This is an optimization exercise on Yosys and OpenROAD, whose aim is small area, a short achievable clock period and few clock cycles per item, not a production implementation.
RTL that was checked went through simulation tests only; none was proved equivalent to the original.
Some runs may be left out. An edit can pass the tests and still lose a function that they never use.
Function not checked in runs 1, 6 to 11 and 13: the RTL went through the layout flow alone.
Power is estimated from default activity; no workload was simulated.

$ cat flow/design.v
module fir (
    input  wire        ap_clk,
    input  wire        ap_rst,
    input  wire        ap_start,
    output wire        ap_done,
    output wire        ap_idle,
    output wire        ap_ready,
    output wire [31:0] y,
    output wire        y_ap_vld,
    output wire [3:0]  c_address0,
    output wire        c_ce0,
    input  wire [31:0] c_q0,
    input  wire [31:0] x
);
reg  [3:0]  cnt;       
reg  [3:0]  ph;        
reg  [3:0]  nvalid;    
reg         done_q;
reg         clr;       
reg  [31:0] ring [0:9];
reg  [31:0] c_reg;
reg  [15:0] bone, btwo, bneg;
reg  [31:0] acc_s, acc_c;
wire busy_rd = (cnt <= 4'd10);
wire ld_ring = (cnt >= 4'd1) && (cnt <= 4'd10);
assign ap_idle    = ~ap_start;
assign ap_done    = done_q;
assign ap_ready   = done_q;
assign y_ap_vld   = done_q;
assign c_ce0      = ap_start & busy_rd;
assign c_address0 = (cnt == 4'd10) ? 4'd0 : ((ph == 4'd9) ? 4'd1 : ph + 4'd2);
always @(posedge ap_clk) begin
    if (ap_rst) begin
        cnt    <= 4'd0;
        done_q <= 1'b0;
        clr    <= 1'b0;
        ph     <= 4'd0;
        nvalid <= 4'd0;
    end else begin
        if (cnt == 4'd0)
            cnt <= {3'd0, ap_start};
        else if (cnt == 4'd13)
            cnt <= 4'd0;
        else
            cnt <= cnt + 4'd1;
        done_q <= (cnt == 4'd12);
        clr    <= (cnt == 4'd1);
        if (done_q) begin
            ph <= (ph >= 4'd8) ? ph - 4'd8 : ph + 4'd2;
            if (nvalid != 4'd10)
                nvalid <= nvalid + 4'd1;
        end else begin
            ph <= (ph == 4'd9) ? 4'd0 : ph + 4'd1;
        end
    end
end
integer r;
always @(posedge ap_clk) begin
    for (r = 0; r < 9; r = r + 1)
        ring[r] <= ring[r + 1];
    ring[9] <= (ld_ring && ph == 4'd9) ? x : ring[0];
end
wire [31:0] dsel = (cnt == 4'd11) ? x : ((ph < nvalid) ? ring[0] : 32'd0);
wire [32:0] dx   = {dsel, 1'b0};
integer g;
always @(posedge ap_clk) begin
    c_reg <= c_q0;
    for (g = 0; g < 16; g = g + 1) begin
        bone[g] <= (dx[2*g+1] ^ dx[2*g]);
        btwo[g] <= ((dx[2*g+2] & ~dx[2*g+1] & ~dx[2*g]) | (~dx[2*g+2] & dx[2*g+1] & dx[2*g]));
        bneg[g] <= dx[2*g+2];
    end
end
wire [31:0] pp0 = ((c_reg[31:0] & {32{bone[0]}}) | ({c_reg[30:0], 1'b0} & {32{btwo[0]}})) ^ {32{bneg[0]}};
wire [29:0] pp1 = ((c_reg[29:0] & {30{bone[1]}}) | ({c_reg[28:0], 1'b0} & {30{btwo[1]}})) ^ {30{bneg[1]}};
wire [27:0] pp2 = ((c_reg[27:0] & {28{bone[2]}}) | ({c_reg[26:0], 1'b0} & {28{btwo[2]}})) ^ {28{bneg[2]}};
wire [25:0] pp3 = ((c_reg[25:0] & {26{bone[3]}}) | ({c_reg[24:0], 1'b0} & {26{btwo[3]}})) ^ {26{bneg[3]}};
wire [23:0] pp4 = ((c_reg[23:0] & {24{bone[4]}}) | ({c_reg[22:0], 1'b0} & {24{btwo[4]}})) ^ {24{bneg[4]}};
wire [21:0] pp5 = ((c_reg[21:0] & {22{bone[5]}}) | ({c_reg[20:0], 1'b0} & {22{btwo[5]}})) ^ {22{bneg[5]}};
wire [19:0] pp6 = ((c_reg[19:0] & {20{bone[6]}}) | ({c_reg[18:0], 1'b0} & {20{btwo[6]}})) ^ {20{bneg[6]}};
wire [17:0] pp7 = ((c_reg[17:0] & {18{bone[7]}}) | ({c_reg[16:0], 1'b0} & {18{btwo[7]}})) ^ {18{bneg[7]}};
wire [15:0] pp8 = ((c_reg[15:0] & {16{bone[8]}}) | ({c_reg[14:0], 1'b0} & {16{btwo[8]}})) ^ {16{bneg[8]}};
wire [13:0] pp9 = ((c_reg[13:0] & {14{bone[9]}}) | ({c_reg[12:0], 1'b0} & {14{btwo[9]}})) ^ {14{bneg[9]}};
wire [11:0] pp10 = ((c_reg[11:0] & {12{bone[10]}}) | ({c_reg[10:0], 1'b0} & {12{btwo[10]}})) ^ {12{bneg[10]}};
wire [9:0] pp11 = ((c_reg[9:0] & {10{bone[11]}}) | ({c_reg[8:0], 1'b0} & {10{btwo[11]}})) ^ {10{bneg[11]}};
wire [7:0] pp12 = ((c_reg[7:0] & {8{bone[12]}}) | ({c_reg[6:0], 1'b0} & {8{btwo[12]}})) ^ {8{bneg[12]}};
wire [5:0] pp13 = ((c_reg[5:0] & {6{bone[13]}}) | ({c_reg[4:0], 1'b0} & {6{btwo[13]}})) ^ {6{bneg[13]}};
wire [3:0] pp14 = ((c_reg[3:0] & {4{bone[14]}}) | ({c_reg[2:0], 1'b0} & {4{btwo[14]}})) ^ {4{bneg[14]}};
wire [1:0] pp15 = ((c_reg[1:0] & {2{bone[15]}}) | ({c_reg[0:0], 1'b0} & {2{btwo[15]}})) ^ {2{bneg[15]}};
wire [31:0] sm = acc_s & {32{~clr}};
wire [31:0] cm = acc_c & {32{~clr}};
wire s_1 = bneg[0] ^ sm[0] ^ cm[0];
wire c_2 = (bneg[0] & sm[0]) | (cm[0] & (bneg[0] ^ sm[0]));
wire s_3 = sm[1] ^ cm[1] ^ pp0[1];
wire c_4 = (sm[1] & cm[1]) | (pp0[1] & (sm[1] ^ cm[1]));
wire s_5 = bneg[1] ^ sm[2] ^ cm[2];
wire c_6 = (bneg[1] & sm[2]) | (cm[2] & (bneg[1] ^ sm[2]));
wire s_7 = pp0[2] ^ pp1[0] ^ s_5;
wire c_8 = (pp0[2] & pp1[0]) | (s_5 & (pp0[2] ^ pp1[0]));
wire s_9 = sm[3] ^ cm[3] ^ pp0[3];
wire c_10 = (sm[3] & cm[3]) | (pp0[3] & (sm[3] ^ cm[3]));
wire s_11 = pp1[1] ^ c_6 ^ s_9;
wire c_12 = (pp1[1] & c_6) | (s_9 & (pp1[1] ^ c_6));
wire s_13 = bneg[2] ^ sm[4] ^ cm[4];
wire c_14 = (bneg[2] & sm[4]) | (cm[4] & (bneg[2] ^ sm[4]));
wire s_15 = pp0[4] ^ pp1[2] ^ pp2[0];
wire c_16 = (pp0[4] & pp1[2]) | (pp2[0] & (pp0[4] ^ pp1[2]));
wire s_17 = s_13 ^ c_10 ^ s_15;
wire c_18 = (s_13 & c_10) | (s_15 & (s_13 ^ c_10));
wire s_19 = sm[5] ^ cm[5] ^ pp0[5];
wire c_20 = (sm[5] & cm[5]) | (pp0[5] & (sm[5] ^ cm[5]));
wire s_21 = pp1[3] ^ pp2[1] ^ c_14;
wire c_22 = (pp1[3] & pp2[1]) | (c_14 & (pp1[3] ^ pp2[1]));
wire s_23 = c_16 ^ s_19 ^ s_21;
wire c_24 = (c_16 & s_19) | (s_21 & (c_16 ^ s_19));
wire s_25 = bneg[3] ^ sm[6] ^ cm[6];
wire c_26 = (bneg[3] & sm[6]) | (cm[6] & (bneg[3] ^ sm[6]));
wire s_27 = pp0[6] ^ pp1[4] ^ pp2[2];
wire c_28 = (pp0[6] & pp1[4]) | (pp2[2] & (pp0[6] ^ pp1[4]));
wire s_29 = pp3[0] ^ s_25 ^ c_20;
wire c_30 = (pp3[0] & s_25) | (c_20 & (pp3[0] ^ s_25));
wire s_31 = c_22 ^ s_27 ^ s_29;
wire c_32 = (c_22 & s_27) | (s_29 & (c_22 ^ s_27));
wire s_33 = sm[7] ^ cm[7] ^ pp0[7];
wire c_34 = (sm[7] & cm[7]) | (pp0[7] & (sm[7] ^ cm[7]));
wire s_35 = pp1[5] ^ pp2[3] ^ pp3[1];
wire c_36 = (pp1[5] & pp2[3]) | (pp3[1] & (pp1[5] ^ pp2[3]));
wire s_37 = c_26 ^ c_28 ^ s_33;
wire c_38 = (c_26 & c_28) | (s_33 & (c_26 ^ c_28));
wire s_39 = s_35 ^ c_30 ^ s_37;
wire c_40 = (s_35 & c_30) | (s_37 & (s_35 ^ c_30));
wire s_41 = bneg[4] ^ sm[8] ^ cm[8];
wire c_42 = (bneg[4] & sm[8]) | (cm[8] & (bneg[4] ^ sm[8]));
wire s_43 = pp0[8] ^ pp1[6] ^ pp2[4];
wire c_44 = (pp0[8] & pp1[6]) | (pp2[4] & (pp0[8] ^ pp1[6]));
wire s_45 = pp3[2] ^ pp4[0] ^ s_41;
wire c_46 = (pp3[2] & pp4[0]) | (s_41 & (pp3[2] ^ pp4[0]));
wire s_47 = c_34 ^ c_36 ^ s_43;
wire c_48 = (c_34 & c_36) | (s_43 & (c_34 ^ c_36));
wire s_49 = s_45 ^ c_38 ^ s_47;
wire c_50 = (s_45 & c_38) | (s_47 & (s_45 ^ c_38));
wire s_51 = sm[9] ^ cm[9] ^ pp0[9];
wire c_52 = (sm[9] & cm[9]) | (pp0[9] & (sm[9] ^ cm[9]));
wire s_53 = pp1[7] ^ pp2[5] ^ pp3[3];
wire c_54 = (pp1[7] & pp2[5]) | (pp3[3] & (pp1[7] ^ pp2[5]));
wire s_55 = pp4[1] ^ c_42 ^ c_44;
wire c_56 = (pp4[1] & c_42) | (c_44 & (pp4[1] ^ c_42));
wire s_57 = s_51 ^ s_53 ^ c_46;
wire c_58 = (s_51 & s_53) | (c_46 & (s_51 ^ s_53));
wire s_59 = c_48 ^ s_55 ^ s_57;
wire c_60 = (c_48 & s_55) | (s_57 & (c_48 ^ s_55));
wire s_61 = bneg[5] ^ sm[10] ^ cm[10];
wire c_62 = (bneg[5] & sm[10]) | (cm[10] & (bneg[5] ^ sm[10]));
wire s_63 = pp0[10] ^ pp1[8] ^ pp2[6];
wire c_64 = (pp0[10] & pp1[8]) | (pp2[6] & (pp0[10] ^ pp1[8]));
wire s_65 = pp3[4] ^ pp4[2] ^ pp5[0];
wire c_66 = (pp3[4] & pp4[2]) | (pp5[0] & (pp3[4] ^ pp4[2]));
wire s_67 = s_61 ^ c_52 ^ c_54;
wire c_68 = (s_61 & c_52) | (c_54 & (s_61 ^ c_52));
wire s_69 = s_63 ^ s_65 ^ c_56;
wire c_70 = (s_63 & s_65) | (c_56 & (s_63 ^ s_65));
wire s_71 = s_67 ^ c_58 ^ s_69;
wire c_72 = (s_67 & c_58) | (s_69 & (s_67 ^ c_58));
wire s_73 = sm[11] ^ cm[11] ^ pp0[11];
wire c_74 = (sm[11] & cm[11]) | (pp0[11] & (sm[11] ^ cm[11]));
wire s_75 = pp1[9] ^ pp2[7] ^ pp3[5];
wire c_76 = (pp1[9] & pp2[7]) | (pp3[5] & (pp1[9] ^ pp2[7]));
wire s_77 = pp4[3] ^ pp5[1] ^ c_62;
wire c_78 = (pp4[3] & pp5[1]) | (c_62 & (pp4[3] ^ pp5[1]));
wire s_79 = c_64 ^ c_66 ^ s_73;
wire c_80 = (c_64 & c_66) | (s_73 & (c_64 ^ c_66));
wire s_81 = s_75 ^ s_77 ^ c_68;
wire c_82 = (s_75 & s_77) | (c_68 & (s_75 ^ s_77));
wire s_83 = s_79 ^ c_70 ^ s_81;
wire c_84 = (s_79 & c_70) | (s_81 & (s_79 ^ c_70));
wire s_85 = bneg[6] ^ sm[12] ^ cm[12];
wire c_86 = (bneg[6] & sm[12]) | (cm[12] & (bneg[6] ^ sm[12]));
wire s_87 = pp0[12] ^ pp1[10] ^ pp2[8];
wire c_88 = (pp0[12] & pp1[10]) | (pp2[8] & (pp0[12] ^ pp1[10]));
wire s_89 = pp3[6] ^ pp4[4] ^ pp5[2];
wire c_90 = (pp3[6] & pp4[4]) | (pp5[2] & (pp3[6] ^ pp4[4]));
wire s_91 = pp6[0] ^ s_85 ^ c_74;
wire c_92 = (pp6[0] & s_85) | (c_74 & (pp6[0] ^ s_85));
wire s_93 = c_76 ^ c_78 ^ s_87;
wire c_94 = (c_76 & c_78) | (s_87 & (c_76 ^ c_78));
wire s_95 = s_89 ^ c_80 ^ s_91;
wire c_96 = (s_89 & c_80) | (s_91 & (s_89 ^ c_80));
wire s_97 = s_93 ^ c_82 ^ s_95;
wire c_98 = (s_93 & c_82) | (s_95 & (s_93 ^ c_82));
wire s_99 = sm[13] ^ cm[13] ^ pp0[13];
wire c_100 = (sm[13] & cm[13]) | (pp0[13] & (sm[13] ^ cm[13]));
wire s_101 = pp1[11] ^ pp2[9] ^ pp3[7];
wire c_102 = (pp1[11] & pp2[9]) | (pp3[7] & (pp1[11] ^ pp2[9]));
wire s_103 = pp4[5] ^ pp5[3] ^ pp6[1];
wire c_104 = (pp4[5] & pp5[3]) | (pp6[1] & (pp4[5] ^ pp5[3]));
wire s_105 = c_86 ^ c_88 ^ c_90;
wire c_106 = (c_86 & c_88) | (c_90 & (c_86 ^ c_88));
wire s_107 = s_99 ^ s_101 ^ s_103;
wire c_108 = (s_99 & s_101) | (s_103 & (s_99 ^ s_101));
wire s_109 = c_92 ^ c_94 ^ s_105;
wire c_110 = (c_92 & c_94) | (s_105 & (c_92 ^ c_94));
wire s_111 = s_107 ^ c_96 ^ s_109;
wire c_112 = (s_107 & c_96) | (s_109 & (s_107 ^ c_96));
wire s_113 = bneg[7] ^ sm[14] ^ cm[14];
wire c_114 = (bneg[7] & sm[14]) | (cm[14] & (bneg[7] ^ sm[14]));
wire s_115 = pp0[14] ^ pp1[12] ^ pp2[10];
wire c_116 = (pp0[14] & pp1[12]) | (pp2[10] & (pp0[14] ^ pp1[12]));
wire s_117 = pp3[8] ^ pp4[6] ^ pp5[4];
wire c_118 = (pp3[8] & pp4[6]) | (pp5[4] & (pp3[8] ^ pp4[6]));
wire s_119 = pp6[2] ^ pp7[0] ^ s_113;
wire c_120 = (pp6[2] & pp7[0]) | (s_113 & (pp6[2] ^ pp7[0]));
wire s_121 = c_100 ^ c_102 ^ c_104;
wire c_122 = (c_100 & c_102) | (c_104 & (c_100 ^ c_102));
wire s_123 = s_115 ^ s_117 ^ s_119;
wire c_124 = (s_115 & s_117) | (s_119 & (s_115 ^ s_117));
wire s_125 = c_106 ^ c_108 ^ s_121;
wire c_126 = (c_106 & c_108) | (s_121 & (c_106 ^ c_108));
wire s_127 = s_123 ^ c_110 ^ s_125;
wire c_128 = (s_123 & c_110) | (s_125 & (s_123 ^ c_110));
wire s_129 = sm[15] ^ cm[15] ^ pp0[15];
wire c_130 = (sm[15] & cm[15]) | (pp0[15] & (sm[15] ^ cm[15]));
wire s_131 = pp1[13] ^ pp2[11] ^ pp3[9];
wire c_132 = (pp1[13] & pp2[11]) | (pp3[9] & (pp1[13] ^ pp2[11]));
wire s_133 = pp4[7] ^ pp5[5] ^ pp6[3];
wire c_134 = (pp4[7] & pp5[5]) | (pp6[3] & (pp4[7] ^ pp5[5]));
wire s_135 = pp7[1] ^ c_114 ^ c_116;
wire c_136 = (pp7[1] & c_114) | (c_116 & (pp7[1] ^ c_114));
wire s_137 = c_118 ^ s_129 ^ s_131;
wire c_138 = (c_118 & s_129) | (s_131 & (c_118 ^ s_129));
wire s_139 = s_133 ^ c_120 ^ c_122;
wire c_140 = (s_133 & c_120) | (c_122 & (s_133 ^ c_120));
wire s_141 = s_135 ^ s_137 ^ c_124;
wire c_142 = (s_135 & s_137) | (c_124 & (s_135 ^ s_137));
wire s_143 = s_139 ^ c_126 ^ s_141;
wire c_144 = (s_139 & c_126) | (s_141 & (s_139 ^ c_126));
wire s_145 = bneg[8] ^ sm[16] ^ cm[16];
wire c_146 = (bneg[8] & sm[16]) | (cm[16] & (bneg[8] ^ sm[16]));
wire s_147 = pp0[16] ^ pp1[14] ^ pp2[12];
wire c_148 = (pp0[16] & pp1[14]) | (pp2[12] & (pp0[16] ^ pp1[14]));
wire s_149 = pp3[10] ^ pp4[8] ^ pp5[6];
wire c_150 = (pp3[10] & pp4[8]) | (pp5[6] & (pp3[10] ^ pp4[8]));
wire s_151 = pp6[4] ^ pp7[2] ^ pp8[0];
wire c_152 = (pp6[4] & pp7[2]) | (pp8[0] & (pp6[4] ^ pp7[2]));
wire s_153 = s_145 ^ c_130 ^ c_132;
wire c_154 = (s_145 & c_130) | (c_132 & (s_145 ^ c_130));
wire s_155 = c_134 ^ s_147 ^ s_149;
wire c_156 = (c_134 & s_147) | (s_149 & (c_134 ^ s_147));
wire s_157 = s_151 ^ c_136 ^ c_138;
wire c_158 = (s_151 & c_136) | (c_138 & (s_151 ^ c_136));
wire s_159 = s_153 ^ s_155 ^ c_140;
wire c_160 = (s_153 & s_155) | (c_140 & (s_153 ^ s_155));
wire s_161 = s_157 ^ c_142 ^ s_159;
wire c_162 = (s_157 & c_142) | (s_159 & (s_157 ^ c_142));
wire s_163 = sm[17] ^ cm[17] ^ pp0[17];
wire c_164 = (sm[17] & cm[17]) | (pp0[17] & (sm[17] ^ cm[17]));
wire s_165 = pp1[15] ^ pp2[13] ^ pp3[11];
wire c_166 = (pp1[15] & pp2[13]) | (pp3[11] & (pp1[15] ^ pp2[13]));
wire s_167 = pp4[9] ^ pp5[7] ^ pp6[5];
wire c_168 = (pp4[9] & pp5[7]) | (pp6[5] & (pp4[9] ^ pp5[7]));
wire s_169 = pp7[3] ^ pp8[1] ^ c_146;
wire c_170 = (pp7[3] & pp8[1]) | (c_146 & (pp7[3] ^ pp8[1]));
wire s_171 = c_148 ^ c_150 ^ c_152;
wire c_172 = (c_148 & c_150) | (c_152 & (c_148 ^ c_150));
wire s_173 = s_163 ^ s_165 ^ s_167;
wire c_174 = (s_163 & s_165) | (s_167 & (s_163 ^ s_165));
wire s_175 = s_169 ^ c_154 ^ c_156;
wire c_176 = (s_169 & c_154) | (c_156 & (s_169 ^ c_154));
wire s_177 = s_171 ^ s_173 ^ c_158;
wire c_178 = (s_171 & s_173) | (c_158 & (s_171 ^ s_173));
wire s_179 = s_175 ^ c_160 ^ s_177;
wire c_180 = (s_175 & c_160) | (s_177 & (s_175 ^ c_160));
wire s_181 = bneg[9] ^ sm[18] ^ cm[18];
wire c_182 = (bneg[9] & sm[18]) | (cm[18] & (bneg[9] ^ sm[18]));
wire s_183 = pp0[18] ^ pp1[16] ^ pp2[14];
wire c_184 = (pp0[18] & pp1[16]) | (pp2[14] & (pp0[18] ^ pp1[16]));
wire s_185 = pp3[12] ^ pp4[10] ^ pp5[8];
wire c_186 = (pp3[12] & pp4[10]) | (pp5[8] & (pp3[12] ^ pp4[10]));
wire s_187 = pp6[6] ^ pp7[4] ^ pp8[2];
wire c_188 = (pp6[6] & pp7[4]) | (pp8[2] & (pp6[6] ^ pp7[4]));
wire s_189 = pp9[0] ^ s_181 ^ c_164;
wire c_190 = (pp9[0] & s_181) | (c_164 & (pp9[0] ^ s_181));
wire s_191 = c_166 ^ c_168 ^ c_170;
wire c_192 = (c_166 & c_168) | (c_170 & (c_166 ^ c_168));
wire s_193 = s_183 ^ s_185 ^ s_187;
wire c_194 = (s_183 & s_185) | (s_187 & (s_183 ^ s_185));
wire s_195 = c_172 ^ c_174 ^ s_189;
wire c_196 = (c_172 & c_174) | (s_189 & (c_172 ^ c_174));
wire s_197 = s_191 ^ s_193 ^ c_176;
wire c_198 = (s_191 & s_193) | (c_176 & (s_191 ^ s_193));
wire s_199 = s_195 ^ c_178 ^ s_197;
wire c_200 = (s_195 & c_178) | (s_197 & (s_195 ^ c_178));
wire s_201 = sm[19] ^ cm[19] ^ pp0[19];
wire c_202 = (sm[19] & cm[19]) | (pp0[19] & (sm[19] ^ cm[19]));
wire s_203 = pp1[17] ^ pp2[15] ^ pp3[13];
wire c_204 = (pp1[17] & pp2[15]) | (pp3[13] & (pp1[17] ^ pp2[15]));
wire s_205 = pp4[11] ^ pp5[9] ^ pp6[7];
wire c_206 = (pp4[11] & pp5[9]) | (pp6[7] & (pp4[11] ^ pp5[9]));
wire s_207 = pp7[5] ^ pp8[3] ^ pp9[1];
wire c_208 = (pp7[5] & pp8[3]) | (pp9[1] & (pp7[5] ^ pp8[3]));
wire s_209 = c_182 ^ c_184 ^ c_186;
wire c_210 = (c_182 & c_184) | (c_186 & (c_182 ^ c_184));
wire s_211 = c_188 ^ s_201 ^ s_203;
wire c_212 = (c_188 & s_201) | (s_203 & (c_188 ^ s_201));
wire s_213 = s_205 ^ s_207 ^ c_190;
wire c_214 = (s_205 & s_207) | (c_190 & (s_205 ^ s_207));
wire s_215 = c_192 ^ c_194 ^ s_209;
wire c_216 = (c_192 & c_194) | (s_209 & (c_192 ^ c_194));
wire s_217 = s_211 ^ s_213 ^ c_196;
wire c_218 = (s_211 & s_213) | (c_196 & (s_211 ^ s_213));
wire s_219 = s_215 ^ c_198 ^ s_217;
wire c_220 = (s_215 & c_198) | (s_217 & (s_215 ^ c_198));
wire s_221 = bneg[10] ^ sm[20] ^ cm[20];
wire c_222 = (bneg[10] & sm[20]) | (cm[20] & (bneg[10] ^ sm[20]));
wire s_223 = pp0[20] ^ pp1[18] ^ pp2[16];
wire c_224 = (pp0[20] & pp1[18]) | (pp2[16] & (pp0[20] ^ pp1[18]));
wire s_225 = pp3[14] ^ pp4[12] ^ pp5[10];
wire c_226 = (pp3[14] & pp4[12]) | (pp5[10] & (pp3[14] ^ pp4[12]));
wire s_227 = pp6[8] ^ pp7[6] ^ pp8[4];
wire c_228 = (pp6[8] & pp7[6]) | (pp8[4] & (pp6[8] ^ pp7[6]));
wire s_229 = pp9[2] ^ pp10[0] ^ s_221;
wire c_230 = (pp9[2] & pp10[0]) | (s_221 & (pp9[2] ^ pp10[0]));
wire s_231 = c_202 ^ c_204 ^ c_206;
wire c_232 = (c_202 & c_204) | (c_206 & (c_202 ^ c_204));
wire s_233 = c_208 ^ s_223 ^ s_225;
wire c_234 = (c_208 & s_223) | (s_225 & (c_208 ^ s_223));
wire s_235 = s_227 ^ s_229 ^ c_210;
wire c_236 = (s_227 & s_229) | (c_210 & (s_227 ^ s_229));
wire s_237 = c_212 ^ s_231 ^ s_233;
wire c_238 = (c_212 & s_231) | (s_233 & (c_212 ^ s_231));
wire s_239 = c_214 ^ s_235 ^ c_216;
wire c_240 = (c_214 & s_235) | (c_216 & (c_214 ^ s_235));
wire s_241 = s_237 ^ c_218 ^ s_239;
wire c_242 = (s_237 & c_218) | (s_239 & (s_237 ^ c_218));
wire s_243 = sm[21] ^ cm[21] ^ pp0[21];
wire c_244 = (sm[21] & cm[21]) | (pp0[21] & (sm[21] ^ cm[21]));
wire s_245 = pp1[19] ^ pp2[17] ^ pp3[15];
wire c_246 = (pp1[19] & pp2[17]) | (pp3[15] & (pp1[19] ^ pp2[17]));
wire s_247 = pp4[13] ^ pp5[11] ^ pp6[9];
wire c_248 = (pp4[13] & pp5[11]) | (pp6[9] & (pp4[13] ^ pp5[11]));
wire s_249 = pp7[7] ^ pp8[5] ^ pp9[3];
wire c_250 = (pp7[7] & pp8[5]) | (pp9[3] & (pp7[7] ^ pp8[5]));
wire s_251 = pp10[1] ^ c_222 ^ c_224;
wire c_252 = (pp10[1] & c_222) | (c_224 & (pp10[1] ^ c_222));
wire s_253 = c_226 ^ c_228 ^ s_243;
wire c_254 = (c_226 & c_228) | (s_243 & (c_226 ^ c_228));
wire s_255 = s_245 ^ s_247 ^ s_249;
wire c_256 = (s_245 & s_247) | (s_249 & (s_245 ^ s_247));
wire s_257 = c_230 ^ c_232 ^ c_234;
wire c_258 = (c_230 & c_232) | (c_234 & (c_230 ^ c_232));
wire s_259 = s_251 ^ s_253 ^ s_255;
wire c_260 = (s_251 & s_253) | (s_255 & (s_251 ^ s_253));
wire s_261 = c_236 ^ s_257 ^ c_238;
wire c_262 = (c_236 & s_257) | (c_238 & (c_236 ^ s_257));
wire s_263 = s_259 ^ c_240 ^ s_261;
wire c_264 = (s_259 & c_240) | (s_261 & (s_259 ^ c_240));
wire s_265 = bneg[11] ^ sm[22] ^ cm[22];
wire c_266 = (bneg[11] & sm[22]) | (cm[22] & (bneg[11] ^ sm[22]));
wire s_267 = pp0[22] ^ pp1[20] ^ pp2[18];
wire c_268 = (pp0[22] & pp1[20]) | (pp2[18] & (pp0[22] ^ pp1[20]));
wire s_269 = pp3[16] ^ pp4[14] ^ pp5[12];
wire c_270 = (pp3[16] & pp4[14]) | (pp5[12] & (pp3[16] ^ pp4[14]));
wire s_271 = pp6[10] ^ pp7[8] ^ pp8[6];
wire c_272 = (pp6[10] & pp7[8]) | (pp8[6] & (pp6[10] ^ pp7[8]));
wire s_273 = pp9[4] ^ pp10[2] ^ pp11[0];
wire c_274 = (pp9[4] & pp10[2]) | (pp11[0] & (pp9[4] ^ pp10[2]));
wire s_275 = s_265 ^ c_244 ^ c_246;
wire c_276 = (s_265 & c_244) | (c_246 & (s_265 ^ c_244));
wire s_277 = c_248 ^ c_250 ^ s_267;
wire c_278 = (c_248 & c_250) | (s_267 & (c_248 ^ c_250));
wire s_279 = s_269 ^ s_271 ^ s_273;
wire c_280 = (s_269 & s_271) | (s_273 & (s_269 ^ s_271));
wire s_281 = c_252 ^ c_254 ^ c_256;
wire c_282 = (c_252 & c_254) | (c_256 & (c_252 ^ c_254));
wire s_283 = s_275 ^ s_277 ^ s_279;
wire c_284 = (s_275 & s_277) | (s_279 & (s_275 ^ s_277));
wire s_285 = c_258 ^ s_281 ^ c_260;
wire c_286 = (c_258 & s_281) | (c_260 & (c_258 ^ s_281));
wire s_287 = s_283 ^ c_262 ^ s_285;
wire c_288 = (s_283 & c_262) | (s_285 & (s_283 ^ c_262));
wire s_289 = sm[23] ^ cm[23] ^ pp0[23];
wire c_290 = (sm[23] & cm[23]) | (pp0[23] & (sm[23] ^ cm[23]));
wire s_291 = pp1[21] ^ pp2[19] ^ pp3[17];
wire c_292 = (pp1[21] & pp2[19]) | (pp3[17] & (pp1[21] ^ pp2[19]));
wire s_293 = pp4[15] ^ pp5[13] ^ pp6[11];
wire c_294 = (pp4[15] & pp5[13]) | (pp6[11] & (pp4[15] ^ pp5[13]));
wire s_295 = pp7[9] ^ pp8[7] ^ pp9[5];
wire c_296 = (pp7[9] & pp8[7]) | (pp9[5] & (pp7[9] ^ pp8[7]));
wire s_297 = pp10[3] ^ pp11[1] ^ c_266;
wire c_298 = (pp10[3] & pp11[1]) | (c_266 & (pp10[3] ^ pp11[1]));
wire s_299 = c_268 ^ c_270 ^ c_272;
wire c_300 = (c_268 & c_270) | (c_272 & (c_268 ^ c_270));
wire s_301 = c_274 ^ s_289 ^ s_291;
wire c_302 = (c_274 & s_289) | (s_291 & (c_274 ^ s_289));
wire s_303 = s_293 ^ s_295 ^ s_297;
wire c_304 = (s_293 & s_295) | (s_297 & (s_293 ^ s_295));
wire s_305 = c_276 ^ c_278 ^ c_280;
wire c_306 = (c_276 & c_278) | (c_280 & (c_276 ^ c_278));
wire s_307 = s_299 ^ s_301 ^ s_303;
wire c_308 = (s_299 & s_301) | (s_303 & (s_299 ^ s_301));
wire s_309 = c_282 ^ s_305 ^ c_284;
wire c_310 = (c_282 & s_305) | (c_284 & (c_282 ^ s_305));
wire s_311 = s_307 ^ c_286 ^ s_309;
wire c_312 = (s_307 & c_286) | (s_309 & (s_307 ^ c_286));
wire s_313 = bneg[12] ^ sm[24] ^ cm[24];
wire c_314 = (bneg[12] & sm[24]) | (cm[24] & (bneg[12] ^ sm[24]));
wire s_315 = pp0[24] ^ pp1[22] ^ pp2[20];
wire c_316 = (pp0[24] & pp1[22]) | (pp2[20] & (pp0[24] ^ pp1[22]));
wire s_317 = pp3[18] ^ pp4[16] ^ pp5[14];
wire c_318 = (pp3[18] & pp4[16]) | (pp5[14] & (pp3[18] ^ pp4[16]));
wire s_319 = pp6[12] ^ pp7[10] ^ pp8[8];
wire c_320 = (pp6[12] & pp7[10]) | (pp8[8] & (pp6[12] ^ pp7[10]));
wire s_321 = pp9[6] ^ pp10[4] ^ pp11[2];
wire c_322 = (pp9[6] & pp10[4]) | (pp11[2] & (pp9[6] ^ pp10[4]));
wire s_323 = pp12[0] ^ s_313 ^ c_290;
wire c_324 = (pp12[0] & s_313) | (c_290 & (pp12[0] ^ s_313));
wire s_325 = c_292 ^ c_294 ^ c_296;
wire c_326 = (c_292 & c_294) | (c_296 & (c_292 ^ c_294));
wire s_327 = c_298 ^ s_315 ^ s_317;
wire c_328 = (c_298 & s_315) | (s_317 & (c_298 ^ s_315));
wire s_329 = s_319 ^ s_321 ^ c_300;
wire c_330 = (s_319 & s_321) | (c_300 & (s_319 ^ s_321));
wire s_331 = c_302 ^ s_323 ^ s_325;
wire c_332 = (c_302 & s_323) | (s_325 & (c_302 ^ s_323));
wire s_333 = c_304 ^ s_327 ^ c_306;
wire c_334 = (c_304 & s_327) | (c_306 & (c_304 ^ s_327));
wire s_335 = s_329 ^ s_331 ^ c_308;
wire c_336 = (s_329 & s_331) | (c_308 & (s_329 ^ s_331));
wire s_337 = s_333 ^ c_310 ^ s_335;
wire c_338 = (s_333 & c_310) | (s_335 & (s_333 ^ c_310));
wire s_339 = sm[25] ^ cm[25] ^ pp0[25];
wire c_340 = (sm[25] & cm[25]) | (pp0[25] & (sm[25] ^ cm[25]));
wire s_341 = pp1[23] ^ pp2[21] ^ pp3[19];
wire c_342 = (pp1[23] & pp2[21]) | (pp3[19] & (pp1[23] ^ pp2[21]));
wire s_343 = pp4[17] ^ pp5[15] ^ pp6[13];
wire c_344 = (pp4[17] & pp5[15]) | (pp6[13] & (pp4[17] ^ pp5[15]));
wire s_345 = pp7[11] ^ pp8[9] ^ pp9[7];
wire c_346 = (pp7[11] & pp8[9]) | (pp9[7] & (pp7[11] ^ pp8[9]));
wire s_347 = pp10[5] ^ pp11[3] ^ pp12[1];
wire c_348 = (pp10[5] & pp11[3]) | (pp12[1] & (pp10[5] ^ pp11[3]));
wire s_349 = c_314 ^ c_316 ^ c_318;
wire c_350 = (c_314 & c_316) | (c_318 & (c_314 ^ c_316));
wire s_351 = c_320 ^ c_322 ^ s_339;
wire c_352 = (c_320 & c_322) | (s_339 & (c_320 ^ c_322));
wire s_353 = s_341 ^ s_343 ^ s_345;
wire c_354 = (s_341 & s_343) | (s_345 & (s_341 ^ s_343));
wire s_355 = s_347 ^ c_324 ^ c_326;
wire c_356 = (s_347 & c_324) | (c_326 & (s_347 ^ c_324));
wire s_357 = c_328 ^ s_349 ^ s_351;
wire c_358 = (c_328 & s_349) | (s_351 & (c_328 ^ s_349));
wire s_359 = s_353 ^ c_330 ^ s_355;
wire c_360 = (s_353 & c_330) | (s_355 & (s_353 ^ c_330));
wire s_361 = c_332 ^ s_357 ^ c_334;
wire c_362 = (c_332 & s_357) | (c_334 & (c_332 ^ s_357));
wire s_363 = s_359 ^ c_336 ^ s_361;
wire c_364 = (s_359 & c_336) | (s_361 & (s_359 ^ c_336));
wire s_365 = bneg[13] ^ sm[26] ^ cm[26];
wire c_366 = (bneg[13] & sm[26]) | (cm[26] & (bneg[13] ^ sm[26]));
wire s_367 = pp0[26] ^ pp1[24] ^ pp2[22];
wire c_368 = (pp0[26] & pp1[24]) | (pp2[22] & (pp0[26] ^ pp1[24]));
wire s_369 = pp3[20] ^ pp4[18] ^ pp5[16];
wire c_370 = (pp3[20] & pp4[18]) | (pp5[16] & (pp3[20] ^ pp4[18]));
wire s_371 = pp6[14] ^ pp7[12] ^ pp8[10];
wire c_372 = (pp6[14] & pp7[12]) | (pp8[10] & (pp6[14] ^ pp7[12]));
wire s_373 = pp9[8] ^ pp10[6] ^ pp11[4];
wire c_374 = (pp9[8] & pp10[6]) | (pp11[4] & (pp9[8] ^ pp10[6]));
wire s_375 = pp12[2] ^ pp13[0] ^ s_365;
wire c_376 = (pp12[2] & pp13[0]) | (s_365 & (pp12[2] ^ pp13[0]));
wire s_377 = c_340 ^ c_342 ^ c_344;
wire c_378 = (c_340 & c_342) | (c_344 & (c_340 ^ c_342));
wire s_379 = c_346 ^ c_348 ^ s_367;
wire c_380 = (c_346 & c_348) | (s_367 & (c_346 ^ c_348));
wire s_381 = s_369 ^ s_371 ^ s_373;
wire c_382 = (s_369 & s_371) | (s_373 & (s_369 ^ s_371));
wire s_383 = s_375 ^ c_350 ^ c_352;
wire c_384 = (s_375 & c_350) | (c_352 & (s_375 ^ c_350));
wire s_385 = c_354 ^ s_377 ^ s_379;
wire c_386 = (c_354 & s_377) | (s_379 & (c_354 ^ s_377));
wire s_387 = s_381 ^ c_356 ^ s_383;
wire c_388 = (s_381 & c_356) | (s_383 & (s_381 ^ c_356));
wire s_389 = c_358 ^ s_385 ^ c_360;
wire c_390 = (c_358 & s_385) | (c_360 & (c_358 ^ s_385));
wire s_391 = s_387 ^ c_362 ^ s_389;
wire c_392 = (s_387 & c_362) | (s_389 & (s_387 ^ c_362));
wire s_393 = sm[27] ^ cm[27] ^ pp0[27];
wire c_394 = (sm[27] & cm[27]) | (pp0[27] & (sm[27] ^ cm[27]));
wire s_395 = pp1[25] ^ pp2[23] ^ pp3[21];
wire c_396 = (pp1[25] & pp2[23]) | (pp3[21] & (pp1[25] ^ pp2[23]));
wire s_397 = pp4[19] ^ pp5[17] ^ pp6[15];
wire c_398 = (pp4[19] & pp5[17]) | (pp6[15] & (pp4[19] ^ pp5[17]));
wire s_399 = pp7[13] ^ pp8[11] ^ pp9[9];
wire c_400 = (pp7[13] & pp8[11]) | (pp9[9] & (pp7[13] ^ pp8[11]));
wire s_401 = pp10[7] ^ pp11[5] ^ pp12[3];
wire c_402 = (pp10[7] & pp11[5]) | (pp12[3] & (pp10[7] ^ pp11[5]));
wire s_403 = pp13[1] ^ c_366 ^ c_368;
wire c_404 = (pp13[1] & c_366) | (c_368 & (pp13[1] ^ c_366));
wire s_405 = c_370 ^ c_372 ^ c_374;
wire c_406 = (c_370 & c_372) | (c_374 & (c_370 ^ c_372));
wire s_407 = s_393 ^ s_395 ^ s_397;
wire c_408 = (s_393 & s_395) | (s_397 & (s_393 ^ s_395));
wire s_409 = s_399 ^ s_401 ^ c_376;
wire c_410 = (s_399 & s_401) | (c_376 & (s_399 ^ s_401));
wire s_411 = c_378 ^ c_380 ^ c_382;
wire c_412 = (c_378 & c_380) | (c_382 & (c_378 ^ c_380));
wire s_413 = s_403 ^ s_405 ^ s_407;
wire c_414 = (s_403 & s_405) | (s_407 & (s_403 ^ s_405));
wire s_415 = s_409 ^ c_384 ^ s_411;
wire c_416 = (s_409 & c_384) | (s_411 & (s_409 ^ c_384));
wire s_417 = c_386 ^ s_413 ^ c_388;
wire c_418 = (c_386 & s_413) | (c_388 & (c_386 ^ s_413));
wire s_419 = s_415 ^ c_390 ^ s_417;
wire c_420 = (s_415 & c_390) | (s_417 & (s_415 ^ c_390));
wire s_421 = bneg[14] ^ sm[28] ^ cm[28];
wire c_422 = (bneg[14] & sm[28]) | (cm[28] & (bneg[14] ^ sm[28]));
wire s_423 = pp0[28] ^ pp1[26] ^ pp2[24];
wire c_424 = (pp0[28] & pp1[26]) | (pp2[24] & (pp0[28] ^ pp1[26]));
wire s_425 = pp3[22] ^ pp4[20] ^ pp5[18];
wire c_426 = (pp3[22] & pp4[20]) | (pp5[18] & (pp3[22] ^ pp4[20]));
wire s_427 = pp6[16] ^ pp7[14] ^ pp8[12];
wire c_428 = (pp6[16] & pp7[14]) | (pp8[12] & (pp6[16] ^ pp7[14]));
wire s_429 = pp9[10] ^ pp10[8] ^ pp11[6];
wire c_430 = (pp9[10] & pp10[8]) | (pp11[6] & (pp9[10] ^ pp10[8]));
wire s_431 = pp12[4] ^ pp13[2] ^ pp14[0];
wire c_432 = (pp12[4] & pp13[2]) | (pp14[0] & (pp12[4] ^ pp13[2]));
wire s_433 = s_421 ^ c_394 ^ c_396;
wire c_434 = (s_421 & c_394) | (c_396 & (s_421 ^ c_394));
wire s_435 = c_398 ^ c_400 ^ c_402;
wire c_436 = (c_398 & c_400) | (c_402 & (c_398 ^ c_400));
wire s_437 = s_423 ^ s_425 ^ s_427;
wire c_438 = (s_423 & s_425) | (s_427 & (s_423 ^ s_425));
wire s_439 = s_429 ^ s_431 ^ c_404;
wire c_440 = (s_429 & s_431) | (c_404 & (s_429 ^ s_431));
wire s_441 = c_406 ^ c_408 ^ s_433;
wire c_442 = (c_406 & c_408) | (s_433 & (c_406 ^ c_408));
wire s_443 = s_435 ^ c_410 ^ s_437;
wire c_444 = (s_435 & c_410) | (s_437 & (s_435 ^ c_410));
wire s_445 = c_412 ^ s_439 ^ c_414;
wire c_446 = (c_412 & s_439) | (c_414 & (c_412 ^ s_439));
wire s_447 = s_441 ^ s_443 ^ c_416;
wire c_448 = (s_441 & s_443) | (c_416 & (s_441 ^ s_443));
wire s_449 = s_445 ^ c_418 ^ s_447;
wire c_450 = (s_445 & c_418) | (s_447 & (s_445 ^ c_418));
wire s_451 = sm[29] ^ cm[29] ^ pp0[29];
wire c_452 = (sm[29] & cm[29]) | (pp0[29] & (sm[29] ^ cm[29]));
wire s_453 = pp1[27] ^ pp2[25] ^ pp3[23];
wire c_454 = (pp1[27] & pp2[25]) | (pp3[23] & (pp1[27] ^ pp2[25]));
wire s_455 = pp4[21] ^ pp5[19] ^ pp6[17];
wire c_456 = (pp4[21] & pp5[19]) | (pp6[17] & (pp4[21] ^ pp5[19]));
wire s_457 = pp7[15] ^ pp8[13] ^ pp9[11];
wire c_458 = (pp7[15] & pp8[13]) | (pp9[11] & (pp7[15] ^ pp8[13]));
wire s_459 = pp10[9] ^ pp11[7] ^ pp12[5];
wire c_460 = (pp10[9] & pp11[7]) | (pp12[5] & (pp10[9] ^ pp11[7]));
wire s_461 = pp13[3] ^ pp14[1] ^ c_422;
wire c_462 = (pp13[3] & pp14[1]) | (c_422 & (pp13[3] ^ pp14[1]));
wire s_463 = c_424 ^ c_426 ^ c_428;
wire c_464 = (c_424 & c_426) | (c_428 & (c_424 ^ c_426));
wire s_465 = c_430 ^ c_432 ^ s_451;
wire c_466 = (c_430 & c_432) | (s_451 & (c_430 ^ c_432));
wire s_467 = s_453 ^ s_455 ^ s_457;
wire c_468 = (s_453 & s_455) | (s_457 & (s_453 ^ s_455));
wire s_469 = s_459 ^ s_461 ^ c_434;
wire c_470 = (s_459 & s_461) | (c_434 & (s_459 ^ s_461));
wire s_471 = c_436 ^ c_438 ^ s_463;
wire c_472 = (c_436 & c_438) | (s_463 & (c_436 ^ c_438));
wire s_473 = s_465 ^ s_467 ^ c_440;
wire c_474 = (s_465 & s_467) | (c_440 & (s_465 ^ s_467));
wire s_475 = s_469 ^ c_442 ^ c_444;
wire c_476 = (s_469 & c_442) | (c_444 & (s_469 ^ c_442));
wire s_477 = s_471 ^ s_473 ^ c_446;
wire c_478 = (s_471 & s_473) | (c_446 & (s_471 ^ s_473));
wire s_479 = s_475 ^ c_448 ^ s_477;
wire c_480 = (s_475 & c_448) | (s_477 & (s_475 ^ c_448));
wire s_481 = bneg[15] ^ sm[30] ^ cm[30];
wire c_482 = (bneg[15] & sm[30]) | (cm[30] & (bneg[15] ^ sm[30]));
wire s_483 = pp0[30] ^ pp1[28] ^ pp2[26];
wire c_484 = (pp0[30] & pp1[28]) | (pp2[26] & (pp0[30] ^ pp1[28]));
wire s_485 = pp3[24] ^ pp4[22] ^ pp5[20];
wire c_486 = (pp3[24] & pp4[22]) | (pp5[20] & (pp3[24] ^ pp4[22]));
wire s_487 = pp6[18] ^ pp7[16] ^ pp8[14];
wire c_488 = (pp6[18] & pp7[16]) | (pp8[14] & (pp6[18] ^ pp7[16]));
wire s_489 = pp9[12] ^ pp10[10] ^ pp11[8];
wire c_490 = (pp9[12] & pp10[10]) | (pp11[8] & (pp9[12] ^ pp10[10]));
wire s_491 = pp12[6] ^ pp13[4] ^ pp14[2];
wire c_492 = (pp12[6] & pp13[4]) | (pp14[2] & (pp12[6] ^ pp13[4]));
wire s_493 = pp15[0] ^ s_481 ^ c_452;
wire c_494 = (pp15[0] & s_481) | (c_452 & (pp15[0] ^ s_481));
wire s_495 = c_454 ^ c_456 ^ c_458;
wire c_496 = (c_454 & c_456) | (c_458 & (c_454 ^ c_456));
wire s_497 = c_460 ^ c_462 ^ s_483;
wire c_498 = (c_460 & c_462) | (s_483 & (c_460 ^ c_462));
wire s_499 = s_485 ^ s_487 ^ s_489;
wire c_500 = (s_485 & s_487) | (s_489 & (s_485 ^ s_487));
wire s_501 = s_491 ^ c_464 ^ c_466;
wire c_502 = (s_491 & c_464) | (c_466 & (s_491 ^ c_464));
wire s_503 = c_468 ^ s_493 ^ s_495;
wire c_504 = (c_468 & s_493) | (s_495 & (c_468 ^ s_493));
wire s_505 = s_497 ^ s_499 ^ c_470;
wire c_506 = (s_497 & s_499) | (c_470 & (s_497 ^ s_499));
wire s_507 = c_472 ^ s_501 ^ s_503;
wire c_508 = (c_472 & s_501) | (s_503 & (c_472 ^ s_501));
wire s_509 = c_474 ^ s_505 ^ c_476;
wire c_510 = (c_474 & s_505) | (c_476 & (c_474 ^ s_505));
wire s_511 = s_507 ^ c_478 ^ s_509;
wire c_512 = (s_507 & c_478) | (s_509 & (s_507 ^ c_478));
wire s_513 = sm[31] ^ cm[31];
wire s_514 = s_513 ^ pp0[31];
wire s_515 = pp1[29] ^ pp2[27];
wire s_516 = pp3[25] ^ pp4[23];
wire s_517 = pp5[21] ^ pp6[19];
wire s_518 = pp7[17] ^ pp8[15];
wire s_519 = pp9[13] ^ pp10[11];
wire s_520 = pp11[9] ^ pp12[7];
wire s_521 = pp13[5] ^ pp14[3];
wire s_522 = pp15[1] ^ c_482;
wire s_523 = s_514 ^ s_515;
wire s_524 = s_516 ^ s_517;
wire s_525 = s_518 ^ s_519;
wire s_526 = s_520 ^ s_521;
wire s_527 = s_522 ^ s_523;
wire s_528 = s_524 ^ s_525;
wire s_529 = s_526 ^ c_484;
wire s_530 = c_486 ^ c_488;
wire s_531 = c_490 ^ c_492;
wire s_532 = s_527 ^ s_528;
wire s_533 = s_529 ^ s_530;
wire s_534 = s_531 ^ s_532;
wire s_535 = s_533 ^ c_494;
wire s_536 = c_496 ^ c_498;
wire s_537 = c_500 ^ s_534;
wire s_538 = s_535 ^ s_536;
wire s_539 = s_537 ^ s_538;
wire s_540 = c_502 ^ c_504;
wire s_541 = s_539 ^ s_540;
wire s_542 = c_506 ^ s_541;
wire s_543 = c_508 ^ s_542;
wire s_544 = s_543 ^ c_510;
wire [31:0] nxt_s = {s_544, c_480, c_450, c_420, c_392, c_364, c_338, c_312, c_288, c_264, c_242, c_220, c_200, c_180, c_162, c_144, c_128, c_112, c_98, c_84, c_72, c_60, c_50, c_40, c_32, c_24, c_18, c_12, c_8, c_4, c_2, pp0[0]};
wire [31:0] nxt_c = {c_512, s_511, s_479, s_449, s_419, s_391, s_363, s_337, s_311, s_287, s_263, s_241, s_219, s_199, s_179, s_161, s_143, s_127, s_111, s_97, s_83, s_71, s_59, s_49, s_39, s_31, s_23, s_17, s_11, s_7, s_3, s_1};
wire [31:0] kg0 = acc_s & acc_c;
wire [31:0] kp0 = acc_s ^ acc_c;
wire [31:0] kg1 = kg0 | (kp0 & {kg0[30:0], 1'b0});
wire [31:0] kp1 = kp0 & {kp0[30:0], 1'b0};
wire [31:0] kg2 = kg1 | (kp1 & {kg1[29:0], 2'b0});
wire [31:0] kp2 = kp1 & {kp1[29:0], 2'b0};
wire [31:0] kg3 = kg2 | (kp2 & {kg2[27:0], 4'b0});
wire [31:0] kp3 = kp2 & {kp2[27:0], 4'b0};
wire [31:0] kg4 = kg3 | (kp3 & {kg3[23:0], 8'b0});
wire [31:0] kp4 = kp3 & {kp3[23:0], 8'b0};
wire [31:0] kg5 = kg4 | (kp4 & {kg4[15:0], 16'b0});
wire [31:0] kp5 = kp4 & {kp4[15:0], 16'b0};
assign y = kp0 ^ {kg5[30:0], 1'b0};
always @(posedge ap_clk) begin
    acc_s <= nxt_s;
    acc_c <= nxt_c;
end
endmodule
$ cat flow/config.mk
export PLATFORM = sky130hd
export DESIGN_NAME = fir
export DESIGN_NICKNAME = fir
export VERILOG_FILES = /design/flow/design.v
export SDC_FILE = /design/flow/constraint.sdc
export NUM_CORES = 4
export LEC_CHECK = 0
export ABC_CLOCK_PERIOD_IN_PS = 3500
export CAP_MARGIN = 20
export CORE_MARGIN = 2
export CORE_UTILIZATION = 55
export PLACE_DENSITY = 0.65
export SETUP_SLACK_MARGIN = 4.8
export SLEW_MARGIN = 20
$ cat flow/constraint.sdc
create_clock -name core_clock -period 8.5 [get_ports {ap_clk}]
set_input_delay 1.7000 -clock core_clock [delete_from_list [all_inputs] [get_ports {ap_clk}]]
set_output_delay 1.7000 -clock core_clock [all_outputs]
set_load 0.01 [all_outputs]
$ cat flow/run.sh
#!/bin/bash
# synth_recipe.tcl (not shown) runs the flow's synth.tcl, then flattens the netlist and writes it again
# the make line also repeats each setting of config.mk as NAME=value (left out here)
make -C /OpenROAD-flow-scripts/flow DESIGN_CONFIG=/design/flow/config.mk WORK_HOME=/design/flow/orfs CLKGATE_MAP_FILE= SYNTH_SCRIPT=/design/flow/synth_recipe.tcl finish
==> run_1/registers.png <==
Bar = 50 um. Other sequential cells in the stronger gray, the rest of the logic in the fainter gray.
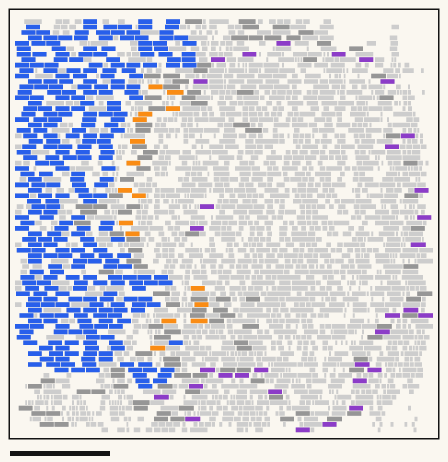
netlist name	color	sequential cells
acc_c	purple	32
ring	blue	320
bneg	orange	16

==> run_1/cell_classes.png <==
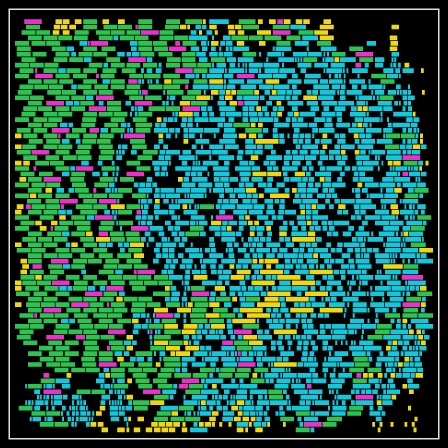
class	color	cells
all other logic	cyan	1531
flip-flops	green	478
other buffers and delay cells	yellow	272
clock drivers and dummy loads	magenta	82

==> run_1/clock_map.png <==
Bar = 50 um.
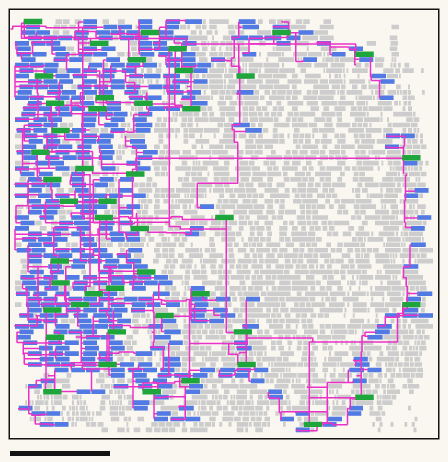
[cells driving clock nets] green | count: 46
[flip-flops] blue | count: 478
[clock wires] magenta | length: 5330 um
routed clock nets	47

==> run summary, run 1 <==
----------------------------------------------------
[Synthesis]
  Synth Instances ... 2162
  Net count after synthesis ... 2528
  Area share of and/or/nand/nor cells after synthesis ... 0.0470
  Synth cell count leaders ... sky130_fd_sc_hd__dfxtp_1 (478), sky130_fd_sc_hd__a22oi_1 (271), sky130_fd_sc_hd__fa_1 (257), sky130_fd_sc_hd__inv_1 (220), sky130_fd_sc_hd__xor2_1 (182)
  Distinct cells, synth ... 61
  Synth area leader ... sky130_fd_sc_hd__dfxtp_1
  Post-synth EDFFs ... 0
  Main combinational cell family by area after synthesis ... adder cells
  Synth Area in Compound Gates ... 0.122
  Top-area cell type share of the netlist area ... 0.395
  Syn avg cell area ... 11.2 um2
  Cell with the most instances after synthesis ... sky130_fd_sc_hd__dfxtp_1
  Xor and xnor area share after synthesis ... 0.127
  Top FF cell, synth ... sky130_fd_sc_hd__dfxtp_1
  Mux share of post-synthesis cell area ... 0.0157
  Combined area of all synthesized cells ... 24200 um2
  Post-synthesis share of cell area spent on full adders, half adders and majority gates ... 0.234
  Fraction of synthesis flops using an asynchronous set or reset pin ... 0

[STA]
  Slew Limit Headroom ... 0.468
  Final setup violation count ... 0
  Least setup slack across all paths after layout ... about 3.6 ns
  Maximum clock frequency ... 204 MHz
  Setup repair after global routing missed its margin ... yes
  Sum Neg Setup Slack ... 0 ns
  Post-layout minimum cycle time ... 4.91 ns
  Worst hold margin ... between 0.3 and 0.4 ns
  Pins Over Slew Limit ... 0
  Endpoints failing hold ... 0
  Actual transition at the worst max-transition pin ... 0.798 ns

[Clock tree]
  Clock transition time at the flip-flop clock pins of the worst setup and hold paths ... 0.06 ns
  Count of H-tree levels built during CTS ... 2
  TritonCTS sink count ... 478
  Cts bufs inserted ... 46
  Clock tree from TritonCTS ... yes
  Cell at the root of the clock tree ... sky130_fd_sc_hd__clkbuf_16

[Setup path]
  Start-to-end type of the worst setup path ... register to primary output
  Cell occurring most often along the worst timing path ... sky130_fd_sc_hd__a21o_1
  Kind of end point of the critical path ... primary output
  Worst path top cell family by delay ... compound AO/OA/AOI/OAI gates
  Critical Path Fanout Max ... 5
  Crit path arrival time ... approximately 3.2 ns
  Standard cell with the maximum stage delay on the critical path ... sky130_fd_sc_hd__a2111o_1
  FF-to-FF setup slack ... roughly 4.5 ns
  Critical path launch point type ... register
  Maximum cell stage delay along the critical path ... 0.42 ns
  Number of buffers and inverters on the critical path ... 2

[Cells and area]
  Largest register FFs ... 320
  Sequential cell area ... 9740 um2
  Number of inserted filler cells in the final layout ... 2976
  Fraction of final layout cells sized beyond drive strength 1 ... 0.303
  Area growth syn-to-layout ... 27.1%
  Multi-input logic area ... approximately 15000 um2
  Largest reg by FF count ... ring

[GRT]
  Via count of the first global-routing pass ... between 15000 and 20000
  Pin count of the biggest net entering global routing ... 34
  Global Route met1 Usage ... 0.374
  GRT Total Usage ... 0.295
  Grt met2 use ... 0.474
  Global-route wire length before repair ... just over 100000 um
  Busiest metal layer after global routing ... met2
  Antenna violations before repair ... 1
  Met3 Resource Use GR ... 0.0636

[Pwr]
  Peak supply drop ... 0.000182 V
  Static Leakage ... approximately 0.012 uW

[Placement]
  Placed wire-length estimate ... a little over 40000 um
  Global placement routability congestion ... 0.881
  Worst slack after detailed placement ... roughly 3.7 ns

[Floorplanning]
  Count of standard-cell rows ... 76
  Die width ... 214 um
  Number of top-level design ports ... 108
  Core region area ... 43300 um2
  Die Area ... 45700 um2
  Chip Height ... about 210 um
  Initial standard-cell utilization of the core ... 0.560

[Detailed routing]
  Number of vias per cell after detailed routing ... 5.67
  DRC viols ... 0
  Iteration-0 DRC count of the detailed router ... 1534
  Post-DRT Antenna Nets ... 0
  Post-DR wirelength/cell ... about 22 um

[Min path]
  Min-Delay Path Class ... register to register

[Run]
  Max-cap violations ... 0

[Run status]
  Status ... finished clean

----------------------------------------------------
-- run 1: cells in the final DEF, fill, tap and decap left out, drive strengths merged, types with 3 or more instances in the layout --
master | Yosys | layout
fa | 257 | 257
nor3 | 10 | 10
nand2b | 49 | 49
bufbuf | 0 | 18
xor2 | 182 | 182
clkinvlp | 0 | 6
o21a | 7 | 7
nand3 | 25 | 25
o211ai | 4 | 4
nor2 | 36 | 36
o21bai | 4 | 4
a21o | 11 | 11
a22oi | 271 | 271
and2 | 4 | 4
ha | 42 | 42
a22o | 17 | 17
dlygate4sd2 | 0 | 5
o21ai | 37 | 37
a21oi | 26 | 26
and3 | 6 | 6
clkinv | 0 | 11
nand4 | 3 | 3
mux2 | 32 | 32
inv | 225 | 229
nor2b | 24 | 24
clkbuf | 99 | 60
xnor2 | 168 | 168
nand2 | 51 | 51
a211oi | 6 | 6
a31oi | 4 | 4
dfxtp | 478 | 478
clkdlybuf4s50 | 0 | 69
buf | 54 | 179
-- run 1: power breakdown --
part	switching, uW	internal (uW)	total (uW)
combinational	557	507	1060
clock	865	1120	1980
sequential	101	2340	2440
total	1520	3960	5480
-- run 1: cell type report --
class                           count  area share
Antenna cell                        1   0.0000813
Sequential cell                   478       0.317
Clock buffer                       59      0.0409
Clock inverter                     23     0.00687
Multi-Input combinational cell   1306       0.479
Tap cell                          585      0.0238
Timing Repair Buffer              272       0.104
Inverter                          225      0.0280
-- run 1: path summary, 6_finish.rpt --
check,cells past startpoint,endpoint,start
setup / recovery,11,y[18],acc_s[9]
hold / removal,0,ring[2][4],ring[3][4]
setup reg to reg,15,acc_c[26],btwo[0]
hold reg to reg,0,ring[2][4],ring[3][4]
-- run 1: layer usage --
metal  wire length [um]  part of all wire  vias to the layer above
met5                  0                 0                        -
met4               3630             0.055                        0
met3               5430             0.082                      246
met2              31100              0.47                      781
met1              25800              0.39                     8315
li1                   -                 -                     7385
-- run 1: through the flow --
step	std cells	utilization	total power, uW	area (um2)
5_1_grt	2949	0.711	5730	30800
4_1_cts	2912	0.692	5470	29900
3_3_place_gp	2738	0.601	3390	26000
6_report	2949	0.711	5480	30800
2_1_floorplan	2162	-	3050	24900
3_5_place_dp	2738	0.601	3410	26000
-- run 1: timing repair --
item,CTS,global route
pin swaps,123,149
setup buffers,72,36
gates cloned,20,0
endpoints found under the hold margin,0,0
resized for setup,500,165
setup endpoints to repair,69,59
hold buffers,0,0
## Run 2: what changed since run 1
--- a/flow/design.v
+++ b/flow/design.v
@@ -21,12 +21,14 @@
 reg  [31:0] c_reg;
 reg  [15:0] bone, btwo, bneg;
 reg  [31:0] acc_s, acc_c;
+reg  [31:0] y_q;
 wire busy_rd = (cnt <= 4'd10);
 wire ld_ring = (cnt >= 4'd1) && (cnt <= 4'd10);
 assign ap_idle    = ~ap_start;
 assign ap_done    = done_q;
 assign ap_ready   = done_q;
 assign y_ap_vld   = done_q;
+assign y          = y_q;
 assign c_ce0      = ap_start & busy_rd;
 assign c_address0 = (cnt == 4'd10) ? 4'd0 : ((ph == 4'd9) ? 4'd1 : ph + 4'd2);
 always @(posedge ap_clk) begin
@@ -39,11 +41,11 @@
     end else begin
         if (cnt == 4'd0)
             cnt <= {3'd0, ap_start};
-        else if (cnt == 4'd13)
+        else if (cnt == 4'd14)
             cnt <= 4'd0;
         else
             cnt <= cnt + 4'd1;
-        done_q <= (cnt == 4'd12);
+        done_q <= (cnt == 4'd13);
         clr    <= (cnt == 4'd1);
         if (done_q) begin
             ph <= (ph >= 4'd8) ? ph - 4'd8 : ph + 4'd2;
@@ -635,21 +637,9 @@
 wire s_544 = s_543 ^ c_510;
 wire [31:0] nxt_s = {s_544, c_480, c_450, c_420, c_392, c_364, c_338, c_312, c_288, c_264, c_242, c_220, c_200, c_180, c_162, c_144, c_128, c_112, c_98, c_84, c_72, c_60, c_50, c_40, c_32, c_24, c_18, c_12, c_8, c_4, c_2, pp0[0]};
 wire [31:0] nxt_c = {c_512, s_511, s_479, s_449, s_419, s_391, s_363, s_337, s_311, s_287, s_263, s_241, s_219, s_199, s_179, s_161, s_143, s_127, s_111, s_97, s_83, s_71, s_59, s_49, s_39, s_31, s_23, s_17, s_11, s_7, s_3, s_1};
-wire [31:0] kg0 = acc_s & acc_c;
-wire [31:0] kp0 = acc_s ^ acc_c;
-wire [31:0] kg1 = kg0 | (kp0 & {kg0[30:0], 1'b0});
-wire [31:0] kp1 = kp0 & {kp0[30:0], 1'b0};
-wire [31:0] kg2 = kg1 | (kp1 & {kg1[29:0], 2'b0});
-wire [31:0] kp2 = kp1 & {kp1[29:0], 2'b0};
-wire [31:0] kg3 = kg2 | (kp2 & {kg2[27:0], 4'b0});
-wire [31:0] kp3 = kp2 & {kp2[27:0], 4'b0};
-wire [31:0] kg4 = kg3 | (kp3 & {kg3[23:0], 8'b0});
-wire [31:0] kp4 = kp3 & {kp3[23:0], 8'b0};
-wire [31:0] kg5 = kg4 | (kp4 & {kg4[15:0], 16'b0});
-wire [31:0] kp5 = kp4 & {kp4[15:0], 16'b0};
-assign y = kp0 ^ {kg5[30:0], 1'b0};
 always @(posedge ap_clk) begin
     acc_s <= nxt_s;
     acc_c <= nxt_c;
+    y_q   <= acc_s + acc_c;
 end
 endmodule
==> flow/config.mk (replaced) <==
export PLATFORM = sky130hd
export DESIGN_NAME = fir
export DESIGN_NICKNAME = fir
export VERILOG_FILES = /design/flow/design.v
export SDC_FILE = /design/flow/constraint.sdc
export NUM_CORES = 4
export LEC_CHECK = 0
export CAP_MARGIN = 20
export CORE_MARGIN = 2
export CORE_UTILIZATION = 60
export PLACE_DENSITY = 0.7
export SETUP_SLACK_MARGIN = 4.3
export SLEW_MARGIN = 20
==> run_2/gate_families.png <==
Bar = 50 um.
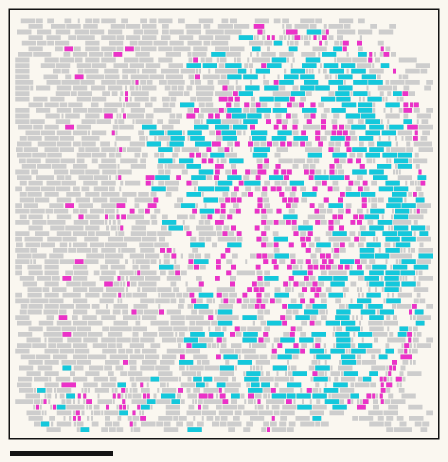
family	color	cells	most used
adder and majority cells	cyan	299	fa_1
inverting AOI/OAI gates	magenta	376	a22oi_1

==> run_2/registers.png <==
Bar = 50 um. Other sequential cells in the stronger gray, the rest of the logic in the fainter gray.
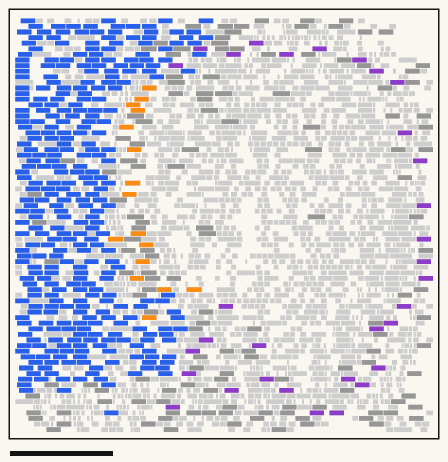
netlist name	color	sequential cells
ring	blue	320
acc_c	purple	32
bneg	orange	16

==> run summary, run 2 <==
----------------------------------------------------
[Synthesis]
  Synth cell count leaders ... sky130_fd_sc_hd__dfxtp_1 (510), sky130_fd_sc_hd__a22oi_1 (259), sky130_fd_sc_hd__fa_1 (257), sky130_fd_sc_hd__inv_1 (203), sky130_fd_sc_hd__xor2_1 (180)
  Syn avg cell area ... 11.4 um2
  Top-area cell type share of the netlist area ... 0.409
  Part of the Yosys area used for sequential elements ... 0.409
  Xor and xnor area share after synthesis ... 0.123
  Area share of and/or/nand/nor cells after synthesis ... 0.0434
  Largest cells by area after synthesis ... sky130_fd_sc_hd__dfxtp_1 (41%), sky130_fd_sc_hd__fa_1 (21%), sky130_fd_sc_hd__a22oi_1 (7.8%), sky130_fd_sc_hd__xor2_1 (6.3%), sky130_fd_sc_hd__xnor2_1 (6.0%)
  Main combinational cell family by area after synthesis ... adder cells
  Net count after synthesis ... between 2000 and 3000
  Post-synth EDFFs ... 0
  Synth Instances ... approximately 2200
  Top FF cell, synth ... sky130_fd_sc_hd__dfxtp_1
  Mux share of post-synthesis cell area ... 0.0148
  Combined area of all synthesized cells ... 24900 um2
  Distinct cells, synth ... 61
  Flip-flop and latch count after synthesis ... 510
  Post-synthesis share of cell area spent on full adders, half adders and majority gates ... 0.227
  Cell with the most instances after synthesis ... sky130_fd_sc_hd__dfxtp_1
  Warnings from Yosys ... 2
  Synth area leader ... sky130_fd_sc_hd__dfxtp_1
  Synth Area in Compound Gates ... 0.124
  Fraction of synthesis flops using an asynchronous set or reset pin ... 0

[Detailed routing]
  Met3 Wirelength ... 4390 um
  Met1 Routed Length ... 24600 um
  Via count ... ~16000
  DRC viols ... 0
  Routed wire length ... 61400 um
  Post-DR wirelength/cell ... ~22 um
  Iteration-0 DRC count of the detailed router ... 1393
  Number of search-and-repair iterations in the first detailed-routing pass ... 7
  Number of vias per cell after detailed routing ... 5.73
  Highest routed layer ... met4
  Post-DRT Antenna Nets ... 0
  Met2 Routed Length ... 29500 um

[STA]
  Maximum clock frequency ... between 200 and 250 MHz
  Pins Over Slew Limit ... 0
  Actual transition at the worst max-transition pin ... 0.642 ns
  Slew Limit Headroom ... 0.568
  Tcrit/Tclk final ... 0.497
  Endpoints failing hold ... 0
  Setup repair after global routing missed its margin ... yes
  Final setup violation count ... 0

[Pwr]
  Sw power ... 1480 uW
  Switch share ... 0.258
  Peak supply drop ... 0.000267 V
  PD cells ... 201 nW/um2
  Static Leakage ... 0.0109 uW
  Internal Power ... 4260 uW
  Share of power burned in registers ... 0.459
  Power share of the combinational group ... 0.146
  Total chip power ... approximately 5700 uW

[Cells and area]
  Antenna diode count ... 0
  Most common library cell in the layout ignoring fill and taps ... sky130_fd_sc_hd__dfxtp_1
  Largest reg by FF count ... ring
  Fraction of final layout cells sized beyond drive strength 1 ... 0.116
  Largest register FFs ... 320
  Multi-input logic area ... between 10000 and 15000 um2
  Summed area of non-filler cells in the final layout ... 28500 um2
  Final #Nets ... 2602
  Area growth syn-to-layout ... 14.4%
  Number of inserted filler cells in the final layout ... 2992
  Most frequent cells in the layout ... sky130_fd_sc_hd__dfxtp_1 (470), sky130_fd_sc_hd__a22oi_1 (252), sky130_fd_sc_hd__fa_1 (251)
  Sequential cell area ... 10300 um2

[Setup path]
  Cell occurring most often along the worst timing path ... sky130_fd_sc_hd__fa_1
  Crit path arrival time ... 4.74 ns
  Worst reg2reg path endpoint ... acc_s[31]
  FF-to-FF setup slack ... about 4.3 ns
  Worst path top cell family by delay ... adder cells
  Cell depth of the worst flop-to-flop path ... 15
  Total stage count of the critical path ... 15
  Setup crit start ... btwo[7]
  Start-to-end type of the worst setup path ... register to register
  Reg-to-reg startpoint ... btwo[7]
  Number of buffers and inverters on the critical path ... 2
  Standard cell with the maximum stage delay on the critical path ... sky130_fd_sc_hd__dfxtp_2
  Data required, critical path ... 9.01 ns
  Maximum cell stage delay along the critical path ... just over 0.6 ns
  Kind of end point of the critical path ... register
  Series of cell instances along the critical path ... a22oi_2 -> xor2_1 -> fa_1 -> fa_1 -> fa_1 -> inv_1 -> fa_1 -> inv_1 -> fa_1 -> xnor2_2 -> xnor2_2 -> xnor2_1 -> xnor2_1 -> xnor2_1 -> xnor2_1
  Critical path launch point type ... register
  Critical Path Fanout Max ... 17

[Placement]
  Placed wire-length estimate ... 43300 um
  Global placement routability congestion ... 0.933
  Cell area reported after detailed placement ... 26300 um2
  Port-buffer cells ... 107

[GRT]
  Global Route met1 Usage ... 0.376
  Grt met2 use ... 0.474
  Pin count of the biggest net entering global routing ... 53
  Overflow left after global routing ... 0
  Met3 Resource Use GR ... 0.0494
  GRT Total Usage ... 0.289
  Antenna violations before repair ... 0
  Via count of the first global-routing pass ... 17100
  Busiest metal layer after global routing ... met2
  Global-route wire length before repair ... 97400 um

[Clock tree]
  Clock transition time at the flip-flop clock pins of the worst setup and hold paths ... 0.06 ns
  Clock tree from TritonCTS ... yes
  Cell at the root of the clock tree ... sky130_fd_sc_hd__clkbuf_16
  Buffer depth of the longest clock path ... 3
  TritonCTS sink count ... 510
  Cts bufs inserted ... 49
  CTS hold repair buffers ... 0
  Count of H-tree levels built during CTS ... 2

[Floorplanning]
  Die width ... 208 um
  Count of standard-cell rows ... 74
  Number of top-level design ports ... 108
  Chip Height ... 208 um
  Die Area ... approximately 43000 um2
  Core region area ... 40900 um2
  Initial standard-cell utilization of the core ... 0.610

[Min path]
  Hold path endpoint ... ring[6][24]
  Worst hold path stage count ... 0
  Min-Delay Path Class ... register to register
  Launch instance of the worst min-delay path ... ring[7][24]

[Run status]
  Status ... finished clean

[Run]
  Max-cap violations ... 0

----------------------------------------------------
Testbench counts for the RTL of run 2, summed over its fixed seeds: cycles 24,000, items 1,600.
==> run_2/final_worst_path.png <==
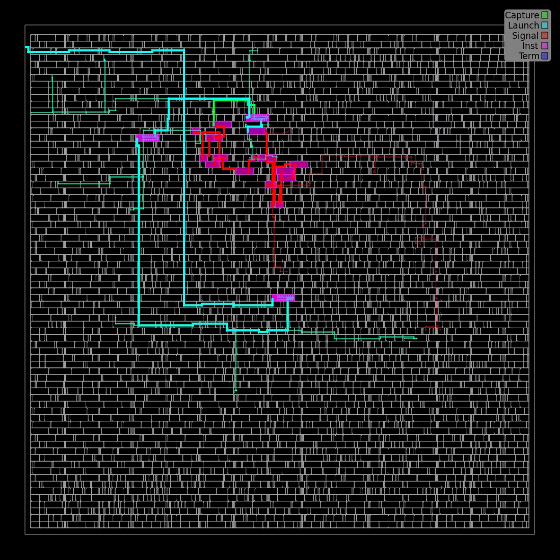
Sum Neg Setup Slack: 0 ns
final design utilization: 0.697
Non-Filler Instances: 2808
post-layout minimum cycle time: 4.22 ns

==> run_2/clock_map.png <==
Bar = 50 um.
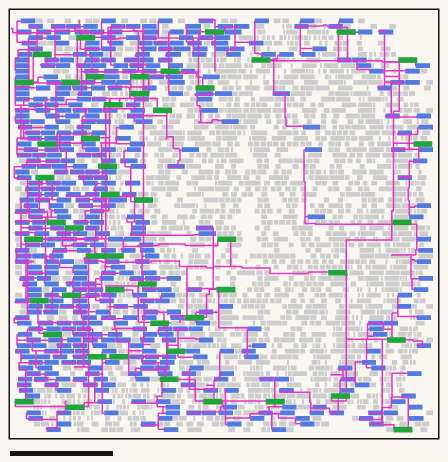
[flip-flops] blue | count: 510
[clock wires] magenta | length: 5790 um
[cells driving clock nets] green | count: 49
routed clock nets	50
flops lie	widely spread
clock insertion delay at the later pin of the skew report: 0.60 ns
power attributed to the clock group: 2270 uW
clock share of power: 0.395
worst setup skew after layout: 0.0201 ns

## run 2: power groups by stage
stage          clock [uW]  combinational (uW)  sequential, uW
6_report             2270                 838            2640
5_1_grt              2400                 932            2650
4_1_cts              2310                 837            2640
3_5_place_dp            0                 829            2690
3_3_place_gp            0                 806            2690
2_1_floorplan           0                 498            2690
## run 2: repair_timing
action / CTS / global route
gates resized for setup: 43 / 103
pin swaps: 0 / 8
gates cloned: 0 / 1
setup endpoints to repair: 16 / 16
buffers inserted: 2 / 5
endpoints found under the hold margin: 0 / 0
## run 2: worst reg2reg max path: stages (launching register included)
cell                      delay (ns)
sky130_fd_sc_hd__dfxtp_2        0.62
sky130_fd_sc_hd__a22oi_2        0.11
sky130_fd_sc_hd__xor2_1         0.23
sky130_fd_sc_hd__fa_1           0.48
sky130_fd_sc_hd__fa_1           0.52
sky130_fd_sc_hd__fa_1           0.46
sky130_fd_sc_hd__inv_1          0.11
sky130_fd_sc_hd__fa_1           0.17
sky130_fd_sc_hd__inv_1          0.05
sky130_fd_sc_hd__fa_1           0.41
sky130_fd_sc_hd__xnor2_2        0.17
sky130_fd_sc_hd__xnor2_2        0.15
sky130_fd_sc_hd__xnor2_1        0.22
sky130_fd_sc_hd__xnor2_1        0.16
sky130_fd_sc_hd__xnor2_1        0.15
sky130_fd_sc_hd__xnor2_1        0.14
## run 2: worst max path at each step
stage	to	slack, ns
finish	acc_s[31]	4.28
global route	acc_s[31]	4.21
CTS	acc_s[31]	4.23
detailed placement	acc_s[31]	3.83
global placement	acc_s[31]	3.86
floorplan	acc_c[28]	4.33
## run 2: through the flow
step | hold WS [ns] | setup slack (ns) | instances
2_1_floorplan | 0.310 | 4.33 | 2192
3_5_place_dp | 0.312 | 3.83 | 2709
6_report | 0.324 | 4.28 | 2808
3_3_place_gp | 0.310 | 3.86 | 2709
4_1_cts | 0.323 | 4.23 | 2802
5_1_grt | 0.327 | 4.21 | 2808
## run 2: cell families (layout without fill, tap and decap cells)
logic type	count (synthesis)	in the layout
multiplexers	33	33
buffers and inverters	375	459
AND/OR/NAND/NOR	214	214
flip-flops	510	510
AO/OA/AOI/OAI	411	411
XOR/XNOR	350	350
adder cells (fa/ha/maj)	299	299
## run 2: cell type report
class	count	share of cell area
clock buffer	70	0.0496
clock inverter	21	0.0104
inverter	223	0.0298
multi-input combinational	1307	0.470
sequential	510	0.362
tap	532	0.0233
timing repair buffer	145	0.0553
## Run 3: what changed since run 2
--- a/flow/config.mk
+++ b/flow/config.mk
@@ -9,5 +9,5 @@
 export CORE_MARGIN = 2
 export CORE_UTILIZATION = 60
 export PLACE_DENSITY = 0.7
-export SETUP_SLACK_MARGIN = 4.3
+export SETUP_SLACK_MARGIN = 4.7
 export SLEW_MARGIN = 20
==> run_3/gate_families.png <==
Bar = 50 um.
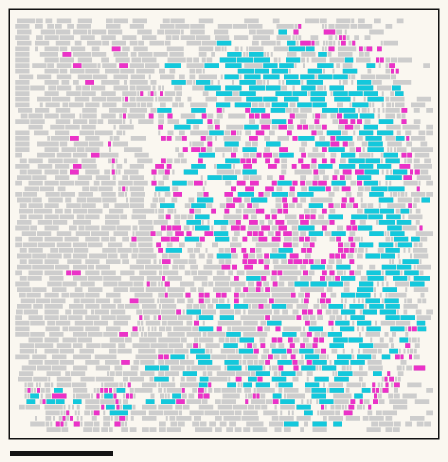
family	color	cells	most used
adder and majority cells	cyan	299	fa_1
inverting AOI/OAI gates	magenta	376	a22oi_1

==> run_3/registers.png <==
Bar = 50 um. Other sequential cells in the stronger gray, the rest of the logic in the fainter gray.
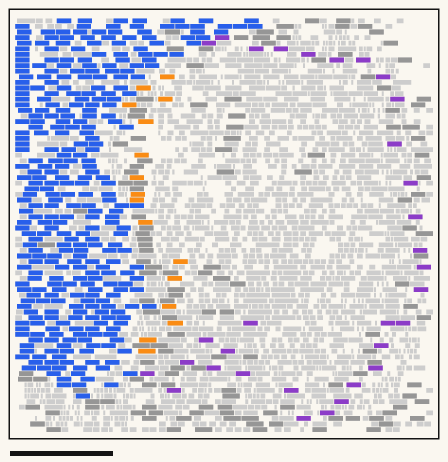
netlist name	color	sequential cells
ring	blue	320
acc_c	purple	32
bneg	orange	16
power attributed to sequential cells: 2640 uW
flip-flop and latch share of the layout cell area: 0.346
sequential cell area: 10400 um2

==> run summary, run 3 <==
----------------------------------------------------
[Placement]
  Worst slack after detailed placement ... 3.91 ns
  Number of placed instances, taps included ... 2715
  Placed wire-length estimate ... 41900 um
  Global placement routability congestion ... approximately 0.88

[Cells and area]
  Non-Filler Instances ... 2846
  Final #Nets ... 2636
  Largest reg by FF count ... ring
  Fraction of final layout cells sized beyond drive strength 1 ... 0.197
  Largest register FFs ... 320
  Multi-input logic area ... 13900 um2
  Number of inserted filler cells in the final layout ... between 2000 and 3000

[Detailed routing]
  Via count ... 16600
  Post-DR wirelength/cell ... 23.0 um
  Iteration-0 DRC count of the detailed router ... 1650
  Number of search-and-repair iterations in the first detailed-routing pass ... 6
  Post-DRT Antenna Nets ... 0
  Number of vias per cell after detailed routing ... between 5 and 6

[Synthesis]
  Synth Instances ... ~2200
  Top FF cell, synth ... sky130_fd_sc_hd__dfxtp_1
  Syn avg cell area ... roughly 11 um2
  Part of the Yosys area used for sequential elements ... 0.409
  Distinct cells, synth ... 61
  Top-area cell type share of the netlist area ... 0.409
  Combined area of all synthesized cells ... 24900 um2
  Synth cell count leaders ... sky130_fd_sc_hd__dfxtp_1 (510), sky130_fd_sc_hd__a22oi_1 (259), sky130_fd_sc_hd__fa_1 (257), sky130_fd_sc_hd__inv_1 (203), sky130_fd_sc_hd__xor2_1 (180)

[Clock tree]
  Count of H-tree levels built during CTS ... 2
  Clock tree from TritonCTS ... yes
  TritonCTS sink count ... 510
  Cts bufs inserted ... 48
  Clock insertion delay at the later pin of the skew report ... 0.61 ns
  Clock transition time at the flip-flop clock pins of the worst setup and hold paths ... 0.07 ns

[Setup path]
  Crit path arrival time ... 4.40 ns
  Kind of end point of the critical path ... register
  Start-to-end type of the worst setup path ... register to register
  Critical Path Fanout Max ... 6
  Series of cell instances along the critical path ... bufbuf_16 -> a22oi_2 -> xor2_2 -> fa_2 -> fa_2 -> fa_2 -> fa_2 -> fa_2 -> xnor2_2 -> xnor2_1 -> xnor2_1 -> xnor2_1 -> xnor2_1 -> xnor2_1
  Worst path top cell family by delay ... adder cells
  Maximum cell stage delay along the critical path ... between 0.4 and 0.5 ns

[STA]
  Setup repair after global routing missed its margin ... yes
  Endpoints failing hold ... 0
  Post-layout minimum cycle time ... approximately 3.9 ns
  Pins Over Slew Limit ... 0
  Slew Limit Headroom ... 0.574
  Worst setup skew after layout ... around 0.053 ns
  Least setup slack across all paths after layout ... roughly 4.6 ns

[Floorplanning]
  Count of standard-cell rows ... 74
  Initial standard-cell utilization of the core ... 0.610
  Number of top-level design ports ... 108
  Die Area ... between 40000 and 50000 um2
  Core region area ... 40900 um2
  Chip Height ... 208 um
  Die width ... 208 um

[Pwr]
  PD cells ... about 190 nW/um2
  Peak supply drop ... ~0.00021 V

[Min path]
  Min-Delay Path Class ... register to register

[Run status]
  Status ... finished clean

[Run]
  Max-cap violations ... 0

[GRT]
  Pin count of the biggest net entering global routing ... 42
  GRT Total Usage ... 0.298
  Via count of the first global-routing pass ... 17700

----------------------------------------------------
==> run_3/clock_map.png <==
Bar = 50 um.
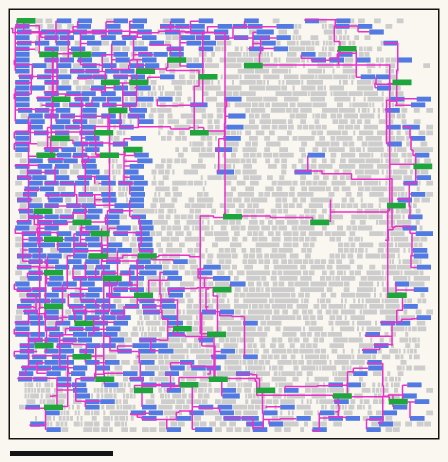
[flip-flops] blue | count: 510
[clock wires] magenta | length: 5640 um
[cells driving clock nets] green | count: 48
flops lie	widely spread

==> run_3/cell_classes.png <==
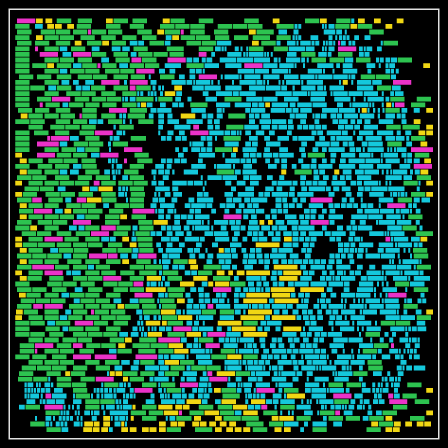
class	color	cells
clock drivers and dummy loads	magenta	90
other buffers and delay cells	yellow	180
flip-flops	green	510
all other logic	cyan	1530

[run 3: cell count changes in the layout (fill, tap and decap cells not counted), sizes merged]
| cell | change |
|---|---|
| buf | +18 |
| bufbuf | +14 |
| clkbuf | -6 |
| clkinv | +5 |
| diode | +4 |
| clkdlybuf4s50 | -3 |
| bufinv | +2 |
| inv | +2 |
| clkdlybuf4s15 | -1 |
| clkinvlp | +1 |
| dlygate4sd2 | +1 |
| dlymetal6s2s | +1 |
[run 3: cell type report]
| cell class | instances | share of cell area |
|---|---|---|
| inverters | 223 | 0.0284 |
| multi-input cells | 1307 | 0.463 |
| clock inverters | 31 | 0.0142 |
| clock buffers | 59 | 0.0441 |
| repair buffers | 180 | 0.0816 |
| diodes | 4 | 0.000334 |
| well taps | 532 | 0.0222 |
| flip-flops and latches | 510 | 0.346 |
[run 3: where the power goes]
part	internal (uW)	leakage (uW)	switching (uW)
combinational	426	0.00636	467
clock	1340	0.000853	968
sequential	2540	0.00419	94.1
[run 3: per-stage QoR]
| stage | total power (uW) | hold slack (ns) |
|---|---|---|
| floorplan | 3190 | 0.310 |
| detailed placement | 3520 | 0.312 |
| global route | 6080 | 0.326 |
| CTS | 5850 | 0.313 |
| global placement | 3490 | 0.310 |
| finish | 5840 | 0.315 |
[run 3: what timing repair did]
| action | CTS | global route |
|---|---|---|
| pin swaps | 66 | 69 |
| gates resized for setup | 224 | 101 |
| setup buffers | 14 | 3 |
| hold buffers | 0 | 0 |
| setup endpoints to repair | 38 | 29 |
| gates cloned | 14 | 6 |
[run 3: worst paths after layout]
check	startpoint	end	slack, ns	cells past startpoint
min	ring[1][3]	ring[0][3]	0.32	0
max	btwo[0]	acc_s[31]	4.59	14
max reg2reg	btwo[0]	acc_s[31]	4.59	14
min reg2reg	ring[1][3]	ring[0][3]	0.32	0
[run 3: kinds of logic after synthesis]
logic type / after synthesis / synth area share
fa+ha+maj: 299 / 0.227
xor+xnor: 350 / 0.123
compound gates: 411 / 0.124
simple gates: 214 / 0.0434
flops: 510 / 0.409
buf+inv: 375 / 0.0580
mux: 33 / 0.0148
[run 3: metal layers]
layer / wire (um) / global-route usage / vias up
met4: 4040 / 0.156 / 0
met5: 0 / 0 / -
met3: 5190 / 0.0590 / 233
li1: - / - / 7327
met2: 30700 / 0.483 / 819
met1: 25500 / 0.381 / 8188
## Run 4: what changed since run 3
--- a/flow/config.mk
+++ b/flow/config.mk
@@ -8,6 +8,9 @@
 export CAP_MARGIN = 20
 export CORE_MARGIN = 2
 export CORE_UTILIZATION = 60
+export CTS_BUF_LIST = sky130_fd_sc_hd__clkbuf_16
+export CTS_CLUSTER_DIAMETER = 80
+export CTS_CLUSTER_SIZE = 24
 export PLACE_DENSITY = 0.7
 export SETUP_SLACK_MARGIN = 4.7
 export SLEW_MARGIN = 20
==> run_4/clock_map.png <==
Bar = 50 um.
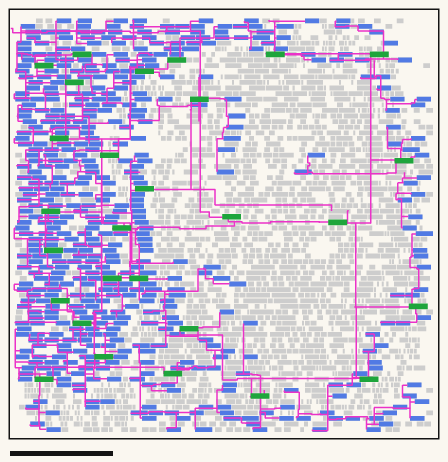
[cells driving clock nets] green | count: 28
[clock wires] magenta | length: 5050 um
[flip-flops] blue | count: 510
routed clock nets	29
flops lie	widely spread
worst setup skew after layout: 0.0283 ns
clock insertion delay at the later pin of the skew report: 0.63 ns

==> run_4/registers.png <==
Bar = 50 um. Other sequential cells in the stronger gray, the rest of the logic in the fainter gray.
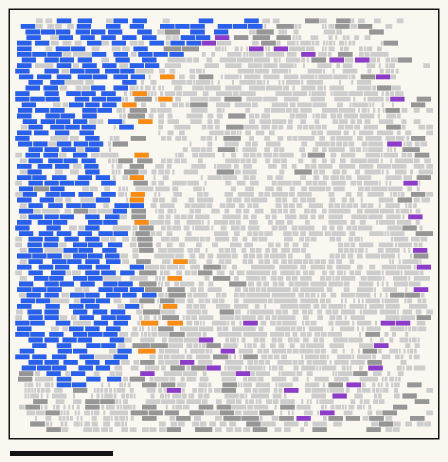
netlist name	color	sequential cells
ring	blue	320
acc_c	purple	32
bneg	orange	16
not colored	142

==> run summary, run 4 <==
----------------------------------------------------
[Synthesis]
  Cell with the most instances after synthesis ... sky130_fd_sc_hd__dfxtp_1
  Synth area leader ... sky130_fd_sc_hd__dfxtp_1
  Synth cell count leaders ... sky130_fd_sc_hd__dfxtp_1 (510), sky130_fd_sc_hd__a22oi_1 (259), sky130_fd_sc_hd__fa_1 (257), sky130_fd_sc_hd__inv_1 (203), sky130_fd_sc_hd__xor2_1 (180)
  Largest cells by area after synthesis ... sky130_fd_sc_hd__dfxtp_1 (41%), sky130_fd_sc_hd__fa_1 (21%), sky130_fd_sc_hd__a22oi_1 (7.8%), sky130_fd_sc_hd__xor2_1 (6.3%), sky130_fd_sc_hd__xnor2_1 (6.0%)
  Post-synth EDFFs ... 0
  Flip-flop and latch count after synthesis ... 510
  Top FF cell, synth ... sky130_fd_sc_hd__dfxtp_1
  Net count after synthesis ... 2558
  Top-area cell type share of the netlist area ... 0.409
  Distinct cells, synth ... 61
  Fraction of synthesis flops using an asynchronous set or reset pin ... 0
  Syn avg cell area ... between 10 and 15 um2
  Warnings from Yosys ... 2
  Synth Instances ... 2192

[Run status]
  Status ... finished clean

[Floorplanning]
  Core region area ... about 41000 um2
  Initial standard-cell utilization of the core ... 0.610
  Chip Height ... 208 um
  Die width ... 208 um
  Number of top-level design ports ... 108
  Die Area ... between 40000 and 50000 um2
  Count of standard-cell rows ... 74

[Cells and area]
  Fraction of final layout cells sized beyond drive strength 1 ... 0.169
  Largest reg by FF count ... ring
  Most frequent cells in the layout ... sky130_fd_sc_hd__dfxtp_1 (461), sky130_fd_sc_hd__a22oi_1 (216), sky130_fd_sc_hd__fa_1 (200)
  Most common library cell in the layout ignoring fill and taps ... sky130_fd_sc_hd__dfxtp_1
  Summed area of non-filler cells in the final layout ... 29000 um2

[STA]
  Endpoints failing hold ... 0
  Tcrit/Tclk final ... 0.462
  Sum Neg Setup Slack ... 0 ns
  Final setup violation count ... 0
  Actual transition at the worst max-transition pin ... roughly 0.63 ns

[Pwr]
  Static Leakage ... roughly 0.011 uW
  PD cells ... 171 nW/um2

[Run]
  Max-cap violations ... 0

[GRT]
  GRT Total Usage ... 0.289
  Antenna violations before repair ... 2
  Global-route wire length before repair ... about 100000 um
  Via count of the first global-routing pass ... 17100
  Overflow left after global routing ... 0

[Clock tree]
  Buffer depth of the longest clock path ... 3
  Clock tree from TritonCTS ... yes
  Clock transition time at the flip-flop clock pins of the worst setup and hold paths ... 0.10 ns
  Cell at the root of the clock tree ... sky130_fd_sc_hd__clkbuf_16
  TritonCTS sink count ... 510

[Setup path]
  Maximum cell stage delay along the critical path ... 0.52 ns
  Worst path top cell family by delay ... adder cells
  Number of buffers and inverters on the critical path ... 3
  Kind of end point of the critical path ... register
  Series of cell instances along the critical path ... buf_12 -> a22oi_2 -> xor2_1 -> fa_1 -> fa_1 -> fa_2 -> inv_2 -> fa_1 -> inv_1 -> fa_2 -> xnor2_2 -> xnor2_1 -> xnor2_1 -> xnor2_1 -> xnor2_1 -> xnor2_1
  Cell occurring most often along the worst timing path ... sky130_fd_sc_hd__xnor2_1
  Start-to-end type of the worst setup path ... register to register
  FF-to-FF setup slack ... 4.57 ns
  Critical Path Fanout Max ... 19
  Data required, critical path ... about 9 ns

[Detailed routing]
  Via count ... 16200
  DRC viols ... 0
  Routed wire length ... approximately 63000 um
  Number of vias per cell after detailed routing ... between 5 and 6

[Placement]
  Global placement routability congestion ... around 0.9
  Cell area reported after detailed placement ... 26500 um2
  Port-buffer cells ... 107
  Placed wire-length estimate ... 41900 um

----------------------------------------------------
==> run_4/final_worst_path.png <==
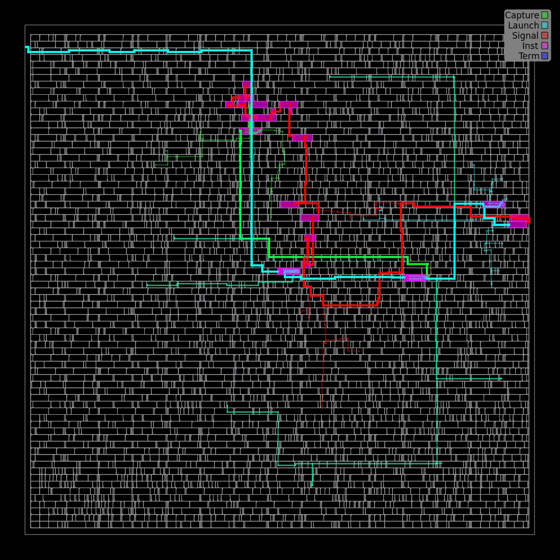
least setup slack across all paths after layout: 4.57 ns
final design utilization: 0.707
post-layout minimum cycle time: 3.93 ns
Non-Filler Instances: 2792

==> run_4/gate_families.png <==
Bar = 50 um.
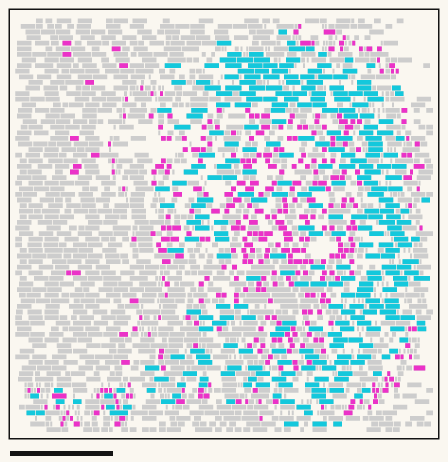
family	color	cells	most used
adder and majority cells	cyan	299	fa_1
inverting AOI/OAI gates	magenta	376	a22oi_1

run 4: cell types whose count changed in the layout (fill, tap and decap cells not counted), sizes merged, moves of 2 or more:
cell      previous run  this run
bufinv               7         0
inv                224       226
bufbuf              14        12
clkbuf              66        37
clkinvlp             5         2
clkinv              18         5
run 4: worst paths after layout:
| check | depth (start not counted) | endpoint | start |
|---|---|---|---|
| worst max register to register | 16 | acc_s[31] | c_reg[13] |
| worst min-delay path | 0 | ring[1][7] | ring[2][7] |
| worst min register to register | 0 | ring[1][7] | ring[2][7] |
| worst max-delay path | 16 | acc_s[31] | c_reg[13] |
run 4: logic make-up (layout without fill, tap and decap cells):
family                   Yosys count  count (layout)  synth area share
multiplexers                      33              33            0.0148
AO/OA/AOI/OAI                    411             411             0.124
buffers and inverters            375             440            0.0580
adder cells (fa/ha/maj)          299             299             0.227
XOR/XNOR                         350             350             0.123
other                              0               3                 0
flip-flops                       510             510             0.409
AND/OR/NAND/NOR                  214             214            0.0434
run 4: layout make-up:
| class | count | area (um2) |
|---|---|---|
| tap | 532 | 666 |
| clock buffer | 28 | 701 |
| timing repair buffer | 179 | 2400 |
| sequential | 510 | 10400 |
| antenna | 3 | 7.51 |
| fill | 2925 | 12000 |
| inverter | 223 | 851 |
| multi-input combinational | 1307 | 13800 |
| clock inverter | 10 | 143 |
run 4: power breakdown:
part | internal, uW | switching, uW | total, uW
combinational | 421 | 461 | 882
sequential | 2540 | 93.3 | 2630
clock | 623 | 806 | 1430
run 4: timing repair:
| action | 4_1_cts | 5_1_grt |
|---|---|---|
| gates resized for setup | 204 | 104 |
| pin swaps | 71 | 57 |
| endpoints found under the setup margin | 35 | 30 |
| cloned | 12 | 6 |
| setup buffers | 12 | 6 |
run 4: through the flow:
step,hold slack (ns),total power (uW),utilization,std cells,worst slack (ns)
floorplan,0.310,3190,-,2192,4.69
global placement,0.310,3490,0.646,2715,3.90
detailed placement,0.312,3520,0.646,2715,3.91
CTS,0.318,4960,0.693,2777,4.59
global route,0.331,5170,0.707,2790,4.43
finish,0.308,4940,0.707,2792,4.57
run 4: routing by layer:
layer  GRT usage  up-vias  part of all wire
met1       0.377     8036              0.40
met4       0.127        0             0.056
met5           0        -                 0
met3      0.0525      196             0.074
met2       0.476      724              0.47
li1            -     7246                 -
## Run 5: what changed since run 4
--- a/flow/config.mk
+++ b/flow/config.mk
@@ -8,9 +8,9 @@
 export CAP_MARGIN = 20
 export CORE_MARGIN = 2
 export CORE_UTILIZATION = 60
-export CTS_BUF_LIST = sky130_fd_sc_hd__clkbuf_16
-export CTS_CLUSTER_DIAMETER = 80
-export CTS_CLUSTER_SIZE = 24
+export CTS_BUF_LIST = sky130_fd_sc_hd__clkbuf_8
+export CTS_CLUSTER_DIAMETER = 60
+export CTS_CLUSTER_SIZE = 16
 export PLACE_DENSITY = 0.7
 export SETUP_SLACK_MARGIN = 4.7
 export SLEW_MARGIN = 20
==> run_5/cell_classes.png <==
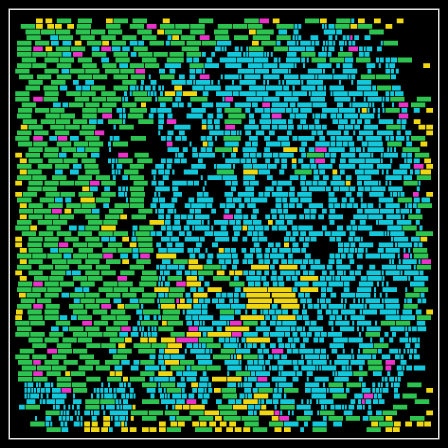
class	color	cells
other buffers and delay cells	yellow	182
flip-flops	green	510
clock drivers and dummy loads	magenta	61
all other logic	cyan	1530
count of standard-cell rows: 74
core region area: 40900 um2
final design utilization: 0.706
flip-flop and latch share of the layout cell area: 0.359

==> run_5/registers.png <==
Bar = 50 um. Other sequential cells in the stronger gray, the rest of the logic in the fainter gray.
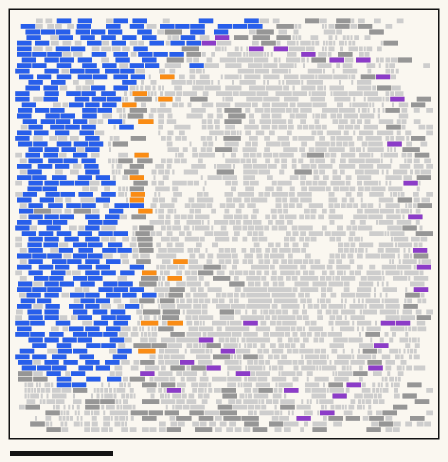
netlist name	color	sequential cells
bneg	orange	16
acc_c	purple	32
ring	blue	320
not colored	142

==> run summary, run 5 <==
----------------------------------------------------
[Clock tree]
  Cts bufs inserted ... between 40 and 50
  Cell at the root of the clock tree ... sky130_fd_sc_hd__clkbuf_8
  Clock tree from TritonCTS ... yes
  Count of H-tree levels built during CTS ... 2
  TritonCTS sink count ... 510
  CTS hold repair buffers ... 0
  Buffer depth of the longest clock path ... 3
  Clock transition time at the flip-flop clock pins of the worst setup and hold paths ... 0.09 ns

[Synthesis]
  Synth area leader ... sky130_fd_sc_hd__dfxtp_1
  Part of the Yosys area used for sequential elements ... 0.409
  Fraction of synthesis flops using an asynchronous set or reset pin ... 0
  Top FF cell, synth ... sky130_fd_sc_hd__dfxtp_1
  Syn avg cell area ... 11.4 um2
  Net count after synthesis ... 2558
  Synth Instances ... between 2000 and 2500
  Post-synth EDFFs ... 0
  Combined area of all synthesized cells ... 24900 um2
  Top-area cell type share of the netlist area ... 0.409
  Warnings from Yosys ... 2
  Flip-flop and latch count after synthesis ... 510
  Synth cell count leaders ... sky130_fd_sc_hd__dfxtp_1 (510), sky130_fd_sc_hd__a22oi_1 (259), sky130_fd_sc_hd__fa_1 (257), sky130_fd_sc_hd__inv_1 (203), sky130_fd_sc_hd__xor2_1 (180)
  Cell with the most instances after synthesis ... sky130_fd_sc_hd__dfxtp_1
  Distinct cells, synth ... 61
  Largest cells by area after synthesis ... sky130_fd_sc_hd__dfxtp_1 (41%), sky130_fd_sc_hd__fa_1 (21%), sky130_fd_sc_hd__a22oi_1 (7.8%), sky130_fd_sc_hd__xor2_1 (6.3%), sky130_fd_sc_hd__xnor2_1 (6.0%)

[Setup path]
  Setup crit start ... c_reg[5]
  Start-to-end type of the worst setup path ... register to register
  Crit path arrival time ... ~4.4 ns
  Cell occurring most often along the worst timing path ... sky130_fd_sc_hd__xnor2_1
  Maximum cell stage delay along the critical path ... 0.51 ns
  Kind of end point of the critical path ... register
  Reg-to-reg startpoint ... c_reg[5]
  Critical path launch point type ... register
  Data required, critical path ... roughly 9.1 ns
  Series of cell instances along the critical path ... buf_12 -> a22oi_1 -> xnor2_1 -> fa_1 -> fa_2 -> fa_2 -> inv_2 -> fa_1 -> inv_2 -> fa_2 -> xnor2_2 -> xnor2_1 -> xnor2_1 -> xnor2_1 -> xnor2_1 -> xnor2_1
  Standard cell with the maximum stage delay on the critical path ... sky130_fd_sc_hd__fa_1
  Critical Path Fanout Max ... 14

[Placement]
  Worst slack after detailed placement ... 3.91 ns
  Port-buffer cells ... roughly 110
  Cell area reported after detailed placement ... about 26000 um2
  Number of placed instances, taps included ... 2715
  Global placement routability congestion ... a little under 0.9
  Placed wire-length estimate ... about 42000 um

[GRT]
  Via count of the first global-routing pass ... 17300
  Overflow left after global routing ... 0
  GRT Total Usage ... 0.292
  Global-route wire length before repair ... 98100 um
  Antenna violations before repair ... 4
  Pin count of the biggest net entering global routing ... between 40 and 50

[Pwr]
  PD cells ... roughly 170 nW/um2
  Peak supply drop ... 0.000210 V
  Static Leakage ... 0.0109 uW

[Run]
  Max-cap violations ... 0

[Floorplanning]
  Number of top-level design ports ... 108
  Chip Height ... 208 um
  Die Area ... about 43000 um2
  Initial standard-cell utilization of the core ... 0.610
  Die width ... just over 200 um

[Min path]
  Launch instance of the worst min-delay path ... ring[7][14]
  Min-Delay Path Class ... register to register

[Cells and area]
  Most common library cell in the layout ignoring fill and taps ... sky130_fd_sc_hd__dfxtp_1
  Most frequent cells in the layout ... sky130_fd_sc_hd__dfxtp_1 (457), sky130_fd_sc_hd__a22oi_1 (213), sky130_fd_sc_hd__fa_1 (212)
  Fraction of final layout cells sized beyond drive strength 1 ... 0.175
  Largest reg by FF count ... ring
  Final #Nets ... between 2000 and 3000
  Area growth syn-to-layout ... 15.8%
  Summed area of non-filler cells in the final layout ... 28900 um2
  Largest register FFs ... 320

[STA]
  Least setup slack across all paths after layout ... 4.61 ns
  Pins Over Slew Limit ... 0
  Endpoints failing hold ... 0
  Tcrit/Tclk final ... 0.457
  Final setup violation count ... 0
  Maximum clock frequency ... 257 MHz
  Sum Neg Setup Slack ... 0 ns
  Actual transition at the worst max-transition pin ... 0.614 ns
  Setup repair after global routing missed its margin ... yes
  Slew Limit Headroom ... 0.590

[Detailed routing]
  Via count ... 16400
  Number of search-and-repair iterations in the first detailed-routing pass ... 8
  Iteration-0 DRC count of the detailed router ... 1488
  Number of vias per cell after detailed routing ... 5.82
  DRC viols ... 0
  Post-DR wirelength/cell ... 22.4 um
  Routed wire length ... 63200 um
  Post-DRT Antenna Nets ... 0

[Run status]
  Status ... finished clean

----------------------------------------------------
==> run_5/final_worst_path.png <==
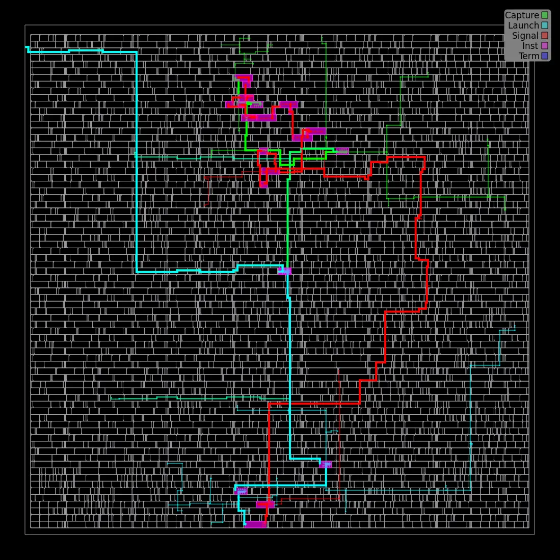
Non-Filler Instances: 2818
post-layout minimum cycle time: 3.89 ns

==> run_5/clock_map.png <==
Bar = 50 um.
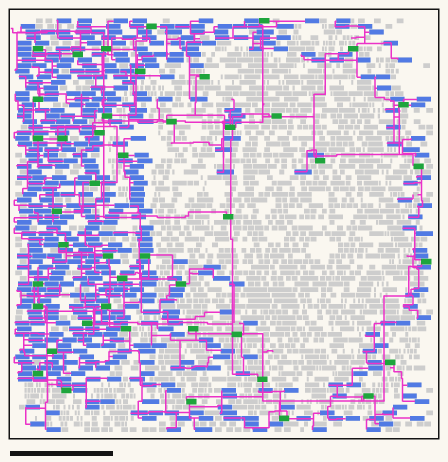
[clock wires] magenta | length: 5370 um
[cells driving clock nets] green | count: 44
[flip-flops] blue | count: 510
routed clock nets	45
power attributed to the clock group: 1360 uW
clock insertion delay at the later pin of the skew report: 0.66 ns
clock share of power: 0.280
worst setup skew after layout: 0.0509 ns

[run 5: cell types whose count changed in the layout (fill, tap and decap cells not counted), sizes merged]
cell / previous run / this run
dlygate4sd2: 2 / 3
bufinv: 0 / 1
clkdlybuf4s50: 101 / 100
bufbuf: 12 / 11
clkinv: 5 / 7
clkbuf: 37 / 54
inv: 226 / 228
buf: 54 / 59
[run 5: metal layers]
layer / routed length (um) / GRT usage
met5: 0 / 0
met4: 3430 / 0.154
met3: 4900 / 0.0605
met2: 29500 / 0.466
met1: 25400 / 0.378
[run 5: timing repair]
item	CTS	global route
endpoints found under the setup margin	34	26
pin swaps	46	46
gates cloned	11	6
setup buffers	15	7
resized for setup	214	85
[run 5: kinds of logic after synthesis]
logic type	after synthesis	share of synthesized area
flops	510	0.409
mux	33	0.0148
xor+xnor	350	0.123
compound gates	411	0.124
simple gates	214	0.0434
fa+ha+maj	299	0.227
buf+inv	375	0.0580
[run 5: power by group]
part | internal [uW] | switching (uW)
Sequential | 2540 | 91.9
Combinational | 420 | 462
Clock | 551 | 813
Total | 3510 | 1370
[run 5: worst max-delay path: cells and delay by family (launching register included)]
kind	cells	cell delay, ns
adders and majority gates	5	1.80
xor gates and xnor gates	7	1.08
DFF	1	0.38
buffers and inverters	3	0.26
AOI/OAI and AO/OA	1	0.24
[run 5: area by class of cell]
type	instances	area, um2
fill	2942	12000
clock buffer	46	633
multi-input combinational	1307	13800
inverter	223	853
clock inverter	15	169
tap	532	666
sequential	510	10400
antenna	3	7.51
timing repair buffer	182	2400
[run 5: final timing paths]
| kind | end | slack, ns | cells after the start |
|---|---|---|---|
| setup reg to reg | acc_s[31] | 4.61 | 16 |
| setup / recovery | acc_s[31] | 4.61 | 16 |
| hold / removal | ring[6][14] | 0.30 | 0 |
| hold reg to reg | ring[6][14] | 0.30 | 0 |
[run 5: per-stage QoR]
step / hold slack (ns) / total power (uW)
floorplan: 0.310 / 3190
global placement: 0.310 / 3490
detailed placement: 0.312 / 3520
CTS: 0.315 / 4900
global route: 0.321 / 5110
finish: 0.303 / 4880
## Run 6: what changed since run 5
--- a/flow/design.v
+++ b/flow/design.v
@@ -21,14 +21,13 @@
 reg  [31:0] c_reg;
 reg  [15:0] bone, btwo, bneg;
 reg  [31:0] acc_s, acc_c;
-reg  [31:0] y_q;
 wire busy_rd = (cnt <= 4'd10);
 wire ld_ring = (cnt >= 4'd1) && (cnt <= 4'd10);
 assign ap_idle    = ~ap_start;
 assign ap_done    = done_q;
 assign ap_ready   = done_q;
 assign y_ap_vld   = done_q;
-assign y          = y_q;
+assign y          = c_reg;
 assign c_ce0      = ap_start & busy_rd;
 assign c_address0 = (cnt == 4'd10) ? 4'd0 : ((ph == 4'd9) ? 4'd1 : ph + 4'd2);
 always @(posedge ap_clk) begin
@@ -66,7 +65,7 @@
 wire [32:0] dx   = {dsel, 1'b0};
 integer g;
 always @(posedge ap_clk) begin
-    c_reg <= c_q0;
+    c_reg <= (cnt == 4'd13) ? acc_s + acc_c : c_q0;    
     for (g = 0; g < 16; g = g + 1) begin
         bone[g] <= (dx[2*g+1] ^ dx[2*g]);
         btwo[g] <= ((dx[2*g+2] & ~dx[2*g+1] & ~dx[2*g]) | (~dx[2*g+2] & dx[2*g+1] & dx[2*g]));
@@ -640,6 +639,5 @@
 always @(posedge ap_clk) begin
     acc_s <= nxt_s;
     acc_c <= nxt_c;
-    y_q   <= acc_s + acc_c;
 end
 endmodule
==> flow/flow/run.sh (new file) <==
#!/bin/bash
# Standard ORFS layout, with two changes:
#  1. after the standard synthesis, flow/polarity.py re-chooses the polarity of the full adders
#     and XOR gates to drop inverters (same function, same registers);
#  2. ports are buffered with buf_2 instead of the flow's default buffer.
set -euo pipefail
W=$(pwd)
R=$W/orfs/results/$FLOW_PLATFORM/fir/base
bash standard.sh "$R/1_2_yosys.v" > synth.log 2>&1
cp "$R/1_2_yosys.v" "$W/1_2_yosys_standard.v"
python3 flow/polarity.py "$W/1_2_yosys_standard.v" "$R/1_2_yosys.v" > polarity.log 2>&1
export BUFFER_PORTS_ARGS="-buffer_cell sky130_fd_sc_hd__buf_2"
bash standard.sh > layout.log 2>&1
==> flow/flow/polarity.py (new file) <==
#!/usr/bin/env python3
"""Re-choose the polarity of full adders and XOR gates in a mapped sky130 netlist so that
fewer inverters are needed.  A full adder is self-dual (inverting all three inputs inverts
both outputs) and an XOR/XNOR gate absorbs an inversion on any pin by swapping xor2<->xnor2,
so inverters next to them can often be removed.  The function of the netlist is unchanged.

usage: polarity.py IN.v OUT.v
"""
import re, sys, collections

src = open(sys.argv[1]).read()

# --- parse the single flat module ------------------------------------------------------
inst_re = re.compile(r'^\s*(sky130_fd_sc_hd__\w+)\s+(\S+)\s*\((.*?)\);\s*$', re.S | re.M)
pin_re = re.compile(r'\.(\w+)\(\s*([^()]*?)\s*\)')
OUTS = {'X', 'Y', 'Q', 'Q_N', 'SUM', 'COUT', 'HI', 'LO'}

insts = []
for m in inst_re.finditer(src):
    typ, name, body = m.group(1), m.group(2), m.group(3)
    pins = [(p, n) for p, n in pin_re.findall(body)]
    insts.append({'type': typ, 'name': name, 'pins': pins, 'span': m.span()})

def base(t):
    return re.sub(r'^sky130_fd_sc_hd__', '', t)

def kind(t):
    b = base(t)
    if re.match(r'(clk)?inv_\d+$', b): return 'inv'
    if re.match(r'fa_\d+$', b): return 'fa'
    if re.match(r'xor2_\d+$', b): return 'xor'
    if re.match(r'xnor2_\d+$', b): return 'xnor'
    return 'other'

driver = {}
loads = collections.defaultdict(list)   # net -> [(inst idx, pin)]
for i, c in enumerate(insts):
    c['kind'] = kind(c['type'])
    for p, n in c['pins']:
        if p in OUTS:
            driver[n] = (i, p)
        else:
            loads[n].append((i, p))

port_nets = set()
for m in re.finditer(r'^\s*(input|output|inout)\s+(\[[^\]]*\]\s*)?([^;]+);', src, re.M):
    for n in m.group(3).split(','):
        port_nets.add(n.strip())
def is_port(n):
    b = re.sub(r'\[\d+\]$', '', n.strip())
    return n in port_nets or b in port_nets

# --- logical signals: collapse inverters that touch an FA or XOR ---------------------------
# an inverter is collapsible when its input net is not a port and its output net is not a port
# and the output feeds only cells (no port)
def flexible(i):
    return insts[i]['kind'] in ('fa', 'xor', 'xnor')

coll = set()
for i, c in enumerate(insts):
    if c['kind'] != 'inv':
        continue
    a = dict(c['pins'])['A']; y = dict(c['pins'])['Y']
    if is_port(a) or is_port(y) or a not in driver:
        continue
    d = driver[a][0]
    touches = flexible(d) or any(flexible(j) for j, _ in loads[y])
    if touches and all(insts[j]['kind'] != 'inv' for j, _ in loads[y]):
        coll.add(i)

# root(net) -> (root net, parity)
inv_of = {}
for i in coll:
    pd = dict(insts[i]['pins']); inv_of[pd['Y']] = pd['A']
def root(n):
    par = 0
    while n in inv_of:
        n = inv_of[n]; par ^= 1
    return n, par

# signal = root net; consumers: (inst, pin, extra parity)
sig_cons = collections.defaultdict(list)
for i, c in enumerate(insts):
    if i in coll:
        continue
    for p, n in c['pins']:
        if p in OUTS:
            continue
        r, par = root(n)
        sig_cons[r].append((i, p, par))

# variables: FA flip f[i]; XOR output flip q[i]
var = {i: 0 for i, c in enumerate(insts) if c['kind'] in ('fa', 'xor', 'xnor') and i not in coll}

def drv_pol(sig):
    if sig in driver:
        i, p = driver[sig]
        if i in var:
            return var[i]
    return 0

def req(i, par):
    """polarity (relative to the signal) that consumer i needs on a pin fed with parity par"""
    k = insts[i]['kind']
    if k == 'fa':
        return var[i] ^ par
    if k in ('xor', 'xnor'):
        return None            # takes either
    return par

def sig_cost(sig):
    d = drv_pol(sig)
    need_other = False
    for i, p, par in sig_cons.get(sig, []):
        r = req(i, par)
        if r is not None and r != d:
            need_other = True
    # a port driven with the wrong polarity also needs an inverter
    return 1 if need_other else 0

# signals touched by each variable
touch = collections.defaultdict(set)
for i in var:
    for p, n in insts[i]['pins']:
        if p in OUTS:
            touch[i].add(n)
        elif insts[i]['kind'] == 'fa':
            touch[i].add(root(n)[0])
fixed_out = set()
for n in driver:
    if is_port(n):
        fixed_out.add(n)

def can_flip(i):
    for p, n in insts[i]['pins']:
        if p in OUTS and (is_port(n) or n in fixed_out):
            return False
    return True

before = sum(sig_cost(s) for s in set(sig_cons) | set(driver))
improved = True
rounds = 0
while improved and rounds < 50:
    improved = False; rounds += 1
    for i in var:
        if not can_flip(i):
            continue
        sigs = touch[i]
        c0 = sum(sig_cost(s) for s in sigs)
        var[i] ^= 1
        c1 = sum(sig_cost(s) for s in sigs)
        if c1 < c0:
            improved = True
        else:
            var[i] ^= 1
after = sum(sig_cost(s) for s in set(sig_cons) | set(driver))

# --- rewrite ------------------------------------------------------------------------------
# physical net of signal s with polarity d = drv_pol(s) is the root net itself (driver output).
# the opposite polarity is a new inverter output net.
inv_net = {}
new_cells = []
cnt = [0]
def other(sig):
    if sig not in inv_net:
        cnt[0] += 1
        nn = f'_pol{cnt[0]}_'
        inv_net[sig] = nn
        sp = ' ' if sig.startswith(chr(92)) else ''
        new_cells.append(f'  sky130_fd_sc_hd__inv_1 _polinv{cnt[0]}_ (\n    .A({sig}{sp}),\n    .Y({nn})\n  );\n')
    return inv_net[sig]

new_type = {}
new_pins = {}
for i, c in enumerate(insts):
    if i in coll:
        continue
    k = c['kind']
    pins = []
    parity = 0
    for p, n in c['pins']:
        if p in OUTS:
            pins.append((p, n)); continue
        sig, par = root(n)
        d = drv_pol(sig)
        r = req(i, par)
        if r is None:          # XOR consumer: take the driver's polarity
            r = d
            parity ^= d ^ par  # received value = wanted ^ (d ^ par)
        pins.append((p, sig if r == d else other(sig)))
    new_pins[i] = pins
    if k in ('xor', 'xnor'):
        inv = parity ^ var[i] ^ (1 if k == 'xnor' else 0)
        t = c['type']
        size = re.search(r'_(\d+)$', t).group(1)
        new_type[i] = f'sky130_fd_sc_hd__{"xnor2" if inv else "xor2"}_{size}'
        outp = 'Y' if inv else 'X'     # xnor2 drives Y, xor2 drives X
        new_pins[i] = [((outp if p in OUTS else p), n) for p, n in new_pins[i]]

# nets that lost their driver (collapsed inverter outputs) are simply left unused
out = []
last = 0
for i, c in enumerate(insts):
    s, e = c['span']
    out.append(src[last:s])
    last = e
    if i in coll:
        continue
    t = new_type.get(i, c['type'])
    body = ',\n'.join(f'    .{p}({n}{" " if n.startswith(chr(92)) else ""})' for p, n in new_pins[i])
    out.append(f'  {t} {c["name"]} (\n{body}\n  );')
tail = src[last:]
em = tail.rfind('endmodule')
out.append(tail[:em])
# declare new nets
decl = ''.join(f'  wire {inv_net[s]};\n' for s in inv_net)
out.append(decl + ''.join(new_cells) + tail[em:])
txt = ''.join(out)
open(sys.argv[2], 'w').write(txt)
ninv_before = sum(1 for c in insts if c['kind'] == 'inv')
sys.stderr.write(f'polarity: {len(coll)} inverters collapsed, {len(new_cells)} added '
                 f'(cost {before} -> {after}), {ninv_before} inverters before\n')
==> flow/standard.sh (new file) <==
#!/bin/bash
# synth_recipe.tcl (not shown) runs the flow's synth.tcl, then flattens the netlist and writes it again
# the make line also repeats each setting of config.mk as NAME=value (left out here)
make -C /OpenROAD-flow-scripts/flow DESIGN_CONFIG=/design/flow/config.mk WORK_HOME=/design/flow/orfs CLKGATE_MAP_FILE= SYNTH_SCRIPT=/design/flow/synth_recipe.tcl "${@:-finish}"
removed: flow/run.sh
==> run_6/clock_map.png <==
Bar = 50 um.
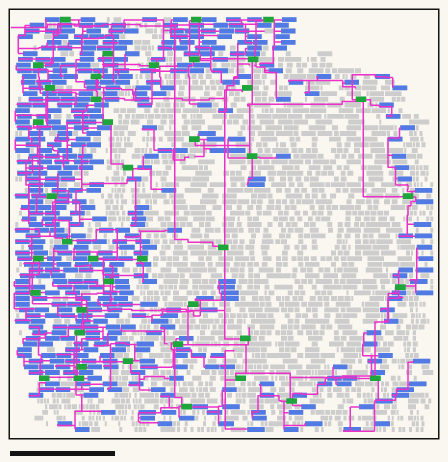
[clock wires] magenta | length: 5130 um
[cells driving clock nets] green | count: 41
[flip-flops] blue | count: 478
routed clock nets	42
flops lie	widely spread
worst setup skew after layout: 0.0449 ns
clock insertion delay at the later pin of the skew report: 0.64 ns

==> run_6/registers.png <==
Bar = 50 um. Other sequential cells in the stronger gray, the rest of the logic in the fainter gray.
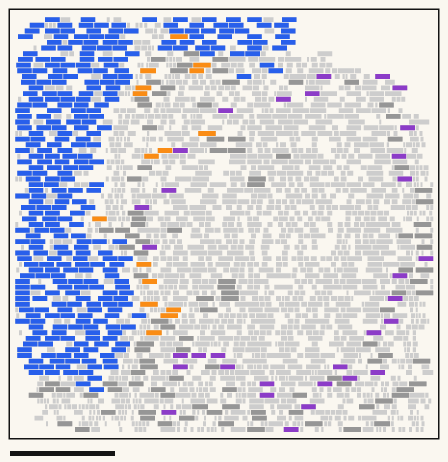
netlist name	color	sequential cells
acc_c	purple	32
ring	blue	320
bneg	orange	16
not colored	110

==> run summary, run 6 <==
----------------------------------------------------
[GRT]
  Overflow left after global routing ... 0
  Antenna violations before repair ... 4
  Global-route wire length before repair ... 100000 um
  GRT Total Usage ... 0.321
  Pin count of the biggest net entering global routing ... 49
  Via count of the first global-routing pass ... 17000

[Pwr]
  Total chip power ... 4500 uW
  Static Leakage ... around 0.0095 uW
  PD cells ... 164 nW/um2
  Peak supply drop ... 0.000196 V

[STA]
  Maximum clock frequency ... 244 MHz
  Pins Over Slew Limit ... 0
  Sum Neg Setup Slack ... 0 ns
  Tcrit/Tclk final ... 0.482
  Worst hold margin ... 0.309 ns
  Slew Limit Headroom ... 0.371
  Final setup violation count ... 0
  Setup repair after global routing missed its margin ... yes
  Endpoints failing hold ... 0
  Actual transition at the worst max-transition pin ... about 0.94 ns
  Post-layout minimum cycle time ... between 4 and 5 ns

[Cells and area]
  Antenna diode count ... 0
  Final #Nets ... 2556
  Fraction of final layout cells sized beyond drive strength 1 ... 0.221
  Largest reg by FF count ... ring
  Most frequent cells in the layout ... sky130_fd_sc_hd__dfxtp_1 (421), sky130_fd_sc_hd__a22oi_1 (234), sky130_fd_sc_hd__xor2_1 (205)
  Largest register FFs ... 320
  Area growth syn-to-layout ... 13.4%
  Number of inserted filler cells in the final layout ... just under 3000

[Detailed routing]
  Routed wire length ... about 66000 um
  Via count ... 16400
  Iteration-0 DRC count of the detailed router ... 1634
  Number of search-and-repair iterations in the first detailed-routing pass ... 6
  Post-DRT Antenna Nets ... 0
  Post-DR wirelength/cell ... 24.1 um
  Number of vias per cell after detailed routing ... roughly 6
  DRC viols ... 0

[Placement]
  Number of placed instances, taps included ... around 2600
  Placed wire-length estimate ... 43500 um
  Global placement routability congestion ... 0.893
  Port-buffer cells ... 107
  Cell area reported after detailed placement ... 25100 um2

[Synthesis]
  Warnings from Yosys ... 2
  Synth Instances ... 2116
  Syn avg cell area ... 11.4 um2
  Net count after synthesis ... between 2000 and 2500
  Combined area of all synthesized cells ... 24100 um2

[Clock tree]
  Buffer depth of the longest clock path ... 3
  TritonCTS sink count ... 478
  Clock tree from TritonCTS ... yes
  Cell at the root of the clock tree ... sky130_fd_sc_hd__clkbuf_8
  Count of H-tree levels built during CTS ... 2
  Clock transition time at the flip-flop clock pins of the worst setup and hold paths ... 0.11 ns
  Cts bufs inserted ... 41

[Floorplanning]
  Die width ... 204 um
  Chip Height ... 204 um
  Number of top-level design ports ... 108
  Die Area ... 41800 um2
  Initial standard-cell utilization of the core ... 0.607

[Setup path]
  Critical Path Fanout Max ... 12
  Kind of end point of the critical path ... register
  Data required, critical path ... roughly 9 ns
  Critical path launch point type ... register
  Crit path arrival time ... 4.62 ns
  Start-to-end type of the worst setup path ... register to register

[Run status]
  Status ... finished clean

[Run]
  Max-cap violations ... 0

[Min path]
  Min-Delay Path Class ... register to register

----------------------------------------------------
==> run_6/cell_classes.png <==
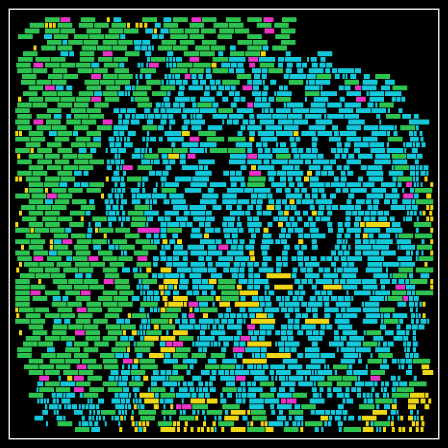
class	color	cells
clock drivers and dummy loads	magenta	59
other buffers and delay cells	yellow	190
flip-flops	green	478
all other logic	cyan	1479
flip-flop and latch share of the layout cell area: 0.356
core region area: 39700 um2
count of standard-cell rows: 73
summed area of non-filler cells in the final layout: 27400 um2

==> run_6/gate_families.png <==
Bar = 50 um.
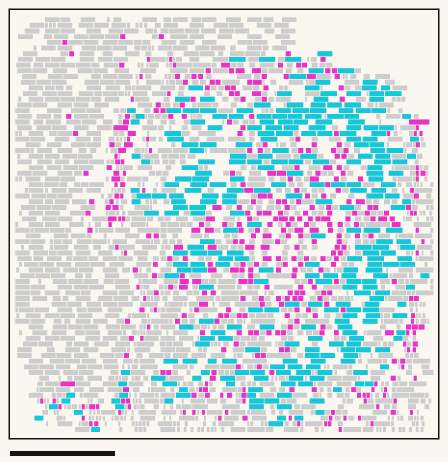
family	color	cells	most used
adder and majority cells	cyan	299	fa_1
inverting AOI/OAI gates	magenta	403	a22oi_1
Non-Filler Instances: 2731
most common library cell in the layout ignoring fill and taps: sky130_fd_sc_hd__dfxtp_1
proportion of cell area occupied by multi-input gates: 0.513

## run 6: per-layer routing
layer | track usage | part of all wire | routed length [um] | vias up
li1 | - | - | - | 7212
met1 | 0.427 | 0.40 | 26200 | 8090
met2 | 0.507 | 0.46 | 30300 | 815
met3 | 0.0646 | 0.089 | 5850 | 227
met4 | 0.148 | 0.052 | 3430 | 10
met5 | 0 | 0.00073 | 48 | -
## run 6: final timing paths
kind	from	to	cells past startpoint	slack, ns
setup / recovery	c_reg[12]	acc_s[31]	13	4.40
hold / removal	ring[4][30]	ring[3][30]	0	0.31
setup reg to reg	c_reg[12]	acc_s[31]	13	4.40
hold reg to reg	ring[4][30]	ring[3][30]	0	0.31
## run 6: what timing repair did
action	4_1_cts	5_1_grt
buffers inserted	29	13
setup endpoints to repair	32	20
cloned	8	3
resized for setup	163	77
pin swaps	42	67
hold buffers	0	0
## run 6: critical path, cell delays in order, from the launching register on
cell and delay [ns]:
sky130_fd_sc_hd__dfxtp_4 0.51, sky130_fd_sc_hd__a22oi_2 0.14, sky130_fd_sc_hd__xor2_2 0.19, sky130_fd_sc_hd__fa_1 0.55, sky130_fd_sc_hd__fa_1 0.48, sky130_fd_sc_hd__fa_2 0.37
sky130_fd_sc_hd__fa_2 0.35, sky130_fd_sc_hd__fa_2 0.36, sky130_fd_sc_hd__xor2_2 0.15, sky130_fd_sc_hd__xnor2_1 0.18, sky130_fd_sc_hd__xnor2_1 0.17, sky130_fd_sc_hd__xnor2_1 0.17
sky130_fd_sc_hd__xnor2_1 0.17, sky130_fd_sc_hd__xnor2_1 0.16
## run 6: area by class of cell
type	count	area, um2	share of cell area
Inverter	112	428	0.0156
Clock buffer	44	606	0.0221
Sequential cell	478	9740	0.356
Tap cell	525	657	0.0240
Multi-Input combinational cell	1367	14000	0.513
Timing Repair Buffer	190	1720	0.0629
Clock inverter	15	169	0.00617
## run 6: per-stage QoR
stage / worst slack [ns] / utilization
detailed placement: 4.01 / 0.632
finish: 4.40 / 0.689
global placement: 4.10 / 0.632
global route: 4.27 / 0.689
floorplan: 4.65 / -
CTS: 4.45 / 0.676
## run 6: power by group
part / leakage [uW] / total, uW / internal (uW) / switching, uW
Clock: 0.000387 / 1300 / 529 / 774
Combinational: 0.00520 / 771 / 329 / 442
Sequential: 0.00393 / 2420 / 2330 / 93.6
Total: 0.00951 / 4500 / 3190 / 1310
--- run 7 (changed files replaced; the others as in run 6) ---
==> flow/design.v <==
module fir (
    input  wire        ap_clk,
    input  wire        ap_rst,
    input  wire        ap_start,
    output wire        ap_done,
    output wire        ap_idle,
    output wire        ap_ready,
    output wire [31:0] y,
    output wire        y_ap_vld,
    output wire [3:0]  c_address0,
    output wire        c_ce0,
    input  wire [31:0] c_q0,
    input  wire [31:0] x
);
reg  [3:0]  cnt;       
reg  [3:0]  ph;        
reg  [3:0]  nvalid;    
reg         done_q;
reg         clr;       
reg  [31:0] ring [0:9];
reg  [31:0] c_reg;
reg  [15:0] bone, btwo, bneg;
reg  [31:0] acc_s, acc_c;
reg  [1:0]  acc_t;      
wire busy_rd = (cnt <= 4'd10);
wire ld_ring = (cnt >= 4'd1) && (cnt <= 4'd10);
assign ap_idle    = ~ap_start;
assign ap_done    = done_q;
assign ap_ready   = done_q;
assign y_ap_vld   = done_q;
assign y          = c_reg;
assign c_ce0      = ap_start & busy_rd;
assign c_address0 = (cnt == 4'd10) ? 4'd0 : ((ph == 4'd9) ? 4'd1 : ph + 4'd2);
always @(posedge ap_clk) begin
    if (ap_rst) begin
        cnt    <= 4'd0;
        done_q <= 1'b0;
        clr    <= 1'b0;
        ph     <= 4'd0;
        nvalid <= 4'd0;
    end else begin
        if (cnt == 4'd0)
            cnt <= {3'd0, ap_start};
        else if (cnt == 4'd14)
            cnt <= 4'd0;
        else
            cnt <= cnt + 4'd1;
        done_q <= (cnt == 4'd13);
        clr    <= (cnt == 4'd1);
        if (done_q) begin
            ph <= (ph >= 4'd8) ? ph - 4'd8 : ph + 4'd2;
            if (nvalid != 4'd10)
                nvalid <= nvalid + 4'd1;
        end else begin
            ph <= (ph == 4'd9) ? 4'd0 : ph + 4'd1;
        end
    end
end
integer r;
always @(posedge ap_clk) begin
    for (r = 0; r < 9; r = r + 1)
        ring[r] <= ring[r + 1];
    ring[9] <= (ld_ring && ph == 4'd9) ? x : ring[0];
end
wire [31:0] dsel = (cnt == 4'd11) ? x : ((ph < nvalid) ? ring[0] : 32'd0);
wire [32:0] dx   = {dsel, 1'b0};
integer g;
always @(posedge ap_clk) begin
    c_reg <= (cnt == 4'd13) ? (acc_s + acc_c) ^ {^acc_t, 31'd0} : c_q0;    
    for (g = 0; g < 16; g = g + 1) begin
        bone[g] <= (dx[2*g+1] ^ dx[2*g]);
        btwo[g] <= ((dx[2*g+2] & ~dx[2*g+1] & ~dx[2*g]) | (~dx[2*g+2] & dx[2*g+1] & dx[2*g]));
        bneg[g] <= dx[2*g+2];
    end
end
wire [31:0] pp0 = ((c_reg[31:0] & {32{bone[0]}}) | ({c_reg[30:0], 1'b0} & {32{btwo[0]}})) ^ {32{bneg[0]}};
wire [29:0] pp1 = ((c_reg[29:0] & {30{bone[1]}}) | ({c_reg[28:0], 1'b0} & {30{btwo[1]}})) ^ {30{bneg[1]}};
wire [27:0] pp2 = ((c_reg[27:0] & {28{bone[2]}}) | ({c_reg[26:0], 1'b0} & {28{btwo[2]}})) ^ {28{bneg[2]}};
wire [25:0] pp3 = ((c_reg[25:0] & {26{bone[3]}}) | ({c_reg[24:0], 1'b0} & {26{btwo[3]}})) ^ {26{bneg[3]}};
wire [23:0] pp4 = ((c_reg[23:0] & {24{bone[4]}}) | ({c_reg[22:0], 1'b0} & {24{btwo[4]}})) ^ {24{bneg[4]}};
wire [21:0] pp5 = ((c_reg[21:0] & {22{bone[5]}}) | ({c_reg[20:0], 1'b0} & {22{btwo[5]}})) ^ {22{bneg[5]}};
wire [19:0] pp6 = ((c_reg[19:0] & {20{bone[6]}}) | ({c_reg[18:0], 1'b0} & {20{btwo[6]}})) ^ {20{bneg[6]}};
wire [17:0] pp7 = ((c_reg[17:0] & {18{bone[7]}}) | ({c_reg[16:0], 1'b0} & {18{btwo[7]}})) ^ {18{bneg[7]}};
wire [15:0] pp8 = ((c_reg[15:0] & {16{bone[8]}}) | ({c_reg[14:0], 1'b0} & {16{btwo[8]}})) ^ {16{bneg[8]}};
wire [13:0] pp9 = ((c_reg[13:0] & {14{bone[9]}}) | ({c_reg[12:0], 1'b0} & {14{btwo[9]}})) ^ {14{bneg[9]}};
wire [11:0] pp10 = ((c_reg[11:0] & {12{bone[10]}}) | ({c_reg[10:0], 1'b0} & {12{btwo[10]}})) ^ {12{bneg[10]}};
wire [9:0] pp11 = ((c_reg[9:0] & {10{bone[11]}}) | ({c_reg[8:0], 1'b0} & {10{btwo[11]}})) ^ {10{bneg[11]}};
wire [7:0] pp12 = ((c_reg[7:0] & {8{bone[12]}}) | ({c_reg[6:0], 1'b0} & {8{btwo[12]}})) ^ {8{bneg[12]}};
wire [5:0] pp13 = ((c_reg[5:0] & {6{bone[13]}}) | ({c_reg[4:0], 1'b0} & {6{btwo[13]}})) ^ {6{bneg[13]}};
wire [3:0] pp14 = ((c_reg[3:0] & {4{bone[14]}}) | ({c_reg[2:0], 1'b0} & {4{btwo[14]}})) ^ {4{bneg[14]}};
wire [1:0] pp15 = ((c_reg[1:0] & {2{bone[15]}}) | ({c_reg[0:0], 1'b0} & {2{btwo[15]}})) ^ {2{bneg[15]}};
wire [31:0] sm = acc_s & {32{~clr}};
wire [31:0] cm = acc_c & {32{~clr}};
wire [1:0]  tm = acc_t & {2{~clr}};
wire s_1 = bneg[0] ^ sm[0] ^ cm[0];
wire c_2 = (bneg[0] & sm[0]) | (cm[0] & (bneg[0] ^ sm[0]));
wire s_3 = sm[1] ^ cm[1] ^ c_2;
wire c_4 = (sm[1] & cm[1]) | (c_2 & (sm[1] ^ cm[1]));
wire s_5 = bneg[1] ^ sm[2] ^ cm[2];
wire c_6 = (bneg[1] & sm[2]) | (cm[2] & (bneg[1] ^ sm[2]));
wire s_7 = pp0[2] ^ pp1[0] ^ s_5;
wire c_8 = (pp0[2] & pp1[0]) | (s_5 & (pp0[2] ^ pp1[0]));
wire s_9 = sm[3] ^ cm[3] ^ c_6;
wire c_10 = (sm[3] & cm[3]) | (c_6 & (sm[3] ^ cm[3]));
wire s_11 = pp0[3] ^ pp1[1] ^ c_8;
wire c_12 = (pp0[3] & pp1[1]) | (c_8 & (pp0[3] ^ pp1[1]));
wire s_13 = bneg[2] ^ sm[4] ^ cm[4];
wire c_14 = (bneg[2] & sm[4]) | (cm[4] & (bneg[2] ^ sm[4]));
wire s_15 = pp0[4] ^ pp1[2] ^ pp2[0];
wire c_16 = (pp0[4] & pp1[2]) | (pp2[0] & (pp0[4] ^ pp1[2]));
wire s_17 = s_13 ^ c_10 ^ s_15;
wire c_18 = (s_13 & c_10) | (s_15 & (s_13 ^ c_10));
wire s_19 = sm[5] ^ cm[5] ^ c_14;
wire c_20 = (sm[5] & cm[5]) | (c_14 & (sm[5] ^ cm[5]));
wire s_21 = pp0[5] ^ pp1[3] ^ pp2[1];
wire c_22 = (pp0[5] & pp1[3]) | (pp2[1] & (pp0[5] ^ pp1[3]));
wire s_23 = c_16 ^ s_19 ^ s_21;
wire c_24 = (c_16 & s_19) | (s_21 & (c_16 ^ s_19));
wire s_25 = bneg[3] ^ sm[6] ^ cm[6];
wire c_26 = (bneg[3] & sm[6]) | (cm[6] & (bneg[3] ^ sm[6]));
wire s_27 = pp0[6] ^ pp1[4] ^ pp2[2];
wire c_28 = (pp0[6] & pp1[4]) | (pp2[2] & (pp0[6] ^ pp1[4]));
wire s_29 = pp3[0] ^ s_25 ^ c_20;
wire c_30 = (pp3[0] & s_25) | (c_20 & (pp3[0] ^ s_25));
wire s_31 = c_22 ^ s_27 ^ s_29;
wire c_32 = (c_22 & s_27) | (s_29 & (c_22 ^ s_27));
wire s_33 = sm[7] ^ cm[7] ^ c_26;
wire c_34 = (sm[7] & cm[7]) | (c_26 & (sm[7] ^ cm[7]));
wire s_35 = pp0[7] ^ pp1[5] ^ pp2[3];
wire c_36 = (pp0[7] & pp1[5]) | (pp2[3] & (pp0[7] ^ pp1[5]));
wire s_37 = pp3[1] ^ c_28 ^ s_33;
wire c_38 = (pp3[1] & c_28) | (s_33 & (pp3[1] ^ c_28));
wire s_39 = s_35 ^ c_30 ^ s_37;
wire c_40 = (s_35 & c_30) | (s_37 & (s_35 ^ c_30));
wire s_41 = bneg[4] ^ sm[8] ^ cm[8];
wire c_42 = (bneg[4] & sm[8]) | (cm[8] & (bneg[4] ^ sm[8]));
wire s_43 = pp0[8] ^ pp1[6] ^ pp2[4];
wire c_44 = (pp0[8] & pp1[6]) | (pp2[4] & (pp0[8] ^ pp1[6]));
wire s_45 = pp3[2] ^ pp4[0] ^ s_41;
wire c_46 = (pp3[2] & pp4[0]) | (s_41 & (pp3[2] ^ pp4[0]));
wire s_47 = c_34 ^ c_36 ^ s_43;
wire c_48 = (c_34 & c_36) | (s_43 & (c_34 ^ c_36));
wire s_49 = s_45 ^ c_38 ^ s_47;
wire c_50 = (s_45 & c_38) | (s_47 & (s_45 ^ c_38));
wire s_51 = sm[9] ^ cm[9] ^ c_42;
wire c_52 = (sm[9] & cm[9]) | (c_42 & (sm[9] ^ cm[9]));
wire s_53 = pp0[9] ^ pp1[7] ^ pp2[5];
wire c_54 = (pp0[9] & pp1[7]) | (pp2[5] & (pp0[9] ^ pp1[7]));
wire s_55 = pp3[3] ^ pp4[1] ^ c_44;
wire c_56 = (pp3[3] & pp4[1]) | (c_44 & (pp3[3] ^ pp4[1]));
wire s_57 = c_46 ^ s_51 ^ s_53;
wire c_58 = (c_46 & s_51) | (s_53 & (c_46 ^ s_51));
wire s_59 = c_48 ^ s_55 ^ s_57;
wire c_60 = (c_48 & s_55) | (s_57 & (c_48 ^ s_55));
wire s_61 = bneg[5] ^ sm[10] ^ cm[10];
wire c_62 = (bneg[5] & sm[10]) | (cm[10] & (bneg[5] ^ sm[10]));
wire s_63 = pp0[10] ^ pp1[8] ^ pp2[6];
wire c_64 = (pp0[10] & pp1[8]) | (pp2[6] & (pp0[10] ^ pp1[8]));
wire s_65 = pp3[4] ^ pp4[2] ^ pp5[0];
wire c_66 = (pp3[4] & pp4[2]) | (pp5[0] & (pp3[4] ^ pp4[2]));
wire s_67 = s_61 ^ c_52 ^ c_54;
wire c_68 = (s_61 & c_52) | (c_54 & (s_61 ^ c_52));
wire s_69 = s_63 ^ s_65 ^ c_56;
wire c_70 = (s_63 & s_65) | (c_56 & (s_63 ^ s_65));
wire s_71 = c_58 ^ s_67 ^ s_69;
wire c_72 = (c_58 & s_67) | (s_69 & (c_58 ^ s_67));
wire s_73 = sm[11] ^ cm[11] ^ c_62;
wire c_74 = (sm[11] & cm[11]) | (c_62 & (sm[11] ^ cm[11]));
wire s_75 = pp0[11] ^ pp1[9] ^ pp2[7];
wire c_76 = (pp0[11] & pp1[9]) | (pp2[7] & (pp0[11] ^ pp1[9]));
wire s_77 = pp3[5] ^ pp4[3] ^ pp5[1];
wire c_78 = (pp3[5] & pp4[3]) | (pp5[1] & (pp3[5] ^ pp4[3]));
wire s_79 = c_64 ^ c_66 ^ s_73;
wire c_80 = (c_64 & c_66) | (s_73 & (c_64 ^ c_66));
wire s_81 = s_75 ^ s_77 ^ c_68;
wire c_82 = (s_75 & s_77) | (c_68 & (s_75 ^ s_77));
wire s_83 = s_79 ^ c_70 ^ s_81;
wire c_84 = (s_79 & c_70) | (s_81 & (s_79 ^ c_70));
wire s_85 = bneg[6] ^ sm[12] ^ cm[12];
wire c_86 = (bneg[6] & sm[12]) | (cm[12] & (bneg[6] ^ sm[12]));
wire s_87 = pp0[12] ^ pp1[10] ^ pp2[8];
wire c_88 = (pp0[12] & pp1[10]) | (pp2[8] & (pp0[12] ^ pp1[10]));
wire s_89 = pp3[6] ^ pp4[4] ^ pp5[2];
wire c_90 = (pp3[6] & pp4[4]) | (pp5[2] & (pp3[6] ^ pp4[4]));
wire s_91 = pp6[0] ^ s_85 ^ c_74;
wire c_92 = (pp6[0] & s_85) | (c_74 & (pp6[0] ^ s_85));
wire s_93 = c_76 ^ c_78 ^ s_87;
wire c_94 = (c_76 & c_78) | (s_87 & (c_76 ^ c_78));
wire s_95 = s_89 ^ c_80 ^ s_91;
wire c_96 = (s_89 & c_80) | (s_91 & (s_89 ^ c_80));
wire s_97 = s_93 ^ c_82 ^ s_95;
wire c_98 = (s_93 & c_82) | (s_95 & (s_93 ^ c_82));
wire s_99 = sm[13] ^ cm[13] ^ c_86;
wire c_100 = (sm[13] & cm[13]) | (c_86 & (sm[13] ^ cm[13]));
wire s_101 = pp0[13] ^ pp1[11] ^ pp2[9];
wire c_102 = (pp0[13] & pp1[11]) | (pp2[9] & (pp0[13] ^ pp1[11]));
wire s_103 = pp3[7] ^ pp4[5] ^ pp5[3];
wire c_104 = (pp3[7] & pp4[5]) | (pp5[3] & (pp3[7] ^ pp4[5]));
wire s_105 = pp6[1] ^ c_88 ^ c_90;
wire c_106 = (pp6[1] & c_88) | (c_90 & (pp6[1] ^ c_88));
wire s_107 = s_99 ^ s_101 ^ s_103;
wire c_108 = (s_99 & s_101) | (s_103 & (s_99 ^ s_101));
wire s_109 = c_92 ^ c_94 ^ s_105;
wire c_110 = (c_92 & c_94) | (s_105 & (c_92 ^ c_94));
wire s_111 = s_107 ^ c_96 ^ s_109;
wire c_112 = (s_107 & c_96) | (s_109 & (s_107 ^ c_96));
wire s_113 = bneg[7] ^ sm[14] ^ cm[14];
wire c_114 = (bneg[7] & sm[14]) | (cm[14] & (bneg[7] ^ sm[14]));
wire s_115 = pp0[14] ^ pp1[12] ^ pp2[10];
wire c_116 = (pp0[14] & pp1[12]) | (pp2[10] & (pp0[14] ^ pp1[12]));
wire s_117 = pp3[8] ^ pp4[6] ^ pp5[4];
wire c_118 = (pp3[8] & pp4[6]) | (pp5[4] & (pp3[8] ^ pp4[6]));
wire s_119 = pp6[2] ^ pp7[0] ^ s_113;
wire c_120 = (pp6[2] & pp7[0]) | (s_113 & (pp6[2] ^ pp7[0]));
wire s_121 = c_100 ^ c_102 ^ c_104;
wire c_122 = (c_100 & c_102) | (c_104 & (c_100 ^ c_102));
wire s_123 = s_115 ^ s_117 ^ s_119;
wire c_124 = (s_115 & s_117) | (s_119 & (s_115 ^ s_117));
wire s_125 = c_106 ^ c_108 ^ s_121;
wire c_126 = (c_106 & c_108) | (s_121 & (c_106 ^ c_108));
wire s_127 = s_123 ^ c_110 ^ s_125;
wire c_128 = (s_123 & c_110) | (s_125 & (s_123 ^ c_110));
wire s_129 = sm[15] ^ cm[15] ^ c_114;
wire c_130 = (sm[15] & cm[15]) | (c_114 & (sm[15] ^ cm[15]));
wire s_131 = pp0[15] ^ pp1[13] ^ pp2[11];
wire c_132 = (pp0[15] & pp1[13]) | (pp2[11] & (pp0[15] ^ pp1[13]));
wire s_133 = pp3[9] ^ pp4[7] ^ pp5[5];
wire c_134 = (pp3[9] & pp4[7]) | (pp5[5] & (pp3[9] ^ pp4[7]));
wire s_135 = pp6[3] ^ pp7[1] ^ c_116;
wire c_136 = (pp6[3] & pp7[1]) | (c_116 & (pp6[3] ^ pp7[1]));
wire s_137 = c_118 ^ c_120 ^ s_129;
wire c_138 = (c_118 & c_120) | (s_129 & (c_118 ^ c_120));
wire s_139 = s_131 ^ s_133 ^ c_122;
wire c_140 = (s_131 & s_133) | (c_122 & (s_131 ^ s_133));
wire s_141 = s_135 ^ c_124 ^ s_137;
wire c_142 = (s_135 & c_124) | (s_137 & (s_135 ^ c_124));
wire s_143 = c_126 ^ s_139 ^ s_141;
wire c_144 = (c_126 & s_139) | (s_141 & (c_126 ^ s_139));
wire s_145 = bneg[8] ^ sm[16] ^ cm[16];
wire c_146 = (bneg[8] & sm[16]) | (cm[16] & (bneg[8] ^ sm[16]));
wire s_147 = pp0[16] ^ pp1[14] ^ pp2[12];
wire c_148 = (pp0[16] & pp1[14]) | (pp2[12] & (pp0[16] ^ pp1[14]));
wire s_149 = pp3[10] ^ pp4[8] ^ pp5[6];
wire c_150 = (pp3[10] & pp4[8]) | (pp5[6] & (pp3[10] ^ pp4[8]));
wire s_151 = pp6[4] ^ pp7[2] ^ pp8[0];
wire c_152 = (pp6[4] & pp7[2]) | (pp8[0] & (pp6[4] ^ pp7[2]));
wire s_153 = s_145 ^ c_130 ^ c_132;
wire c_154 = (s_145 & c_130) | (c_132 & (s_145 ^ c_130));
wire s_155 = c_134 ^ s_147 ^ s_149;
wire c_156 = (c_134 & s_147) | (s_149 & (c_134 ^ s_147));
wire s_157 = s_151 ^ c_136 ^ c_138;
wire c_158 = (s_151 & c_136) | (c_138 & (s_151 ^ c_136));
wire s_159 = s_153 ^ s_155 ^ c_140;
wire c_160 = (s_153 & s_155) | (c_140 & (s_153 ^ s_155));
wire s_161 = c_142 ^ s_157 ^ s_159;
wire c_162 = (c_142 & s_157) | (s_159 & (c_142 ^ s_157));
wire s_163 = sm[17] ^ cm[17] ^ c_146;
wire c_164 = (sm[17] & cm[17]) | (c_146 & (sm[17] ^ cm[17]));
wire s_165 = pp0[17] ^ pp1[15] ^ pp2[13];
wire c_166 = (pp0[17] & pp1[15]) | (pp2[13] & (pp0[17] ^ pp1[15]));
wire s_167 = pp3[11] ^ pp4[9] ^ pp5[7];
wire c_168 = (pp3[11] & pp4[9]) | (pp5[7] & (pp3[11] ^ pp4[9]));
wire s_169 = pp6[5] ^ pp7[3] ^ pp8[1];
wire c_170 = (pp6[5] & pp7[3]) | (pp8[1] & (pp6[5] ^ pp7[3]));
wire s_171 = c_148 ^ c_150 ^ c_152;
wire c_172 = (c_148 & c_150) | (c_152 & (c_148 ^ c_150));
wire s_173 = s_163 ^ s_165 ^ s_167;
wire c_174 = (s_163 & s_165) | (s_167 & (s_163 ^ s_165));
wire s_175 = s_169 ^ c_154 ^ c_156;
wire c_176 = (s_169 & c_154) | (c_156 & (s_169 ^ c_154));
wire s_177 = s_171 ^ s_173 ^ c_158;
wire c_178 = (s_171 & s_173) | (c_158 & (s_171 ^ s_173));
wire s_179 = s_175 ^ c_160 ^ s_177;
wire c_180 = (s_175 & c_160) | (s_177 & (s_175 ^ c_160));
wire s_181 = bneg[9] ^ sm[18] ^ cm[18];
wire c_182 = (bneg[9] & sm[18]) | (cm[18] & (bneg[9] ^ sm[18]));
wire s_183 = pp0[18] ^ pp1[16] ^ pp2[14];
wire c_184 = (pp0[18] & pp1[16]) | (pp2[14] & (pp0[18] ^ pp1[16]));
wire s_185 = pp3[12] ^ pp4[10] ^ pp5[8];
wire c_186 = (pp3[12] & pp4[10]) | (pp5[8] & (pp3[12] ^ pp4[10]));
wire s_187 = pp6[6] ^ pp7[4] ^ pp8[2];
wire c_188 = (pp6[6] & pp7[4]) | (pp8[2] & (pp6[6] ^ pp7[4]));
wire s_189 = pp9[0] ^ s_181 ^ c_164;
wire c_190 = (pp9[0] & s_181) | (c_164 & (pp9[0] ^ s_181));
wire s_191 = c_166 ^ c_168 ^ c_170;
wire c_192 = (c_166 & c_168) | (c_170 & (c_166 ^ c_168));
wire s_193 = s_183 ^ s_185 ^ s_187;
wire c_194 = (s_183 & s_185) | (s_187 & (s_183 ^ s_185));
wire s_195 = c_172 ^ s_189 ^ c_174;
wire c_196 = (c_172 & s_189) | (c_174 & (c_172 ^ s_189));
wire s_197 = s_191 ^ s_193 ^ c_176;
wire c_198 = (s_191 & s_193) | (c_176 & (s_191 ^ s_193));
wire s_199 = s_195 ^ c_178 ^ s_197;
wire c_200 = (s_195 & c_178) | (s_197 & (s_195 ^ c_178));
wire s_201 = sm[19] ^ cm[19] ^ c_182;
wire c_202 = (sm[19] & cm[19]) | (c_182 & (sm[19] ^ cm[19]));
wire s_203 = pp0[19] ^ pp1[17] ^ pp2[15];
wire c_204 = (pp0[19] & pp1[17]) | (pp2[15] & (pp0[19] ^ pp1[17]));
wire s_205 = pp3[13] ^ pp4[11] ^ pp5[9];
wire c_206 = (pp3[13] & pp4[11]) | (pp5[9] & (pp3[13] ^ pp4[11]));
wire s_207 = pp6[7] ^ pp7[5] ^ pp8[3];
wire c_208 = (pp6[7] & pp7[5]) | (pp8[3] & (pp6[7] ^ pp7[5]));
wire s_209 = pp9[1] ^ c_184 ^ c_186;
wire c_210 = (pp9[1] & c_184) | (c_186 & (pp9[1] ^ c_184));
wire s_211 = c_188 ^ s_201 ^ s_203;
wire c_212 = (c_188 & s_201) | (s_203 & (c_188 ^ s_201));
wire s_213 = s_205 ^ s_207 ^ c_190;
wire c_214 = (s_205 & s_207) | (c_190 & (s_205 ^ s_207));
wire s_215 = c_192 ^ c_194 ^ s_209;
wire c_216 = (c_192 & c_194) | (s_209 & (c_192 ^ c_194));
wire s_217 = s_211 ^ s_213 ^ c_196;
wire c_218 = (s_211 & s_213) | (c_196 & (s_211 ^ s_213));
wire s_219 = s_215 ^ c_198 ^ s_217;
wire c_220 = (s_215 & c_198) | (s_217 & (s_215 ^ c_198));
wire s_221 = bneg[10] ^ sm[20] ^ cm[20];
wire c_222 = (bneg[10] & sm[20]) | (cm[20] & (bneg[10] ^ sm[20]));
wire s_223 = pp0[20] ^ pp1[18] ^ pp2[16];
wire c_224 = (pp0[20] & pp1[18]) | (pp2[16] & (pp0[20] ^ pp1[18]));
wire s_225 = pp3[14] ^ pp4[12] ^ pp5[10];
wire c_226 = (pp3[14] & pp4[12]) | (pp5[10] & (pp3[14] ^ pp4[12]));
wire s_227 = pp6[8] ^ pp7[6] ^ pp8[4];
wire c_228 = (pp6[8] & pp7[6]) | (pp8[4] & (pp6[8] ^ pp7[6]));
wire s_229 = pp9[2] ^ pp10[0] ^ s_221;
wire c_230 = (pp9[2] & pp10[0]) | (s_221 & (pp9[2] ^ pp10[0]));
wire s_231 = c_202 ^ c_204 ^ c_206;
wire c_232 = (c_202 & c_204) | (c_206 & (c_202 ^ c_204));
wire s_233 = c_208 ^ s_223 ^ s_225;
wire c_234 = (c_208 & s_223) | (s_225 & (c_208 ^ s_223));
wire s_235 = s_227 ^ s_229 ^ c_210;
wire c_236 = (s_227 & s_229) | (c_210 & (s_227 ^ s_229));
wire s_237 = c_212 ^ s_231 ^ c_214;
wire c_238 = (c_212 & s_231) | (c_214 & (c_212 ^ s_231));
wire s_239 = s_233 ^ c_216 ^ s_235;
wire c_240 = (s_233 & c_216) | (s_235 & (s_233 ^ c_216));
wire s_241 = s_237 ^ c_218 ^ s_239;
wire c_242 = (s_237 & c_218) | (s_239 & (s_237 ^ c_218));
wire s_243 = sm[21] ^ cm[21] ^ c_222;
wire c_244 = (sm[21] & cm[21]) | (c_222 & (sm[21] ^ cm[21]));
wire s_245 = pp0[21] ^ pp1[19] ^ pp2[17];
wire c_246 = (pp0[21] & pp1[19]) | (pp2[17] & (pp0[21] ^ pp1[19]));
wire s_247 = pp3[15] ^ pp4[13] ^ pp5[11];
wire c_248 = (pp3[15] & pp4[13]) | (pp5[11] & (pp3[15] ^ pp4[13]));
wire s_249 = pp6[9] ^ pp7[7] ^ pp8[5];
wire c_250 = (pp6[9] & pp7[7]) | (pp8[5] & (pp6[9] ^ pp7[7]));
wire s_251 = pp9[3] ^ pp10[1] ^ c_224;
wire c_252 = (pp9[3] & pp10[1]) | (c_224 & (pp9[3] ^ pp10[1]));
wire s_253 = c_226 ^ c_228 ^ c_230;
wire c_254 = (c_226 & c_228) | (c_230 & (c_226 ^ c_228));
wire s_255 = s_243 ^ s_245 ^ s_247;
wire c_256 = (s_243 & s_245) | (s_247 & (s_243 ^ s_245));
wire s_257 = s_249 ^ c_232 ^ c_234;
wire c_258 = (s_249 & c_232) | (c_234 & (s_249 ^ c_232));
wire s_259 = s_251 ^ s_253 ^ s_255;
wire c_260 = (s_251 & s_253) | (s_255 & (s_251 ^ s_253));
wire s_261 = c_236 ^ c_238 ^ s_257;
wire c_262 = (c_236 & c_238) | (s_257 & (c_236 ^ c_238));
wire s_263 = s_259 ^ c_240 ^ s_261;
wire c_264 = (s_259 & c_240) | (s_261 & (s_259 ^ c_240));
wire s_265 = bneg[11] ^ sm[22] ^ cm[22];
wire c_266 = (bneg[11] & sm[22]) | (cm[22] & (bneg[11] ^ sm[22]));
wire s_267 = pp0[22] ^ pp1[20] ^ pp2[18];
wire c_268 = (pp0[22] & pp1[20]) | (pp2[18] & (pp0[22] ^ pp1[20]));
wire s_269 = pp3[16] ^ pp4[14] ^ pp5[12];
wire c_270 = (pp3[16] & pp4[14]) | (pp5[12] & (pp3[16] ^ pp4[14]));
wire s_271 = pp6[10] ^ pp7[8] ^ pp8[6];
wire c_272 = (pp6[10] & pp7[8]) | (pp8[6] & (pp6[10] ^ pp7[8]));
wire s_273 = pp9[4] ^ pp10[2] ^ pp11[0];
wire c_274 = (pp9[4] & pp10[2]) | (pp11[0] & (pp9[4] ^ pp10[2]));
wire s_275 = s_265 ^ c_244 ^ c_246;
wire c_276 = (s_265 & c_244) | (c_246 & (s_265 ^ c_244));
wire s_277 = c_248 ^ c_250 ^ s_267;
wire c_278 = (c_248 & c_250) | (s_267 & (c_248 ^ c_250));
wire s_279 = s_269 ^ s_271 ^ s_273;
wire c_280 = (s_269 & s_271) | (s_273 & (s_269 ^ s_271));
wire s_281 = c_252 ^ c_254 ^ c_256;
wire c_282 = (c_252 & c_254) | (c_256 & (c_252 ^ c_254));
wire s_283 = s_275 ^ s_277 ^ s_279;
wire c_284 = (s_275 & s_277) | (s_279 & (s_275 ^ s_277));
wire s_285 = c_258 ^ c_260 ^ s_281;
wire c_286 = (c_258 & c_260) | (s_281 & (c_258 ^ c_260));
wire s_287 = s_283 ^ c_262 ^ s_285;
wire c_288 = (s_283 & c_262) | (s_285 & (s_283 ^ c_262));
wire s_289 = sm[23] ^ cm[23] ^ c_266;
wire c_290 = (sm[23] & cm[23]) | (c_266 & (sm[23] ^ cm[23]));
wire s_291 = pp0[23] ^ pp1[21] ^ pp2[19];
wire c_292 = (pp0[23] & pp1[21]) | (pp2[19] & (pp0[23] ^ pp1[21]));
wire s_293 = pp3[17] ^ pp4[15] ^ pp5[13];
wire c_294 = (pp3[17] & pp4[15]) | (pp5[13] & (pp3[17] ^ pp4[15]));
wire s_295 = pp6[11] ^ pp7[9] ^ pp8[7];
wire c_296 = (pp6[11] & pp7[9]) | (pp8[7] & (pp6[11] ^ pp7[9]));
wire s_297 = pp9[5] ^ pp10[3] ^ pp11[1];
wire c_298 = (pp9[5] & pp10[3]) | (pp11[1] & (pp9[5] ^ pp10[3]));
wire s_299 = c_268 ^ c_270 ^ c_272;
wire c_300 = (c_268 & c_270) | (c_272 & (c_268 ^ c_270));
wire s_301 = c_274 ^ s_289 ^ s_291;
wire c_302 = (c_274 & s_289) | (s_291 & (c_274 ^ s_289));
wire s_303 = s_293 ^ s_295 ^ s_297;
wire c_304 = (s_293 & s_295) | (s_297 & (s_293 ^ s_295));
wire s_305 = c_276 ^ c_278 ^ c_280;
wire c_306 = (c_276 & c_278) | (c_280 & (c_276 ^ c_278));
wire s_307 = s_299 ^ s_301 ^ s_303;
wire c_308 = (s_299 & s_301) | (s_303 & (s_299 ^ s_301));
wire s_309 = c_282 ^ c_284 ^ s_305;
wire c_310 = (c_282 & c_284) | (s_305 & (c_282 ^ c_284));
wire s_311 = s_307 ^ c_286 ^ s_309;
wire c_312 = (s_307 & c_286) | (s_309 & (s_307 ^ c_286));
wire s_313 = bneg[12] ^ sm[24] ^ cm[24];
wire c_314 = (bneg[12] & sm[24]) | (cm[24] & (bneg[12] ^ sm[24]));
wire s_315 = pp0[24] ^ pp1[22] ^ pp2[20];
wire c_316 = (pp0[24] & pp1[22]) | (pp2[20] & (pp0[24] ^ pp1[22]));
wire s_317 = pp3[18] ^ pp4[16] ^ pp5[14];
wire c_318 = (pp3[18] & pp4[16]) | (pp5[14] & (pp3[18] ^ pp4[16]));
wire s_319 = pp6[12] ^ pp7[10] ^ pp8[8];
wire c_320 = (pp6[12] & pp7[10]) | (pp8[8] & (pp6[12] ^ pp7[10]));
wire s_321 = pp9[6] ^ pp10[4] ^ pp11[2];
wire c_322 = (pp9[6] & pp10[4]) | (pp11[2] & (pp9[6] ^ pp10[4]));
wire s_323 = pp12[0] ^ s_313 ^ c_290;
wire c_324 = (pp12[0] & s_313) | (c_290 & (pp12[0] ^ s_313));
wire s_325 = c_292 ^ c_294 ^ c_296;
wire c_326 = (c_292 & c_294) | (c_296 & (c_292 ^ c_294));
wire s_327 = c_298 ^ s_315 ^ s_317;
wire c_328 = (c_298 & s_315) | (s_317 & (c_298 ^ s_315));
wire s_329 = s_319 ^ s_321 ^ c_300;
wire c_330 = (s_319 & s_321) | (c_300 & (s_319 ^ s_321));
wire s_331 = s_323 ^ c_302 ^ c_304;
wire c_332 = (s_323 & c_302) | (c_304 & (s_323 ^ c_302));
wire s_333 = s_325 ^ s_327 ^ c_306;
wire c_334 = (s_325 & s_327) | (c_306 & (s_325 ^ s_327));
wire s_335 = s_329 ^ c_308 ^ s_331;
wire c_336 = (s_329 & c_308) | (s_331 & (s_329 ^ c_308));
wire s_337 = c_310 ^ s_333 ^ s_335;
wire c_338 = (c_310 & s_333) | (s_335 & (c_310 ^ s_333));
wire s_339 = sm[25] ^ cm[25] ^ c_314;
wire c_340 = (sm[25] & cm[25]) | (c_314 & (sm[25] ^ cm[25]));
wire s_341 = pp0[25] ^ pp1[23] ^ pp2[21];
wire c_342 = (pp0[25] & pp1[23]) | (pp2[21] & (pp0[25] ^ pp1[23]));
wire s_343 = pp3[19] ^ pp4[17] ^ pp5[15];
wire c_344 = (pp3[19] & pp4[17]) | (pp5[15] & (pp3[19] ^ pp4[17]));
wire s_345 = pp6[13] ^ pp7[11] ^ pp8[9];
wire c_346 = (pp6[13] & pp7[11]) | (pp8[9] & (pp6[13] ^ pp7[11]));
wire s_347 = pp9[7] ^ pp10[5] ^ pp11[3];
wire c_348 = (pp9[7] & pp10[5]) | (pp11[3] & (pp9[7] ^ pp10[5]));
wire s_349 = pp12[1] ^ c_316 ^ c_318;
wire c_350 = (pp12[1] & c_316) | (c_318 & (pp12[1] ^ c_316));
wire s_351 = c_320 ^ c_322 ^ s_339;
wire c_352 = (c_320 & c_322) | (s_339 & (c_320 ^ c_322));
wire s_353 = s_341 ^ s_343 ^ s_345;
wire c_354 = (s_341 & s_343) | (s_345 & (s_341 ^ s_343));
wire s_355 = s_347 ^ c_324 ^ c_326;
wire c_356 = (s_347 & c_324) | (c_326 & (s_347 ^ c_324));
wire s_357 = c_328 ^ s_349 ^ s_351;
wire c_358 = (c_328 & s_349) | (s_351 & (c_328 ^ s_349));
wire s_359 = s_353 ^ c_330 ^ c_332;
wire c_360 = (s_353 & c_330) | (c_332 & (s_353 ^ c_330));
wire s_361 = s_355 ^ s_357 ^ c_334;
wire c_362 = (s_355 & s_357) | (c_334 & (s_355 ^ s_357));
wire s_363 = c_336 ^ s_359 ^ s_361;
wire c_364 = (c_336 & s_359) | (s_361 & (c_336 ^ s_359));
wire s_365 = bneg[13] ^ sm[26] ^ cm[26];
wire c_366 = (bneg[13] & sm[26]) | (cm[26] & (bneg[13] ^ sm[26]));
wire s_367 = pp0[26] ^ pp1[24] ^ pp2[22];
wire c_368 = (pp0[26] & pp1[24]) | (pp2[22] & (pp0[26] ^ pp1[24]));
wire s_369 = pp3[20] ^ pp4[18] ^ pp5[16];
wire c_370 = (pp3[20] & pp4[18]) | (pp5[16] & (pp3[20] ^ pp4[18]));
wire s_371 = pp6[14] ^ pp7[12] ^ pp8[10];
wire c_372 = (pp6[14] & pp7[12]) | (pp8[10] & (pp6[14] ^ pp7[12]));
wire s_373 = pp9[8] ^ pp10[6] ^ pp11[4];
wire c_374 = (pp9[8] & pp10[6]) | (pp11[4] & (pp9[8] ^ pp10[6]));
wire s_375 = pp12[2] ^ pp13[0] ^ s_365;
wire c_376 = (pp12[2] & pp13[0]) | (s_365 & (pp12[2] ^ pp13[0]));
wire s_377 = c_340 ^ c_342 ^ c_344;
wire c_378 = (c_340 & c_342) | (c_344 & (c_340 ^ c_342));
wire s_379 = c_346 ^ c_348 ^ s_367;
wire c_380 = (c_346 & c_348) | (s_367 & (c_346 ^ c_348));
wire s_381 = s_369 ^ s_371 ^ s_373;
wire c_382 = (s_369 & s_371) | (s_373 & (s_369 ^ s_371));
wire s_383 = s_375 ^ c_350 ^ c_352;
wire c_384 = (s_375 & c_350) | (c_352 & (s_375 ^ c_350));
wire s_385 = c_354 ^ s_377 ^ s_379;
wire c_386 = (c_354 & s_377) | (s_379 & (c_354 ^ s_377));
wire s_387 = s_381 ^ c_356 ^ c_358;
wire c_388 = (s_381 & c_356) | (c_358 & (s_381 ^ c_356));
wire s_389 = s_383 ^ s_385 ^ c_360;
wire c_390 = (s_383 & s_385) | (c_360 & (s_383 ^ s_385));
wire s_391 = s_387 ^ c_362 ^ s_389;
wire c_392 = (s_387 & c_362) | (s_389 & (s_387 ^ c_362));
wire s_393 = sm[27] ^ cm[27] ^ c_366;
wire c_394 = (sm[27] & cm[27]) | (c_366 & (sm[27] ^ cm[27]));
wire s_395 = pp0[27] ^ pp1[25] ^ pp2[23];
wire c_396 = (pp0[27] & pp1[25]) | (pp2[23] & (pp0[27] ^ pp1[25]));
wire s_397 = pp3[21] ^ pp4[19] ^ pp5[17];
wire c_398 = (pp3[21] & pp4[19]) | (pp5[17] & (pp3[21] ^ pp4[19]));
wire s_399 = pp6[15] ^ pp7[13] ^ pp8[11];
wire c_400 = (pp6[15] & pp7[13]) | (pp8[11] & (pp6[15] ^ pp7[13]));
wire s_401 = pp9[9] ^ pp10[7] ^ pp11[5];
wire c_402 = (pp9[9] & pp10[7]) | (pp11[5] & (pp9[9] ^ pp10[7]));
wire s_403 = pp12[3] ^ pp13[1] ^ c_368;
wire c_404 = (pp12[3] & pp13[1]) | (c_368 & (pp12[3] ^ pp13[1]));
wire s_405 = c_370 ^ c_372 ^ c_374;
wire c_406 = (c_370 & c_372) | (c_374 & (c_370 ^ c_372));
wire s_407 = c_376 ^ s_393 ^ s_395;
wire c_408 = (c_376 & s_393) | (s_395 & (c_376 ^ s_393));
wire s_409 = s_397 ^ s_399 ^ s_401;
wire c_410 = (s_397 & s_399) | (s_401 & (s_397 ^ s_399));
wire s_411 = c_378 ^ c_380 ^ c_382;
wire c_412 = (c_378 & c_380) | (c_382 & (c_378 ^ c_380));
wire s_413 = s_403 ^ s_405 ^ s_407;
wire c_414 = (s_403 & s_405) | (s_407 & (s_403 ^ s_405));
wire s_415 = s_409 ^ c_384 ^ c_386;
wire c_416 = (s_409 & c_384) | (c_386 & (s_409 ^ c_384));
wire s_417 = s_411 ^ s_413 ^ c_388;
wire c_418 = (s_411 & s_413) | (c_388 & (s_411 ^ s_413));
wire s_419 = s_415 ^ c_390 ^ s_417;
wire c_420 = (s_415 & c_390) | (s_417 & (s_415 ^ c_390));
wire s_421 = bneg[14] ^ sm[28] ^ cm[28];
wire c_422 = (bneg[14] & sm[28]) | (cm[28] & (bneg[14] ^ sm[28]));
wire s_423 = pp0[28] ^ pp1[26] ^ pp2[24];
wire c_424 = (pp0[28] & pp1[26]) | (pp2[24] & (pp0[28] ^ pp1[26]));
wire s_425 = pp3[22] ^ pp4[20] ^ pp5[18];
wire c_426 = (pp3[22] & pp4[20]) | (pp5[18] & (pp3[22] ^ pp4[20]));
wire s_427 = pp6[16] ^ pp7[14] ^ pp8[12];
wire c_428 = (pp6[16] & pp7[14]) | (pp8[12] & (pp6[16] ^ pp7[14]));
wire s_429 = pp9[10] ^ pp10[8] ^ pp11[6];
wire c_430 = (pp9[10] & pp10[8]) | (pp11[6] & (pp9[10] ^ pp10[8]));
wire s_431 = pp12[4] ^ pp13[2] ^ pp14[0];
wire c_432 = (pp12[4] & pp13[2]) | (pp14[0] & (pp12[4] ^ pp13[2]));
wire s_433 = s_421 ^ c_394 ^ c_396;
wire c_434 = (s_421 & c_394) | (c_396 & (s_421 ^ c_394));
wire s_435 = c_398 ^ c_400 ^ c_402;
wire c_436 = (c_398 & c_400) | (c_402 & (c_398 ^ c_400));
wire s_437 = s_423 ^ s_425 ^ s_427;
wire c_438 = (s_423 & s_425) | (s_427 & (s_423 ^ s_425));
wire s_439 = s_429 ^ s_431 ^ c_404;
wire c_440 = (s_429 & s_431) | (c_404 & (s_429 ^ s_431));
wire s_441 = c_406 ^ c_408 ^ c_410;
wire c_442 = (c_406 & c_408) | (c_410 & (c_406 ^ c_408));
wire s_443 = s_433 ^ s_435 ^ s_437;
wire c_444 = (s_433 & s_435) | (s_437 & (s_433 ^ s_435));
wire s_445 = c_412 ^ s_439 ^ c_414;
wire c_446 = (c_412 & s_439) | (c_414 & (c_412 ^ s_439));
wire s_447 = s_441 ^ s_443 ^ c_416;
wire c_448 = (s_441 & s_443) | (c_416 & (s_441 ^ s_443));
wire s_449 = s_445 ^ c_418 ^ s_447;
wire c_450 = (s_445 & c_418) | (s_447 & (s_445 ^ c_418));
wire s_451 = sm[29] ^ cm[29] ^ c_422;
wire c_452 = (sm[29] & cm[29]) | (c_422 & (sm[29] ^ cm[29]));
wire s_453 = pp0[29] ^ pp1[27] ^ pp2[25];
wire c_454 = (pp0[29] & pp1[27]) | (pp2[25] & (pp0[29] ^ pp1[27]));
wire s_455 = pp3[23] ^ pp4[21] ^ pp5[19];
wire c_456 = (pp3[23] & pp4[21]) | (pp5[19] & (pp3[23] ^ pp4[21]));
wire s_457 = pp6[17] ^ pp7[15] ^ pp8[13];
wire c_458 = (pp6[17] & pp7[15]) | (pp8[13] & (pp6[17] ^ pp7[15]));
wire s_459 = pp9[11] ^ pp10[9] ^ pp11[7];
wire c_460 = (pp9[11] & pp10[9]) | (pp11[7] & (pp9[11] ^ pp10[9]));
wire s_461 = pp12[5] ^ pp13[3] ^ pp14[1];
wire c_462 = (pp12[5] & pp13[3]) | (pp14[1] & (pp12[5] ^ pp13[3]));
wire s_463 = c_424 ^ c_426 ^ c_428;
wire c_464 = (c_424 & c_426) | (c_428 & (c_424 ^ c_426));
wire s_465 = c_430 ^ c_432 ^ s_451;
wire c_466 = (c_430 & c_432) | (s_451 & (c_430 ^ c_432));
wire s_467 = s_453 ^ s_455 ^ s_457;
wire c_468 = (s_453 & s_455) | (s_457 & (s_453 ^ s_455));
wire s_469 = s_459 ^ s_461 ^ c_434;
wire c_470 = (s_459 & s_461) | (c_434 & (s_459 ^ s_461));
wire s_471 = c_436 ^ c_438 ^ s_463;
wire c_472 = (c_436 & c_438) | (s_463 & (c_436 ^ c_438));
wire s_473 = s_465 ^ s_467 ^ c_440;
wire c_474 = (s_465 & s_467) | (c_440 & (s_465 ^ s_467));
wire s_475 = c_442 ^ s_469 ^ c_444;
wire c_476 = (c_442 & s_469) | (c_444 & (c_442 ^ s_469));
wire s_477 = s_471 ^ s_473 ^ c_446;
wire c_478 = (s_471 & s_473) | (c_446 & (s_471 ^ s_473));
wire s_479 = s_475 ^ c_448 ^ s_477;
wire c_480 = (s_475 & c_448) | (s_477 & (s_475 ^ c_448));
wire s_481 = bneg[15] ^ sm[30] ^ cm[30];
wire c_482 = (bneg[15] & sm[30]) | (cm[30] & (bneg[15] ^ sm[30]));
wire s_483 = pp0[30] ^ pp1[28] ^ pp2[26];
wire c_484 = (pp0[30] & pp1[28]) | (pp2[26] & (pp0[30] ^ pp1[28]));
wire s_485 = pp3[24] ^ pp4[22] ^ pp5[20];
wire c_486 = (pp3[24] & pp4[22]) | (pp5[20] & (pp3[24] ^ pp4[22]));
wire s_487 = pp6[18] ^ pp7[16] ^ pp8[14];
wire c_488 = (pp6[18] & pp7[16]) | (pp8[14] & (pp6[18] ^ pp7[16]));
wire s_489 = pp9[12] ^ pp10[10] ^ pp11[8];
wire c_490 = (pp9[12] & pp10[10]) | (pp11[8] & (pp9[12] ^ pp10[10]));
wire s_491 = pp12[6] ^ pp13[4] ^ pp14[2];
wire c_492 = (pp12[6] & pp13[4]) | (pp14[2] & (pp12[6] ^ pp13[4]));
wire s_493 = pp15[0] ^ s_481 ^ c_452;
wire c_494 = (pp15[0] & s_481) | (c_452 & (pp15[0] ^ s_481));
wire s_495 = c_454 ^ c_456 ^ c_458;
wire c_496 = (c_454 & c_456) | (c_458 & (c_454 ^ c_456));
wire s_497 = c_460 ^ c_462 ^ s_483;
wire c_498 = (c_460 & c_462) | (s_483 & (c_460 ^ c_462));
wire s_499 = s_485 ^ s_487 ^ s_489;
wire c_500 = (s_485 & s_487) | (s_489 & (s_485 ^ s_487));
wire s_501 = s_491 ^ c_464 ^ c_466;
wire c_502 = (s_491 & c_464) | (c_466 & (s_491 ^ c_464));
wire s_503 = s_493 ^ c_468 ^ s_495;
wire c_504 = (s_493 & c_468) | (s_495 & (s_493 ^ c_468));
wire s_505 = s_497 ^ s_499 ^ c_470;
wire c_506 = (s_497 & s_499) | (c_470 & (s_497 ^ s_499));
wire s_507 = c_472 ^ s_501 ^ s_503;
wire c_508 = (c_472 & s_501) | (s_503 & (c_472 ^ s_501));
wire s_509 = c_474 ^ s_505 ^ c_476;
wire c_510 = (c_474 & s_505) | (c_476 & (c_474 ^ s_505));
wire s_511 = s_507 ^ c_478 ^ s_509;
wire c_512 = (s_507 & c_478) | (s_509 & (s_507 ^ c_478));
wire s_513 = sm[31] ^ cm[31];
wire s_514 = tm[0] ^ tm[1];
wire s_515 = s_513 ^ s_514;
wire s_516 = s_515 ^ c_482;
wire s_517 = pp0[31] ^ pp1[29];
wire s_518 = pp2[27] ^ pp3[25];
wire s_519 = pp4[23] ^ pp5[21];
wire s_520 = pp6[19] ^ pp7[17];
wire s_521 = pp8[15] ^ pp9[13];
wire s_522 = pp10[11] ^ pp11[9];
wire s_523 = pp12[7] ^ pp13[5];
wire s_524 = pp14[3] ^ pp15[1];
wire s_525 = s_516 ^ s_517;
wire s_526 = s_518 ^ s_519;
wire s_527 = s_520 ^ s_521;
wire s_528 = s_522 ^ s_523;
wire s_529 = s_524 ^ s_525;
wire s_530 = s_526 ^ s_527;
wire s_531 = s_528 ^ c_484;
wire s_532 = c_486 ^ c_488;
wire s_533 = c_490 ^ c_492;
wire s_534 = s_529 ^ s_530;
wire s_535 = s_531 ^ s_532;
wire s_536 = s_533 ^ c_494;
wire s_537 = s_534 ^ s_535;
wire s_538 = c_496 ^ s_536;
wire s_539 = s_537 ^ c_498;
wire s_540 = c_500 ^ s_538;
wire s_541 = s_539 ^ s_540;
wire s_542 = c_502 ^ c_504;
wire s_543 = s_541 ^ s_542;
wire s_544 = c_506 ^ s_543;
wire [31:0] nxt_s = {s_544, c_480, c_450, c_420, c_392, c_364, c_338, c_312, c_288, c_264, c_242, c_220, c_200, c_180, c_162, c_144, c_128, c_112, c_98, c_84, c_72, c_60, c_50, c_40, c_32, c_24, c_18, c_12, s_9, c_4, pp0[1], pp0[0]};
wire [31:0] nxt_c = {c_508, s_511, s_479, s_449, s_419, s_391, s_363, s_337, s_311, s_287, s_263, s_241, s_219, s_199, s_179, s_161, s_143, s_127, s_111, s_97, s_83, s_71, s_59, s_49, s_39, s_31, s_23, s_17, s_11, s_7, s_3, s_1};
wire [1:0]  nxt_t = {c_512, c_510};
always @(posedge ap_clk) begin
    acc_s <= nxt_s;
    acc_c <= nxt_c;
    acc_t <= nxt_t;
end
endmodule
==> run_7/gate_families.png <==
Bar = 50 um.
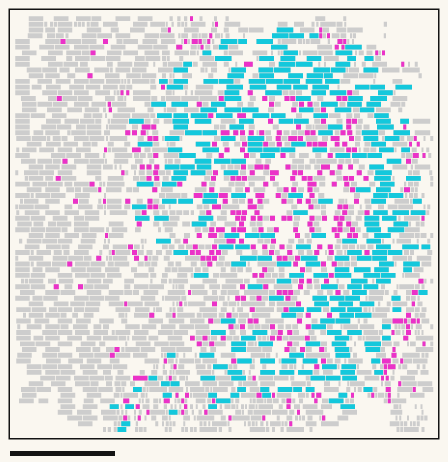
family	color	cells	most used
inverting AOI/OAI gates	magenta	375	a22oi_1
adder and majority cells	cyan	299	fa_1
proportion of cell area occupied by multi-input gates: 0.509
Non-Filler Instances: 2722

==> run_7/clock_map.png <==
Bar = 50 um.
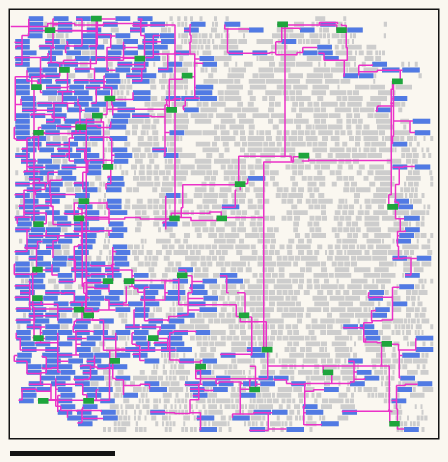
[clock wires] magenta | length: 5060 um
[flip-flops] blue | count: 480
[cells driving clock nets] green | count: 42
routed clock nets	43

==> run summary, run 7 <==
----------------------------------------------------
[Run status]
  Status ... finished clean

[Detailed routing]
  Post-DR wirelength/cell ... between 20 and 25 um
  DRC viols ... 0
  Via count ... ~16000
  Number of vias per cell after detailed routing ... around 6
  Routed wire length ... 66300 um
  Post-DRT Antenna Nets ... 0
  Iteration-0 DRC count of the detailed router ... 1837
  Number of search-and-repair iterations in the first detailed-routing pass ... 7

[STA]
  Endpoints failing hold ... 0
  Pins Over Slew Limit ... 0
  Final setup violation count ... 0
  Maximum clock frequency ... 252 MHz
  Slew Limit Headroom ... 0.567
  Sum Neg Setup Slack ... 0 ns
  Setup repair after global routing missed its margin ... yes
  Tcrit/Tclk final ... 0.468
  Actual transition at the worst max-transition pin ... between 0.6 and 0.7 ns
  Worst setup skew after layout ... 0.0287 ns

[Clock tree]
  Cts bufs inserted ... 42
  TritonCTS sink count ... 480
  Clock transition time at the flip-flop clock pins of the worst setup and hold paths ... 0.10 ns
  Clock insertion delay at the later pin of the skew report ... 0.64 ns
  Buffer depth of the longest clock path ... 3
  Cell at the root of the clock tree ... sky130_fd_sc_hd__clkbuf_8
  Clock tree from TritonCTS ... yes
  CTS hold repair buffers ... 0
  Count of H-tree levels built during CTS ... 2

[Setup path]
  Crit path arrival time ... 4.52 ns
  Series of cell instances along the critical path ... a22oi_2 -> xor2_2 -> fa_1 -> fa_2 -> fa_2 -> fa_1 -> fa_1 -> fa_1 -> inv_1
  Data required, critical path ... 9.04 ns
  Start-to-end type of the worst setup path ... register to register
  Maximum cell stage delay along the critical path ... 0.58 ns
  Number of buffers and inverters on the critical path ... 1
  Worst path top cell family by delay ... adder cells
  Critical path launch point type ... register
  Cell occurring most often along the worst timing path ... sky130_fd_sc_hd__fa_1
  Reg-to-reg startpoint ... c_reg[25]
  Standard cell with the maximum stage delay on the critical path ... sky130_fd_sc_hd__dfxtp_2
  Worst reg2reg path endpoint ... acc_c[29]
  Kind of end point of the critical path ... register
  FF-to-FF setup slack ... 4.52 ns
  Critical Path Fanout Max ... 8
  Cell depth of the worst flop-to-flop path ... 9

[Pwr]
  Peak supply drop ... just under 0.0002 V
  Switch share ... 0.289
  Share of power burned in registers ... 0.541
  Sw power ... between 1000 and 1500 uW
  PD cells ... 166 nW/um2
  Static Leakage ... 0.00957 uW
  Power share of the combinational group ... 0.174
  Internal Power ... 3200 uW
  Clock share of power ... 0.285

[Min path]
  Hold path endpoint ... ring[5][31]
  Worst hold path stage count ... 0
  Launch instance of the worst min-delay path ... ring[6][31]
  Min-Delay Path Class ... register to register

[Floorplanning]
  Count of standard-cell rows ... 73
  Number of top-level design ports ... 108
  Initial standard-cell utilization of the core ... 0.606
  Die width ... 204 um
  Core region area ... 39600 um2
  Chip Height ... slightly above 200 um
  Die Area ... 41600 um2

[Synthesis]
  Combined area of all synthesized cells ... 24000 um2
  Warnings from Yosys ... 2
  Syn avg cell area ... between 10 and 15 um2
  Synth Instances ... 2103
  Net count after synthesis ... 2469

[Placement]
  Worst slack after detailed placement ... 3.98 ns
  Cell area reported after detailed placement ... between 20000 and 25000 um2
  Port-buffer cells ... roughly 110
  Placed wire-length estimate ... 43000 um
  Global placement routability congestion ... roughly 0.95
  Number of placed instances, taps included ... 2610

[Cells and area]
  Final #Nets ... 2548
  Largest reg by FF count ... ring
  Most frequent cells in the layout ... sky130_fd_sc_hd__dfxtp_1 (425), sky130_fd_sc_hd__a22oi_1 (250), sky130_fd_sc_hd__fa_1 (192)
  Largest register FFs ... 320
  Most common library cell in the layout ignoring fill and taps ... sky130_fd_sc_hd__dfxtp_1
  Area growth syn-to-layout ... 13.1%
  Summed area of non-filler cells in the final layout ... 27200 um2
  Fraction of final layout cells sized beyond drive strength 1 ... 0.209

[GRT]
  Pin count of the biggest net entering global routing ... 62
  Global-route wire length before repair ... between 90000 and 100000 um
  Via count of the first global-routing pass ... 16800
  Antenna violations before repair ... 0
  GRT Total Usage ... 0.316
  Overflow left after global routing ... 0

[Run]
  Max-cap violations ... 0

----------------------------------------------------
==> run_7/final_worst_path.png <==
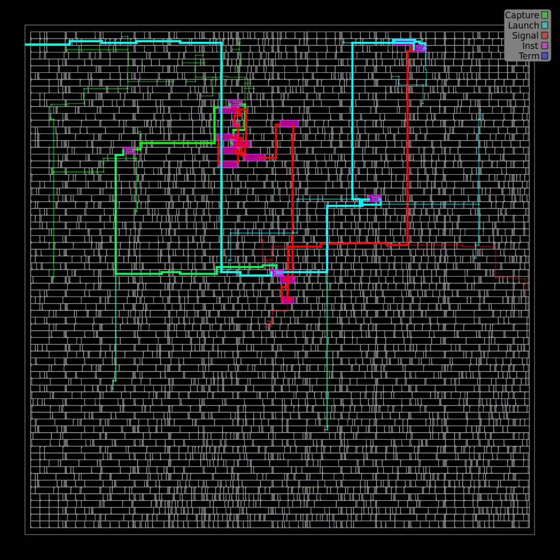
final design utilization: 0.685
least setup slack across all paths after layout: 4.52 ns
post-layout minimum cycle time: 3.98 ns

==> run_7/registers.png <==
Bar = 50 um. Other sequential cells in the stronger gray, the rest of the logic in the fainter gray.
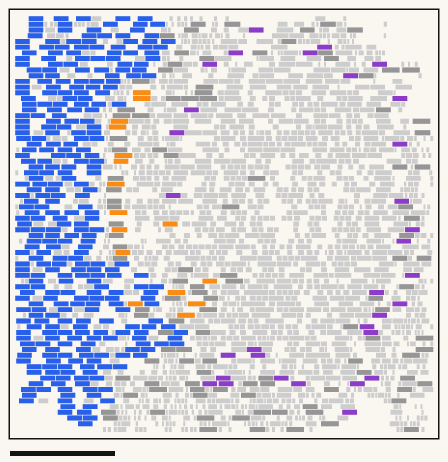
netlist name	color	sequential cells
ring	blue	320
bneg	orange	16
acc_c	purple	32
not colored	112
sequential cell area: 9770 um2
power attributed to sequential cells: 2430 uW
flip-flop and latch share of the layout cell area: 0.360

[run 7: metal layers]
layer	GRT usage	share of wire	up-vias	wire (um)
met3	0.0609	0.097	240	6460
met2	0.503	0.46	906	30600
met5	0	0	-	0
met4	0.169	0.061	0	4030
met1	0.410	0.38	8014	25200
li1	-	-	7134	-
[run 7: worst register-to-register path, stage by stage, from the launching register on]
cell and delay, ns:
sky130_fd_sc_hd__dfxtp_2 0.58, sky130_fd_sc_hd__a22oi_2 0.18, sky130_fd_sc_hd__xor2_2 0.22, sky130_fd_sc_hd__fa_1 0.43
sky130_fd_sc_hd__fa_2 0.42, sky130_fd_sc_hd__fa_2 0.41, sky130_fd_sc_hd__fa_1 0.57, sky130_fd_sc_hd__fa_1 0.47
sky130_fd_sc_hd__fa_1 0.56, sky130_fd_sc_hd__inv_1 0.04
[run 7: final cells by class]
cell class | count | area (um2)
multi-input cells | 1358 | 13800
fillers | 2982 | 12500
flip-flops and latches | 480 | 9770
repair buffers | 189 | 1690
well taps | 525 | 657
clock buffers | 46 | 633
inverters | 111 | 435
clock inverters | 12 | 133
diodes | 1 | 2.50
[run 7: worst max-delay path by stage]
stage | startpoint | to | cells after the start
3_3_place_gp | btwo[2] | acc_c[29] | 9
3_5_place_dp | btwo[2] | acc_c[29] | 9
5_1_grt | clr | acc_c[29] | 10
4_1_cts | bone[7] | acc_c[25] | 9
2_1_floorplan | c_reg[4] | acc_c[25] | 11
6_report | c_reg[25] | acc_c[29] | 9
[run 7: stage by stage]
stage / hold WS (ns) / power, uW
final: 0.307 / 4500
after global routing: 0.321 / 4720
after CTS: 0.317 / 4500
after detailed placement: 0.312 / 3190
after global placement: 0.310 / 3170
after floorplan: 0.310 / 2990
[run 7: timing repair]
action                     in CTS  in global routing
setup buffers                  28                 14
cloned                          4                  7
pin swaps                       7                 44
setup endpoints to repair      34                 24
gates resized for setup       100                107
[run 7: power by group through the flow]
stage / clock (uW) / combinational, uW / sequential, uW
after global placement: 0 / 683 / 2480
after detailed placement: 0 / 704 / 2490
after floorplan: 0 / 540 / 2450
after global routing: 1400 / 875 / 2440
final: 1280 / 783 / 2430
after CTS: 1320 / 746 / 2430
## Run 8: what changed since run 7
--- a/flow/config.mk
+++ b/flow/config.mk
@@ -7,10 +7,10 @@
 export LEC_CHECK = 0
 export CAP_MARGIN = 20
 export CORE_MARGIN = 2
-export CORE_UTILIZATION = 60
+export CORE_UTILIZATION = 70
 export CTS_BUF_LIST = sky130_fd_sc_hd__clkbuf_8
 export CTS_CLUSTER_DIAMETER = 60
 export CTS_CLUSTER_SIZE = 16
-export PLACE_DENSITY = 0.7
+export PLACE_DENSITY = 0.78
 export SETUP_SLACK_MARGIN = 4.7
 export SLEW_MARGIN = 20
==> run_8/registers.png <==
Bar = 50 um. Other sequential cells in the stronger gray, the rest of the logic in the fainter gray.
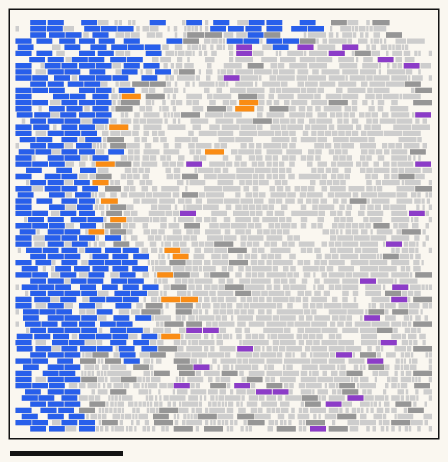
netlist name	color	sequential cells
bneg	orange	16
acc_c	purple	32
ring	blue	320
not colored	112
power attributed to sequential cells: 2440 uW
sequential cell area: 9780 um2

==> run_8/cell_classes.png <==
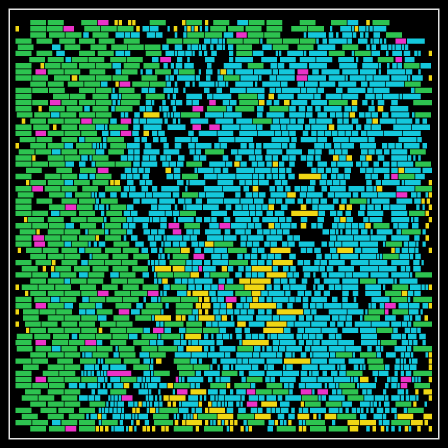
class	color	cells
clock drivers and dummy loads	magenta	54
all other logic	cyan	1469
other buffers and delay cells	yellow	198
flip-flops	green	480
summed area of non-filler cells in the final layout: 27100 um2
count of standard-cell rows: 67

==> run summary, run 8 <==
----------------------------------------------------
[Setup path]
  Worst reg2reg path endpoint ... acc_c[29]
  Maximum cell stage delay along the critical path ... 0.55 ns
  Cell occurring most often along the worst timing path ... sky130_fd_sc_hd__fa_2
  Reg-to-reg startpoint ... clr
  Critical path launch point type ... register
  Kind of end point of the critical path ... register
  FF-to-FF setup slack ... 4.60 ns
  Crit path arrival time ... 4.44 ns
  Cell depth of the worst flop-to-flop path ... 10
  Series of cell instances along the critical path ... buf_12 -> nand2b_4 -> fa_2 -> fa_2 -> fa_2 -> fa_2 -> fa_2 -> fa_2 -> fa_2 -> inv_1
  Data required, critical path ... 9.04 ns
  Critical Path Fanout Max ... 8
  Start-to-end type of the worst setup path ... register to register
  Standard cell with the maximum stage delay on the critical path ... sky130_fd_sc_hd__fa_2

[Pwr]
  Peak supply drop ... about 0.00027 V
  Total chip power ... 4470 uW
  Clock share of power ... 0.277
  Static Leakage ... between 0.009 and 0.01 uW
  PD cells ... between 150 and 200 nW/um2
  Share of power burned in registers ... 0.545
  Sw power ... 1290 uW
  Internal Power ... around 3200 uW
  Power share of the combinational group ... 0.177
  Switch share ... 0.288

[GRT]
  Antenna violations before repair ... 3
  Overflow left after global routing ... 0
  Global-route wire length before repair ... 99700 um
  Pin count of the biggest net entering global routing ... 62
  GRT Total Usage ... 0.368
  Via count of the first global-routing pass ... 17300

[STA]
  Actual transition at the worst max-transition pin ... 0.711 ns
  Endpoints failing hold ... 0
  Pins Over Slew Limit ... 0
  Sum Neg Setup Slack ... 0 ns
  Post-layout minimum cycle time ... 3.90 ns
  Tcrit/Tclk final ... 0.459
  Slew Limit Headroom ... 0.519
  Worst setup skew after layout ... 0.0680 ns
  Setup repair after global routing missed its margin ... yes
  Final setup violation count ... 0
  Maximum clock frequency ... 256 MHz

[Placement]
  Global placement routability congestion ... 0.991
  Placed wire-length estimate ... about 42000 um
  Cell area reported after detailed placement ... 24900 um2
  Port-buffer cells ... 107

[Clock tree]
  CTS hold repair buffers ... 0
  Clock tree from TritonCTS ... yes
  Clock insertion delay at the later pin of the skew report ... roughly 0.63 ns
  Buffer depth of the longest clock path ... 3
  Count of H-tree levels built during CTS ... 2
  Cell at the root of the clock tree ... sky130_fd_sc_hd__clkbuf_8
  Cts bufs inserted ... 39
  Clock transition time at the flip-flop clock pins of the worst setup and hold paths ... 0.10 ns
  TritonCTS sink count ... 480

[Synthesis]
  Net count after synthesis ... 2469
  Synth Instances ... roughly 2100
  Combined area of all synthesized cells ... about 24000 um2
  Warnings from Yosys ... 2
  Syn avg cell area ... 11.4 um2

[Run]
  Max-cap violations ... 0

[Cells and area]
  Largest reg by FF count ... ring
  Most frequent cells in the layout ... sky130_fd_sc_hd__dfxtp_1 (424), sky130_fd_sc_hd__a22oi_1 (249), sky130_fd_sc_hd__fa_1 (180)
  Area growth syn-to-layout ... 13.0%
  Fraction of final layout cells sized beyond drive strength 1 ... 0.216
  Most common library cell in the layout ignoring fill and taps ... sky130_fd_sc_hd__dfxtp_1
  Largest register FFs ... 320
  Antenna diode count ... 0
  Final #Nets ... 2554
  Number of inserted filler cells in the final layout ... 1953
  Final design utilization ... 0.807

[Detailed routing]
  Via count ... 16700
  Post-DRT Antenna Nets ... 0
  DRC viols ... 0
  Number of search-and-repair iterations in the first detailed-routing pass ... 11
  Routed wire length ... ~67000 um
  Post-DR wirelength/cell ... ~25 um
  Iteration-0 DRC count of the detailed router ... 1820
  Number of vias per cell after detailed routing ... 6.29

[Min path]
  Min-Delay Path Class ... register to register
  Launch instance of the worst min-delay path ... ring[7][17]
  Hold path endpoint ... ring[6][17]
  Worst hold path stage count ... 0

[Floorplanning]
  Initial standard-cell utilization of the core ... 0.714
  Die width ... 189 um
  Core region area ... about 34000 um2
  Chip Height ... 189 um
  Number of top-level design ports ... 108
  Die Area ... roughly 36000 um2

[Run status]
  Status ... finished clean

----------------------------------------------------
==> run_8/clock_map.png <==
Bar = 50 um.
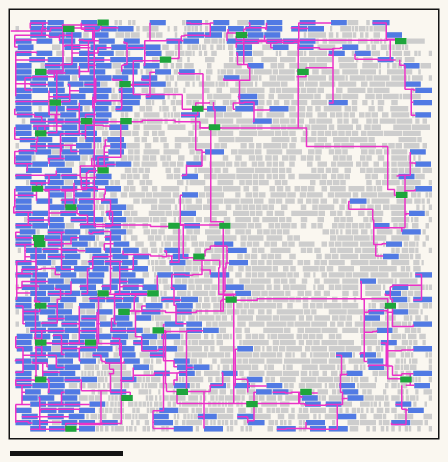
[clock wires] magenta | length: 4890 um
[cells driving clock nets] green | count: 39
[flip-flops] blue | count: 480
routed clock nets	40
flops lie	widely spread

==> run_8/gate_families.png <==
Bar = 50 um.
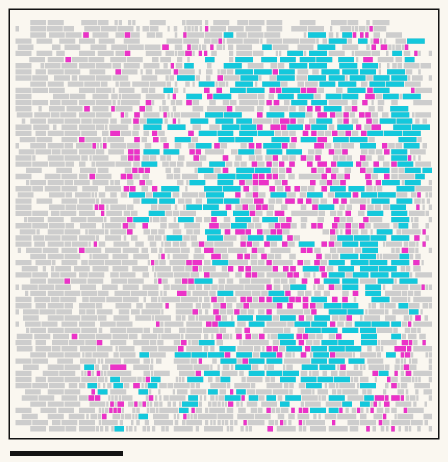
family	color	cells	most used
inverting AOI/OAI gates	magenta	375	a22oi_1
adder and majority cells	cyan	299	fa_1
Non-Filler Instances: 2649
proportion of cell area occupied by multi-input gates: 0.511

==> run 8: cell count changes in the layout (fill, tap and decap cells not counted), sizes merged <==
cell    delta
clkbuf     -2
clkinv     -3
bufinv     +1
inv        +2
buf        +5
diode      -1
bufbuf     +2
==> run 8: critical path: cells and delay by family, from the launching register on <==
| kind | cells | cell delay [ns] |
|---|---|---|
| flops | 1 | 0.41 |
| buf+inv | 2 | 0.20 |
| fa+ha+maj | 7 | 3.04 |
| simple gates | 1 | 0.15 |
==> run 8: repair_timing <==
action | in CTS | in global routing
pin swaps | 37 | 62
endpoints found under the hold margin | 0 | 0
setup buffers | 32 | 13
cloned | 6 | 8
resized for setup | 145 | 83
endpoints found under the setup margin | 32 | 28
==> run 8: power groups by stage <==
stage          clock network [uW]  registers (uW)  logic (uW)
2_1_floorplan                   0            2450         540
3_3_place_gp                    0            2480         685
3_5_place_dp                    0            2480         707
4_1_cts                      1250            2430         759
5_1_grt                      1330            2440         881
6_report                     1240            2440         794
==> run 8: layout make-up <==
| type | instances | area (um2) | area share |
|---|---|---|---|
| Inverter | 111 | 435 | 0.0160 |
| Tap cell | 448 | 561 | 0.0207 |
| Sequential cell | 480 | 9780 | 0.360 |
| Multi-Input combinational cell | 1358 | 13900 | 0.511 |
| Clock inverter | 12 | 120 | 0.00443 |
| Clock buffer | 42 | 578 | 0.0213 |
| Timing Repair Buffer | 198 | 1800 | 0.0664 |
==> run 8: worst max-delay path by stage <==
stage             start   endpoint  slack, ns
3_5_place_dp    bneg[0]  acc_c[25]       4.14
3_3_place_gp    bneg[0]  acc_c[28]       4.15
4_1_cts             clr  acc_c[29]       4.54
2_1_floorplan  c_reg[4]  acc_c[25]       4.66
5_1_grt         btwo[1]  acc_c[28]       4.50
6_report            clr  acc_c[29]       4.60
==> run 8: layer usage <==
metal	track usage	up-vias	routed length, um	share of wire
li1	-	7149	-	-
met1	0.470	8092	24800	0.37
met2	0.587	1079	30500	0.45
met3	0.0845	335	7130	0.11
met4	0.196	2	4930	0.073
met5	0	-	13	0.00019
==> run 8: through the flow <==
stage / hold WS (ns) / setup slack [ns] / std cells
floorplan: 0.310 / 4.66 / 2103
global placement: 0.310 / 4.15 / 2536
detailed placement: 0.312 / 4.14 / 2536
CTS: 0.293 / 4.54 / 2628
global route: 0.295 / 4.50 / 2649
finish: 0.279 / 4.60 / 2649
## Run 9: what changed since run 8
--- a/flow/config.mk
+++ b/flow/config.mk
@@ -11,6 +11,7 @@
 export CTS_BUF_LIST = sky130_fd_sc_hd__clkbuf_8
 export CTS_CLUSTER_DIAMETER = 60
 export CTS_CLUSTER_SIZE = 16
+export GPL_TIMING_DRIVEN = 1
 export PLACE_DENSITY = 0.78
-export SETUP_SLACK_MARGIN = 4.7
+export SETUP_SLACK_MARGIN = 4.8
 export SLEW_MARGIN = 20
==> run_9/gate_families.png <==
Bar = 50 um.
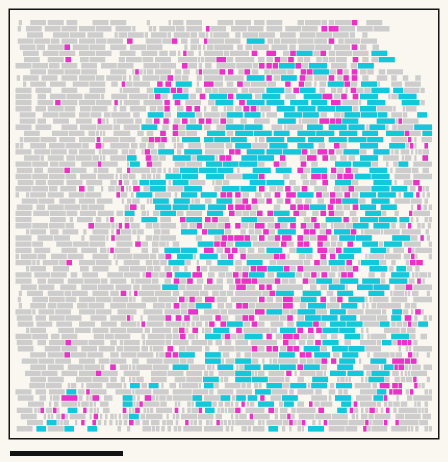
family	color	cells	most used
inverting AOI/OAI gates	magenta	375	a22oi_1
adder and majority cells	cyan	299	fa_1
proportion of cell area occupied by multi-input gates: 0.506
Non-Filler Instances: 2662

==> run_9/final_worst_path.png <==
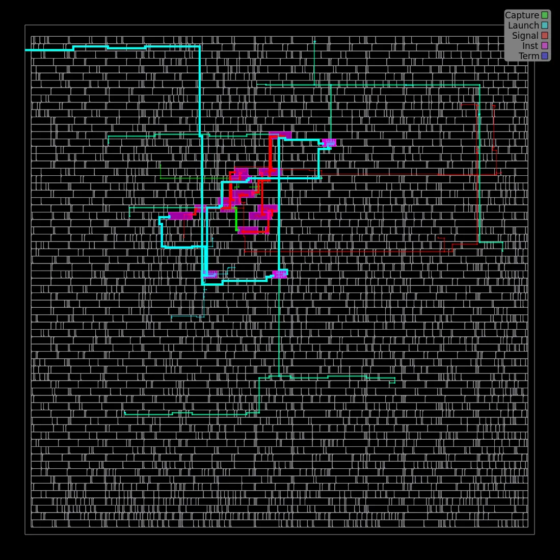
final design utilization: 0.816
post-layout minimum cycle time: 3.87 ns

==> run summary, run 9 <==
----------------------------------------------------
[Run status]
  Status ... finished clean

[Synthesis]
  Syn avg cell area ... 11.4 um2
  Net count after synthesis ... 2469
  Warnings from Yosys ... 2
  Combined area of all synthesized cells ... 24000 um2
  Synth Instances ... 2103

[GRT]
  Global-route wire length before repair ... 104000 um
  GRT Total Usage ... 0.389
  Grt met2 use ... 0.598
  Busiest metal layer after global routing ... met2
  Overflow left after global routing ... 0
  Via count of the first global-routing pass ... 17800
  Global Route met1 Usage ... 0.485
  Pin count of the biggest net entering global routing ... 49
  Met3 Resource Use GR ... 0.111
  Antenna violations before repair ... 3

[Cells and area]
  Largest reg by FF count ... ring
  Final #Nets ... about 2600
  Area growth syn-to-layout ... 14.3%
  Fraction of final layout cells sized beyond drive strength 1 ... 0.226
  Most common library cell in the layout ignoring fill and taps ... sky130_fd_sc_hd__dfxtp_1
  Most frequent cells in the layout ... sky130_fd_sc_hd__dfxtp_1 (426), sky130_fd_sc_hd__a22oi_1 (242), sky130_fd_sc_hd__xor2_1 (173)
  Largest register FFs ... 320
  Summed area of non-filler cells in the final layout ... between 20000 and 30000 um2

[Pwr]
  Total chip power ... 4530 uW
  Peak supply drop ... 0.000250 V
  Static Leakage ... 0.00978 uW
  PD cells ... between 150 and 200 nW/um2

[Detailed routing]
  Post-DR wirelength/cell ... 25.8 um
  DRC viols ... 0
  Post-DRT Antenna Nets ... 0
  Number of search-and-repair iterations in the first detailed-routing pass ... 7
  Via count ... 17100
  Iteration-0 DRC count of the detailed router ... about 2300
  Number of vias per cell after detailed routing ... between 6 and 7
  Routed wire length ... 68600 um

[Placement]
  Cell area reported after detailed placement ... 25000 um2
  Port-buffer cells ... around 110
  Global placement routability congestion ... 0.955
  Placed wire-length estimate ... between 40000 and 50000 um

[Clock tree]
  Cts bufs inserted ... 41
  CTS hold repair buffers ... 0
  Buffer depth of the longest clock path ... 3
  Count of H-tree levels built during CTS ... 2
  Clock transition time at the flip-flop clock pins of the worst setup and hold paths ... 0.09 ns
  Clock tree from TritonCTS ... yes
  Cell at the root of the clock tree ... sky130_fd_sc_hd__clkbuf_8
  TritonCTS sink count ... 480

[STA]
  Actual transition at the worst max-transition pin ... 0.673 ns
  Slew Limit Headroom ... 0.551
  Tcrit/Tclk final ... 0.455
  Endpoints failing hold ... 0
  Maximum clock frequency ... ~260 MHz
  Setup repair after global routing missed its margin ... yes
  Final setup violation count ... 0
  Worst hold margin ... 0.268 ns
  Pins Over Slew Limit ... 0
  Sum Neg Setup Slack ... 0 ns

[Setup path]
  Critical path launch point type ... register
  Kind of end point of the critical path ... register
  Start-to-end type of the worst setup path ... register to register
  Data required, critical path ... 9.12 ns
  Critical Path Fanout Max ... 8
  Crit path arrival time ... between 4 and 5 ns

[Floorplanning]
  Die width ... 189 um
  Count of standard-cell rows ... 67
  Initial standard-cell utilization of the core ... 0.714
  Core region area ... 33600 um2
  Die Area ... 35800 um2
  Chip Height ... 189 um
  Number of top-level design ports ... 108

[Min path]
  Min-Delay Path Class ... register to register

[Run]
  Max-cap violations ... 0

----------------------------------------------------
==> run_9/cell_classes.png <==
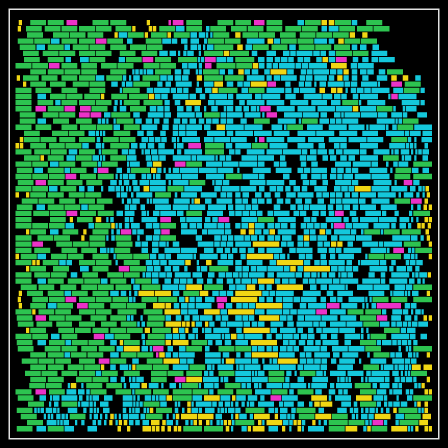
class	color	cells
flip-flops	green	480
other buffers and delay cells	yellow	209
all other logic	cyan	1469
clock drivers and dummy loads	magenta	55

==> run_9/clock_map.png <==
Bar = 50 um.
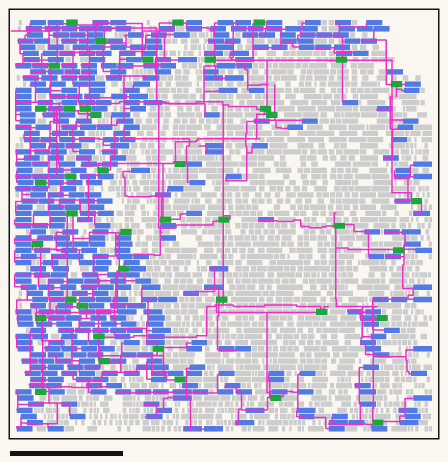
[flip-flops] blue | count: 480
[clock wires] magenta | length: 5060 um
[cells driving clock nets] green | count: 41
flops lie	widely spread
routed clock nets	42
worst setup skew after layout: 0.0704 ns
power attributed to the clock group: 1270 uW
clock share of power: 0.282
clock insertion delay at the later pin of the skew report: 0.68 ns

run 9: metrics by stage:
step                utilization  cells  setup slack (ns)
floorplan                     -   2103              4.71
global placement          0.742   2535              4.07
detailed placement        0.742   2535              4.04
CTS                       0.806   2652              4.65
global route              0.816   2661              4.59
finish                    0.816   2662              4.63
run 9: layout make-up:
| cell class | count | area [um2] |
|---|---|---|
| antenna | 1 | 2.50 |
| fill | 1941 | 6170 |
| inverter | 111 | 435 |
| clock buffer | 42 | 578 |
| timing repair buffer | 209 | 2040 |
| clock inverter | 13 | 149 |
| multi-input combinational | 1358 | 13900 |
| tap | 448 | 561 |
| sequential | 480 | 9780 |
run 9: layer usage:
layer / wire length (um) / share of wire
met1: 24700 / 0.36
met2: 30600 / 0.45
met3: 7780 / 0.11
met4: 5550 / 0.081
met5: 13 / 0.00019
run 9: worst paths after layout:
kind / from / end / slack [ns] / depth (start not counted)
max reg2reg: clr / acc_c[29] / 4.63 / 10
min: ring[1][25] / ring[0][25] / 0.27 / 0
max: clr / acc_c[29] / 4.63 / 10
min reg2reg: ring[1][25] / ring[0][25] / 0.27 / 0
run 9: timing repair:
| action | in CTS | in global routing |
|---|---|---|
| buffers inserted | 50 | 7 |
| cloned | 12 | 2 |
| endpoints found under the setup margin | 40 | 34 |
| gates resized for setup | 173 | 61 |
| pin swaps | 44 | 38 |
run 9: critical path, cell delays in order (launching register included):
cell                       delay (ns)
sky130_fd_sc_hd__dfxtp_4         0.43
sky130_fd_sc_hd__buf_6           0.16
sky130_fd_sc_hd__nand2b_4        0.14
sky130_fd_sc_hd__fa_2            0.36
sky130_fd_sc_hd__fa_2            0.54
sky130_fd_sc_hd__fa_2            0.46
sky130_fd_sc_hd__fa_2            0.36
sky130_fd_sc_hd__fa_2            0.35
sky130_fd_sc_hd__fa_2            0.53
sky130_fd_sc_hd__fa_1            0.41
sky130_fd_sc_hd__inv_1           0.07
run 9: report_power, final:
group | total, uW | leakage (uW) | switching (uW) | internal, uW
sequential | 2440 | 0.00395 | 104 | 2340
combinational | 808 | 0.00545 | 456 | 352
clock | 1270 | 0.000378 | 770 | 504
## Run 10: what changed since run 9
==> flow/config.mk (replaced) <==
export PLATFORM = sky130hd
export DESIGN_NAME = fir
export DESIGN_NICKNAME = fir
export VERILOG_FILES = /design/flow/design.v
export SDC_FILE = /design/flow/constraint.sdc
export NUM_CORES = 4
export LEC_CHECK = 0
export CAP_MARGIN = 5
export CORE_MARGIN = 2
export CORE_UTILIZATION = 70
export CTS_BUF_LIST = sky130_fd_sc_hd__clkbuf_8
export CTS_CLUSTER_DIAMETER = 60
export CTS_CLUSTER_SIZE = 16
export PLACE_DENSITY = 0.78
export SETUP_SLACK_MARGIN = 4.7
export SLEW_MARGIN = 5
export TNS_END_PERCENT = 30
==> run_10/gate_families.png <==
Bar = 50 um.
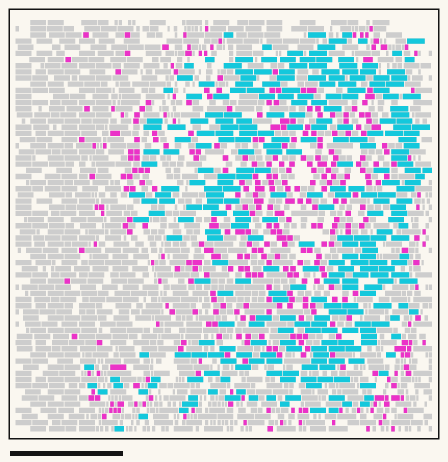
family	color	cells	most used
inverting AOI/OAI gates	magenta	375	a22oi_1
adder and majority cells	cyan	299	fa_1

==> run_10/cell_classes.png <==
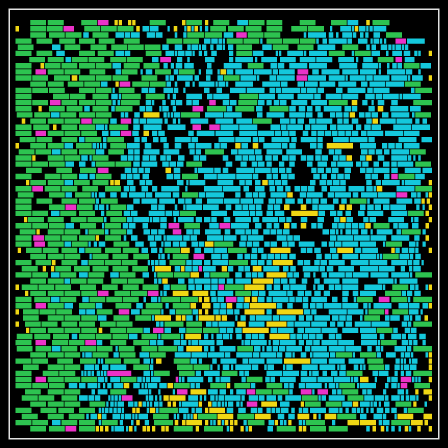
class	color	cells
other buffers and delay cells	yellow	192
clock drivers and dummy loads	magenta	54
flip-flops	green	480
all other logic	cyan	1469

==> run summary, run 10 <==
----------------------------------------------------
[Clock tree]
  Count of H-tree levels built during CTS ... 2
  Clock transition time at the flip-flop clock pins of the worst setup and hold paths ... approximately 0.10 ns
  Buffer depth of the longest clock path ... 3
  CTS hold repair buffers ... 0
  TritonCTS sink count ... between 400 and 500
  Clock insertion delay at the later pin of the skew report ... 0.64 ns
  Cts bufs inserted ... 39
  Clock tree from TritonCTS ... yes
  Cell at the root of the clock tree ... sky130_fd_sc_hd__clkbuf_8

[GRT]
  Antenna violations before repair ... 3
  Overflow left after global routing ... 0
  Global-route wire length before repair ... approximately 99000 um
  Via count of the first global-routing pass ... 17300
  GRT Total Usage ... 0.367

[Setup path]
  Reg-to-reg startpoint ... c_reg[21]
  Critical path launch point type ... register
  Series of cell instances along the critical path ... a22oi_2 -> xor2_2 -> fa_2 -> fa_1 -> fa_2 -> fa_2 -> fa_1 -> fa_1 -> inv_1
  Total stage count of the critical path ... 9
  Start-to-end type of the worst setup path ... register to register
  FF-to-FF setup slack ... approximately 4.6 ns
  Worst path top cell family by delay ... adder cells
  Critical Path Fanout Max ... 12
  Worst reg2reg path endpoint ... acc_c[28]
  Maximum cell stage delay along the critical path ... about 0.58 ns
  Data required, critical path ... approximately 9.0 ns
  Number of buffers and inverters on the critical path ... 1
  Kind of end point of the critical path ... register
  Worst Setup EP ... acc_c[28]
  Standard cell with the maximum stage delay on the critical path ... sky130_fd_sc_hd__dfxtp_2
  Cell depth of the worst flop-to-flop path ... 9
  Setup crit start ... c_reg[21]
  Crit path arrival time ... roughly 4.4 ns

[Detailed routing]
  Via count ... between 15000 and 20000
  Number of vias per cell after detailed routing ... 6.26
  Routed wire length ... 67000 um
  Iteration-0 DRC count of the detailed router ... 1764
  Number of search-and-repair iterations in the first detailed-routing pass ... 10
  Post-DRT Antenna Nets ... 0
  Post-DR wirelength/cell ... 25.4 um

[Run status]
  Status ... finished clean

[Placement]
  Global placement routability congestion ... 0.991
  Number of placed instances, taps included ... around 2500
  Placed wire-length estimate ... ~42000 um
  Port-buffer cells ... ~110

[Synthesis]
  Combined area of all synthesized cells ... 24000 um2
  Net count after synthesis ... roughly 2500
  Synth Instances ... about 2100
  Warnings from Yosys ... 2
  Syn avg cell area ... around 11 um2

[STA]
  Slew Limit Headroom ... 0.448
  Tcrit/Tclk final ... 0.457
  Sum Neg Setup Slack ... 0 ns
  Worst setup skew after layout ... 0.0691 ns
  Worst hold margin ... 0.274 ns
  Setup repair after global routing missed its margin ... yes
  Final setup violation count ... 0
  Actual transition at the worst max-transition pin ... 0.815 ns
  Pins Over Slew Limit ... 0
  Endpoints failing hold ... 0

[Pwr]
  PD cells ... 165 nW/um2
  Static Leakage ... about 0.0096 uW
  Clock share of power ... 0.278
  Internal Power ... 3180 uW
  Total chip power ... around 4500 uW
  Sw power ... roughly 1300 uW
  Peak supply drop ... 0.000270 V
  Power share of the combinational group ... 0.176
  Switch share ... 0.288
  Share of power burned in registers ... 0.546

[Cells and area]
  Largest register FFs ... 320
  Most common library cell in the layout ignoring fill and taps ... sky130_fd_sc_hd__dfxtp_1
  Area growth syn-to-layout ... 12.6%
  Most frequent cells in the layout ... sky130_fd_sc_hd__dfxtp_1 (424), sky130_fd_sc_hd__a22oi_1 (253), sky130_fd_sc_hd__fa_1 (187)
  Final #Nets ... 2548
  Largest reg by FF count ... ring
  Number of inserted filler cells in the final layout ... 1979
  Fraction of final layout cells sized beyond drive strength 1 ... 0.208

[Floorplanning]
  Die Area ... 35800 um2
  Count of standard-cell rows ... 67
  Initial standard-cell utilization of the core ... 0.714
  Core region area ... 33600 um2
  Die width ... 189 um
  Chip Height ... ~190 um

[Min path]
  Min-Delay Path Class ... register to register

[Run]
  Max-cap violations ... 0

----------------------------------------------------
==> run_10/registers.png <==
Bar = 50 um. Other sequential cells in the stronger gray, the rest of the logic in the fainter gray.
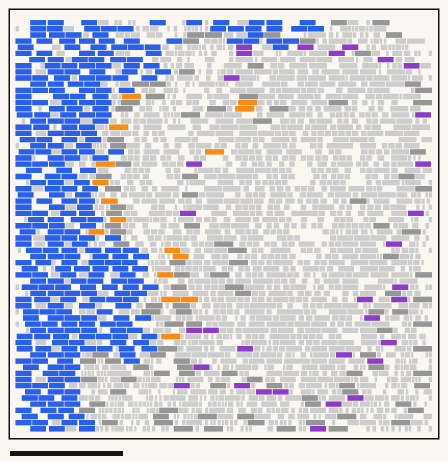
netlist name	color	sequential cells
bneg	orange	16
ring	blue	320
acc_c	purple	32
not colored	112

==> run_10/final_worst_path.png <==
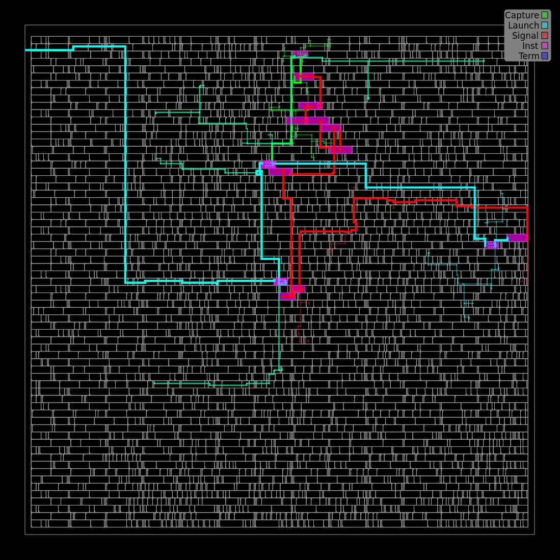
Non-Filler Instances: 2644
least setup slack across all paths after layout: 4.61 ns
post-layout minimum cycle time: 3.89 ns
final design utilization: 0.804

==> run 10: final cells by class <==
type                    count  area, um2  share of cell area
clock inverters            12        120             0.00444
flip-flops and latches    480       9780               0.362
clock buffers              42        578              0.0214
repair buffers            192       1750              0.0649
well taps                 448        561              0.0207
multi-input cells        1358      13800               0.511
diodes                      1       2.50           0.0000926
inverters                 111        435              0.0161
==> run 10: worst min-delay path by stage <==
stage / start / to / slack (ns) / cells after the start
final: ring[7][17] / ring[6][17] / 0.27 / 0
after global routing: ring[4][28] / ring[3][28] / 0.29 / 0
after CTS: ring[4][28] / ring[3][28] / 0.29 / 0
after detailed placement: ring[5][3] / ring[4][3] / 0.31 / 0
after global placement: ring[4][16] / ring[3][16] / 0.31 / 0
after floorplan: ring[1][0] / ring[0][0] / 0.31 / 0
==> run 10: power by group through the flow <==
stage          sequential, uW  combinational [uW]  clock [uW]
2_1_floorplan            2450                 540           0
3_3_place_gp             2480                 685           0
3_5_place_dp             2480                 707           0
4_1_cts                  2430                 751        1250
5_1_grt                  2440                 869        1330
6_report                 2440                 784        1240
==> run 10: per-layer routing <==
metal	GRT usage	vias up	routed length, um
li1	-	7138	-
met4	0.203	2	5160
met3	0.0899	342	7080
met2	0.583	1056	30200
met1	0.465	8026	24500
met5	0	-	13
==> run 10: what timing repair did <==
item,4_1_cts,5_1_grt
pin swaps,34,39
buffers inserted,27,12
gates cloned,6,8
endpoints found under the setup margin,32,31
resized for setup,135,76
==> run 10: per-stage QoR <==
stage | worst slack, ns | cell area (um2) | util
2_1_floorplan | 4.66 | 24500 | -
3_3_place_gp | 4.15 | 24900 | 0.741
3_5_place_dp | 4.14 | 24900 | 0.741
4_1_cts | 4.53 | 26500 | 0.787
5_1_grt | 4.52 | 27000 | 0.804
6_report | 4.61 | 27000 | 0.804
## Run 11: what changed since run 10
==> flow/config.mk (replaced) <==
export PLATFORM = sky130hd
export DESIGN_NAME = fir
export DESIGN_NICKNAME = fir
export VERILOG_FILES = /design/flow/design.v
export SDC_FILE = /design/flow/constraint.sdc
export NUM_CORES = 4
export LEC_CHECK = 0
export CAP_MARGIN = 0
export CORE_MARGIN = 2
export CORE_UTILIZATION = 72
export CTS_BUF_LIST = sky130_fd_sc_hd__clkbuf_8
export CTS_CLUSTER_DIAMETER = 60
export CTS_CLUSTER_SIZE = 16
export PLACE_DENSITY = 0.8
export SETUP_SLACK_MARGIN = 4.7
export SLEW_MARGIN = 0
export TNS_END_PERCENT = 10
==> run_11/registers.png <==
Bar = 50 um. Other sequential cells in the stronger gray, the rest of the logic in the fainter gray.
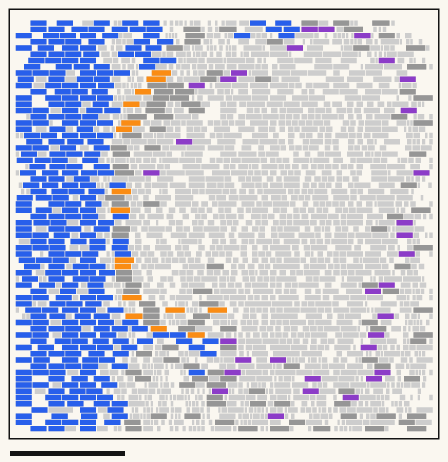
netlist name	color	sequential cells
acc_c	purple	32
ring	blue	320
bneg	orange	16
not colored	112

==> run_11/gate_families.png <==
Bar = 50 um.
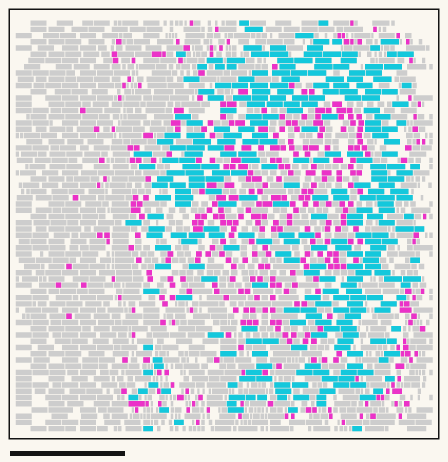
family	color	cells	most used
adder and majority cells	cyan	299	fa_1
inverting AOI/OAI gates	magenta	375	a22oi_1
Non-Filler Instances: 2647
proportion of cell area occupied by multi-input gates: 0.507

==> run summary, run 11 <==
----------------------------------------------------
[Clock tree]
  Clock transition time at the flip-flop clock pins of the worst setup and hold paths ... 0.10 ns
  Clock insertion delay at the later pin of the skew report ... 0.62 ns
  Cts bufs inserted ... 40
  TritonCTS sink count ... 480
  Cell at the root of the clock tree ... sky130_fd_sc_hd__clkbuf_8
  CTS hold repair buffers ... 0
  Count of H-tree levels built during CTS ... 2
  Clock tree from TritonCTS ... yes
  Buffer depth of the longest clock path ... 3

[GRT]
  Via count of the first global-routing pass ... 17700
  Global Route met1 Usage ... 0.474
  Antenna violations before repair ... 0
  Overflow left after global routing ... 0
  Grt met2 use ... 0.592
  Met3 Resource Use GR ... 0.107
  Busiest metal layer after global routing ... met2
  Pin count of the biggest net entering global routing ... just over 60
  GRT Total Usage ... 0.381
  Global-route wire length before repair ... between 100000 and 150000 um

[Floorplanning]
  Core region area ... between 30000 and 40000 um2
  Number of top-level design ports ... 108
  Die Area ... 34800 um2
  Chip Height ... 187 um
  Initial standard-cell utilization of the core ... 0.734
  Count of standard-cell rows ... 66
  Die width ... 187 um

[Cells and area]
  Largest reg by FF count ... ring
  Largest register FFs ... 320
  Summed area of non-filler cells in the final layout ... 27200 um2
  Most common library cell in the layout ignoring fill and taps ... sky130_fd_sc_hd__dfxtp_1
  Fraction of final layout cells sized beyond drive strength 1 ... 0.208
  Final #Nets ... 2558
  Most frequent cells in the layout ... sky130_fd_sc_hd__dfxtp_1 (423), sky130_fd_sc_hd__a22oi_1 (240), sky130_fd_sc_hd__fa_1 (206)
  Area growth syn-to-layout ... 13.3%

[Setup path]
  Cell occurring most often along the worst timing path ... sky130_fd_sc_hd__fa_2
  Standard cell with the maximum stage delay on the critical path ... sky130_fd_sc_hd__fa_2
  Critical path launch point type ... register
  Series of cell instances along the critical path ... buf_12 -> a22oi_1 -> xor2_1 -> fa_2 -> fa_2 -> fa_2 -> fa_2 -> fa_2 -> fa_1 -> inv_1
  Maximum cell stage delay along the critical path ... 0.55 ns
  Crit path arrival time ... 4.57 ns
  Kind of end point of the critical path ... register
  Critical Path Fanout Max ... 14
  Start-to-end type of the worst setup path ... register to register
  Data required, critical path ... 9.07 ns

[Pwr]
  Clock share of power ... 0.282
  Sw power ... 1310 uW
  Static Leakage ... 0.00962 uW
  PD cells ... ~170 nW/um2
  Share of power burned in registers ... 0.539
  Internal Power ... 3200 uW
  Power share of the combinational group ... 0.179
  Peak supply drop ... between 0.0002 and 0.00025 V
  Switch share ... 0.291

[Synthesis]
  Syn avg cell area ... 11.4 um2
  Synth Instances ... 2103
  Net count after synthesis ... 2469
  Warnings from Yosys ... 2
  Combined area of all synthesized cells ... between 20000 and 25000 um2

[STA]
  Worst setup skew after layout ... 0.0168 ns
  Endpoints failing hold ... 0
  Final setup violation count ... 0
  Maximum clock frequency ... roughly 250 MHz
  Setup repair after global routing missed its margin ... yes
  Worst hold margin ... 0.325 ns
  Tcrit/Tclk final ... 0.470
  Slew Limit Headroom ... 0.453
  Actual transition at the worst max-transition pin ... 0.821 ns
  Sum Neg Setup Slack ... 0 ns
  Pins Over Slew Limit ... 0

[Detailed routing]
  Number of vias per cell after detailed routing ... ~6.5
  Post-DR wirelength/cell ... between 20 and 30 um
  Routed wire length ... 69500 um
  Number of search-and-repair iterations in the first detailed-routing pass ... 10
  Iteration-0 DRC count of the detailed router ... 2321
  DRC viols ... 0
  Post-DRT Antenna Nets ... 0
  Via count ... 17100

[Placement]
  Global placement routability congestion ... 0.999
  Placed wire-length estimate ... 43000 um
  Cell area reported after detailed placement ... 24900 um2
  Port-buffer cells ... 107

[Min path]
  Min-Delay Path Class ... register to register

[Run]
  Max-cap violations ... 0

[Run status]
  Status ... finished clean

----------------------------------------------------
==> run_11/final_worst_path.png <==
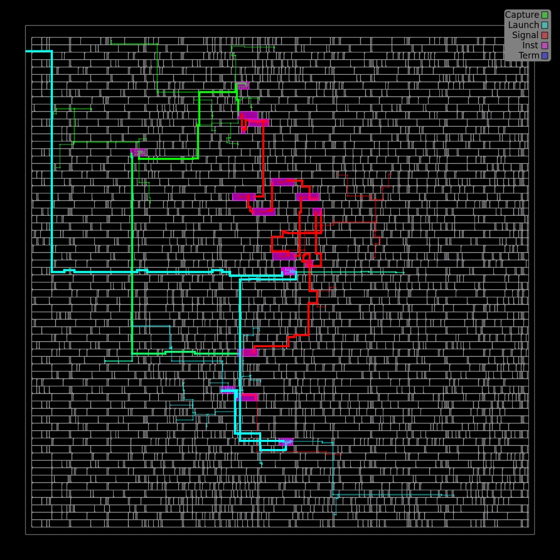
least setup slack across all paths after layout: 4.51 ns
final design utilization: 0.832
post-layout minimum cycle time: 3.99 ns

==> run_11/clock_map.png <==
Bar = 50 um.
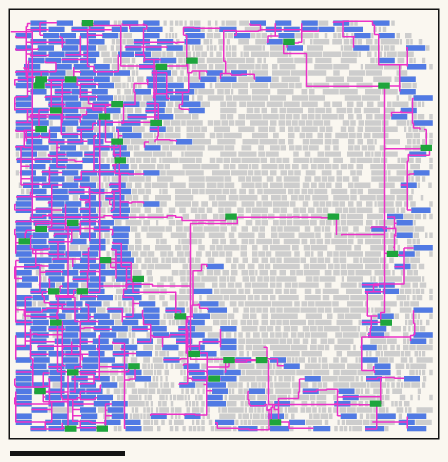
[cells driving clock nets] green | count: 40
[clock wires] magenta | length: 4840 um
[flip-flops] blue | count: 480
flops lie	widely spread

[run 11: cell count changes in the layout (fill, tap and decap cells not counted), sizes merged, moves of 2 or more]
| cell | delta |
|---|---|
| bufbuf | -2 |
| clkinv | +3 |
| inv | -3 |
| buf | +10 |
[run 11: what timing repair did]
action,CTS,global route
setup buffers,28,18
gates cloned,4,9
endpoints found under the setup margin,34,28
pin swaps,24,69
resized for setup,159,83
[run 11: critical path, delay by kind of cell, from the launching register on]
| kind | cells | cell delay, ns |
|---|---|---|
| adder cells (fa/ha/maj) | 6 | 2.72 |
| buffers and inverters | 2 | 0.22 |
| flip-flops | 1 | 0.38 |
| XOR/XNOR | 1 | 0.35 |
| AO/OA/AOI/OAI | 1 | 0.25 |
[run 11: final cells by class]
class | instances | area, um2
clock buffers | 40 | 551
inverters | 111 | 439
diodes | 1 | 2.50
repair buffers | 201 | 1890
fillers | 1796 | 5490
multi-input cells | 1358 | 13800
flip-flops and latches | 480 | 9790
clock inverters | 14 | 179
well taps | 442 | 553
[run 11: layer usage]
metal / vias up / share of wire / wire [um]
met5: - / 0 / 0
met4: 0 / 0.083 / 5780
met3: 440 / 0.13 / 8750
met2: 1302 / 0.44 / 30800
met1: 8198 / 0.35 / 24200
li1: 7160 / - / -
[run 11: per-stage QoR]
step / instances / total power (uW) / setup WS (ns)
after floorplan: 2103 / 2980 / 4.64
after global placement: 2533 / 3160 / 3.87
after detailed placement: 2533 / 3190 / 3.77
after CTS: 2619 / 4460 / 4.56
after global routing: 2646 / 4700 / 4.53
final: 2647 / 4510 / 4.51
[run 11: final timing paths]
path | from | endpoint | slack [ns] | depth (start not counted)
setup / recovery | bone[2] | acc_c[29] | 4.51 | 10
hold / removal | ring[4][21] | ring[3][21] | 0.33 | 0
setup reg to reg | bone[2] | acc_c[29] | 4.51 | 10
hold reg to reg | ring[4][21] | ring[3][21] | 0.33 | 0
[run 11: power by group through the flow]
stage	Sequential, uW	Clock, uW	Combinational, uW
after floorplan	2450	0	537
after global routing	2440	1370	891
final	2430	1270	806
after global placement	2470	0	687
after CTS	2420	1290	752
after detailed placement	2480	0	716
==> run 12: too many edits to list; what changed since run 11 <==
flow/design.v: 647 -> 651 lines; modules unchanged: 0
  fir: edited, 647 -> 651 lines
==> flow/config.mk (replaced) <==
export PLATFORM = sky130hd
export DESIGN_NAME = fir
export DESIGN_NICKNAME = fir
export VERILOG_FILES = /design/flow/design.v
export SDC_FILE = /design/flow/constraint.sdc
export NUM_CORES = 4
export LEC_CHECK = 0
export CAP_MARGIN = 5
export CORE_MARGIN = 2
export CORE_UTILIZATION = 70
export CTS_BUF_LIST = sky130_fd_sc_hd__clkbuf_8
export CTS_CLUSTER_DIAMETER = 60
export CTS_CLUSTER_SIZE = 16
export PLACE_DENSITY = 0.78
export SETUP_SLACK_MARGIN = 4.7
export SLEW_MARGIN = 5
export TNS_END_PERCENT = 30
==> run_12/clock_map.png <==
Bar = 50 um.
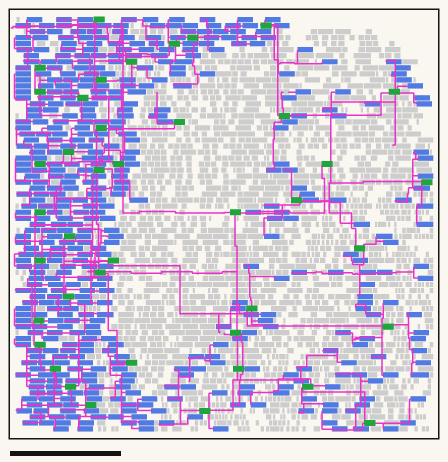
[clock wires] magenta | length: 5020 um
[cells driving clock nets] green | count: 41
[flip-flops] blue | count: 491
flops lie	widely spread
routed clock nets	42
clock insertion delay at the later pin of the skew report: 0.66 ns
worst setup skew after layout: 0.0650 ns
clock share of power: 0.280
power attributed to the clock group: 1300 uW

==> run_12/gate_families.png <==
Bar = 50 um.
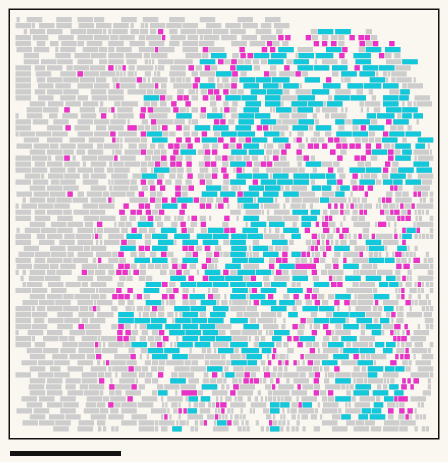
family	color	cells	most used
adder and majority cells	cyan	329	fa_1
inverting AOI/OAI gates	magenta	400	a22oi_1

==> run summary, run 12 <==
----------------------------------------------------
[Run status]
  Status ... finished clean

[Clock tree]
  Count of H-tree levels built during CTS ... 2
  Cts bufs inserted ... 41
  CTS hold repair buffers ... 0
  TritonCTS sink count ... 491
  Clock tree from TritonCTS ... yes
  Buffer depth of the longest clock path ... 3
  Cell at the root of the clock tree ... sky130_fd_sc_hd__clkbuf_8
  Clock transition time at the flip-flop clock pins of the worst setup and hold paths ... about 0.090 ns

[Placement]
  Number of placed instances, taps included ... 2659
  Port-buffer cells ... 107
  Global placement routability congestion ... 0.971
  Placed wire-length estimate ... roughly 44000 um

[Cells and area]
  Number of inserted filler cells in the final layout ... 2428
  Largest register FFs ... 320
  Area growth syn-to-layout ... 7.48%
  Non-Filler Instances ... approximately 2700
  Fraction of final layout cells sized beyond drive strength 1 ... 0.136
  Multi-input logic area ... around 14000 um2
  Final #Nets ... about 2700
  Largest reg by FF count ... ring

[Detailed routing]
  Met1 Routed Length ... 24600 um
  Routed wire length ... 64200 um
  Met2 Routed Length ... 29400 um
  Post-DRT Antenna Nets ... 0
  Met3 Wirelength ... 6660 um
  Iteration-0 DRC count of the detailed router ... between 1500 and 2000
  Via count ... 17100
  Post-DR wirelength/cell ... ~24 um
  DRC viols ... 0
  Number of vias per cell after detailed routing ... about 6.3
  Number of search-and-repair iterations in the first detailed-routing pass ... 7

[Setup path]
  Maximum cell stage delay along the critical path ... 0.13 ns
  Series of cell instances along the critical path ... buf_2 -> and2_1 -> buf_2
  Number of buffers and inverters on the critical path ... 2
  Standard cell with the maximum stage delay on the critical path ... sky130_fd_sc_hd__buf_2
  Critical Path Fanout Max ... 3
  Data required, critical path ... 6.80 ns
  Worst path top cell family by delay ... buffers and inverters
  Start-to-end type of the worst setup path ... input pin to primary output
  Worst reg2reg path endpoint ... acc_e[27]
  Crit path arrival time ... 2.07 ns
  Critical path launch point type ... input pin
  Worst Setup EP ... c_ce0
  Kind of end point of the critical path ... primary output
  Total stage count of the critical path ... 3
  FF-to-FF setup slack ... 4.75 ns
  Reg-to-reg startpoint ... c_reg[22]

[Pwr]
  PD cells ... 172 nW/um2
  Switch share ... 0.293
  Static Leakage ... 0.0103 uW
  Internal Power ... roughly 3300 uW
  Peak supply drop ... 0.000190 V
  Power share of the combinational group ... 0.180

[Run]
  Max-cap violations ... 0

[Floorplanning]
  Die width ... roughly 190 um
  Initial standard-cell utilization of the core ... 0.708
  Die Area ... 37400 um2
  Chip Height ... approximately 190 um

[STA]
  Actual transition at the worst max-transition pin ... 0.747 ns
  Maximum clock frequency ... around 270 MHz
  Post-layout minimum cycle time ... 3.77 ns
  Slew Limit Headroom ... 0.501
  Endpoints failing hold ... 0
  Final setup violation count ... 0
  Setup repair after global routing missed its margin ... yes
  Tcrit/Tclk final ... 0.443
  Pins Over Slew Limit ... 0
  Sum Neg Setup Slack ... 0 ns

[GRT]
  GRT Total Usage ... 0.346
  Via count of the first global-routing pass ... 17800
  Global-route wire length before repair ... around 100000 um
  Antenna violations before repair ... 2

[Synthesis]
  Warnings from Yosys ... 2
  Syn avg cell area ... 11.3 um2
  Combined area of all synthesized cells ... roughly 25000 um2
  Synth Instances ... approximately 2200

[Min path]
  Min-Delay Path Class ... register to register

----------------------------------------------------
Testbench counts for the RTL of run 12, summed over its fixed seeds: cycles 24,000, items 1,600.
==> run_12/registers.png <==
Bar = 50 um. Other sequential cells in the stronger gray, the rest of the logic in the fainter gray.
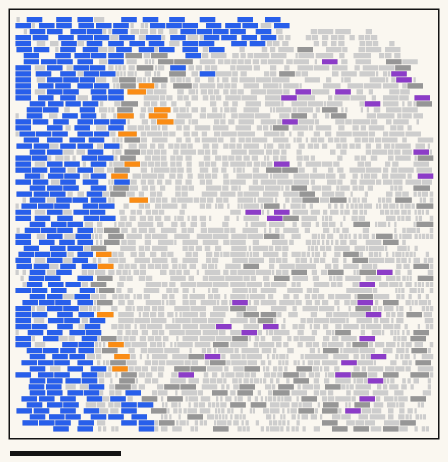
netlist name	color	sequential cells
ring	blue	320
bneg	orange	16
acc_c	purple	32
power attributed to sequential cells: 2500 uW
final design utilization: 0.760
flip-flop and latch share of the layout cell area: 0.366
sequential cell area: 9880 um2

==> run_12/cell_classes.png <==
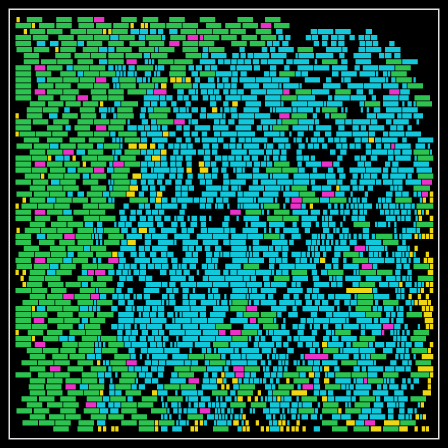
class	color	cells
flip-flops	green	491
clock drivers and dummy loads	magenta	58
other buffers and delay cells	yellow	156
all other logic	cyan	1566

==> run 12: changes by cell type in the layout (fill, tap and decap cells not counted), sizes merged, moves of 7 or more <==
cell    before  now
nand2b      52   69
o21ai       49   61
fa         257  268
xnor2      175  217
nand2       90   79
dfxtp      480  491
buf        188  154
xor2       175  127
inv        110  157
ha          42   61
nor2b       17   10
==> run 12: metrics by stage <==
| step | instance area [um2] | hold WS [ns] | utilization | power (uW) | setup slack, ns |
|---|---|---|---|---|---|
| finish | 27000 | 0.278 | 0.760 | 4640 | 4.73 |
| global route | 27000 | 0.296 | 0.760 | 4860 | 4.63 |
| CTS | 26800 | 0.299 | 0.755 | 4660 | 4.68 |
| detailed placement | 25900 | 0.312 | 0.729 | 3360 | 4.17 |
| global placement | 25900 | 0.310 | 0.729 | 3330 | 4.28 |
| floorplan | 25100 | 0.310 | - | 3110 | 4.72 |
==> run 12: worst min path at each step <==
| stage | startpoint | cells past startpoint | endpoint |
|---|---|---|---|
| 2_1_floorplan | ring[1][0] | 0 | ring[0][0] |
| 3_3_place_gp | ring[5][8] | 0 | ring[4][8] |
| 3_5_place_dp | ring[1][20] | 0 | ring[0][20] |
| 4_1_cts | ring[4][1] | 0 | ring[3][1] |
| 5_1_grt | ring[3][22] | 0 | ring[2][22] |
| 6_report | ring[3][21] | 0 | ring[2][21] |
==> run 12: power by group through the flow <==
stage,combinational (uW),sequential [uW],clock (uW)
finish,834,2500,1300
global route,932,2520,1410
CTS,828,2500,1330
detailed placement,808,2550,0
global placement,785,2550,0
floorplan,599,2510,0
==> run 12: what timing repair did <==
| item | in CTS | in global routing |
|---|---|---|
| cloned | 1 | 0 |
| pin swaps | 2 | 7 |
| gates resized for setup | 43 | 42 |
| setup buffers | 5 | 9 |
| endpoints found under the setup margin | 32 | 18 |
| endpoints found under the hold margin | 0 | 0 |
==> run 12: layer usage <==
| metal | track usage | vias to the layer above |
|---|---|---|
| met5 | 0 | - |
| met2 | 0.545 | 1081 |
| met4 | 0.184 | 2 |
| met3 | 0.0751 | 281 |
| li1 | - | 7431 |
| met1 | 0.453 | 8338 |
==> run 12: cell type report <==
class	instances	share of cell area
Antenna cell	1	0.0000927
Timing Repair Buffer	156	0.0384
Clock buffer	44	0.0224
Tap cell	461	0.0214
Multi-Input combinational cell	1413	0.524
Clock inverter	14	0.00547
Sequential cell	491	0.366
Inverter	153	0.0220
## Run 13: what changed since run 12
--- a/flow/design.v
+++ b/flow/design.v
@@ -16,6 +16,7 @@
 reg  [3:0]  ph;        
 reg  [3:0]  nvalid;    
 reg         done_q;
+reg         rd_q;      
 reg         clr;       
 reg  [31:0] ring [0:9];
 reg  [31:0] c_reg;
@@ -23,19 +24,19 @@
 reg  [31:0] acc_s, acc_c;
 reg  [1:0]  acc_t;      
 reg  [31:0] acc_e;      
-wire busy_rd = (cnt <= 4'd10);
 wire ld_ring = (cnt >= 4'd1) && (cnt <= 4'd10);
 assign ap_idle    = ~ap_start;
 assign ap_done    = done_q;
 assign ap_ready   = done_q;
 assign y_ap_vld   = done_q;
 assign y          = c_reg;
-assign c_ce0      = ap_start & busy_rd;
+assign c_ce0      = ap_start & rd_q;
 assign c_address0 = (cnt == 4'd10) ? 4'd0 : ((ph == 4'd9) ? 4'd1 : ph + 4'd2);
 always @(posedge ap_clk) begin
     if (ap_rst) begin
         cnt    <= 4'd0;
         done_q <= 1'b0;
+        rd_q   <= 1'b1;
         clr    <= 1'b0;
         ph     <= 4'd0;
         nvalid <= 4'd0;
@@ -47,6 +48,7 @@
         else
             cnt <= cnt + 4'd1;
         done_q <= (cnt == 4'd13);
+        rd_q   <= (cnt <= 4'd9) || (cnt == 4'd14);    
         clr    <= (cnt == 4'd1);
         if (done_q) begin
             ph <= (ph >= 4'd8) ? ph - 4'd8 : ph + 4'd2;
@@ -240,102 +242,102 @@
 wire c_144 = (c_126 & s_139) | (s_141 & (c_126 ^ s_139));
 wire s_145 = bneg[8] ^ sm[16] ^ cm[16];
 wire c_146 = (bneg[8] & sm[16]) | (cm[16] & (bneg[8] ^ sm[16]));
-wire s_147 = pp0[16] ^ pp1[14] ^ pp2[12];
-wire c_148 = (pp0[16] & pp1[14]) | (pp2[12] & (pp0[16] ^ pp1[14]));
-wire s_149 = pp3[10] ^ pp4[8] ^ pp5[6];
-wire c_150 = (pp3[10] & pp4[8]) | (pp5[6] & (pp3[10] ^ pp4[8]));
-wire s_151 = pp6[4] ^ pp7[2] ^ pp8[0];
-wire c_152 = (pp6[4] & pp7[2]) | (pp8[0] & (pp6[4] ^ pp7[2]));
-wire s_153 = s_145 ^ c_130 ^ c_132;
-wire c_154 = (s_145 & c_130) | (c_132 & (s_145 ^ c_130));
-wire s_155 = c_134 ^ s_147 ^ s_149;
-wire c_156 = (c_134 & s_147) | (s_149 & (c_134 ^ s_147));
-wire s_157 = s_151 ^ c_136 ^ c_138;
-wire c_158 = (s_151 & c_136) | (c_138 & (s_151 ^ c_136));
-wire s_159 = s_153 ^ s_155 ^ c_140;
-wire c_160 = (s_153 & s_155) | (c_140 & (s_153 ^ s_155));
-wire s_161 = c_142 ^ s_157 ^ s_159;
-wire c_162 = (c_142 & s_157) | (s_159 & (c_142 ^ s_157));
-wire s_163 = sm[17] ^ cm[17] ^ c_146;
-wire c_164 = (sm[17] & cm[17]) | (c_146 & (sm[17] ^ cm[17]));
-wire s_165 = pp0[17] ^ pp1[15] ^ pp2[13];
-wire c_166 = (pp0[17] & pp1[15]) | (pp2[13] & (pp0[17] ^ pp1[15]));
-wire s_167 = pp3[11] ^ pp4[9] ^ pp5[7];
-wire c_168 = (pp3[11] & pp4[9]) | (pp5[7] & (pp3[11] ^ pp4[9]));
-wire s_169 = pp6[5] ^ pp7[3] ^ pp8[1];
-wire c_170 = (pp6[5] & pp7[3]) | (pp8[1] & (pp6[5] ^ pp7[3]));
-wire s_171 = c_148 ^ c_150 ^ c_152;
-wire c_172 = (c_148 & c_150) | (c_152 & (c_148 ^ c_150));
-wire s_173 = s_163 ^ s_165 ^ s_167;
-wire c_174 = (s_163 & s_165) | (s_167 & (s_163 ^ s_165));
-wire s_175 = s_169 ^ c_154 ^ c_156;
-wire c_176 = (s_169 & c_154) | (c_156 & (s_169 ^ c_154));
-wire s_177 = s_171 ^ s_173 ^ c_158;
-wire c_178 = (s_171 & s_173) | (c_158 & (s_171 ^ s_173));
-wire s_179 = s_175 ^ c_160 ^ s_177;
-wire c_180 = (s_175 & c_160) | (s_177 & (s_175 ^ c_160));
+wire s_147 = em[16] ^ pp0[16] ^ pp1[14];
+wire c_148 = (em[16] & pp0[16]) | (pp1[14] & (em[16] ^ pp0[16]));
+wire s_149 = pp2[12] ^ pp3[10] ^ pp4[8];
+wire c_150 = (pp2[12] & pp3[10]) | (pp4[8] & (pp2[12] ^ pp3[10]));
+wire s_151 = pp5[6] ^ pp6[4] ^ pp7[2];
+wire c_152 = (pp5[6] & pp6[4]) | (pp7[2] & (pp5[6] ^ pp6[4]));
+wire s_153 = pp8[0] ^ s_145 ^ c_130;
+wire c_154 = (pp8[0] & s_145) | (c_130 & (pp8[0] ^ s_145));
+wire s_155 = c_132 ^ c_134 ^ s_147;
+wire c_156 = (c_132 & c_134) | (s_147 & (c_132 ^ c_134));
+wire s_157 = s_149 ^ s_151 ^ c_136;
+wire c_158 = (s_149 & s_151) | (c_136 & (s_149 ^ s_151));
+wire s_159 = c_138 ^ s_153 ^ s_155;
+wire c_160 = (c_138 & s_153) | (s_155 & (c_138 ^ s_153));
+wire s_161 = c_140 ^ s_157 ^ c_142;
+wire c_162 = (c_140 & s_157) | (c_142 & (c_140 ^ s_157));
+wire s_163 = sm[17] ^ cm[17] ^ em[17];
+wire c_164 = (sm[17] & cm[17]) | (em[17] & (sm[17] ^ cm[17]));
+wire s_165 = c_146 ^ pp0[17] ^ pp1[15];
+wire c_166 = (c_146 & pp0[17]) | (pp1[15] & (c_146 ^ pp0[17]));
+wire s_167 = pp2[13] ^ pp3[11] ^ pp4[9];
+wire c_168 = (pp2[13] & pp3[11]) | (pp4[9] & (pp2[13] ^ pp3[11]));
+wire s_169 = pp5[7] ^ pp6[5] ^ pp7[3];
+wire c_170 = (pp5[7] & pp6[5]) | (pp7[3] & (pp5[7] ^ pp6[5]));
+wire s_171 = pp8[1] ^ s_163 ^ c_148;
+wire c_172 = (pp8[1] & s_163) | (c_148 & (pp8[1] ^ s_163));
+wire s_173 = c_150 ^ c_152 ^ s_165;
+wire c_174 = (c_150 & c_152) | (s_165 & (c_150 ^ c_152));
+wire s_175 = s_167 ^ s_169 ^ c_154;
+wire c_176 = (s_167 & s_169) | (c_154 & (s_167 ^ s_169));
+wire s_177 = c_156 ^ s_171 ^ s_173;
+wire c_178 = (c_156 & s_171) | (s_173 & (c_156 ^ s_171));
+wire s_179 = c_158 ^ s_175 ^ c_160;
+wire c_180 = (c_158 & s_175) | (c_160 & (c_158 ^ s_175));
 wire s_181 = bneg[9] ^ sm[18] ^ cm[18];
 wire c_182 = (bneg[9] & sm[18]) | (cm[18] & (bneg[9] ^ sm[18]));
-wire s_183 = pp0[18] ^ pp1[16] ^ pp2[14];
-wire c_184 = (pp0[18] & pp1[16]) | (pp2[14] & (pp0[18] ^ pp1[16]));
-wire s_185 = pp3[12] ^ pp4[10] ^ pp5[8];
-wire c_186 = (pp3[12] & pp4[10]) | (pp5[8] & (pp3[12] ^ pp4[10]));
-wire s_187 = pp6[6] ^ pp7[4] ^ pp8[2];
-wire c_188 = (pp6[6] & pp7[4]) | (pp8[2] & (pp6[6] ^ pp7[4]));
-wire s_189 = pp9[0] ^ s_181 ^ c_164;
-wire c_190 = (pp9[0] & s_181) | (c_164 & (pp9[0] ^ s_181));
-wire s_191 = c_166 ^ c_168 ^ c_170;
-wire c_192 = (c_166 & c_168) | (c_170 & (c_166 ^ c_168));
-wire s_193 = s_183 ^ s_185 ^ s_187;
-wire c_194 = (s_183 & s_185) | (s_187 & (s_183 ^ s_185));
-wire s_195 = c_172 ^ s_189 ^ c_174;
-wire c_196 = (c_172 & s_189) | (c_174 & (c_172 ^ s_189));
-wire s_197 = s_191 ^ s_193 ^ c_176;
-wire c_198 = (s_191 & s_193) | (c_176 & (s_191 ^ s_193));
-wire s_199 = s_195 ^ c_178 ^ s_197;
-wire c_200 = (s_195 & c_178) | (s_197 & (s_195 ^ c_178));
-wire s_201 = sm[19] ^ cm[19] ^ c_182;
-wire c_202 = (sm[19] & cm[19]) | (c_182 & (sm[19] ^ cm[19]));
-wire s_203 = pp0[19] ^ pp1[17] ^ pp2[15];
-wire c_204 = (pp0[19] & pp1[17]) | (pp2[15] & (pp0[19] ^ pp1[17]));
-wire s_205 = pp3[13] ^ pp4[11] ^ pp5[9];
-wire c_206 = (pp3[13] & pp4[11]) | (pp5[9] & (pp3[13] ^ pp4[11]));
-wire s_207 = pp6[7] ^ pp7[5] ^ pp8[3];
-wire c_208 = (pp6[7] & pp7[5]) | (pp8[3] & (pp6[7] ^ pp7[5]));
-wire s_209 = pp9[1] ^ c_184 ^ c_186;
-wire c_210 = (pp9[1] & c_184) | (c_186 & (pp9[1] ^ c_184));
-wire s_211 = c_188 ^ s_201 ^ s_203;
-wire c_212 = (c_188 & s_201) | (s_203 & (c_188 ^ s_201));
-wire s_213 = s_205 ^ s_207 ^ c_190;
-wire c_214 = (s_205 & s_207) | (c_190 & (s_205 ^ s_207));
-wire s_215 = c_192 ^ c_194 ^ s_209;
-wire c_216 = (c_192 & c_194) | (s_209 & (c_192 ^ c_194));
-wire s_217 = s_211 ^ s_213 ^ c_196;
-wire c_218 = (s_211 & s_213) | (c_196 & (s_211 ^ s_213));
-wire s_219 = s_215 ^ c_198 ^ s_217;
-wire c_220 = (s_215 & c_198) | (s_217 & (s_215 ^ c_198));
+wire s_183 = em[18] ^ c_164 ^ pp0[18];
+wire c_184 = (em[18] & c_164) | (pp0[18] & (em[18] ^ c_164));
+wire s_185 = pp1[16] ^ pp2[14] ^ pp3[12];
+wire c_186 = (pp1[16] & pp2[14]) | (pp3[12] & (pp1[16] ^ pp2[14]));
+wire s_187 = pp4[10] ^ pp5[8] ^ pp6[6];
+wire c_188 = (pp4[10] & pp5[8]) | (pp6[6] & (pp4[10] ^ pp5[8]));
+wire s_189 = pp7[4] ^ pp8[2] ^ pp9[0];
+wire c_190 = (pp7[4] & pp8[2]) | (pp9[0] & (pp7[4] ^ pp8[2]));
+wire s_191 = s_181 ^ c_166 ^ c_168;
+wire c_192 = (s_181 & c_166) | (c_168 & (s_181 ^ c_166));
+wire s_193 = c_170 ^ s_183 ^ s_185;
+wire c_194 = (c_170 & s_183) | (s_185 & (c_170 ^ s_183));
+wire s_195 = s_187 ^ s_189 ^ c_172;
+wire c_196 = (s_187 & s_189) | (c_172 & (s_187 ^ s_189));
+wire s_197 = c_174 ^ s_191 ^ c_176;
+wire c_198 = (c_174 & s_191) | (c_176 & (c_174 ^ s_191));
+wire s_199 = s_193 ^ s_195 ^ c_178;
+wire c_200 = (s_193 & s_195) | (c_178 & (s_193 ^ s_195));
+wire s_201 = sm[19] ^ cm[19] ^ em[19];
+wire c_202 = (sm[19] & cm[19]) | (em[19] & (sm[19] ^ cm[19]));
+wire s_203 = c_182 ^ pp0[19] ^ pp1[17];
+wire c_204 = (c_182 & pp0[19]) | (pp1[17] & (c_182 ^ pp0[19]));
+wire s_205 = pp2[15] ^ pp3[13] ^ pp4[11];
+wire c_206 = (pp2[15] & pp3[13]) | (pp4[11] & (pp2[15] ^ pp3[13]));
+wire s_207 = pp5[9] ^ pp6[7] ^ pp7[5];
+wire c_208 = (pp5[9] & pp6[7]) | (pp7[5] & (pp5[9] ^ pp6[7]));
+wire s_209 = pp8[3] ^ pp9[1] ^ s_201;
+wire c_210 = (pp8[3] & pp9[1]) | (s_201 & (pp8[3] ^ pp9[1]));
+wire s_211 = c_184 ^ c_186 ^ c_188;
+wire c_212 = (c_184 & c_186) | (c_188 & (c_184 ^ c_186));
+wire s_213 = c_190 ^ s_203 ^ s_205;
+wire c_214 = (c_190 & s_203) | (s_205 & (c_190 ^ s_203));
+wire s_215 = s_207 ^ s_209 ^ c_192;
+wire c_216 = (s_207 & s_209) | (c_192 & (s_207 ^ s_209));
+wire s_217 = c_194 ^ s_211 ^ s_213;
+wire c_218 = (c_194 & s_211) | (s_213 & (c_194 ^ s_211));
+wire s_219 = c_196 ^ s_215 ^ c_198;
+wire c_220 = (c_196 & s_215) | (c_198 & (c_196 ^ s_215));
 wire s_221 = bneg[10] ^ sm[20] ^ cm[20];
 wire c_222 = (bneg[10] & sm[20]) | (cm[20] & (bneg[10] ^ sm[20]));
-wire s_223 = em[20] ^ pp0[20] ^ pp1[18];
-wire c_224 = (em[20] & pp0[20]) | (pp1[18] & (em[20] ^ pp0[20]));
-wire s_225 = pp2[16] ^ pp3[14] ^ pp4[12];
-wire c_226 = (pp2[16] & pp3[14]) | (pp4[12] & (pp2[16] ^ pp3[14]));
-wire s_227 = pp5[10] ^ pp6[8] ^ pp7[6];
-wire c_228 = (pp5[10] & pp6[8]) | (pp7[6] & (pp5[10] ^ pp6[8]));
-wire s_229 = pp8[4] ^ pp9[2] ^ pp10[0];
-wire c_230 = (pp8[4] & pp9[2]) | (pp10[0] & (pp8[4] ^ pp9[2]));
-wire s_231 = s_221 ^ c_202 ^ c_204;
-wire c_232 = (s_221 & c_202) | (c_204 & (s_221 ^ c_202));
-wire s_233 = c_206 ^ c_208 ^ s_223;
-wire c_234 = (c_206 & c_208) | (s_223 & (c_206 ^ c_208));
-wire s_235 = s_225 ^ s_227 ^ s_229;
-wire c_236 = (s_225 & s_227) | (s_229 & (s_225 ^ s_227));
-wire s_237 = c_210 ^ c_212 ^ s_231;
-wire c_238 = (c_210 & c_212) | (s_231 & (c_210 ^ c_212));
-wire s_239 = c_214 ^ s_233 ^ s_235;
-wire c_240 = (c_214 & s_233) | (s_235 & (c_214 ^ s_233));
-wire s_241 = c_216 ^ s_237 ^ s_239;
-wire c_242 = (c_216 & s_237) | (s_239 & (c_216 ^ s_237));
+wire s_223 = em[20] ^ c_202 ^ pp0[20];
+wire c_224 = (em[20] & c_202) | (pp0[20] & (em[20] ^ c_202));
+wire s_225 = pp1[18] ^ pp2[16] ^ pp3[14];
+wire c_226 = (pp1[18] & pp2[16]) | (pp3[14] & (pp1[18] ^ pp2[16]));
+wire s_227 = pp4[12] ^ pp5[10] ^ pp6[8];
+wire c_228 = (pp4[12] & pp5[10]) | (pp6[8] & (pp4[12] ^ pp5[10]));
+wire s_229 = pp7[6] ^ pp8[4] ^ pp9[2];
+wire c_230 = (pp7[6] & pp8[4]) | (pp9[2] & (pp7[6] ^ pp8[4]));
+wire s_231 = pp10[0] ^ s_221 ^ c_204;
+wire c_232 = (pp10[0] & s_221) | (c_204 & (pp10[0] ^ s_221));
+wire s_233 = c_206 ^ c_208 ^ c_210;
+wire c_234 = (c_206 & c_208) | (c_210 & (c_206 ^ c_208));
+wire s_235 = s_223 ^ s_225 ^ s_227;
+wire c_236 = (s_223 & s_225) | (s_227 & (s_223 ^ s_225));
+wire s_237 = s_229 ^ c_212 ^ c_214;
+wire c_238 = (s_229 & c_212) | (c_214 & (s_229 ^ c_212));
+wire s_239 = s_231 ^ s_233 ^ s_235;
+wire c_240 = (s_231 & s_233) | (s_235 & (s_231 ^ s_233));
+wire s_241 = c_216 ^ c_218 ^ s_237;
+wire c_242 = (c_216 & c_218) | (s_237 & (c_216 ^ c_218));
 wire s_243 = sm[21] ^ cm[21] ^ em[21];
 wire c_244 = (sm[21] & cm[21]) | (em[21] & (sm[21] ^ cm[21]));
 wire s_245 = c_222 ^ pp0[21] ^ pp1[19];
@@ -638,10 +640,10 @@
 wire s_542 = s_540 ^ s_541;
 wire s_543 = c_504 ^ c_506;
 wire s_544 = s_542 ^ s_543;
-wire [31:0] nxt_s = {s_544, s_509, s_477, s_447, s_417, s_389, s_361, s_335, c_288, s_285, s_261, c_218, c_200, c_180, c_162, c_144, c_128, c_112, c_98, c_84, c_72, c_60, c_50, c_40, c_32, c_24, c_18, c_12, s_9, c_4, pp0[1], pp0[0]};
-wire [31:0] nxt_c = {c_508, c_480, c_450, c_420, c_392, c_364, c_338, c_312, s_309, c_264, c_242, s_241, s_219, s_199, s_179, s_161, s_143, s_127, s_111, s_97, s_83, s_71, s_59, s_49, s_39, s_31, s_23, s_17, s_11, s_7, s_3, s_1};
+wire [31:0] nxt_s = {s_544, s_509, s_477, s_447, s_417, s_389, s_361, s_335, c_288, s_285, s_261, s_239, s_217, s_197, s_177, s_159, c_128, c_112, c_98, c_84, c_72, c_60, c_50, c_40, c_32, c_24, c_18, c_12, s_9, c_4, pp0[1], pp0[0]};
+wire [31:0] nxt_c = {c_508, c_480, c_450, c_420, c_392, c_364, c_338, c_312, s_309, c_264, c_242, c_220, c_200, c_180, c_162, c_144, s_143, s_127, s_111, s_97, s_83, s_71, s_59, s_49, s_39, s_31, s_23, s_17, s_11, s_7, s_3, s_1};
 wire [1:0]  nxt_t = {c_512, c_510};
-wire [31:0] nxt_e = {1'b0, s_511, s_479, s_449, s_419, s_391, s_363, s_337, s_311, s_287, s_263, c_220, 1'b0, 1'b0, 1'b0, 1'b0, 1'b0, 1'b0, 1'b0, 1'b0, 1'b0, 1'b0, 1'b0, 1'b0, 1'b0, 1'b0, 1'b0, 1'b0, 1'b0, 1'b0, 1'b0, 1'b0};
+wire [31:0] nxt_e = {1'b0, s_511, s_479, s_449, s_419, s_391, s_363, s_337, s_311, s_287, s_263, s_241, s_219, s_199, s_179, s_161, 1'b0, 1'b0, 1'b0, 1'b0, 1'b0, 1'b0, 1'b0, 1'b0, 1'b0, 1'b0, 1'b0, 1'b0, 1'b0, 1'b0, 1'b0, 1'b0};
 always @(posedge ap_clk) begin
     acc_s <= nxt_s;
     acc_c <= nxt_c;
--- a/flow/config.mk
+++ b/flow/config.mk
@@ -12,6 +12,6 @@
 export CTS_CLUSTER_DIAMETER = 60
 export CTS_CLUSTER_SIZE = 16
 export PLACE_DENSITY = 0.78
-export SETUP_SLACK_MARGIN = 4.7
+export SETUP_SLACK_MARGIN = 4.8
 export SLEW_MARGIN = 5
 export TNS_END_PERCENT = 30
==> run_13/cell_classes.png <==
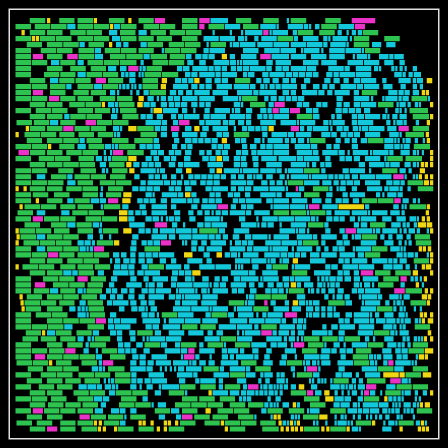
class	color	cells
clock drivers and dummy loads	magenta	62
other buffers and delay cells	yellow	157
all other logic	cyan	1571
flip-flops	green	496
summed area of non-filler cells in the final layout: 27100 um2
count of standard-cell rows: 69
flip-flop and latch share of the layout cell area: 0.368
core region area: 35600 um2

==> run_13/registers.png <==
Bar = 50 um. Other sequential cells in the stronger gray, the rest of the logic in the fainter gray.
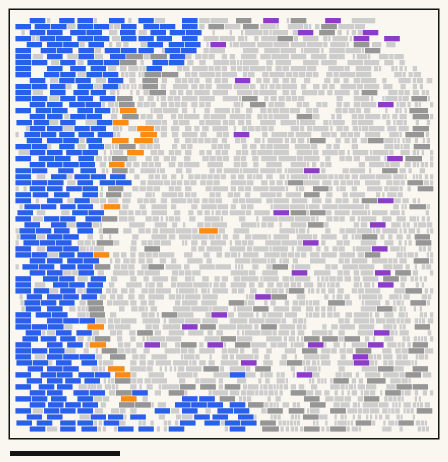
netlist name	color	sequential cells
bneg	orange	16
acc_c	purple	32
ring	blue	320
not colored	128

==> run summary, run 13 <==
----------------------------------------------------
[Run status]
  Status ... finished clean

[Detailed routing]
  Routed wire length ... 65200 um
  Number of vias per cell after detailed routing ... 6.27
  Post-DRT Antenna Nets ... 0
  Number of search-and-repair iterations in the first detailed-routing pass ... 6
  Iteration-0 DRC count of the detailed router ... 1783
  Post-DR wirelength/cell ... 23.7 um
  DRC viols ... 0
  Via count ... 17200

[Cells and area]
  Largest register FFs ... 320
  Largest reg by FF count ... ring
  Fraction of final layout cells sized beyond drive strength 1 ... 0.142
  Final #Nets ... 2666
  Area growth syn-to-layout ... 7.62%
  Most common library cell in the layout ignoring fill and taps ... sky130_fd_sc_hd__dfxtp_1
  Most frequent cells in the layout ... sky130_fd_sc_hd__dfxtp_1 (465), sky130_fd_sc_hd__a22oi_1 (271), sky130_fd_sc_hd__fa_1 (256)
  Non-Filler Instances ... between 2000 and 3000

[STA]
  Sum Neg Setup Slack ... 0 ns
  Worst hold margin ... 0.321 ns
  Actual transition at the worst max-transition pin ... 0.823 ns
  Final setup violation count ... 0
  Endpoints failing hold ... 0
  Maximum clock frequency ... 263 MHz
  Pins Over Slew Limit ... 0
  Tcrit/Tclk final ... 0.447
  Slew Limit Headroom ... 0.451
  Post-layout minimum cycle time ... 3.80 ns
  Worst setup skew after layout ... 0.0380 ns
  Setup repair after global routing missed its margin ... yes

[Setup path]
  Crit path arrival time ... 2.10 ns
  Kind of end point of the critical path ... primary output
  Critical path launch point type ... input pin
  Worst reg2reg path endpoint ... acc_e[30]
  Start-to-end type of the worst setup path ... input pin to primary output
  FF-to-FF setup slack ... 4.81 ns
  Data required, critical path ... 6.80 ns
  Reg-to-reg startpoint ... c_reg[9]
  Cell depth of the worst flop-to-flop path ... 9
  Critical Path Fanout Max ... 3

[GRT]
  Overflow left after global routing ... 0
  Grt met2 use ... 0.559
  Pin count of the biggest net entering global routing ... 42
  GRT Total Usage ... 0.351
  Via count of the first global-routing pass ... 18400
  Met3 Resource Use GR ... 0.0824
  Global Route met1 Usage ... 0.449
  Busiest metal layer after global routing ... met2
  Antenna violations before repair ... 2
  Global-route wire length before repair ... 102000 um

[Clock tree]
  Count of H-tree levels built during CTS ... 2
  Cell at the root of the clock tree ... sky130_fd_sc_hd__clkbuf_8
  Buffer depth of the longest clock path ... 3
  Clock insertion delay at the later pin of the skew report ... between 0.6 and 0.7 ns
  Clock transition time at the flip-flop clock pins of the worst setup and hold paths ... 0.09 ns
  CTS hold repair buffers ... 0
  Cts bufs inserted ... 44
  TritonCTS sink count ... 496
  Clock tree from TritonCTS ... yes

[Synthesis]
  Combined area of all synthesized cells ... 25200 um2
  Synth Instances ... 2227
  Warnings from Yosys ... 2
  Net count after synthesis ... 2623
  Syn avg cell area ... ~11 um2

[Floorplanning]
  Die Area ... 37600 um2
  Number of top-level design ports ... 108
  Initial standard-cell utilization of the core ... 0.709
  Die width ... 194 um
  Chip Height ... 194 um

[Min path]
  Min-Delay Path Class ... register to register
  Launch instance of the worst min-delay path ... ring[1][19]
  Worst hold path stage count ... 0
  Hold path endpoint ... ring[0][19]

[Run]
  Max-cap violations ... 0

[Placement]
  Placed wire-length estimate ... ~44000 um
  Port-buffer cells ... around 110
  Number of placed instances, taps included ... ~2700
  Global placement routability congestion ... 0.925

[Pwr]
  Static Leakage ... around 0.010 uW
  PD cells ... around 180 nW/um2
  Peak supply drop ... 0.000220 V

----------------------------------------------------
==> run_13/clock_map.png <==
Bar = 50 um.
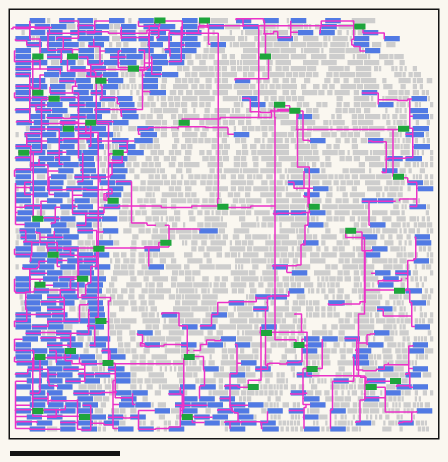
[clock wires] magenta | length: 5220 um
[flip-flops] blue | count: 496
[cells driving clock nets] green | count: 44
flops lie	widely spread
routed clock nets	45

==> run_13/gate_families.png <==
Bar = 50 um.
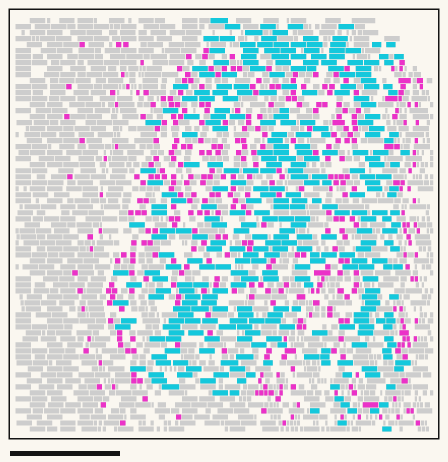
family	color	cells	most used
inverting AOI/OAI gates	magenta	389	a22oi_1
adder and majority cells	cyan	329	fa_1

==> run 13: layout make-up <==
type	instances	area (um2)
Multi-Input combinational cell	1413	14200
Sequential cell	496	9980
Inverter	158	604
Timing Repair Buffer	157	1010
Clock inverter	17	184
Tap cell	461	577
Antenna cell	1	2.50
Clock buffer	45	619
Fill cell	2371	8420
==> run 13: worst max-delay path by stage <==
| stage | slack [ns] | cells past startpoint | endpoint | start |
|---|---|---|---|---|
| floorplan | 4.69 | 10 | acc_e[24] | c_reg[3] |
| global placement | 4.29 | 9 | acc_e[24] | bneg[0] |
| detailed placement | 4.20 | 9 | acc_e[24] | bneg[0] |
| CTS | 4.69 | 10 | acc_s[31] | bone[8] |
| global route | 4.69 | 3 | c_ce0 | ap_start |
| finish | 4.70 | 3 | c_ce0 | ap_start |
==> run 13: report_power, final <==
| part | total [uW] | switching [uW] | leakage, uW | internal [uW] |
|---|---|---|---|---|
| Sequential | 2530 | 97.0 | 0.00406 | 2430 |
| Clock | 1350 | 805 | 0.000402 | 541 |
| Combinational | 879 | 525 | 0.00590 | 354 |
| Total | 4750 | 1430 | 0.0104 | 3330 |
==> run 13: routing by layer <==
metal | vias up | share of wire
li1 | 7433 | -
met4 | 2 | 0.053
met2 | 1088 | 0.46
met1 | 8406 | 0.37
met5 | - | 0.00020
met3 | 300 | 0.11
==> run 13: what timing repair did <==
action                                  CTS  global route
endpoints found under the setup margin   50            26
cloned                                    1             0
setup buffers                             5             6
resized for setup                        31            44
pin swaps                                 2             8
==> run 13: critical path, cell delays in order <==
cell                     delay [ns]
sky130_fd_sc_hd__buf_4         0.13
sky130_fd_sc_hd__and2_1        0.14
sky130_fd_sc_hd__buf_2         0.13
==> run 13: stage by stage <==
| step | worst slack [ns] | total power, uW | util | area, um2 |
|---|---|---|---|---|
| after floorplan | 4.69 | 3150 | - | 25300 |
| after global placement | 4.29 | 3390 | 0.732 | 26000 |
| after detailed placement | 4.20 | 3420 | 0.732 | 26000 |
| after CTS | 4.69 | 4770 | 0.758 | 27000 |
| after global routing | 4.69 | 4970 | 0.763 | 27100 |
| final | 4.70 | 4750 | 0.763 | 27100 |
## Run 14: what changed since run 13
--- a/flow/design.v
+++ b/flow/design.v
@@ -16,7 +16,6 @@
 reg  [3:0]  ph;        
 reg  [3:0]  nvalid;    
 reg         done_q;
-reg         rd_q;      
 reg         clr;       
 reg  [31:0] ring [0:9];
 reg  [31:0] c_reg;
@@ -30,13 +29,12 @@
 assign ap_ready   = done_q;
 assign y_ap_vld   = done_q;
 assign y          = c_reg;
-assign c_ce0      = ap_start & rd_q;
+assign c_ce0      = ap_start;
 assign c_address0 = (cnt == 4'd10) ? 4'd0 : ((ph == 4'd9) ? 4'd1 : ph + 4'd2);
 always @(posedge ap_clk) begin
     if (ap_rst) begin
         cnt    <= 4'd0;
         done_q <= 1'b0;
-        rd_q   <= 1'b1;
         clr    <= 1'b0;
         ph     <= 4'd0;
         nvalid <= 4'd0;
@@ -48,7 +46,6 @@
         else
             cnt <= cnt + 4'd1;
         done_q <= (cnt == 4'd13);
-        rd_q   <= (cnt <= 4'd9) || (cnt == 4'd14);    
         clr    <= (cnt == 4'd1);
         if (done_q) begin
             ph <= (ph >= 4'd8) ? ph - 4'd8 : ph + 4'd2;
==> run_14/final_worst_path.png <==
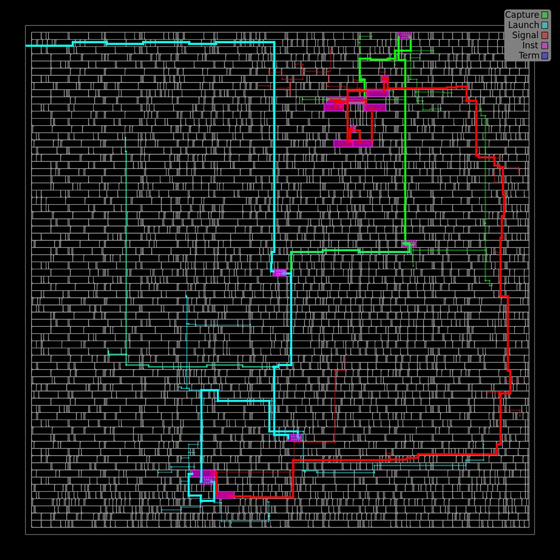
least setup slack across all paths after layout: 4.82 ns
final design utilization: 0.758
post-layout minimum cycle time: 3.68 ns
Non-Filler Instances: 2692

==> run_14/clock_map.png <==
Bar = 50 um.
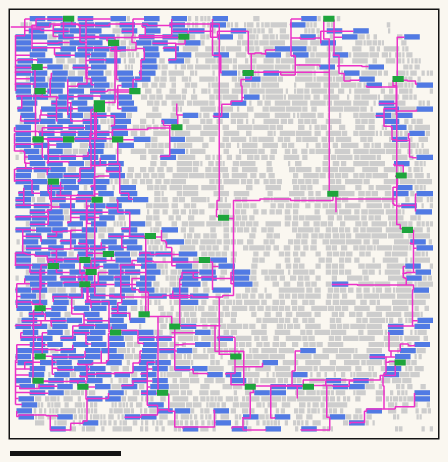
[cells driving clock nets] green | count: 40
[clock wires] magenta | length: 5020 um
[flip-flops] blue | count: 495
routed clock nets	41
clock share of power: 0.276
clock insertion delay at the later pin of the skew report: 0.63 ns
worst setup skew after layout: 0.0309 ns
power attributed to the clock group: 1270 uW

==> run summary, run 14 <==
----------------------------------------------------
[Run status]
  Status ... finished clean

[STA]
  Sum Neg Setup Slack ... 0 ns
  Endpoints failing hold ... 0
  Actual transition at the worst max-transition pin ... about 0.67 ns
  Maximum clock frequency ... 272 MHz
  Slew Limit Headroom ... 0.553
  Tcrit/Tclk final ... 0.433
  Setup repair after global routing missed its margin ... yes
  Final setup violation count ... 0
  Pins Over Slew Limit ... 0
  Worst hold margin ... a little over 0.3 ns

[Cells and area]
  Number of inserted filler cells in the final layout ... 2426
  Largest reg by FF count ... ring
  Final #Nets ... around 2600
  Area growth syn-to-layout ... 7.29%
  Most common library cell in the layout ignoring fill and taps ... sky130_fd_sc_hd__dfxtp_1
  Largest register FFs ... 320
  Most frequent cells in the layout ... sky130_fd_sc_hd__dfxtp_1 (459), sky130_fd_sc_hd__a22oi_1 (270), sky130_fd_sc_hd__fa_1 (252)
  Summed area of non-filler cells in the final layout ... approximately 27000 um2
  Fraction of final layout cells sized beyond drive strength 1 ... 0.139

[Detailed routing]
  Post-DR wirelength/cell ... roughly 22 um
  Number of vias per cell after detailed routing ... ~6.0
  Iteration-0 DRC count of the detailed router ... 1653
  Number of search-and-repair iterations in the first detailed-routing pass ... 6
  Post-DRT Antenna Nets ... 0
  Via count ... roughly 16000
  Routed wire length ... 59300 um
  DRC viols ... 0

[Pwr]
  Internal Power ... 3300 uW
  Peak supply drop ... 0.000221 V
  Static Leakage ... 0.0102 uW
  Power share of the combinational group ... 0.180
  Switch share ... 0.286
  Share of power burned in registers ... 0.545
  Sw power ... 1320 uW
  PD cells ... 172 nW/um2

[Setup path]
  Start-to-end type of the worst setup path ... register to register
  Crit path arrival time ... 4.20 ns
  Kind of end point of the critical path ... register
  Critical Path Fanout Max ... 39
  Setup crit start ... clr
  Critical path launch point type ... register
  Data required, critical path ... around 9 ns
  Reg-to-reg startpoint ... clr

[Synthesis]
  Net count after synthesis ... 2585
  Combined area of all synthesized cells ... 25000 um2
  Syn avg cell area ... around 11 um2
  Synth Instances ... about 2200
  Warnings from Yosys ... 2

[Clock tree]
  TritonCTS sink count ... around 500
  CTS hold repair buffers ... 0
  Cts bufs inserted ... 40
  Clock tree from TritonCTS ... yes
  Clock transition time at the flip-flop clock pins of the worst setup and hold paths ... 0.10 ns
  Buffer depth of the longest clock path ... 3
  Count of H-tree levels built during CTS ... 2
  Cell at the root of the clock tree ... sky130_fd_sc_hd__clkbuf_8

[Placement]
  Global placement routability congestion ... 0.908
  Number of placed instances, taps included ... 2628
  Port-buffer cells ... 107
  Worst slack after detailed placement ... 4.30 ns
  Placed wire-length estimate ... about 42000 um
  Cell area reported after detailed placement ... 25700 um2

[Floorplanning]
  Die Area ... roughly 37000 um2
  Number of top-level design ports ... 108
  Initial standard-cell utilization of the core ... 0.706
  Core region area ... 35400 um2
  Count of standard-cell rows ... 69
  Chip Height ... 193 um
  Die width ... 193 um

[GRT]
  Via count of the first global-routing pass ... 17100
  Overflow left after global routing ... 0
  GRT Total Usage ... 0.330
  Global-route wire length before repair ... 93600 um
  Pin count of the biggest net entering global routing ... 62
  Antenna violations before repair ... 1

[Run]
  Max-cap violations ... 0

[Min path]
  Launch instance of the worst min-delay path ... ring[7][0]
  Min-Delay Path Class ... register to register

----------------------------------------------------
Testbench counts for the RTL of run 14, summed over its fixed seeds: cycles 24,000, items 1,600.
==> run_14/registers.png <==
Bar = 50 um. Other sequential cells in the stronger gray, the rest of the logic in the fainter gray.
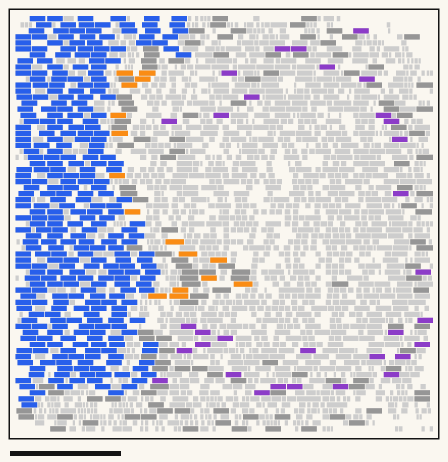
netlist name	color	sequential cells
ring	blue	320
acc_c	purple	32
bneg	orange	16
flip-flop and latch share of the layout cell area: 0.372
sequential cell area: 9990 um2

==> run_14/gate_families.png <==
Bar = 50 um.
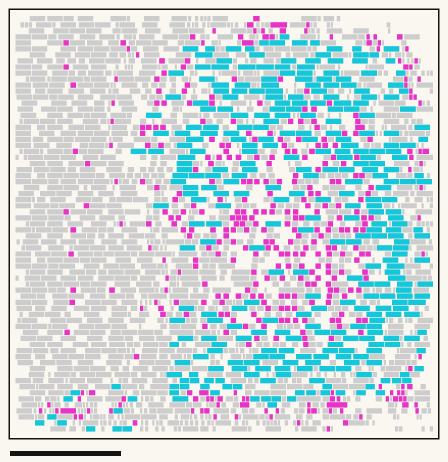
family	color	cells	most used
adder and majority cells	cyan	329	fa_1
inverting AOI/OAI gates	magenta	390	a22oi_1
proportion of cell area occupied by multi-input gates: 0.522

==> run 14: layer usage <==
metal,track usage,vias up,wire (um)
met3,0.0525,207,4300
met4,0.159,0,2870
met1,0.436,7992,24100
li1,-,7261,-
met5,0,-,0
met2,0.539,772,28000
==> run 14: worst paths after layout <==
kind | end | slack [ns] | cells after the start
worst max-delay path | acc_e[27] | 4.82 | 9
worst min-delay path | ring[6][0] | 0.31 | 0
worst max register to register | acc_e[27] | 4.82 | 9
worst min register to register | ring[6][0] | 0.31 | 0
==> run 14: area by class of cell <==
type,count,area [um2],share of cell area
clock buffers,41,564,0.0210
clock inverters,11,154,0.00574
multi-input cells,1380,14000,0.522
flip-flops and latches,495,9990,0.372
well taps,461,577,0.0215
repair inverters,2,15.0,0.000560
inverters,157,604,0.0225
diodes,1,2.50,0.0000933
repair buffers,144,905,0.0337
==> run 14: critical path, stage by stage, from the launching register on <==
cell and delay [ns]:
sky130_fd_sc_hd__dfxtp_4 0.38, sky130_fd_sc_hd__buf_12 0.16, sky130_fd_sc_hd__nand2b_1 0.19, sky130_fd_sc_hd__fa_2 0.38, sky130_fd_sc_hd__fa_1 0.49, sky130_fd_sc_hd__inv_1 0.06, sky130_fd_sc_hd__fa_1 0.52, sky130_fd_sc_hd__fa_2 0.41
sky130_fd_sc_hd__fa_1 0.46, sky130_fd_sc_hd__fa_1 0.48
==> run 14: timing repair <==
item,4_1_cts,5_1_grt
pin swaps,3,12
buffers inserted,8,0
cloned,3,0
resized for setup,65,30
setup endpoints to repair,48,34
==> run 14: power by group through the flow <==
stage / Clock [uW] / Combinational (uW) / Sequential [uW]
detailed placement: 0 / 801 / 2570
CTS: 1300 / 825 / 2520
floorplan: 0 / 591 / 2540
finish: 1270 / 830 / 2520
global route: 1380 / 933 / 2530
global placement: 0 / 777 / 2560
==> run 14: stage by stage <==
| step | power (uW) | util |
|---|---|---|
| CTS | 4640 | 0.755 |
| detailed placement | 3370 | 0.727 |
| global route | 4840 | 0.758 |
| global placement | 3340 | 0.727 |
| floorplan | 3130 | - |
| finish | 4620 | 0.758 |

==> layout pictures side by side <==
Placed cells, one color a class.
shot_01.png
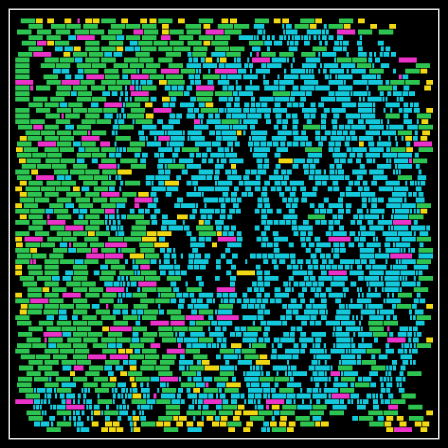
shot_02.png
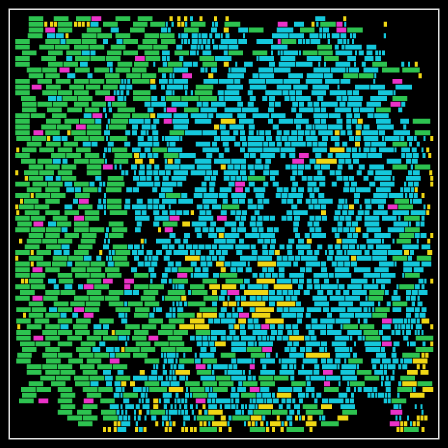
shot_03.png
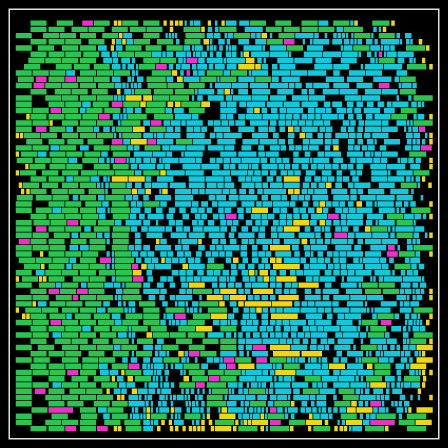
shot_04.png
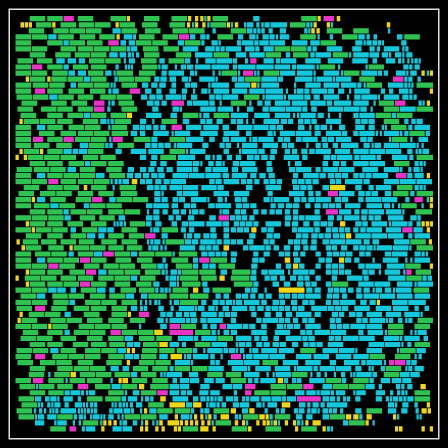
Run 14 is shot_04.png.
Run 2 is shot_01.png.
Run 7 is shot_02.png.
Run 11 is shot_03.png.

Key to shot_04.png:
class	color	cells
flip-flops	green	495
all other logic	cyan	1539
other buffers and delay cells	yellow	144
clock drivers and dummy loads	magenta	52


## Gallery

The worst timing path.
picture 1
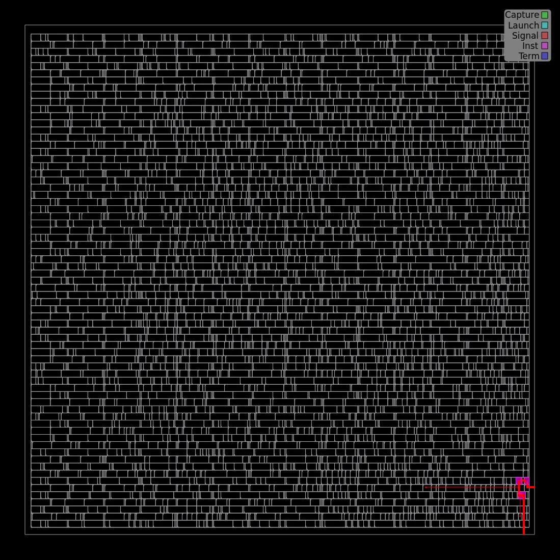
picture 2
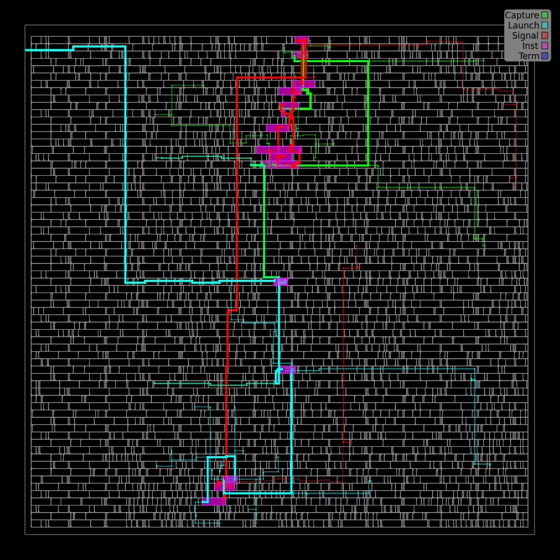
picture 3
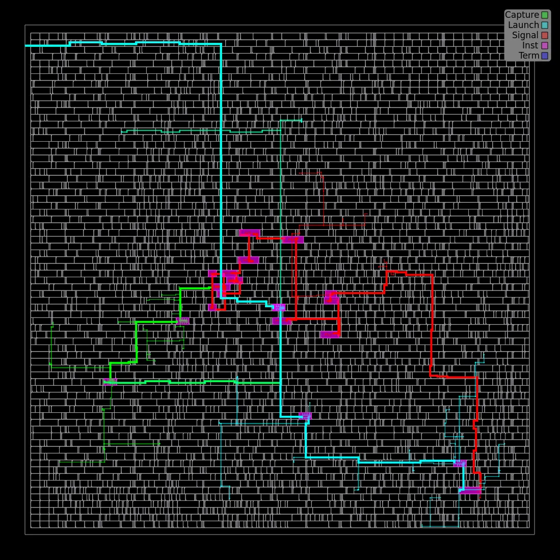
| picture | from |
|---|---|
| picture 3 | run 6 |
| picture 2 | run 8 |
| picture 1 | run 13 |

-- what the ideal ports hide --
The results above use ideal ports. As a check the final layouts listed here were re-extracted and re-timed, cells and wires unchanged. Step 1 (the two cells are an assumption about what drives the block):
set clk [get_ports {ap_clk}]
set_driving_cell -lib_cell sky130_fd_sc_hd__clkbuf_16 $clk
set_driving_cell -lib_cell sky130_fd_sc_hd__buf_2 [delete_from_list [all_inputs] $clk]
Step 2 adds t to the input delays and takes it off the output delays; t is the mean of the earliest and latest rising clock arrival at the registers after step 1. Input paths then give back, and output paths get back, about the clock's delay inside the block. Slacks: ideal / step 1 / step 2; pairs: ideal / step 1.
run | t, ns | setup slack, ns | worst setup path at the end | clock arrival spread, ns | worst data-port slew with drivers (ns)
run 1 | 0.620 | 3.586 / 3.530 / 4.150 | register to output | 0.028 / 0.028 | 0.07
run 2 | 0.644 | 4.278 / 4.278 / 4.278 | register to register | 0.021 / 0.022 | 0.06
run 3 | 0.637 | 4.587 / 4.587 / 4.587 | register to register | 0.053 / 0.053 | 0.09
run 4 | 0.667 | 4.573 / 4.573 / 4.573 | register to register | 0.031 / 0.031 | 0.09
run 5 | 0.693 | 4.613 / 4.613 / 4.613 | register to register | 0.051 / 0.052 | 0.09
run 6 | 0.669 | 4.404 / 4.404 / 4.404 | register to register | 0.050 / 0.050 | 0.07
run 7 | 0.683 | 4.525 / 4.525 / 4.525 | register to register | 0.029 / 0.028 | 0.06
run 8 | 0.652 | 4.598 / 4.598 / 4.598 | register to register | 0.068 / 0.068 | 0.06
run 9 | 0.694 | 4.631 / 4.631 / 4.631 | register to register | 0.078 / 0.077 | 0.07
run 10 | 0.652 | 4.614 / 4.614 / 4.614 | register to register | 0.074 / 0.074 | 0.06
run 11 | 0.665 | 4.509 / 4.509 / 4.509 | register to register | 0.017 / 0.017 | 0.05
run 12 | 0.682 | 4.734 / 4.715 / 4.715 | input to output | 0.065 / 0.065 | 0.06
run 13 | 0.679 | 4.704 / 4.677 / 4.677 | input to output | 0.038 / 0.038 | 0.06
run 14 | 0.662 | 4.819 / 4.817 / 4.817 | input to output | 0.033 / 0.034 | 0.06
After both steps every run listed still meets setup and hold. The setup slack of run 13, which loses most, moves by -0.027 ns with the drivers and by -0.027 ns with both steps.
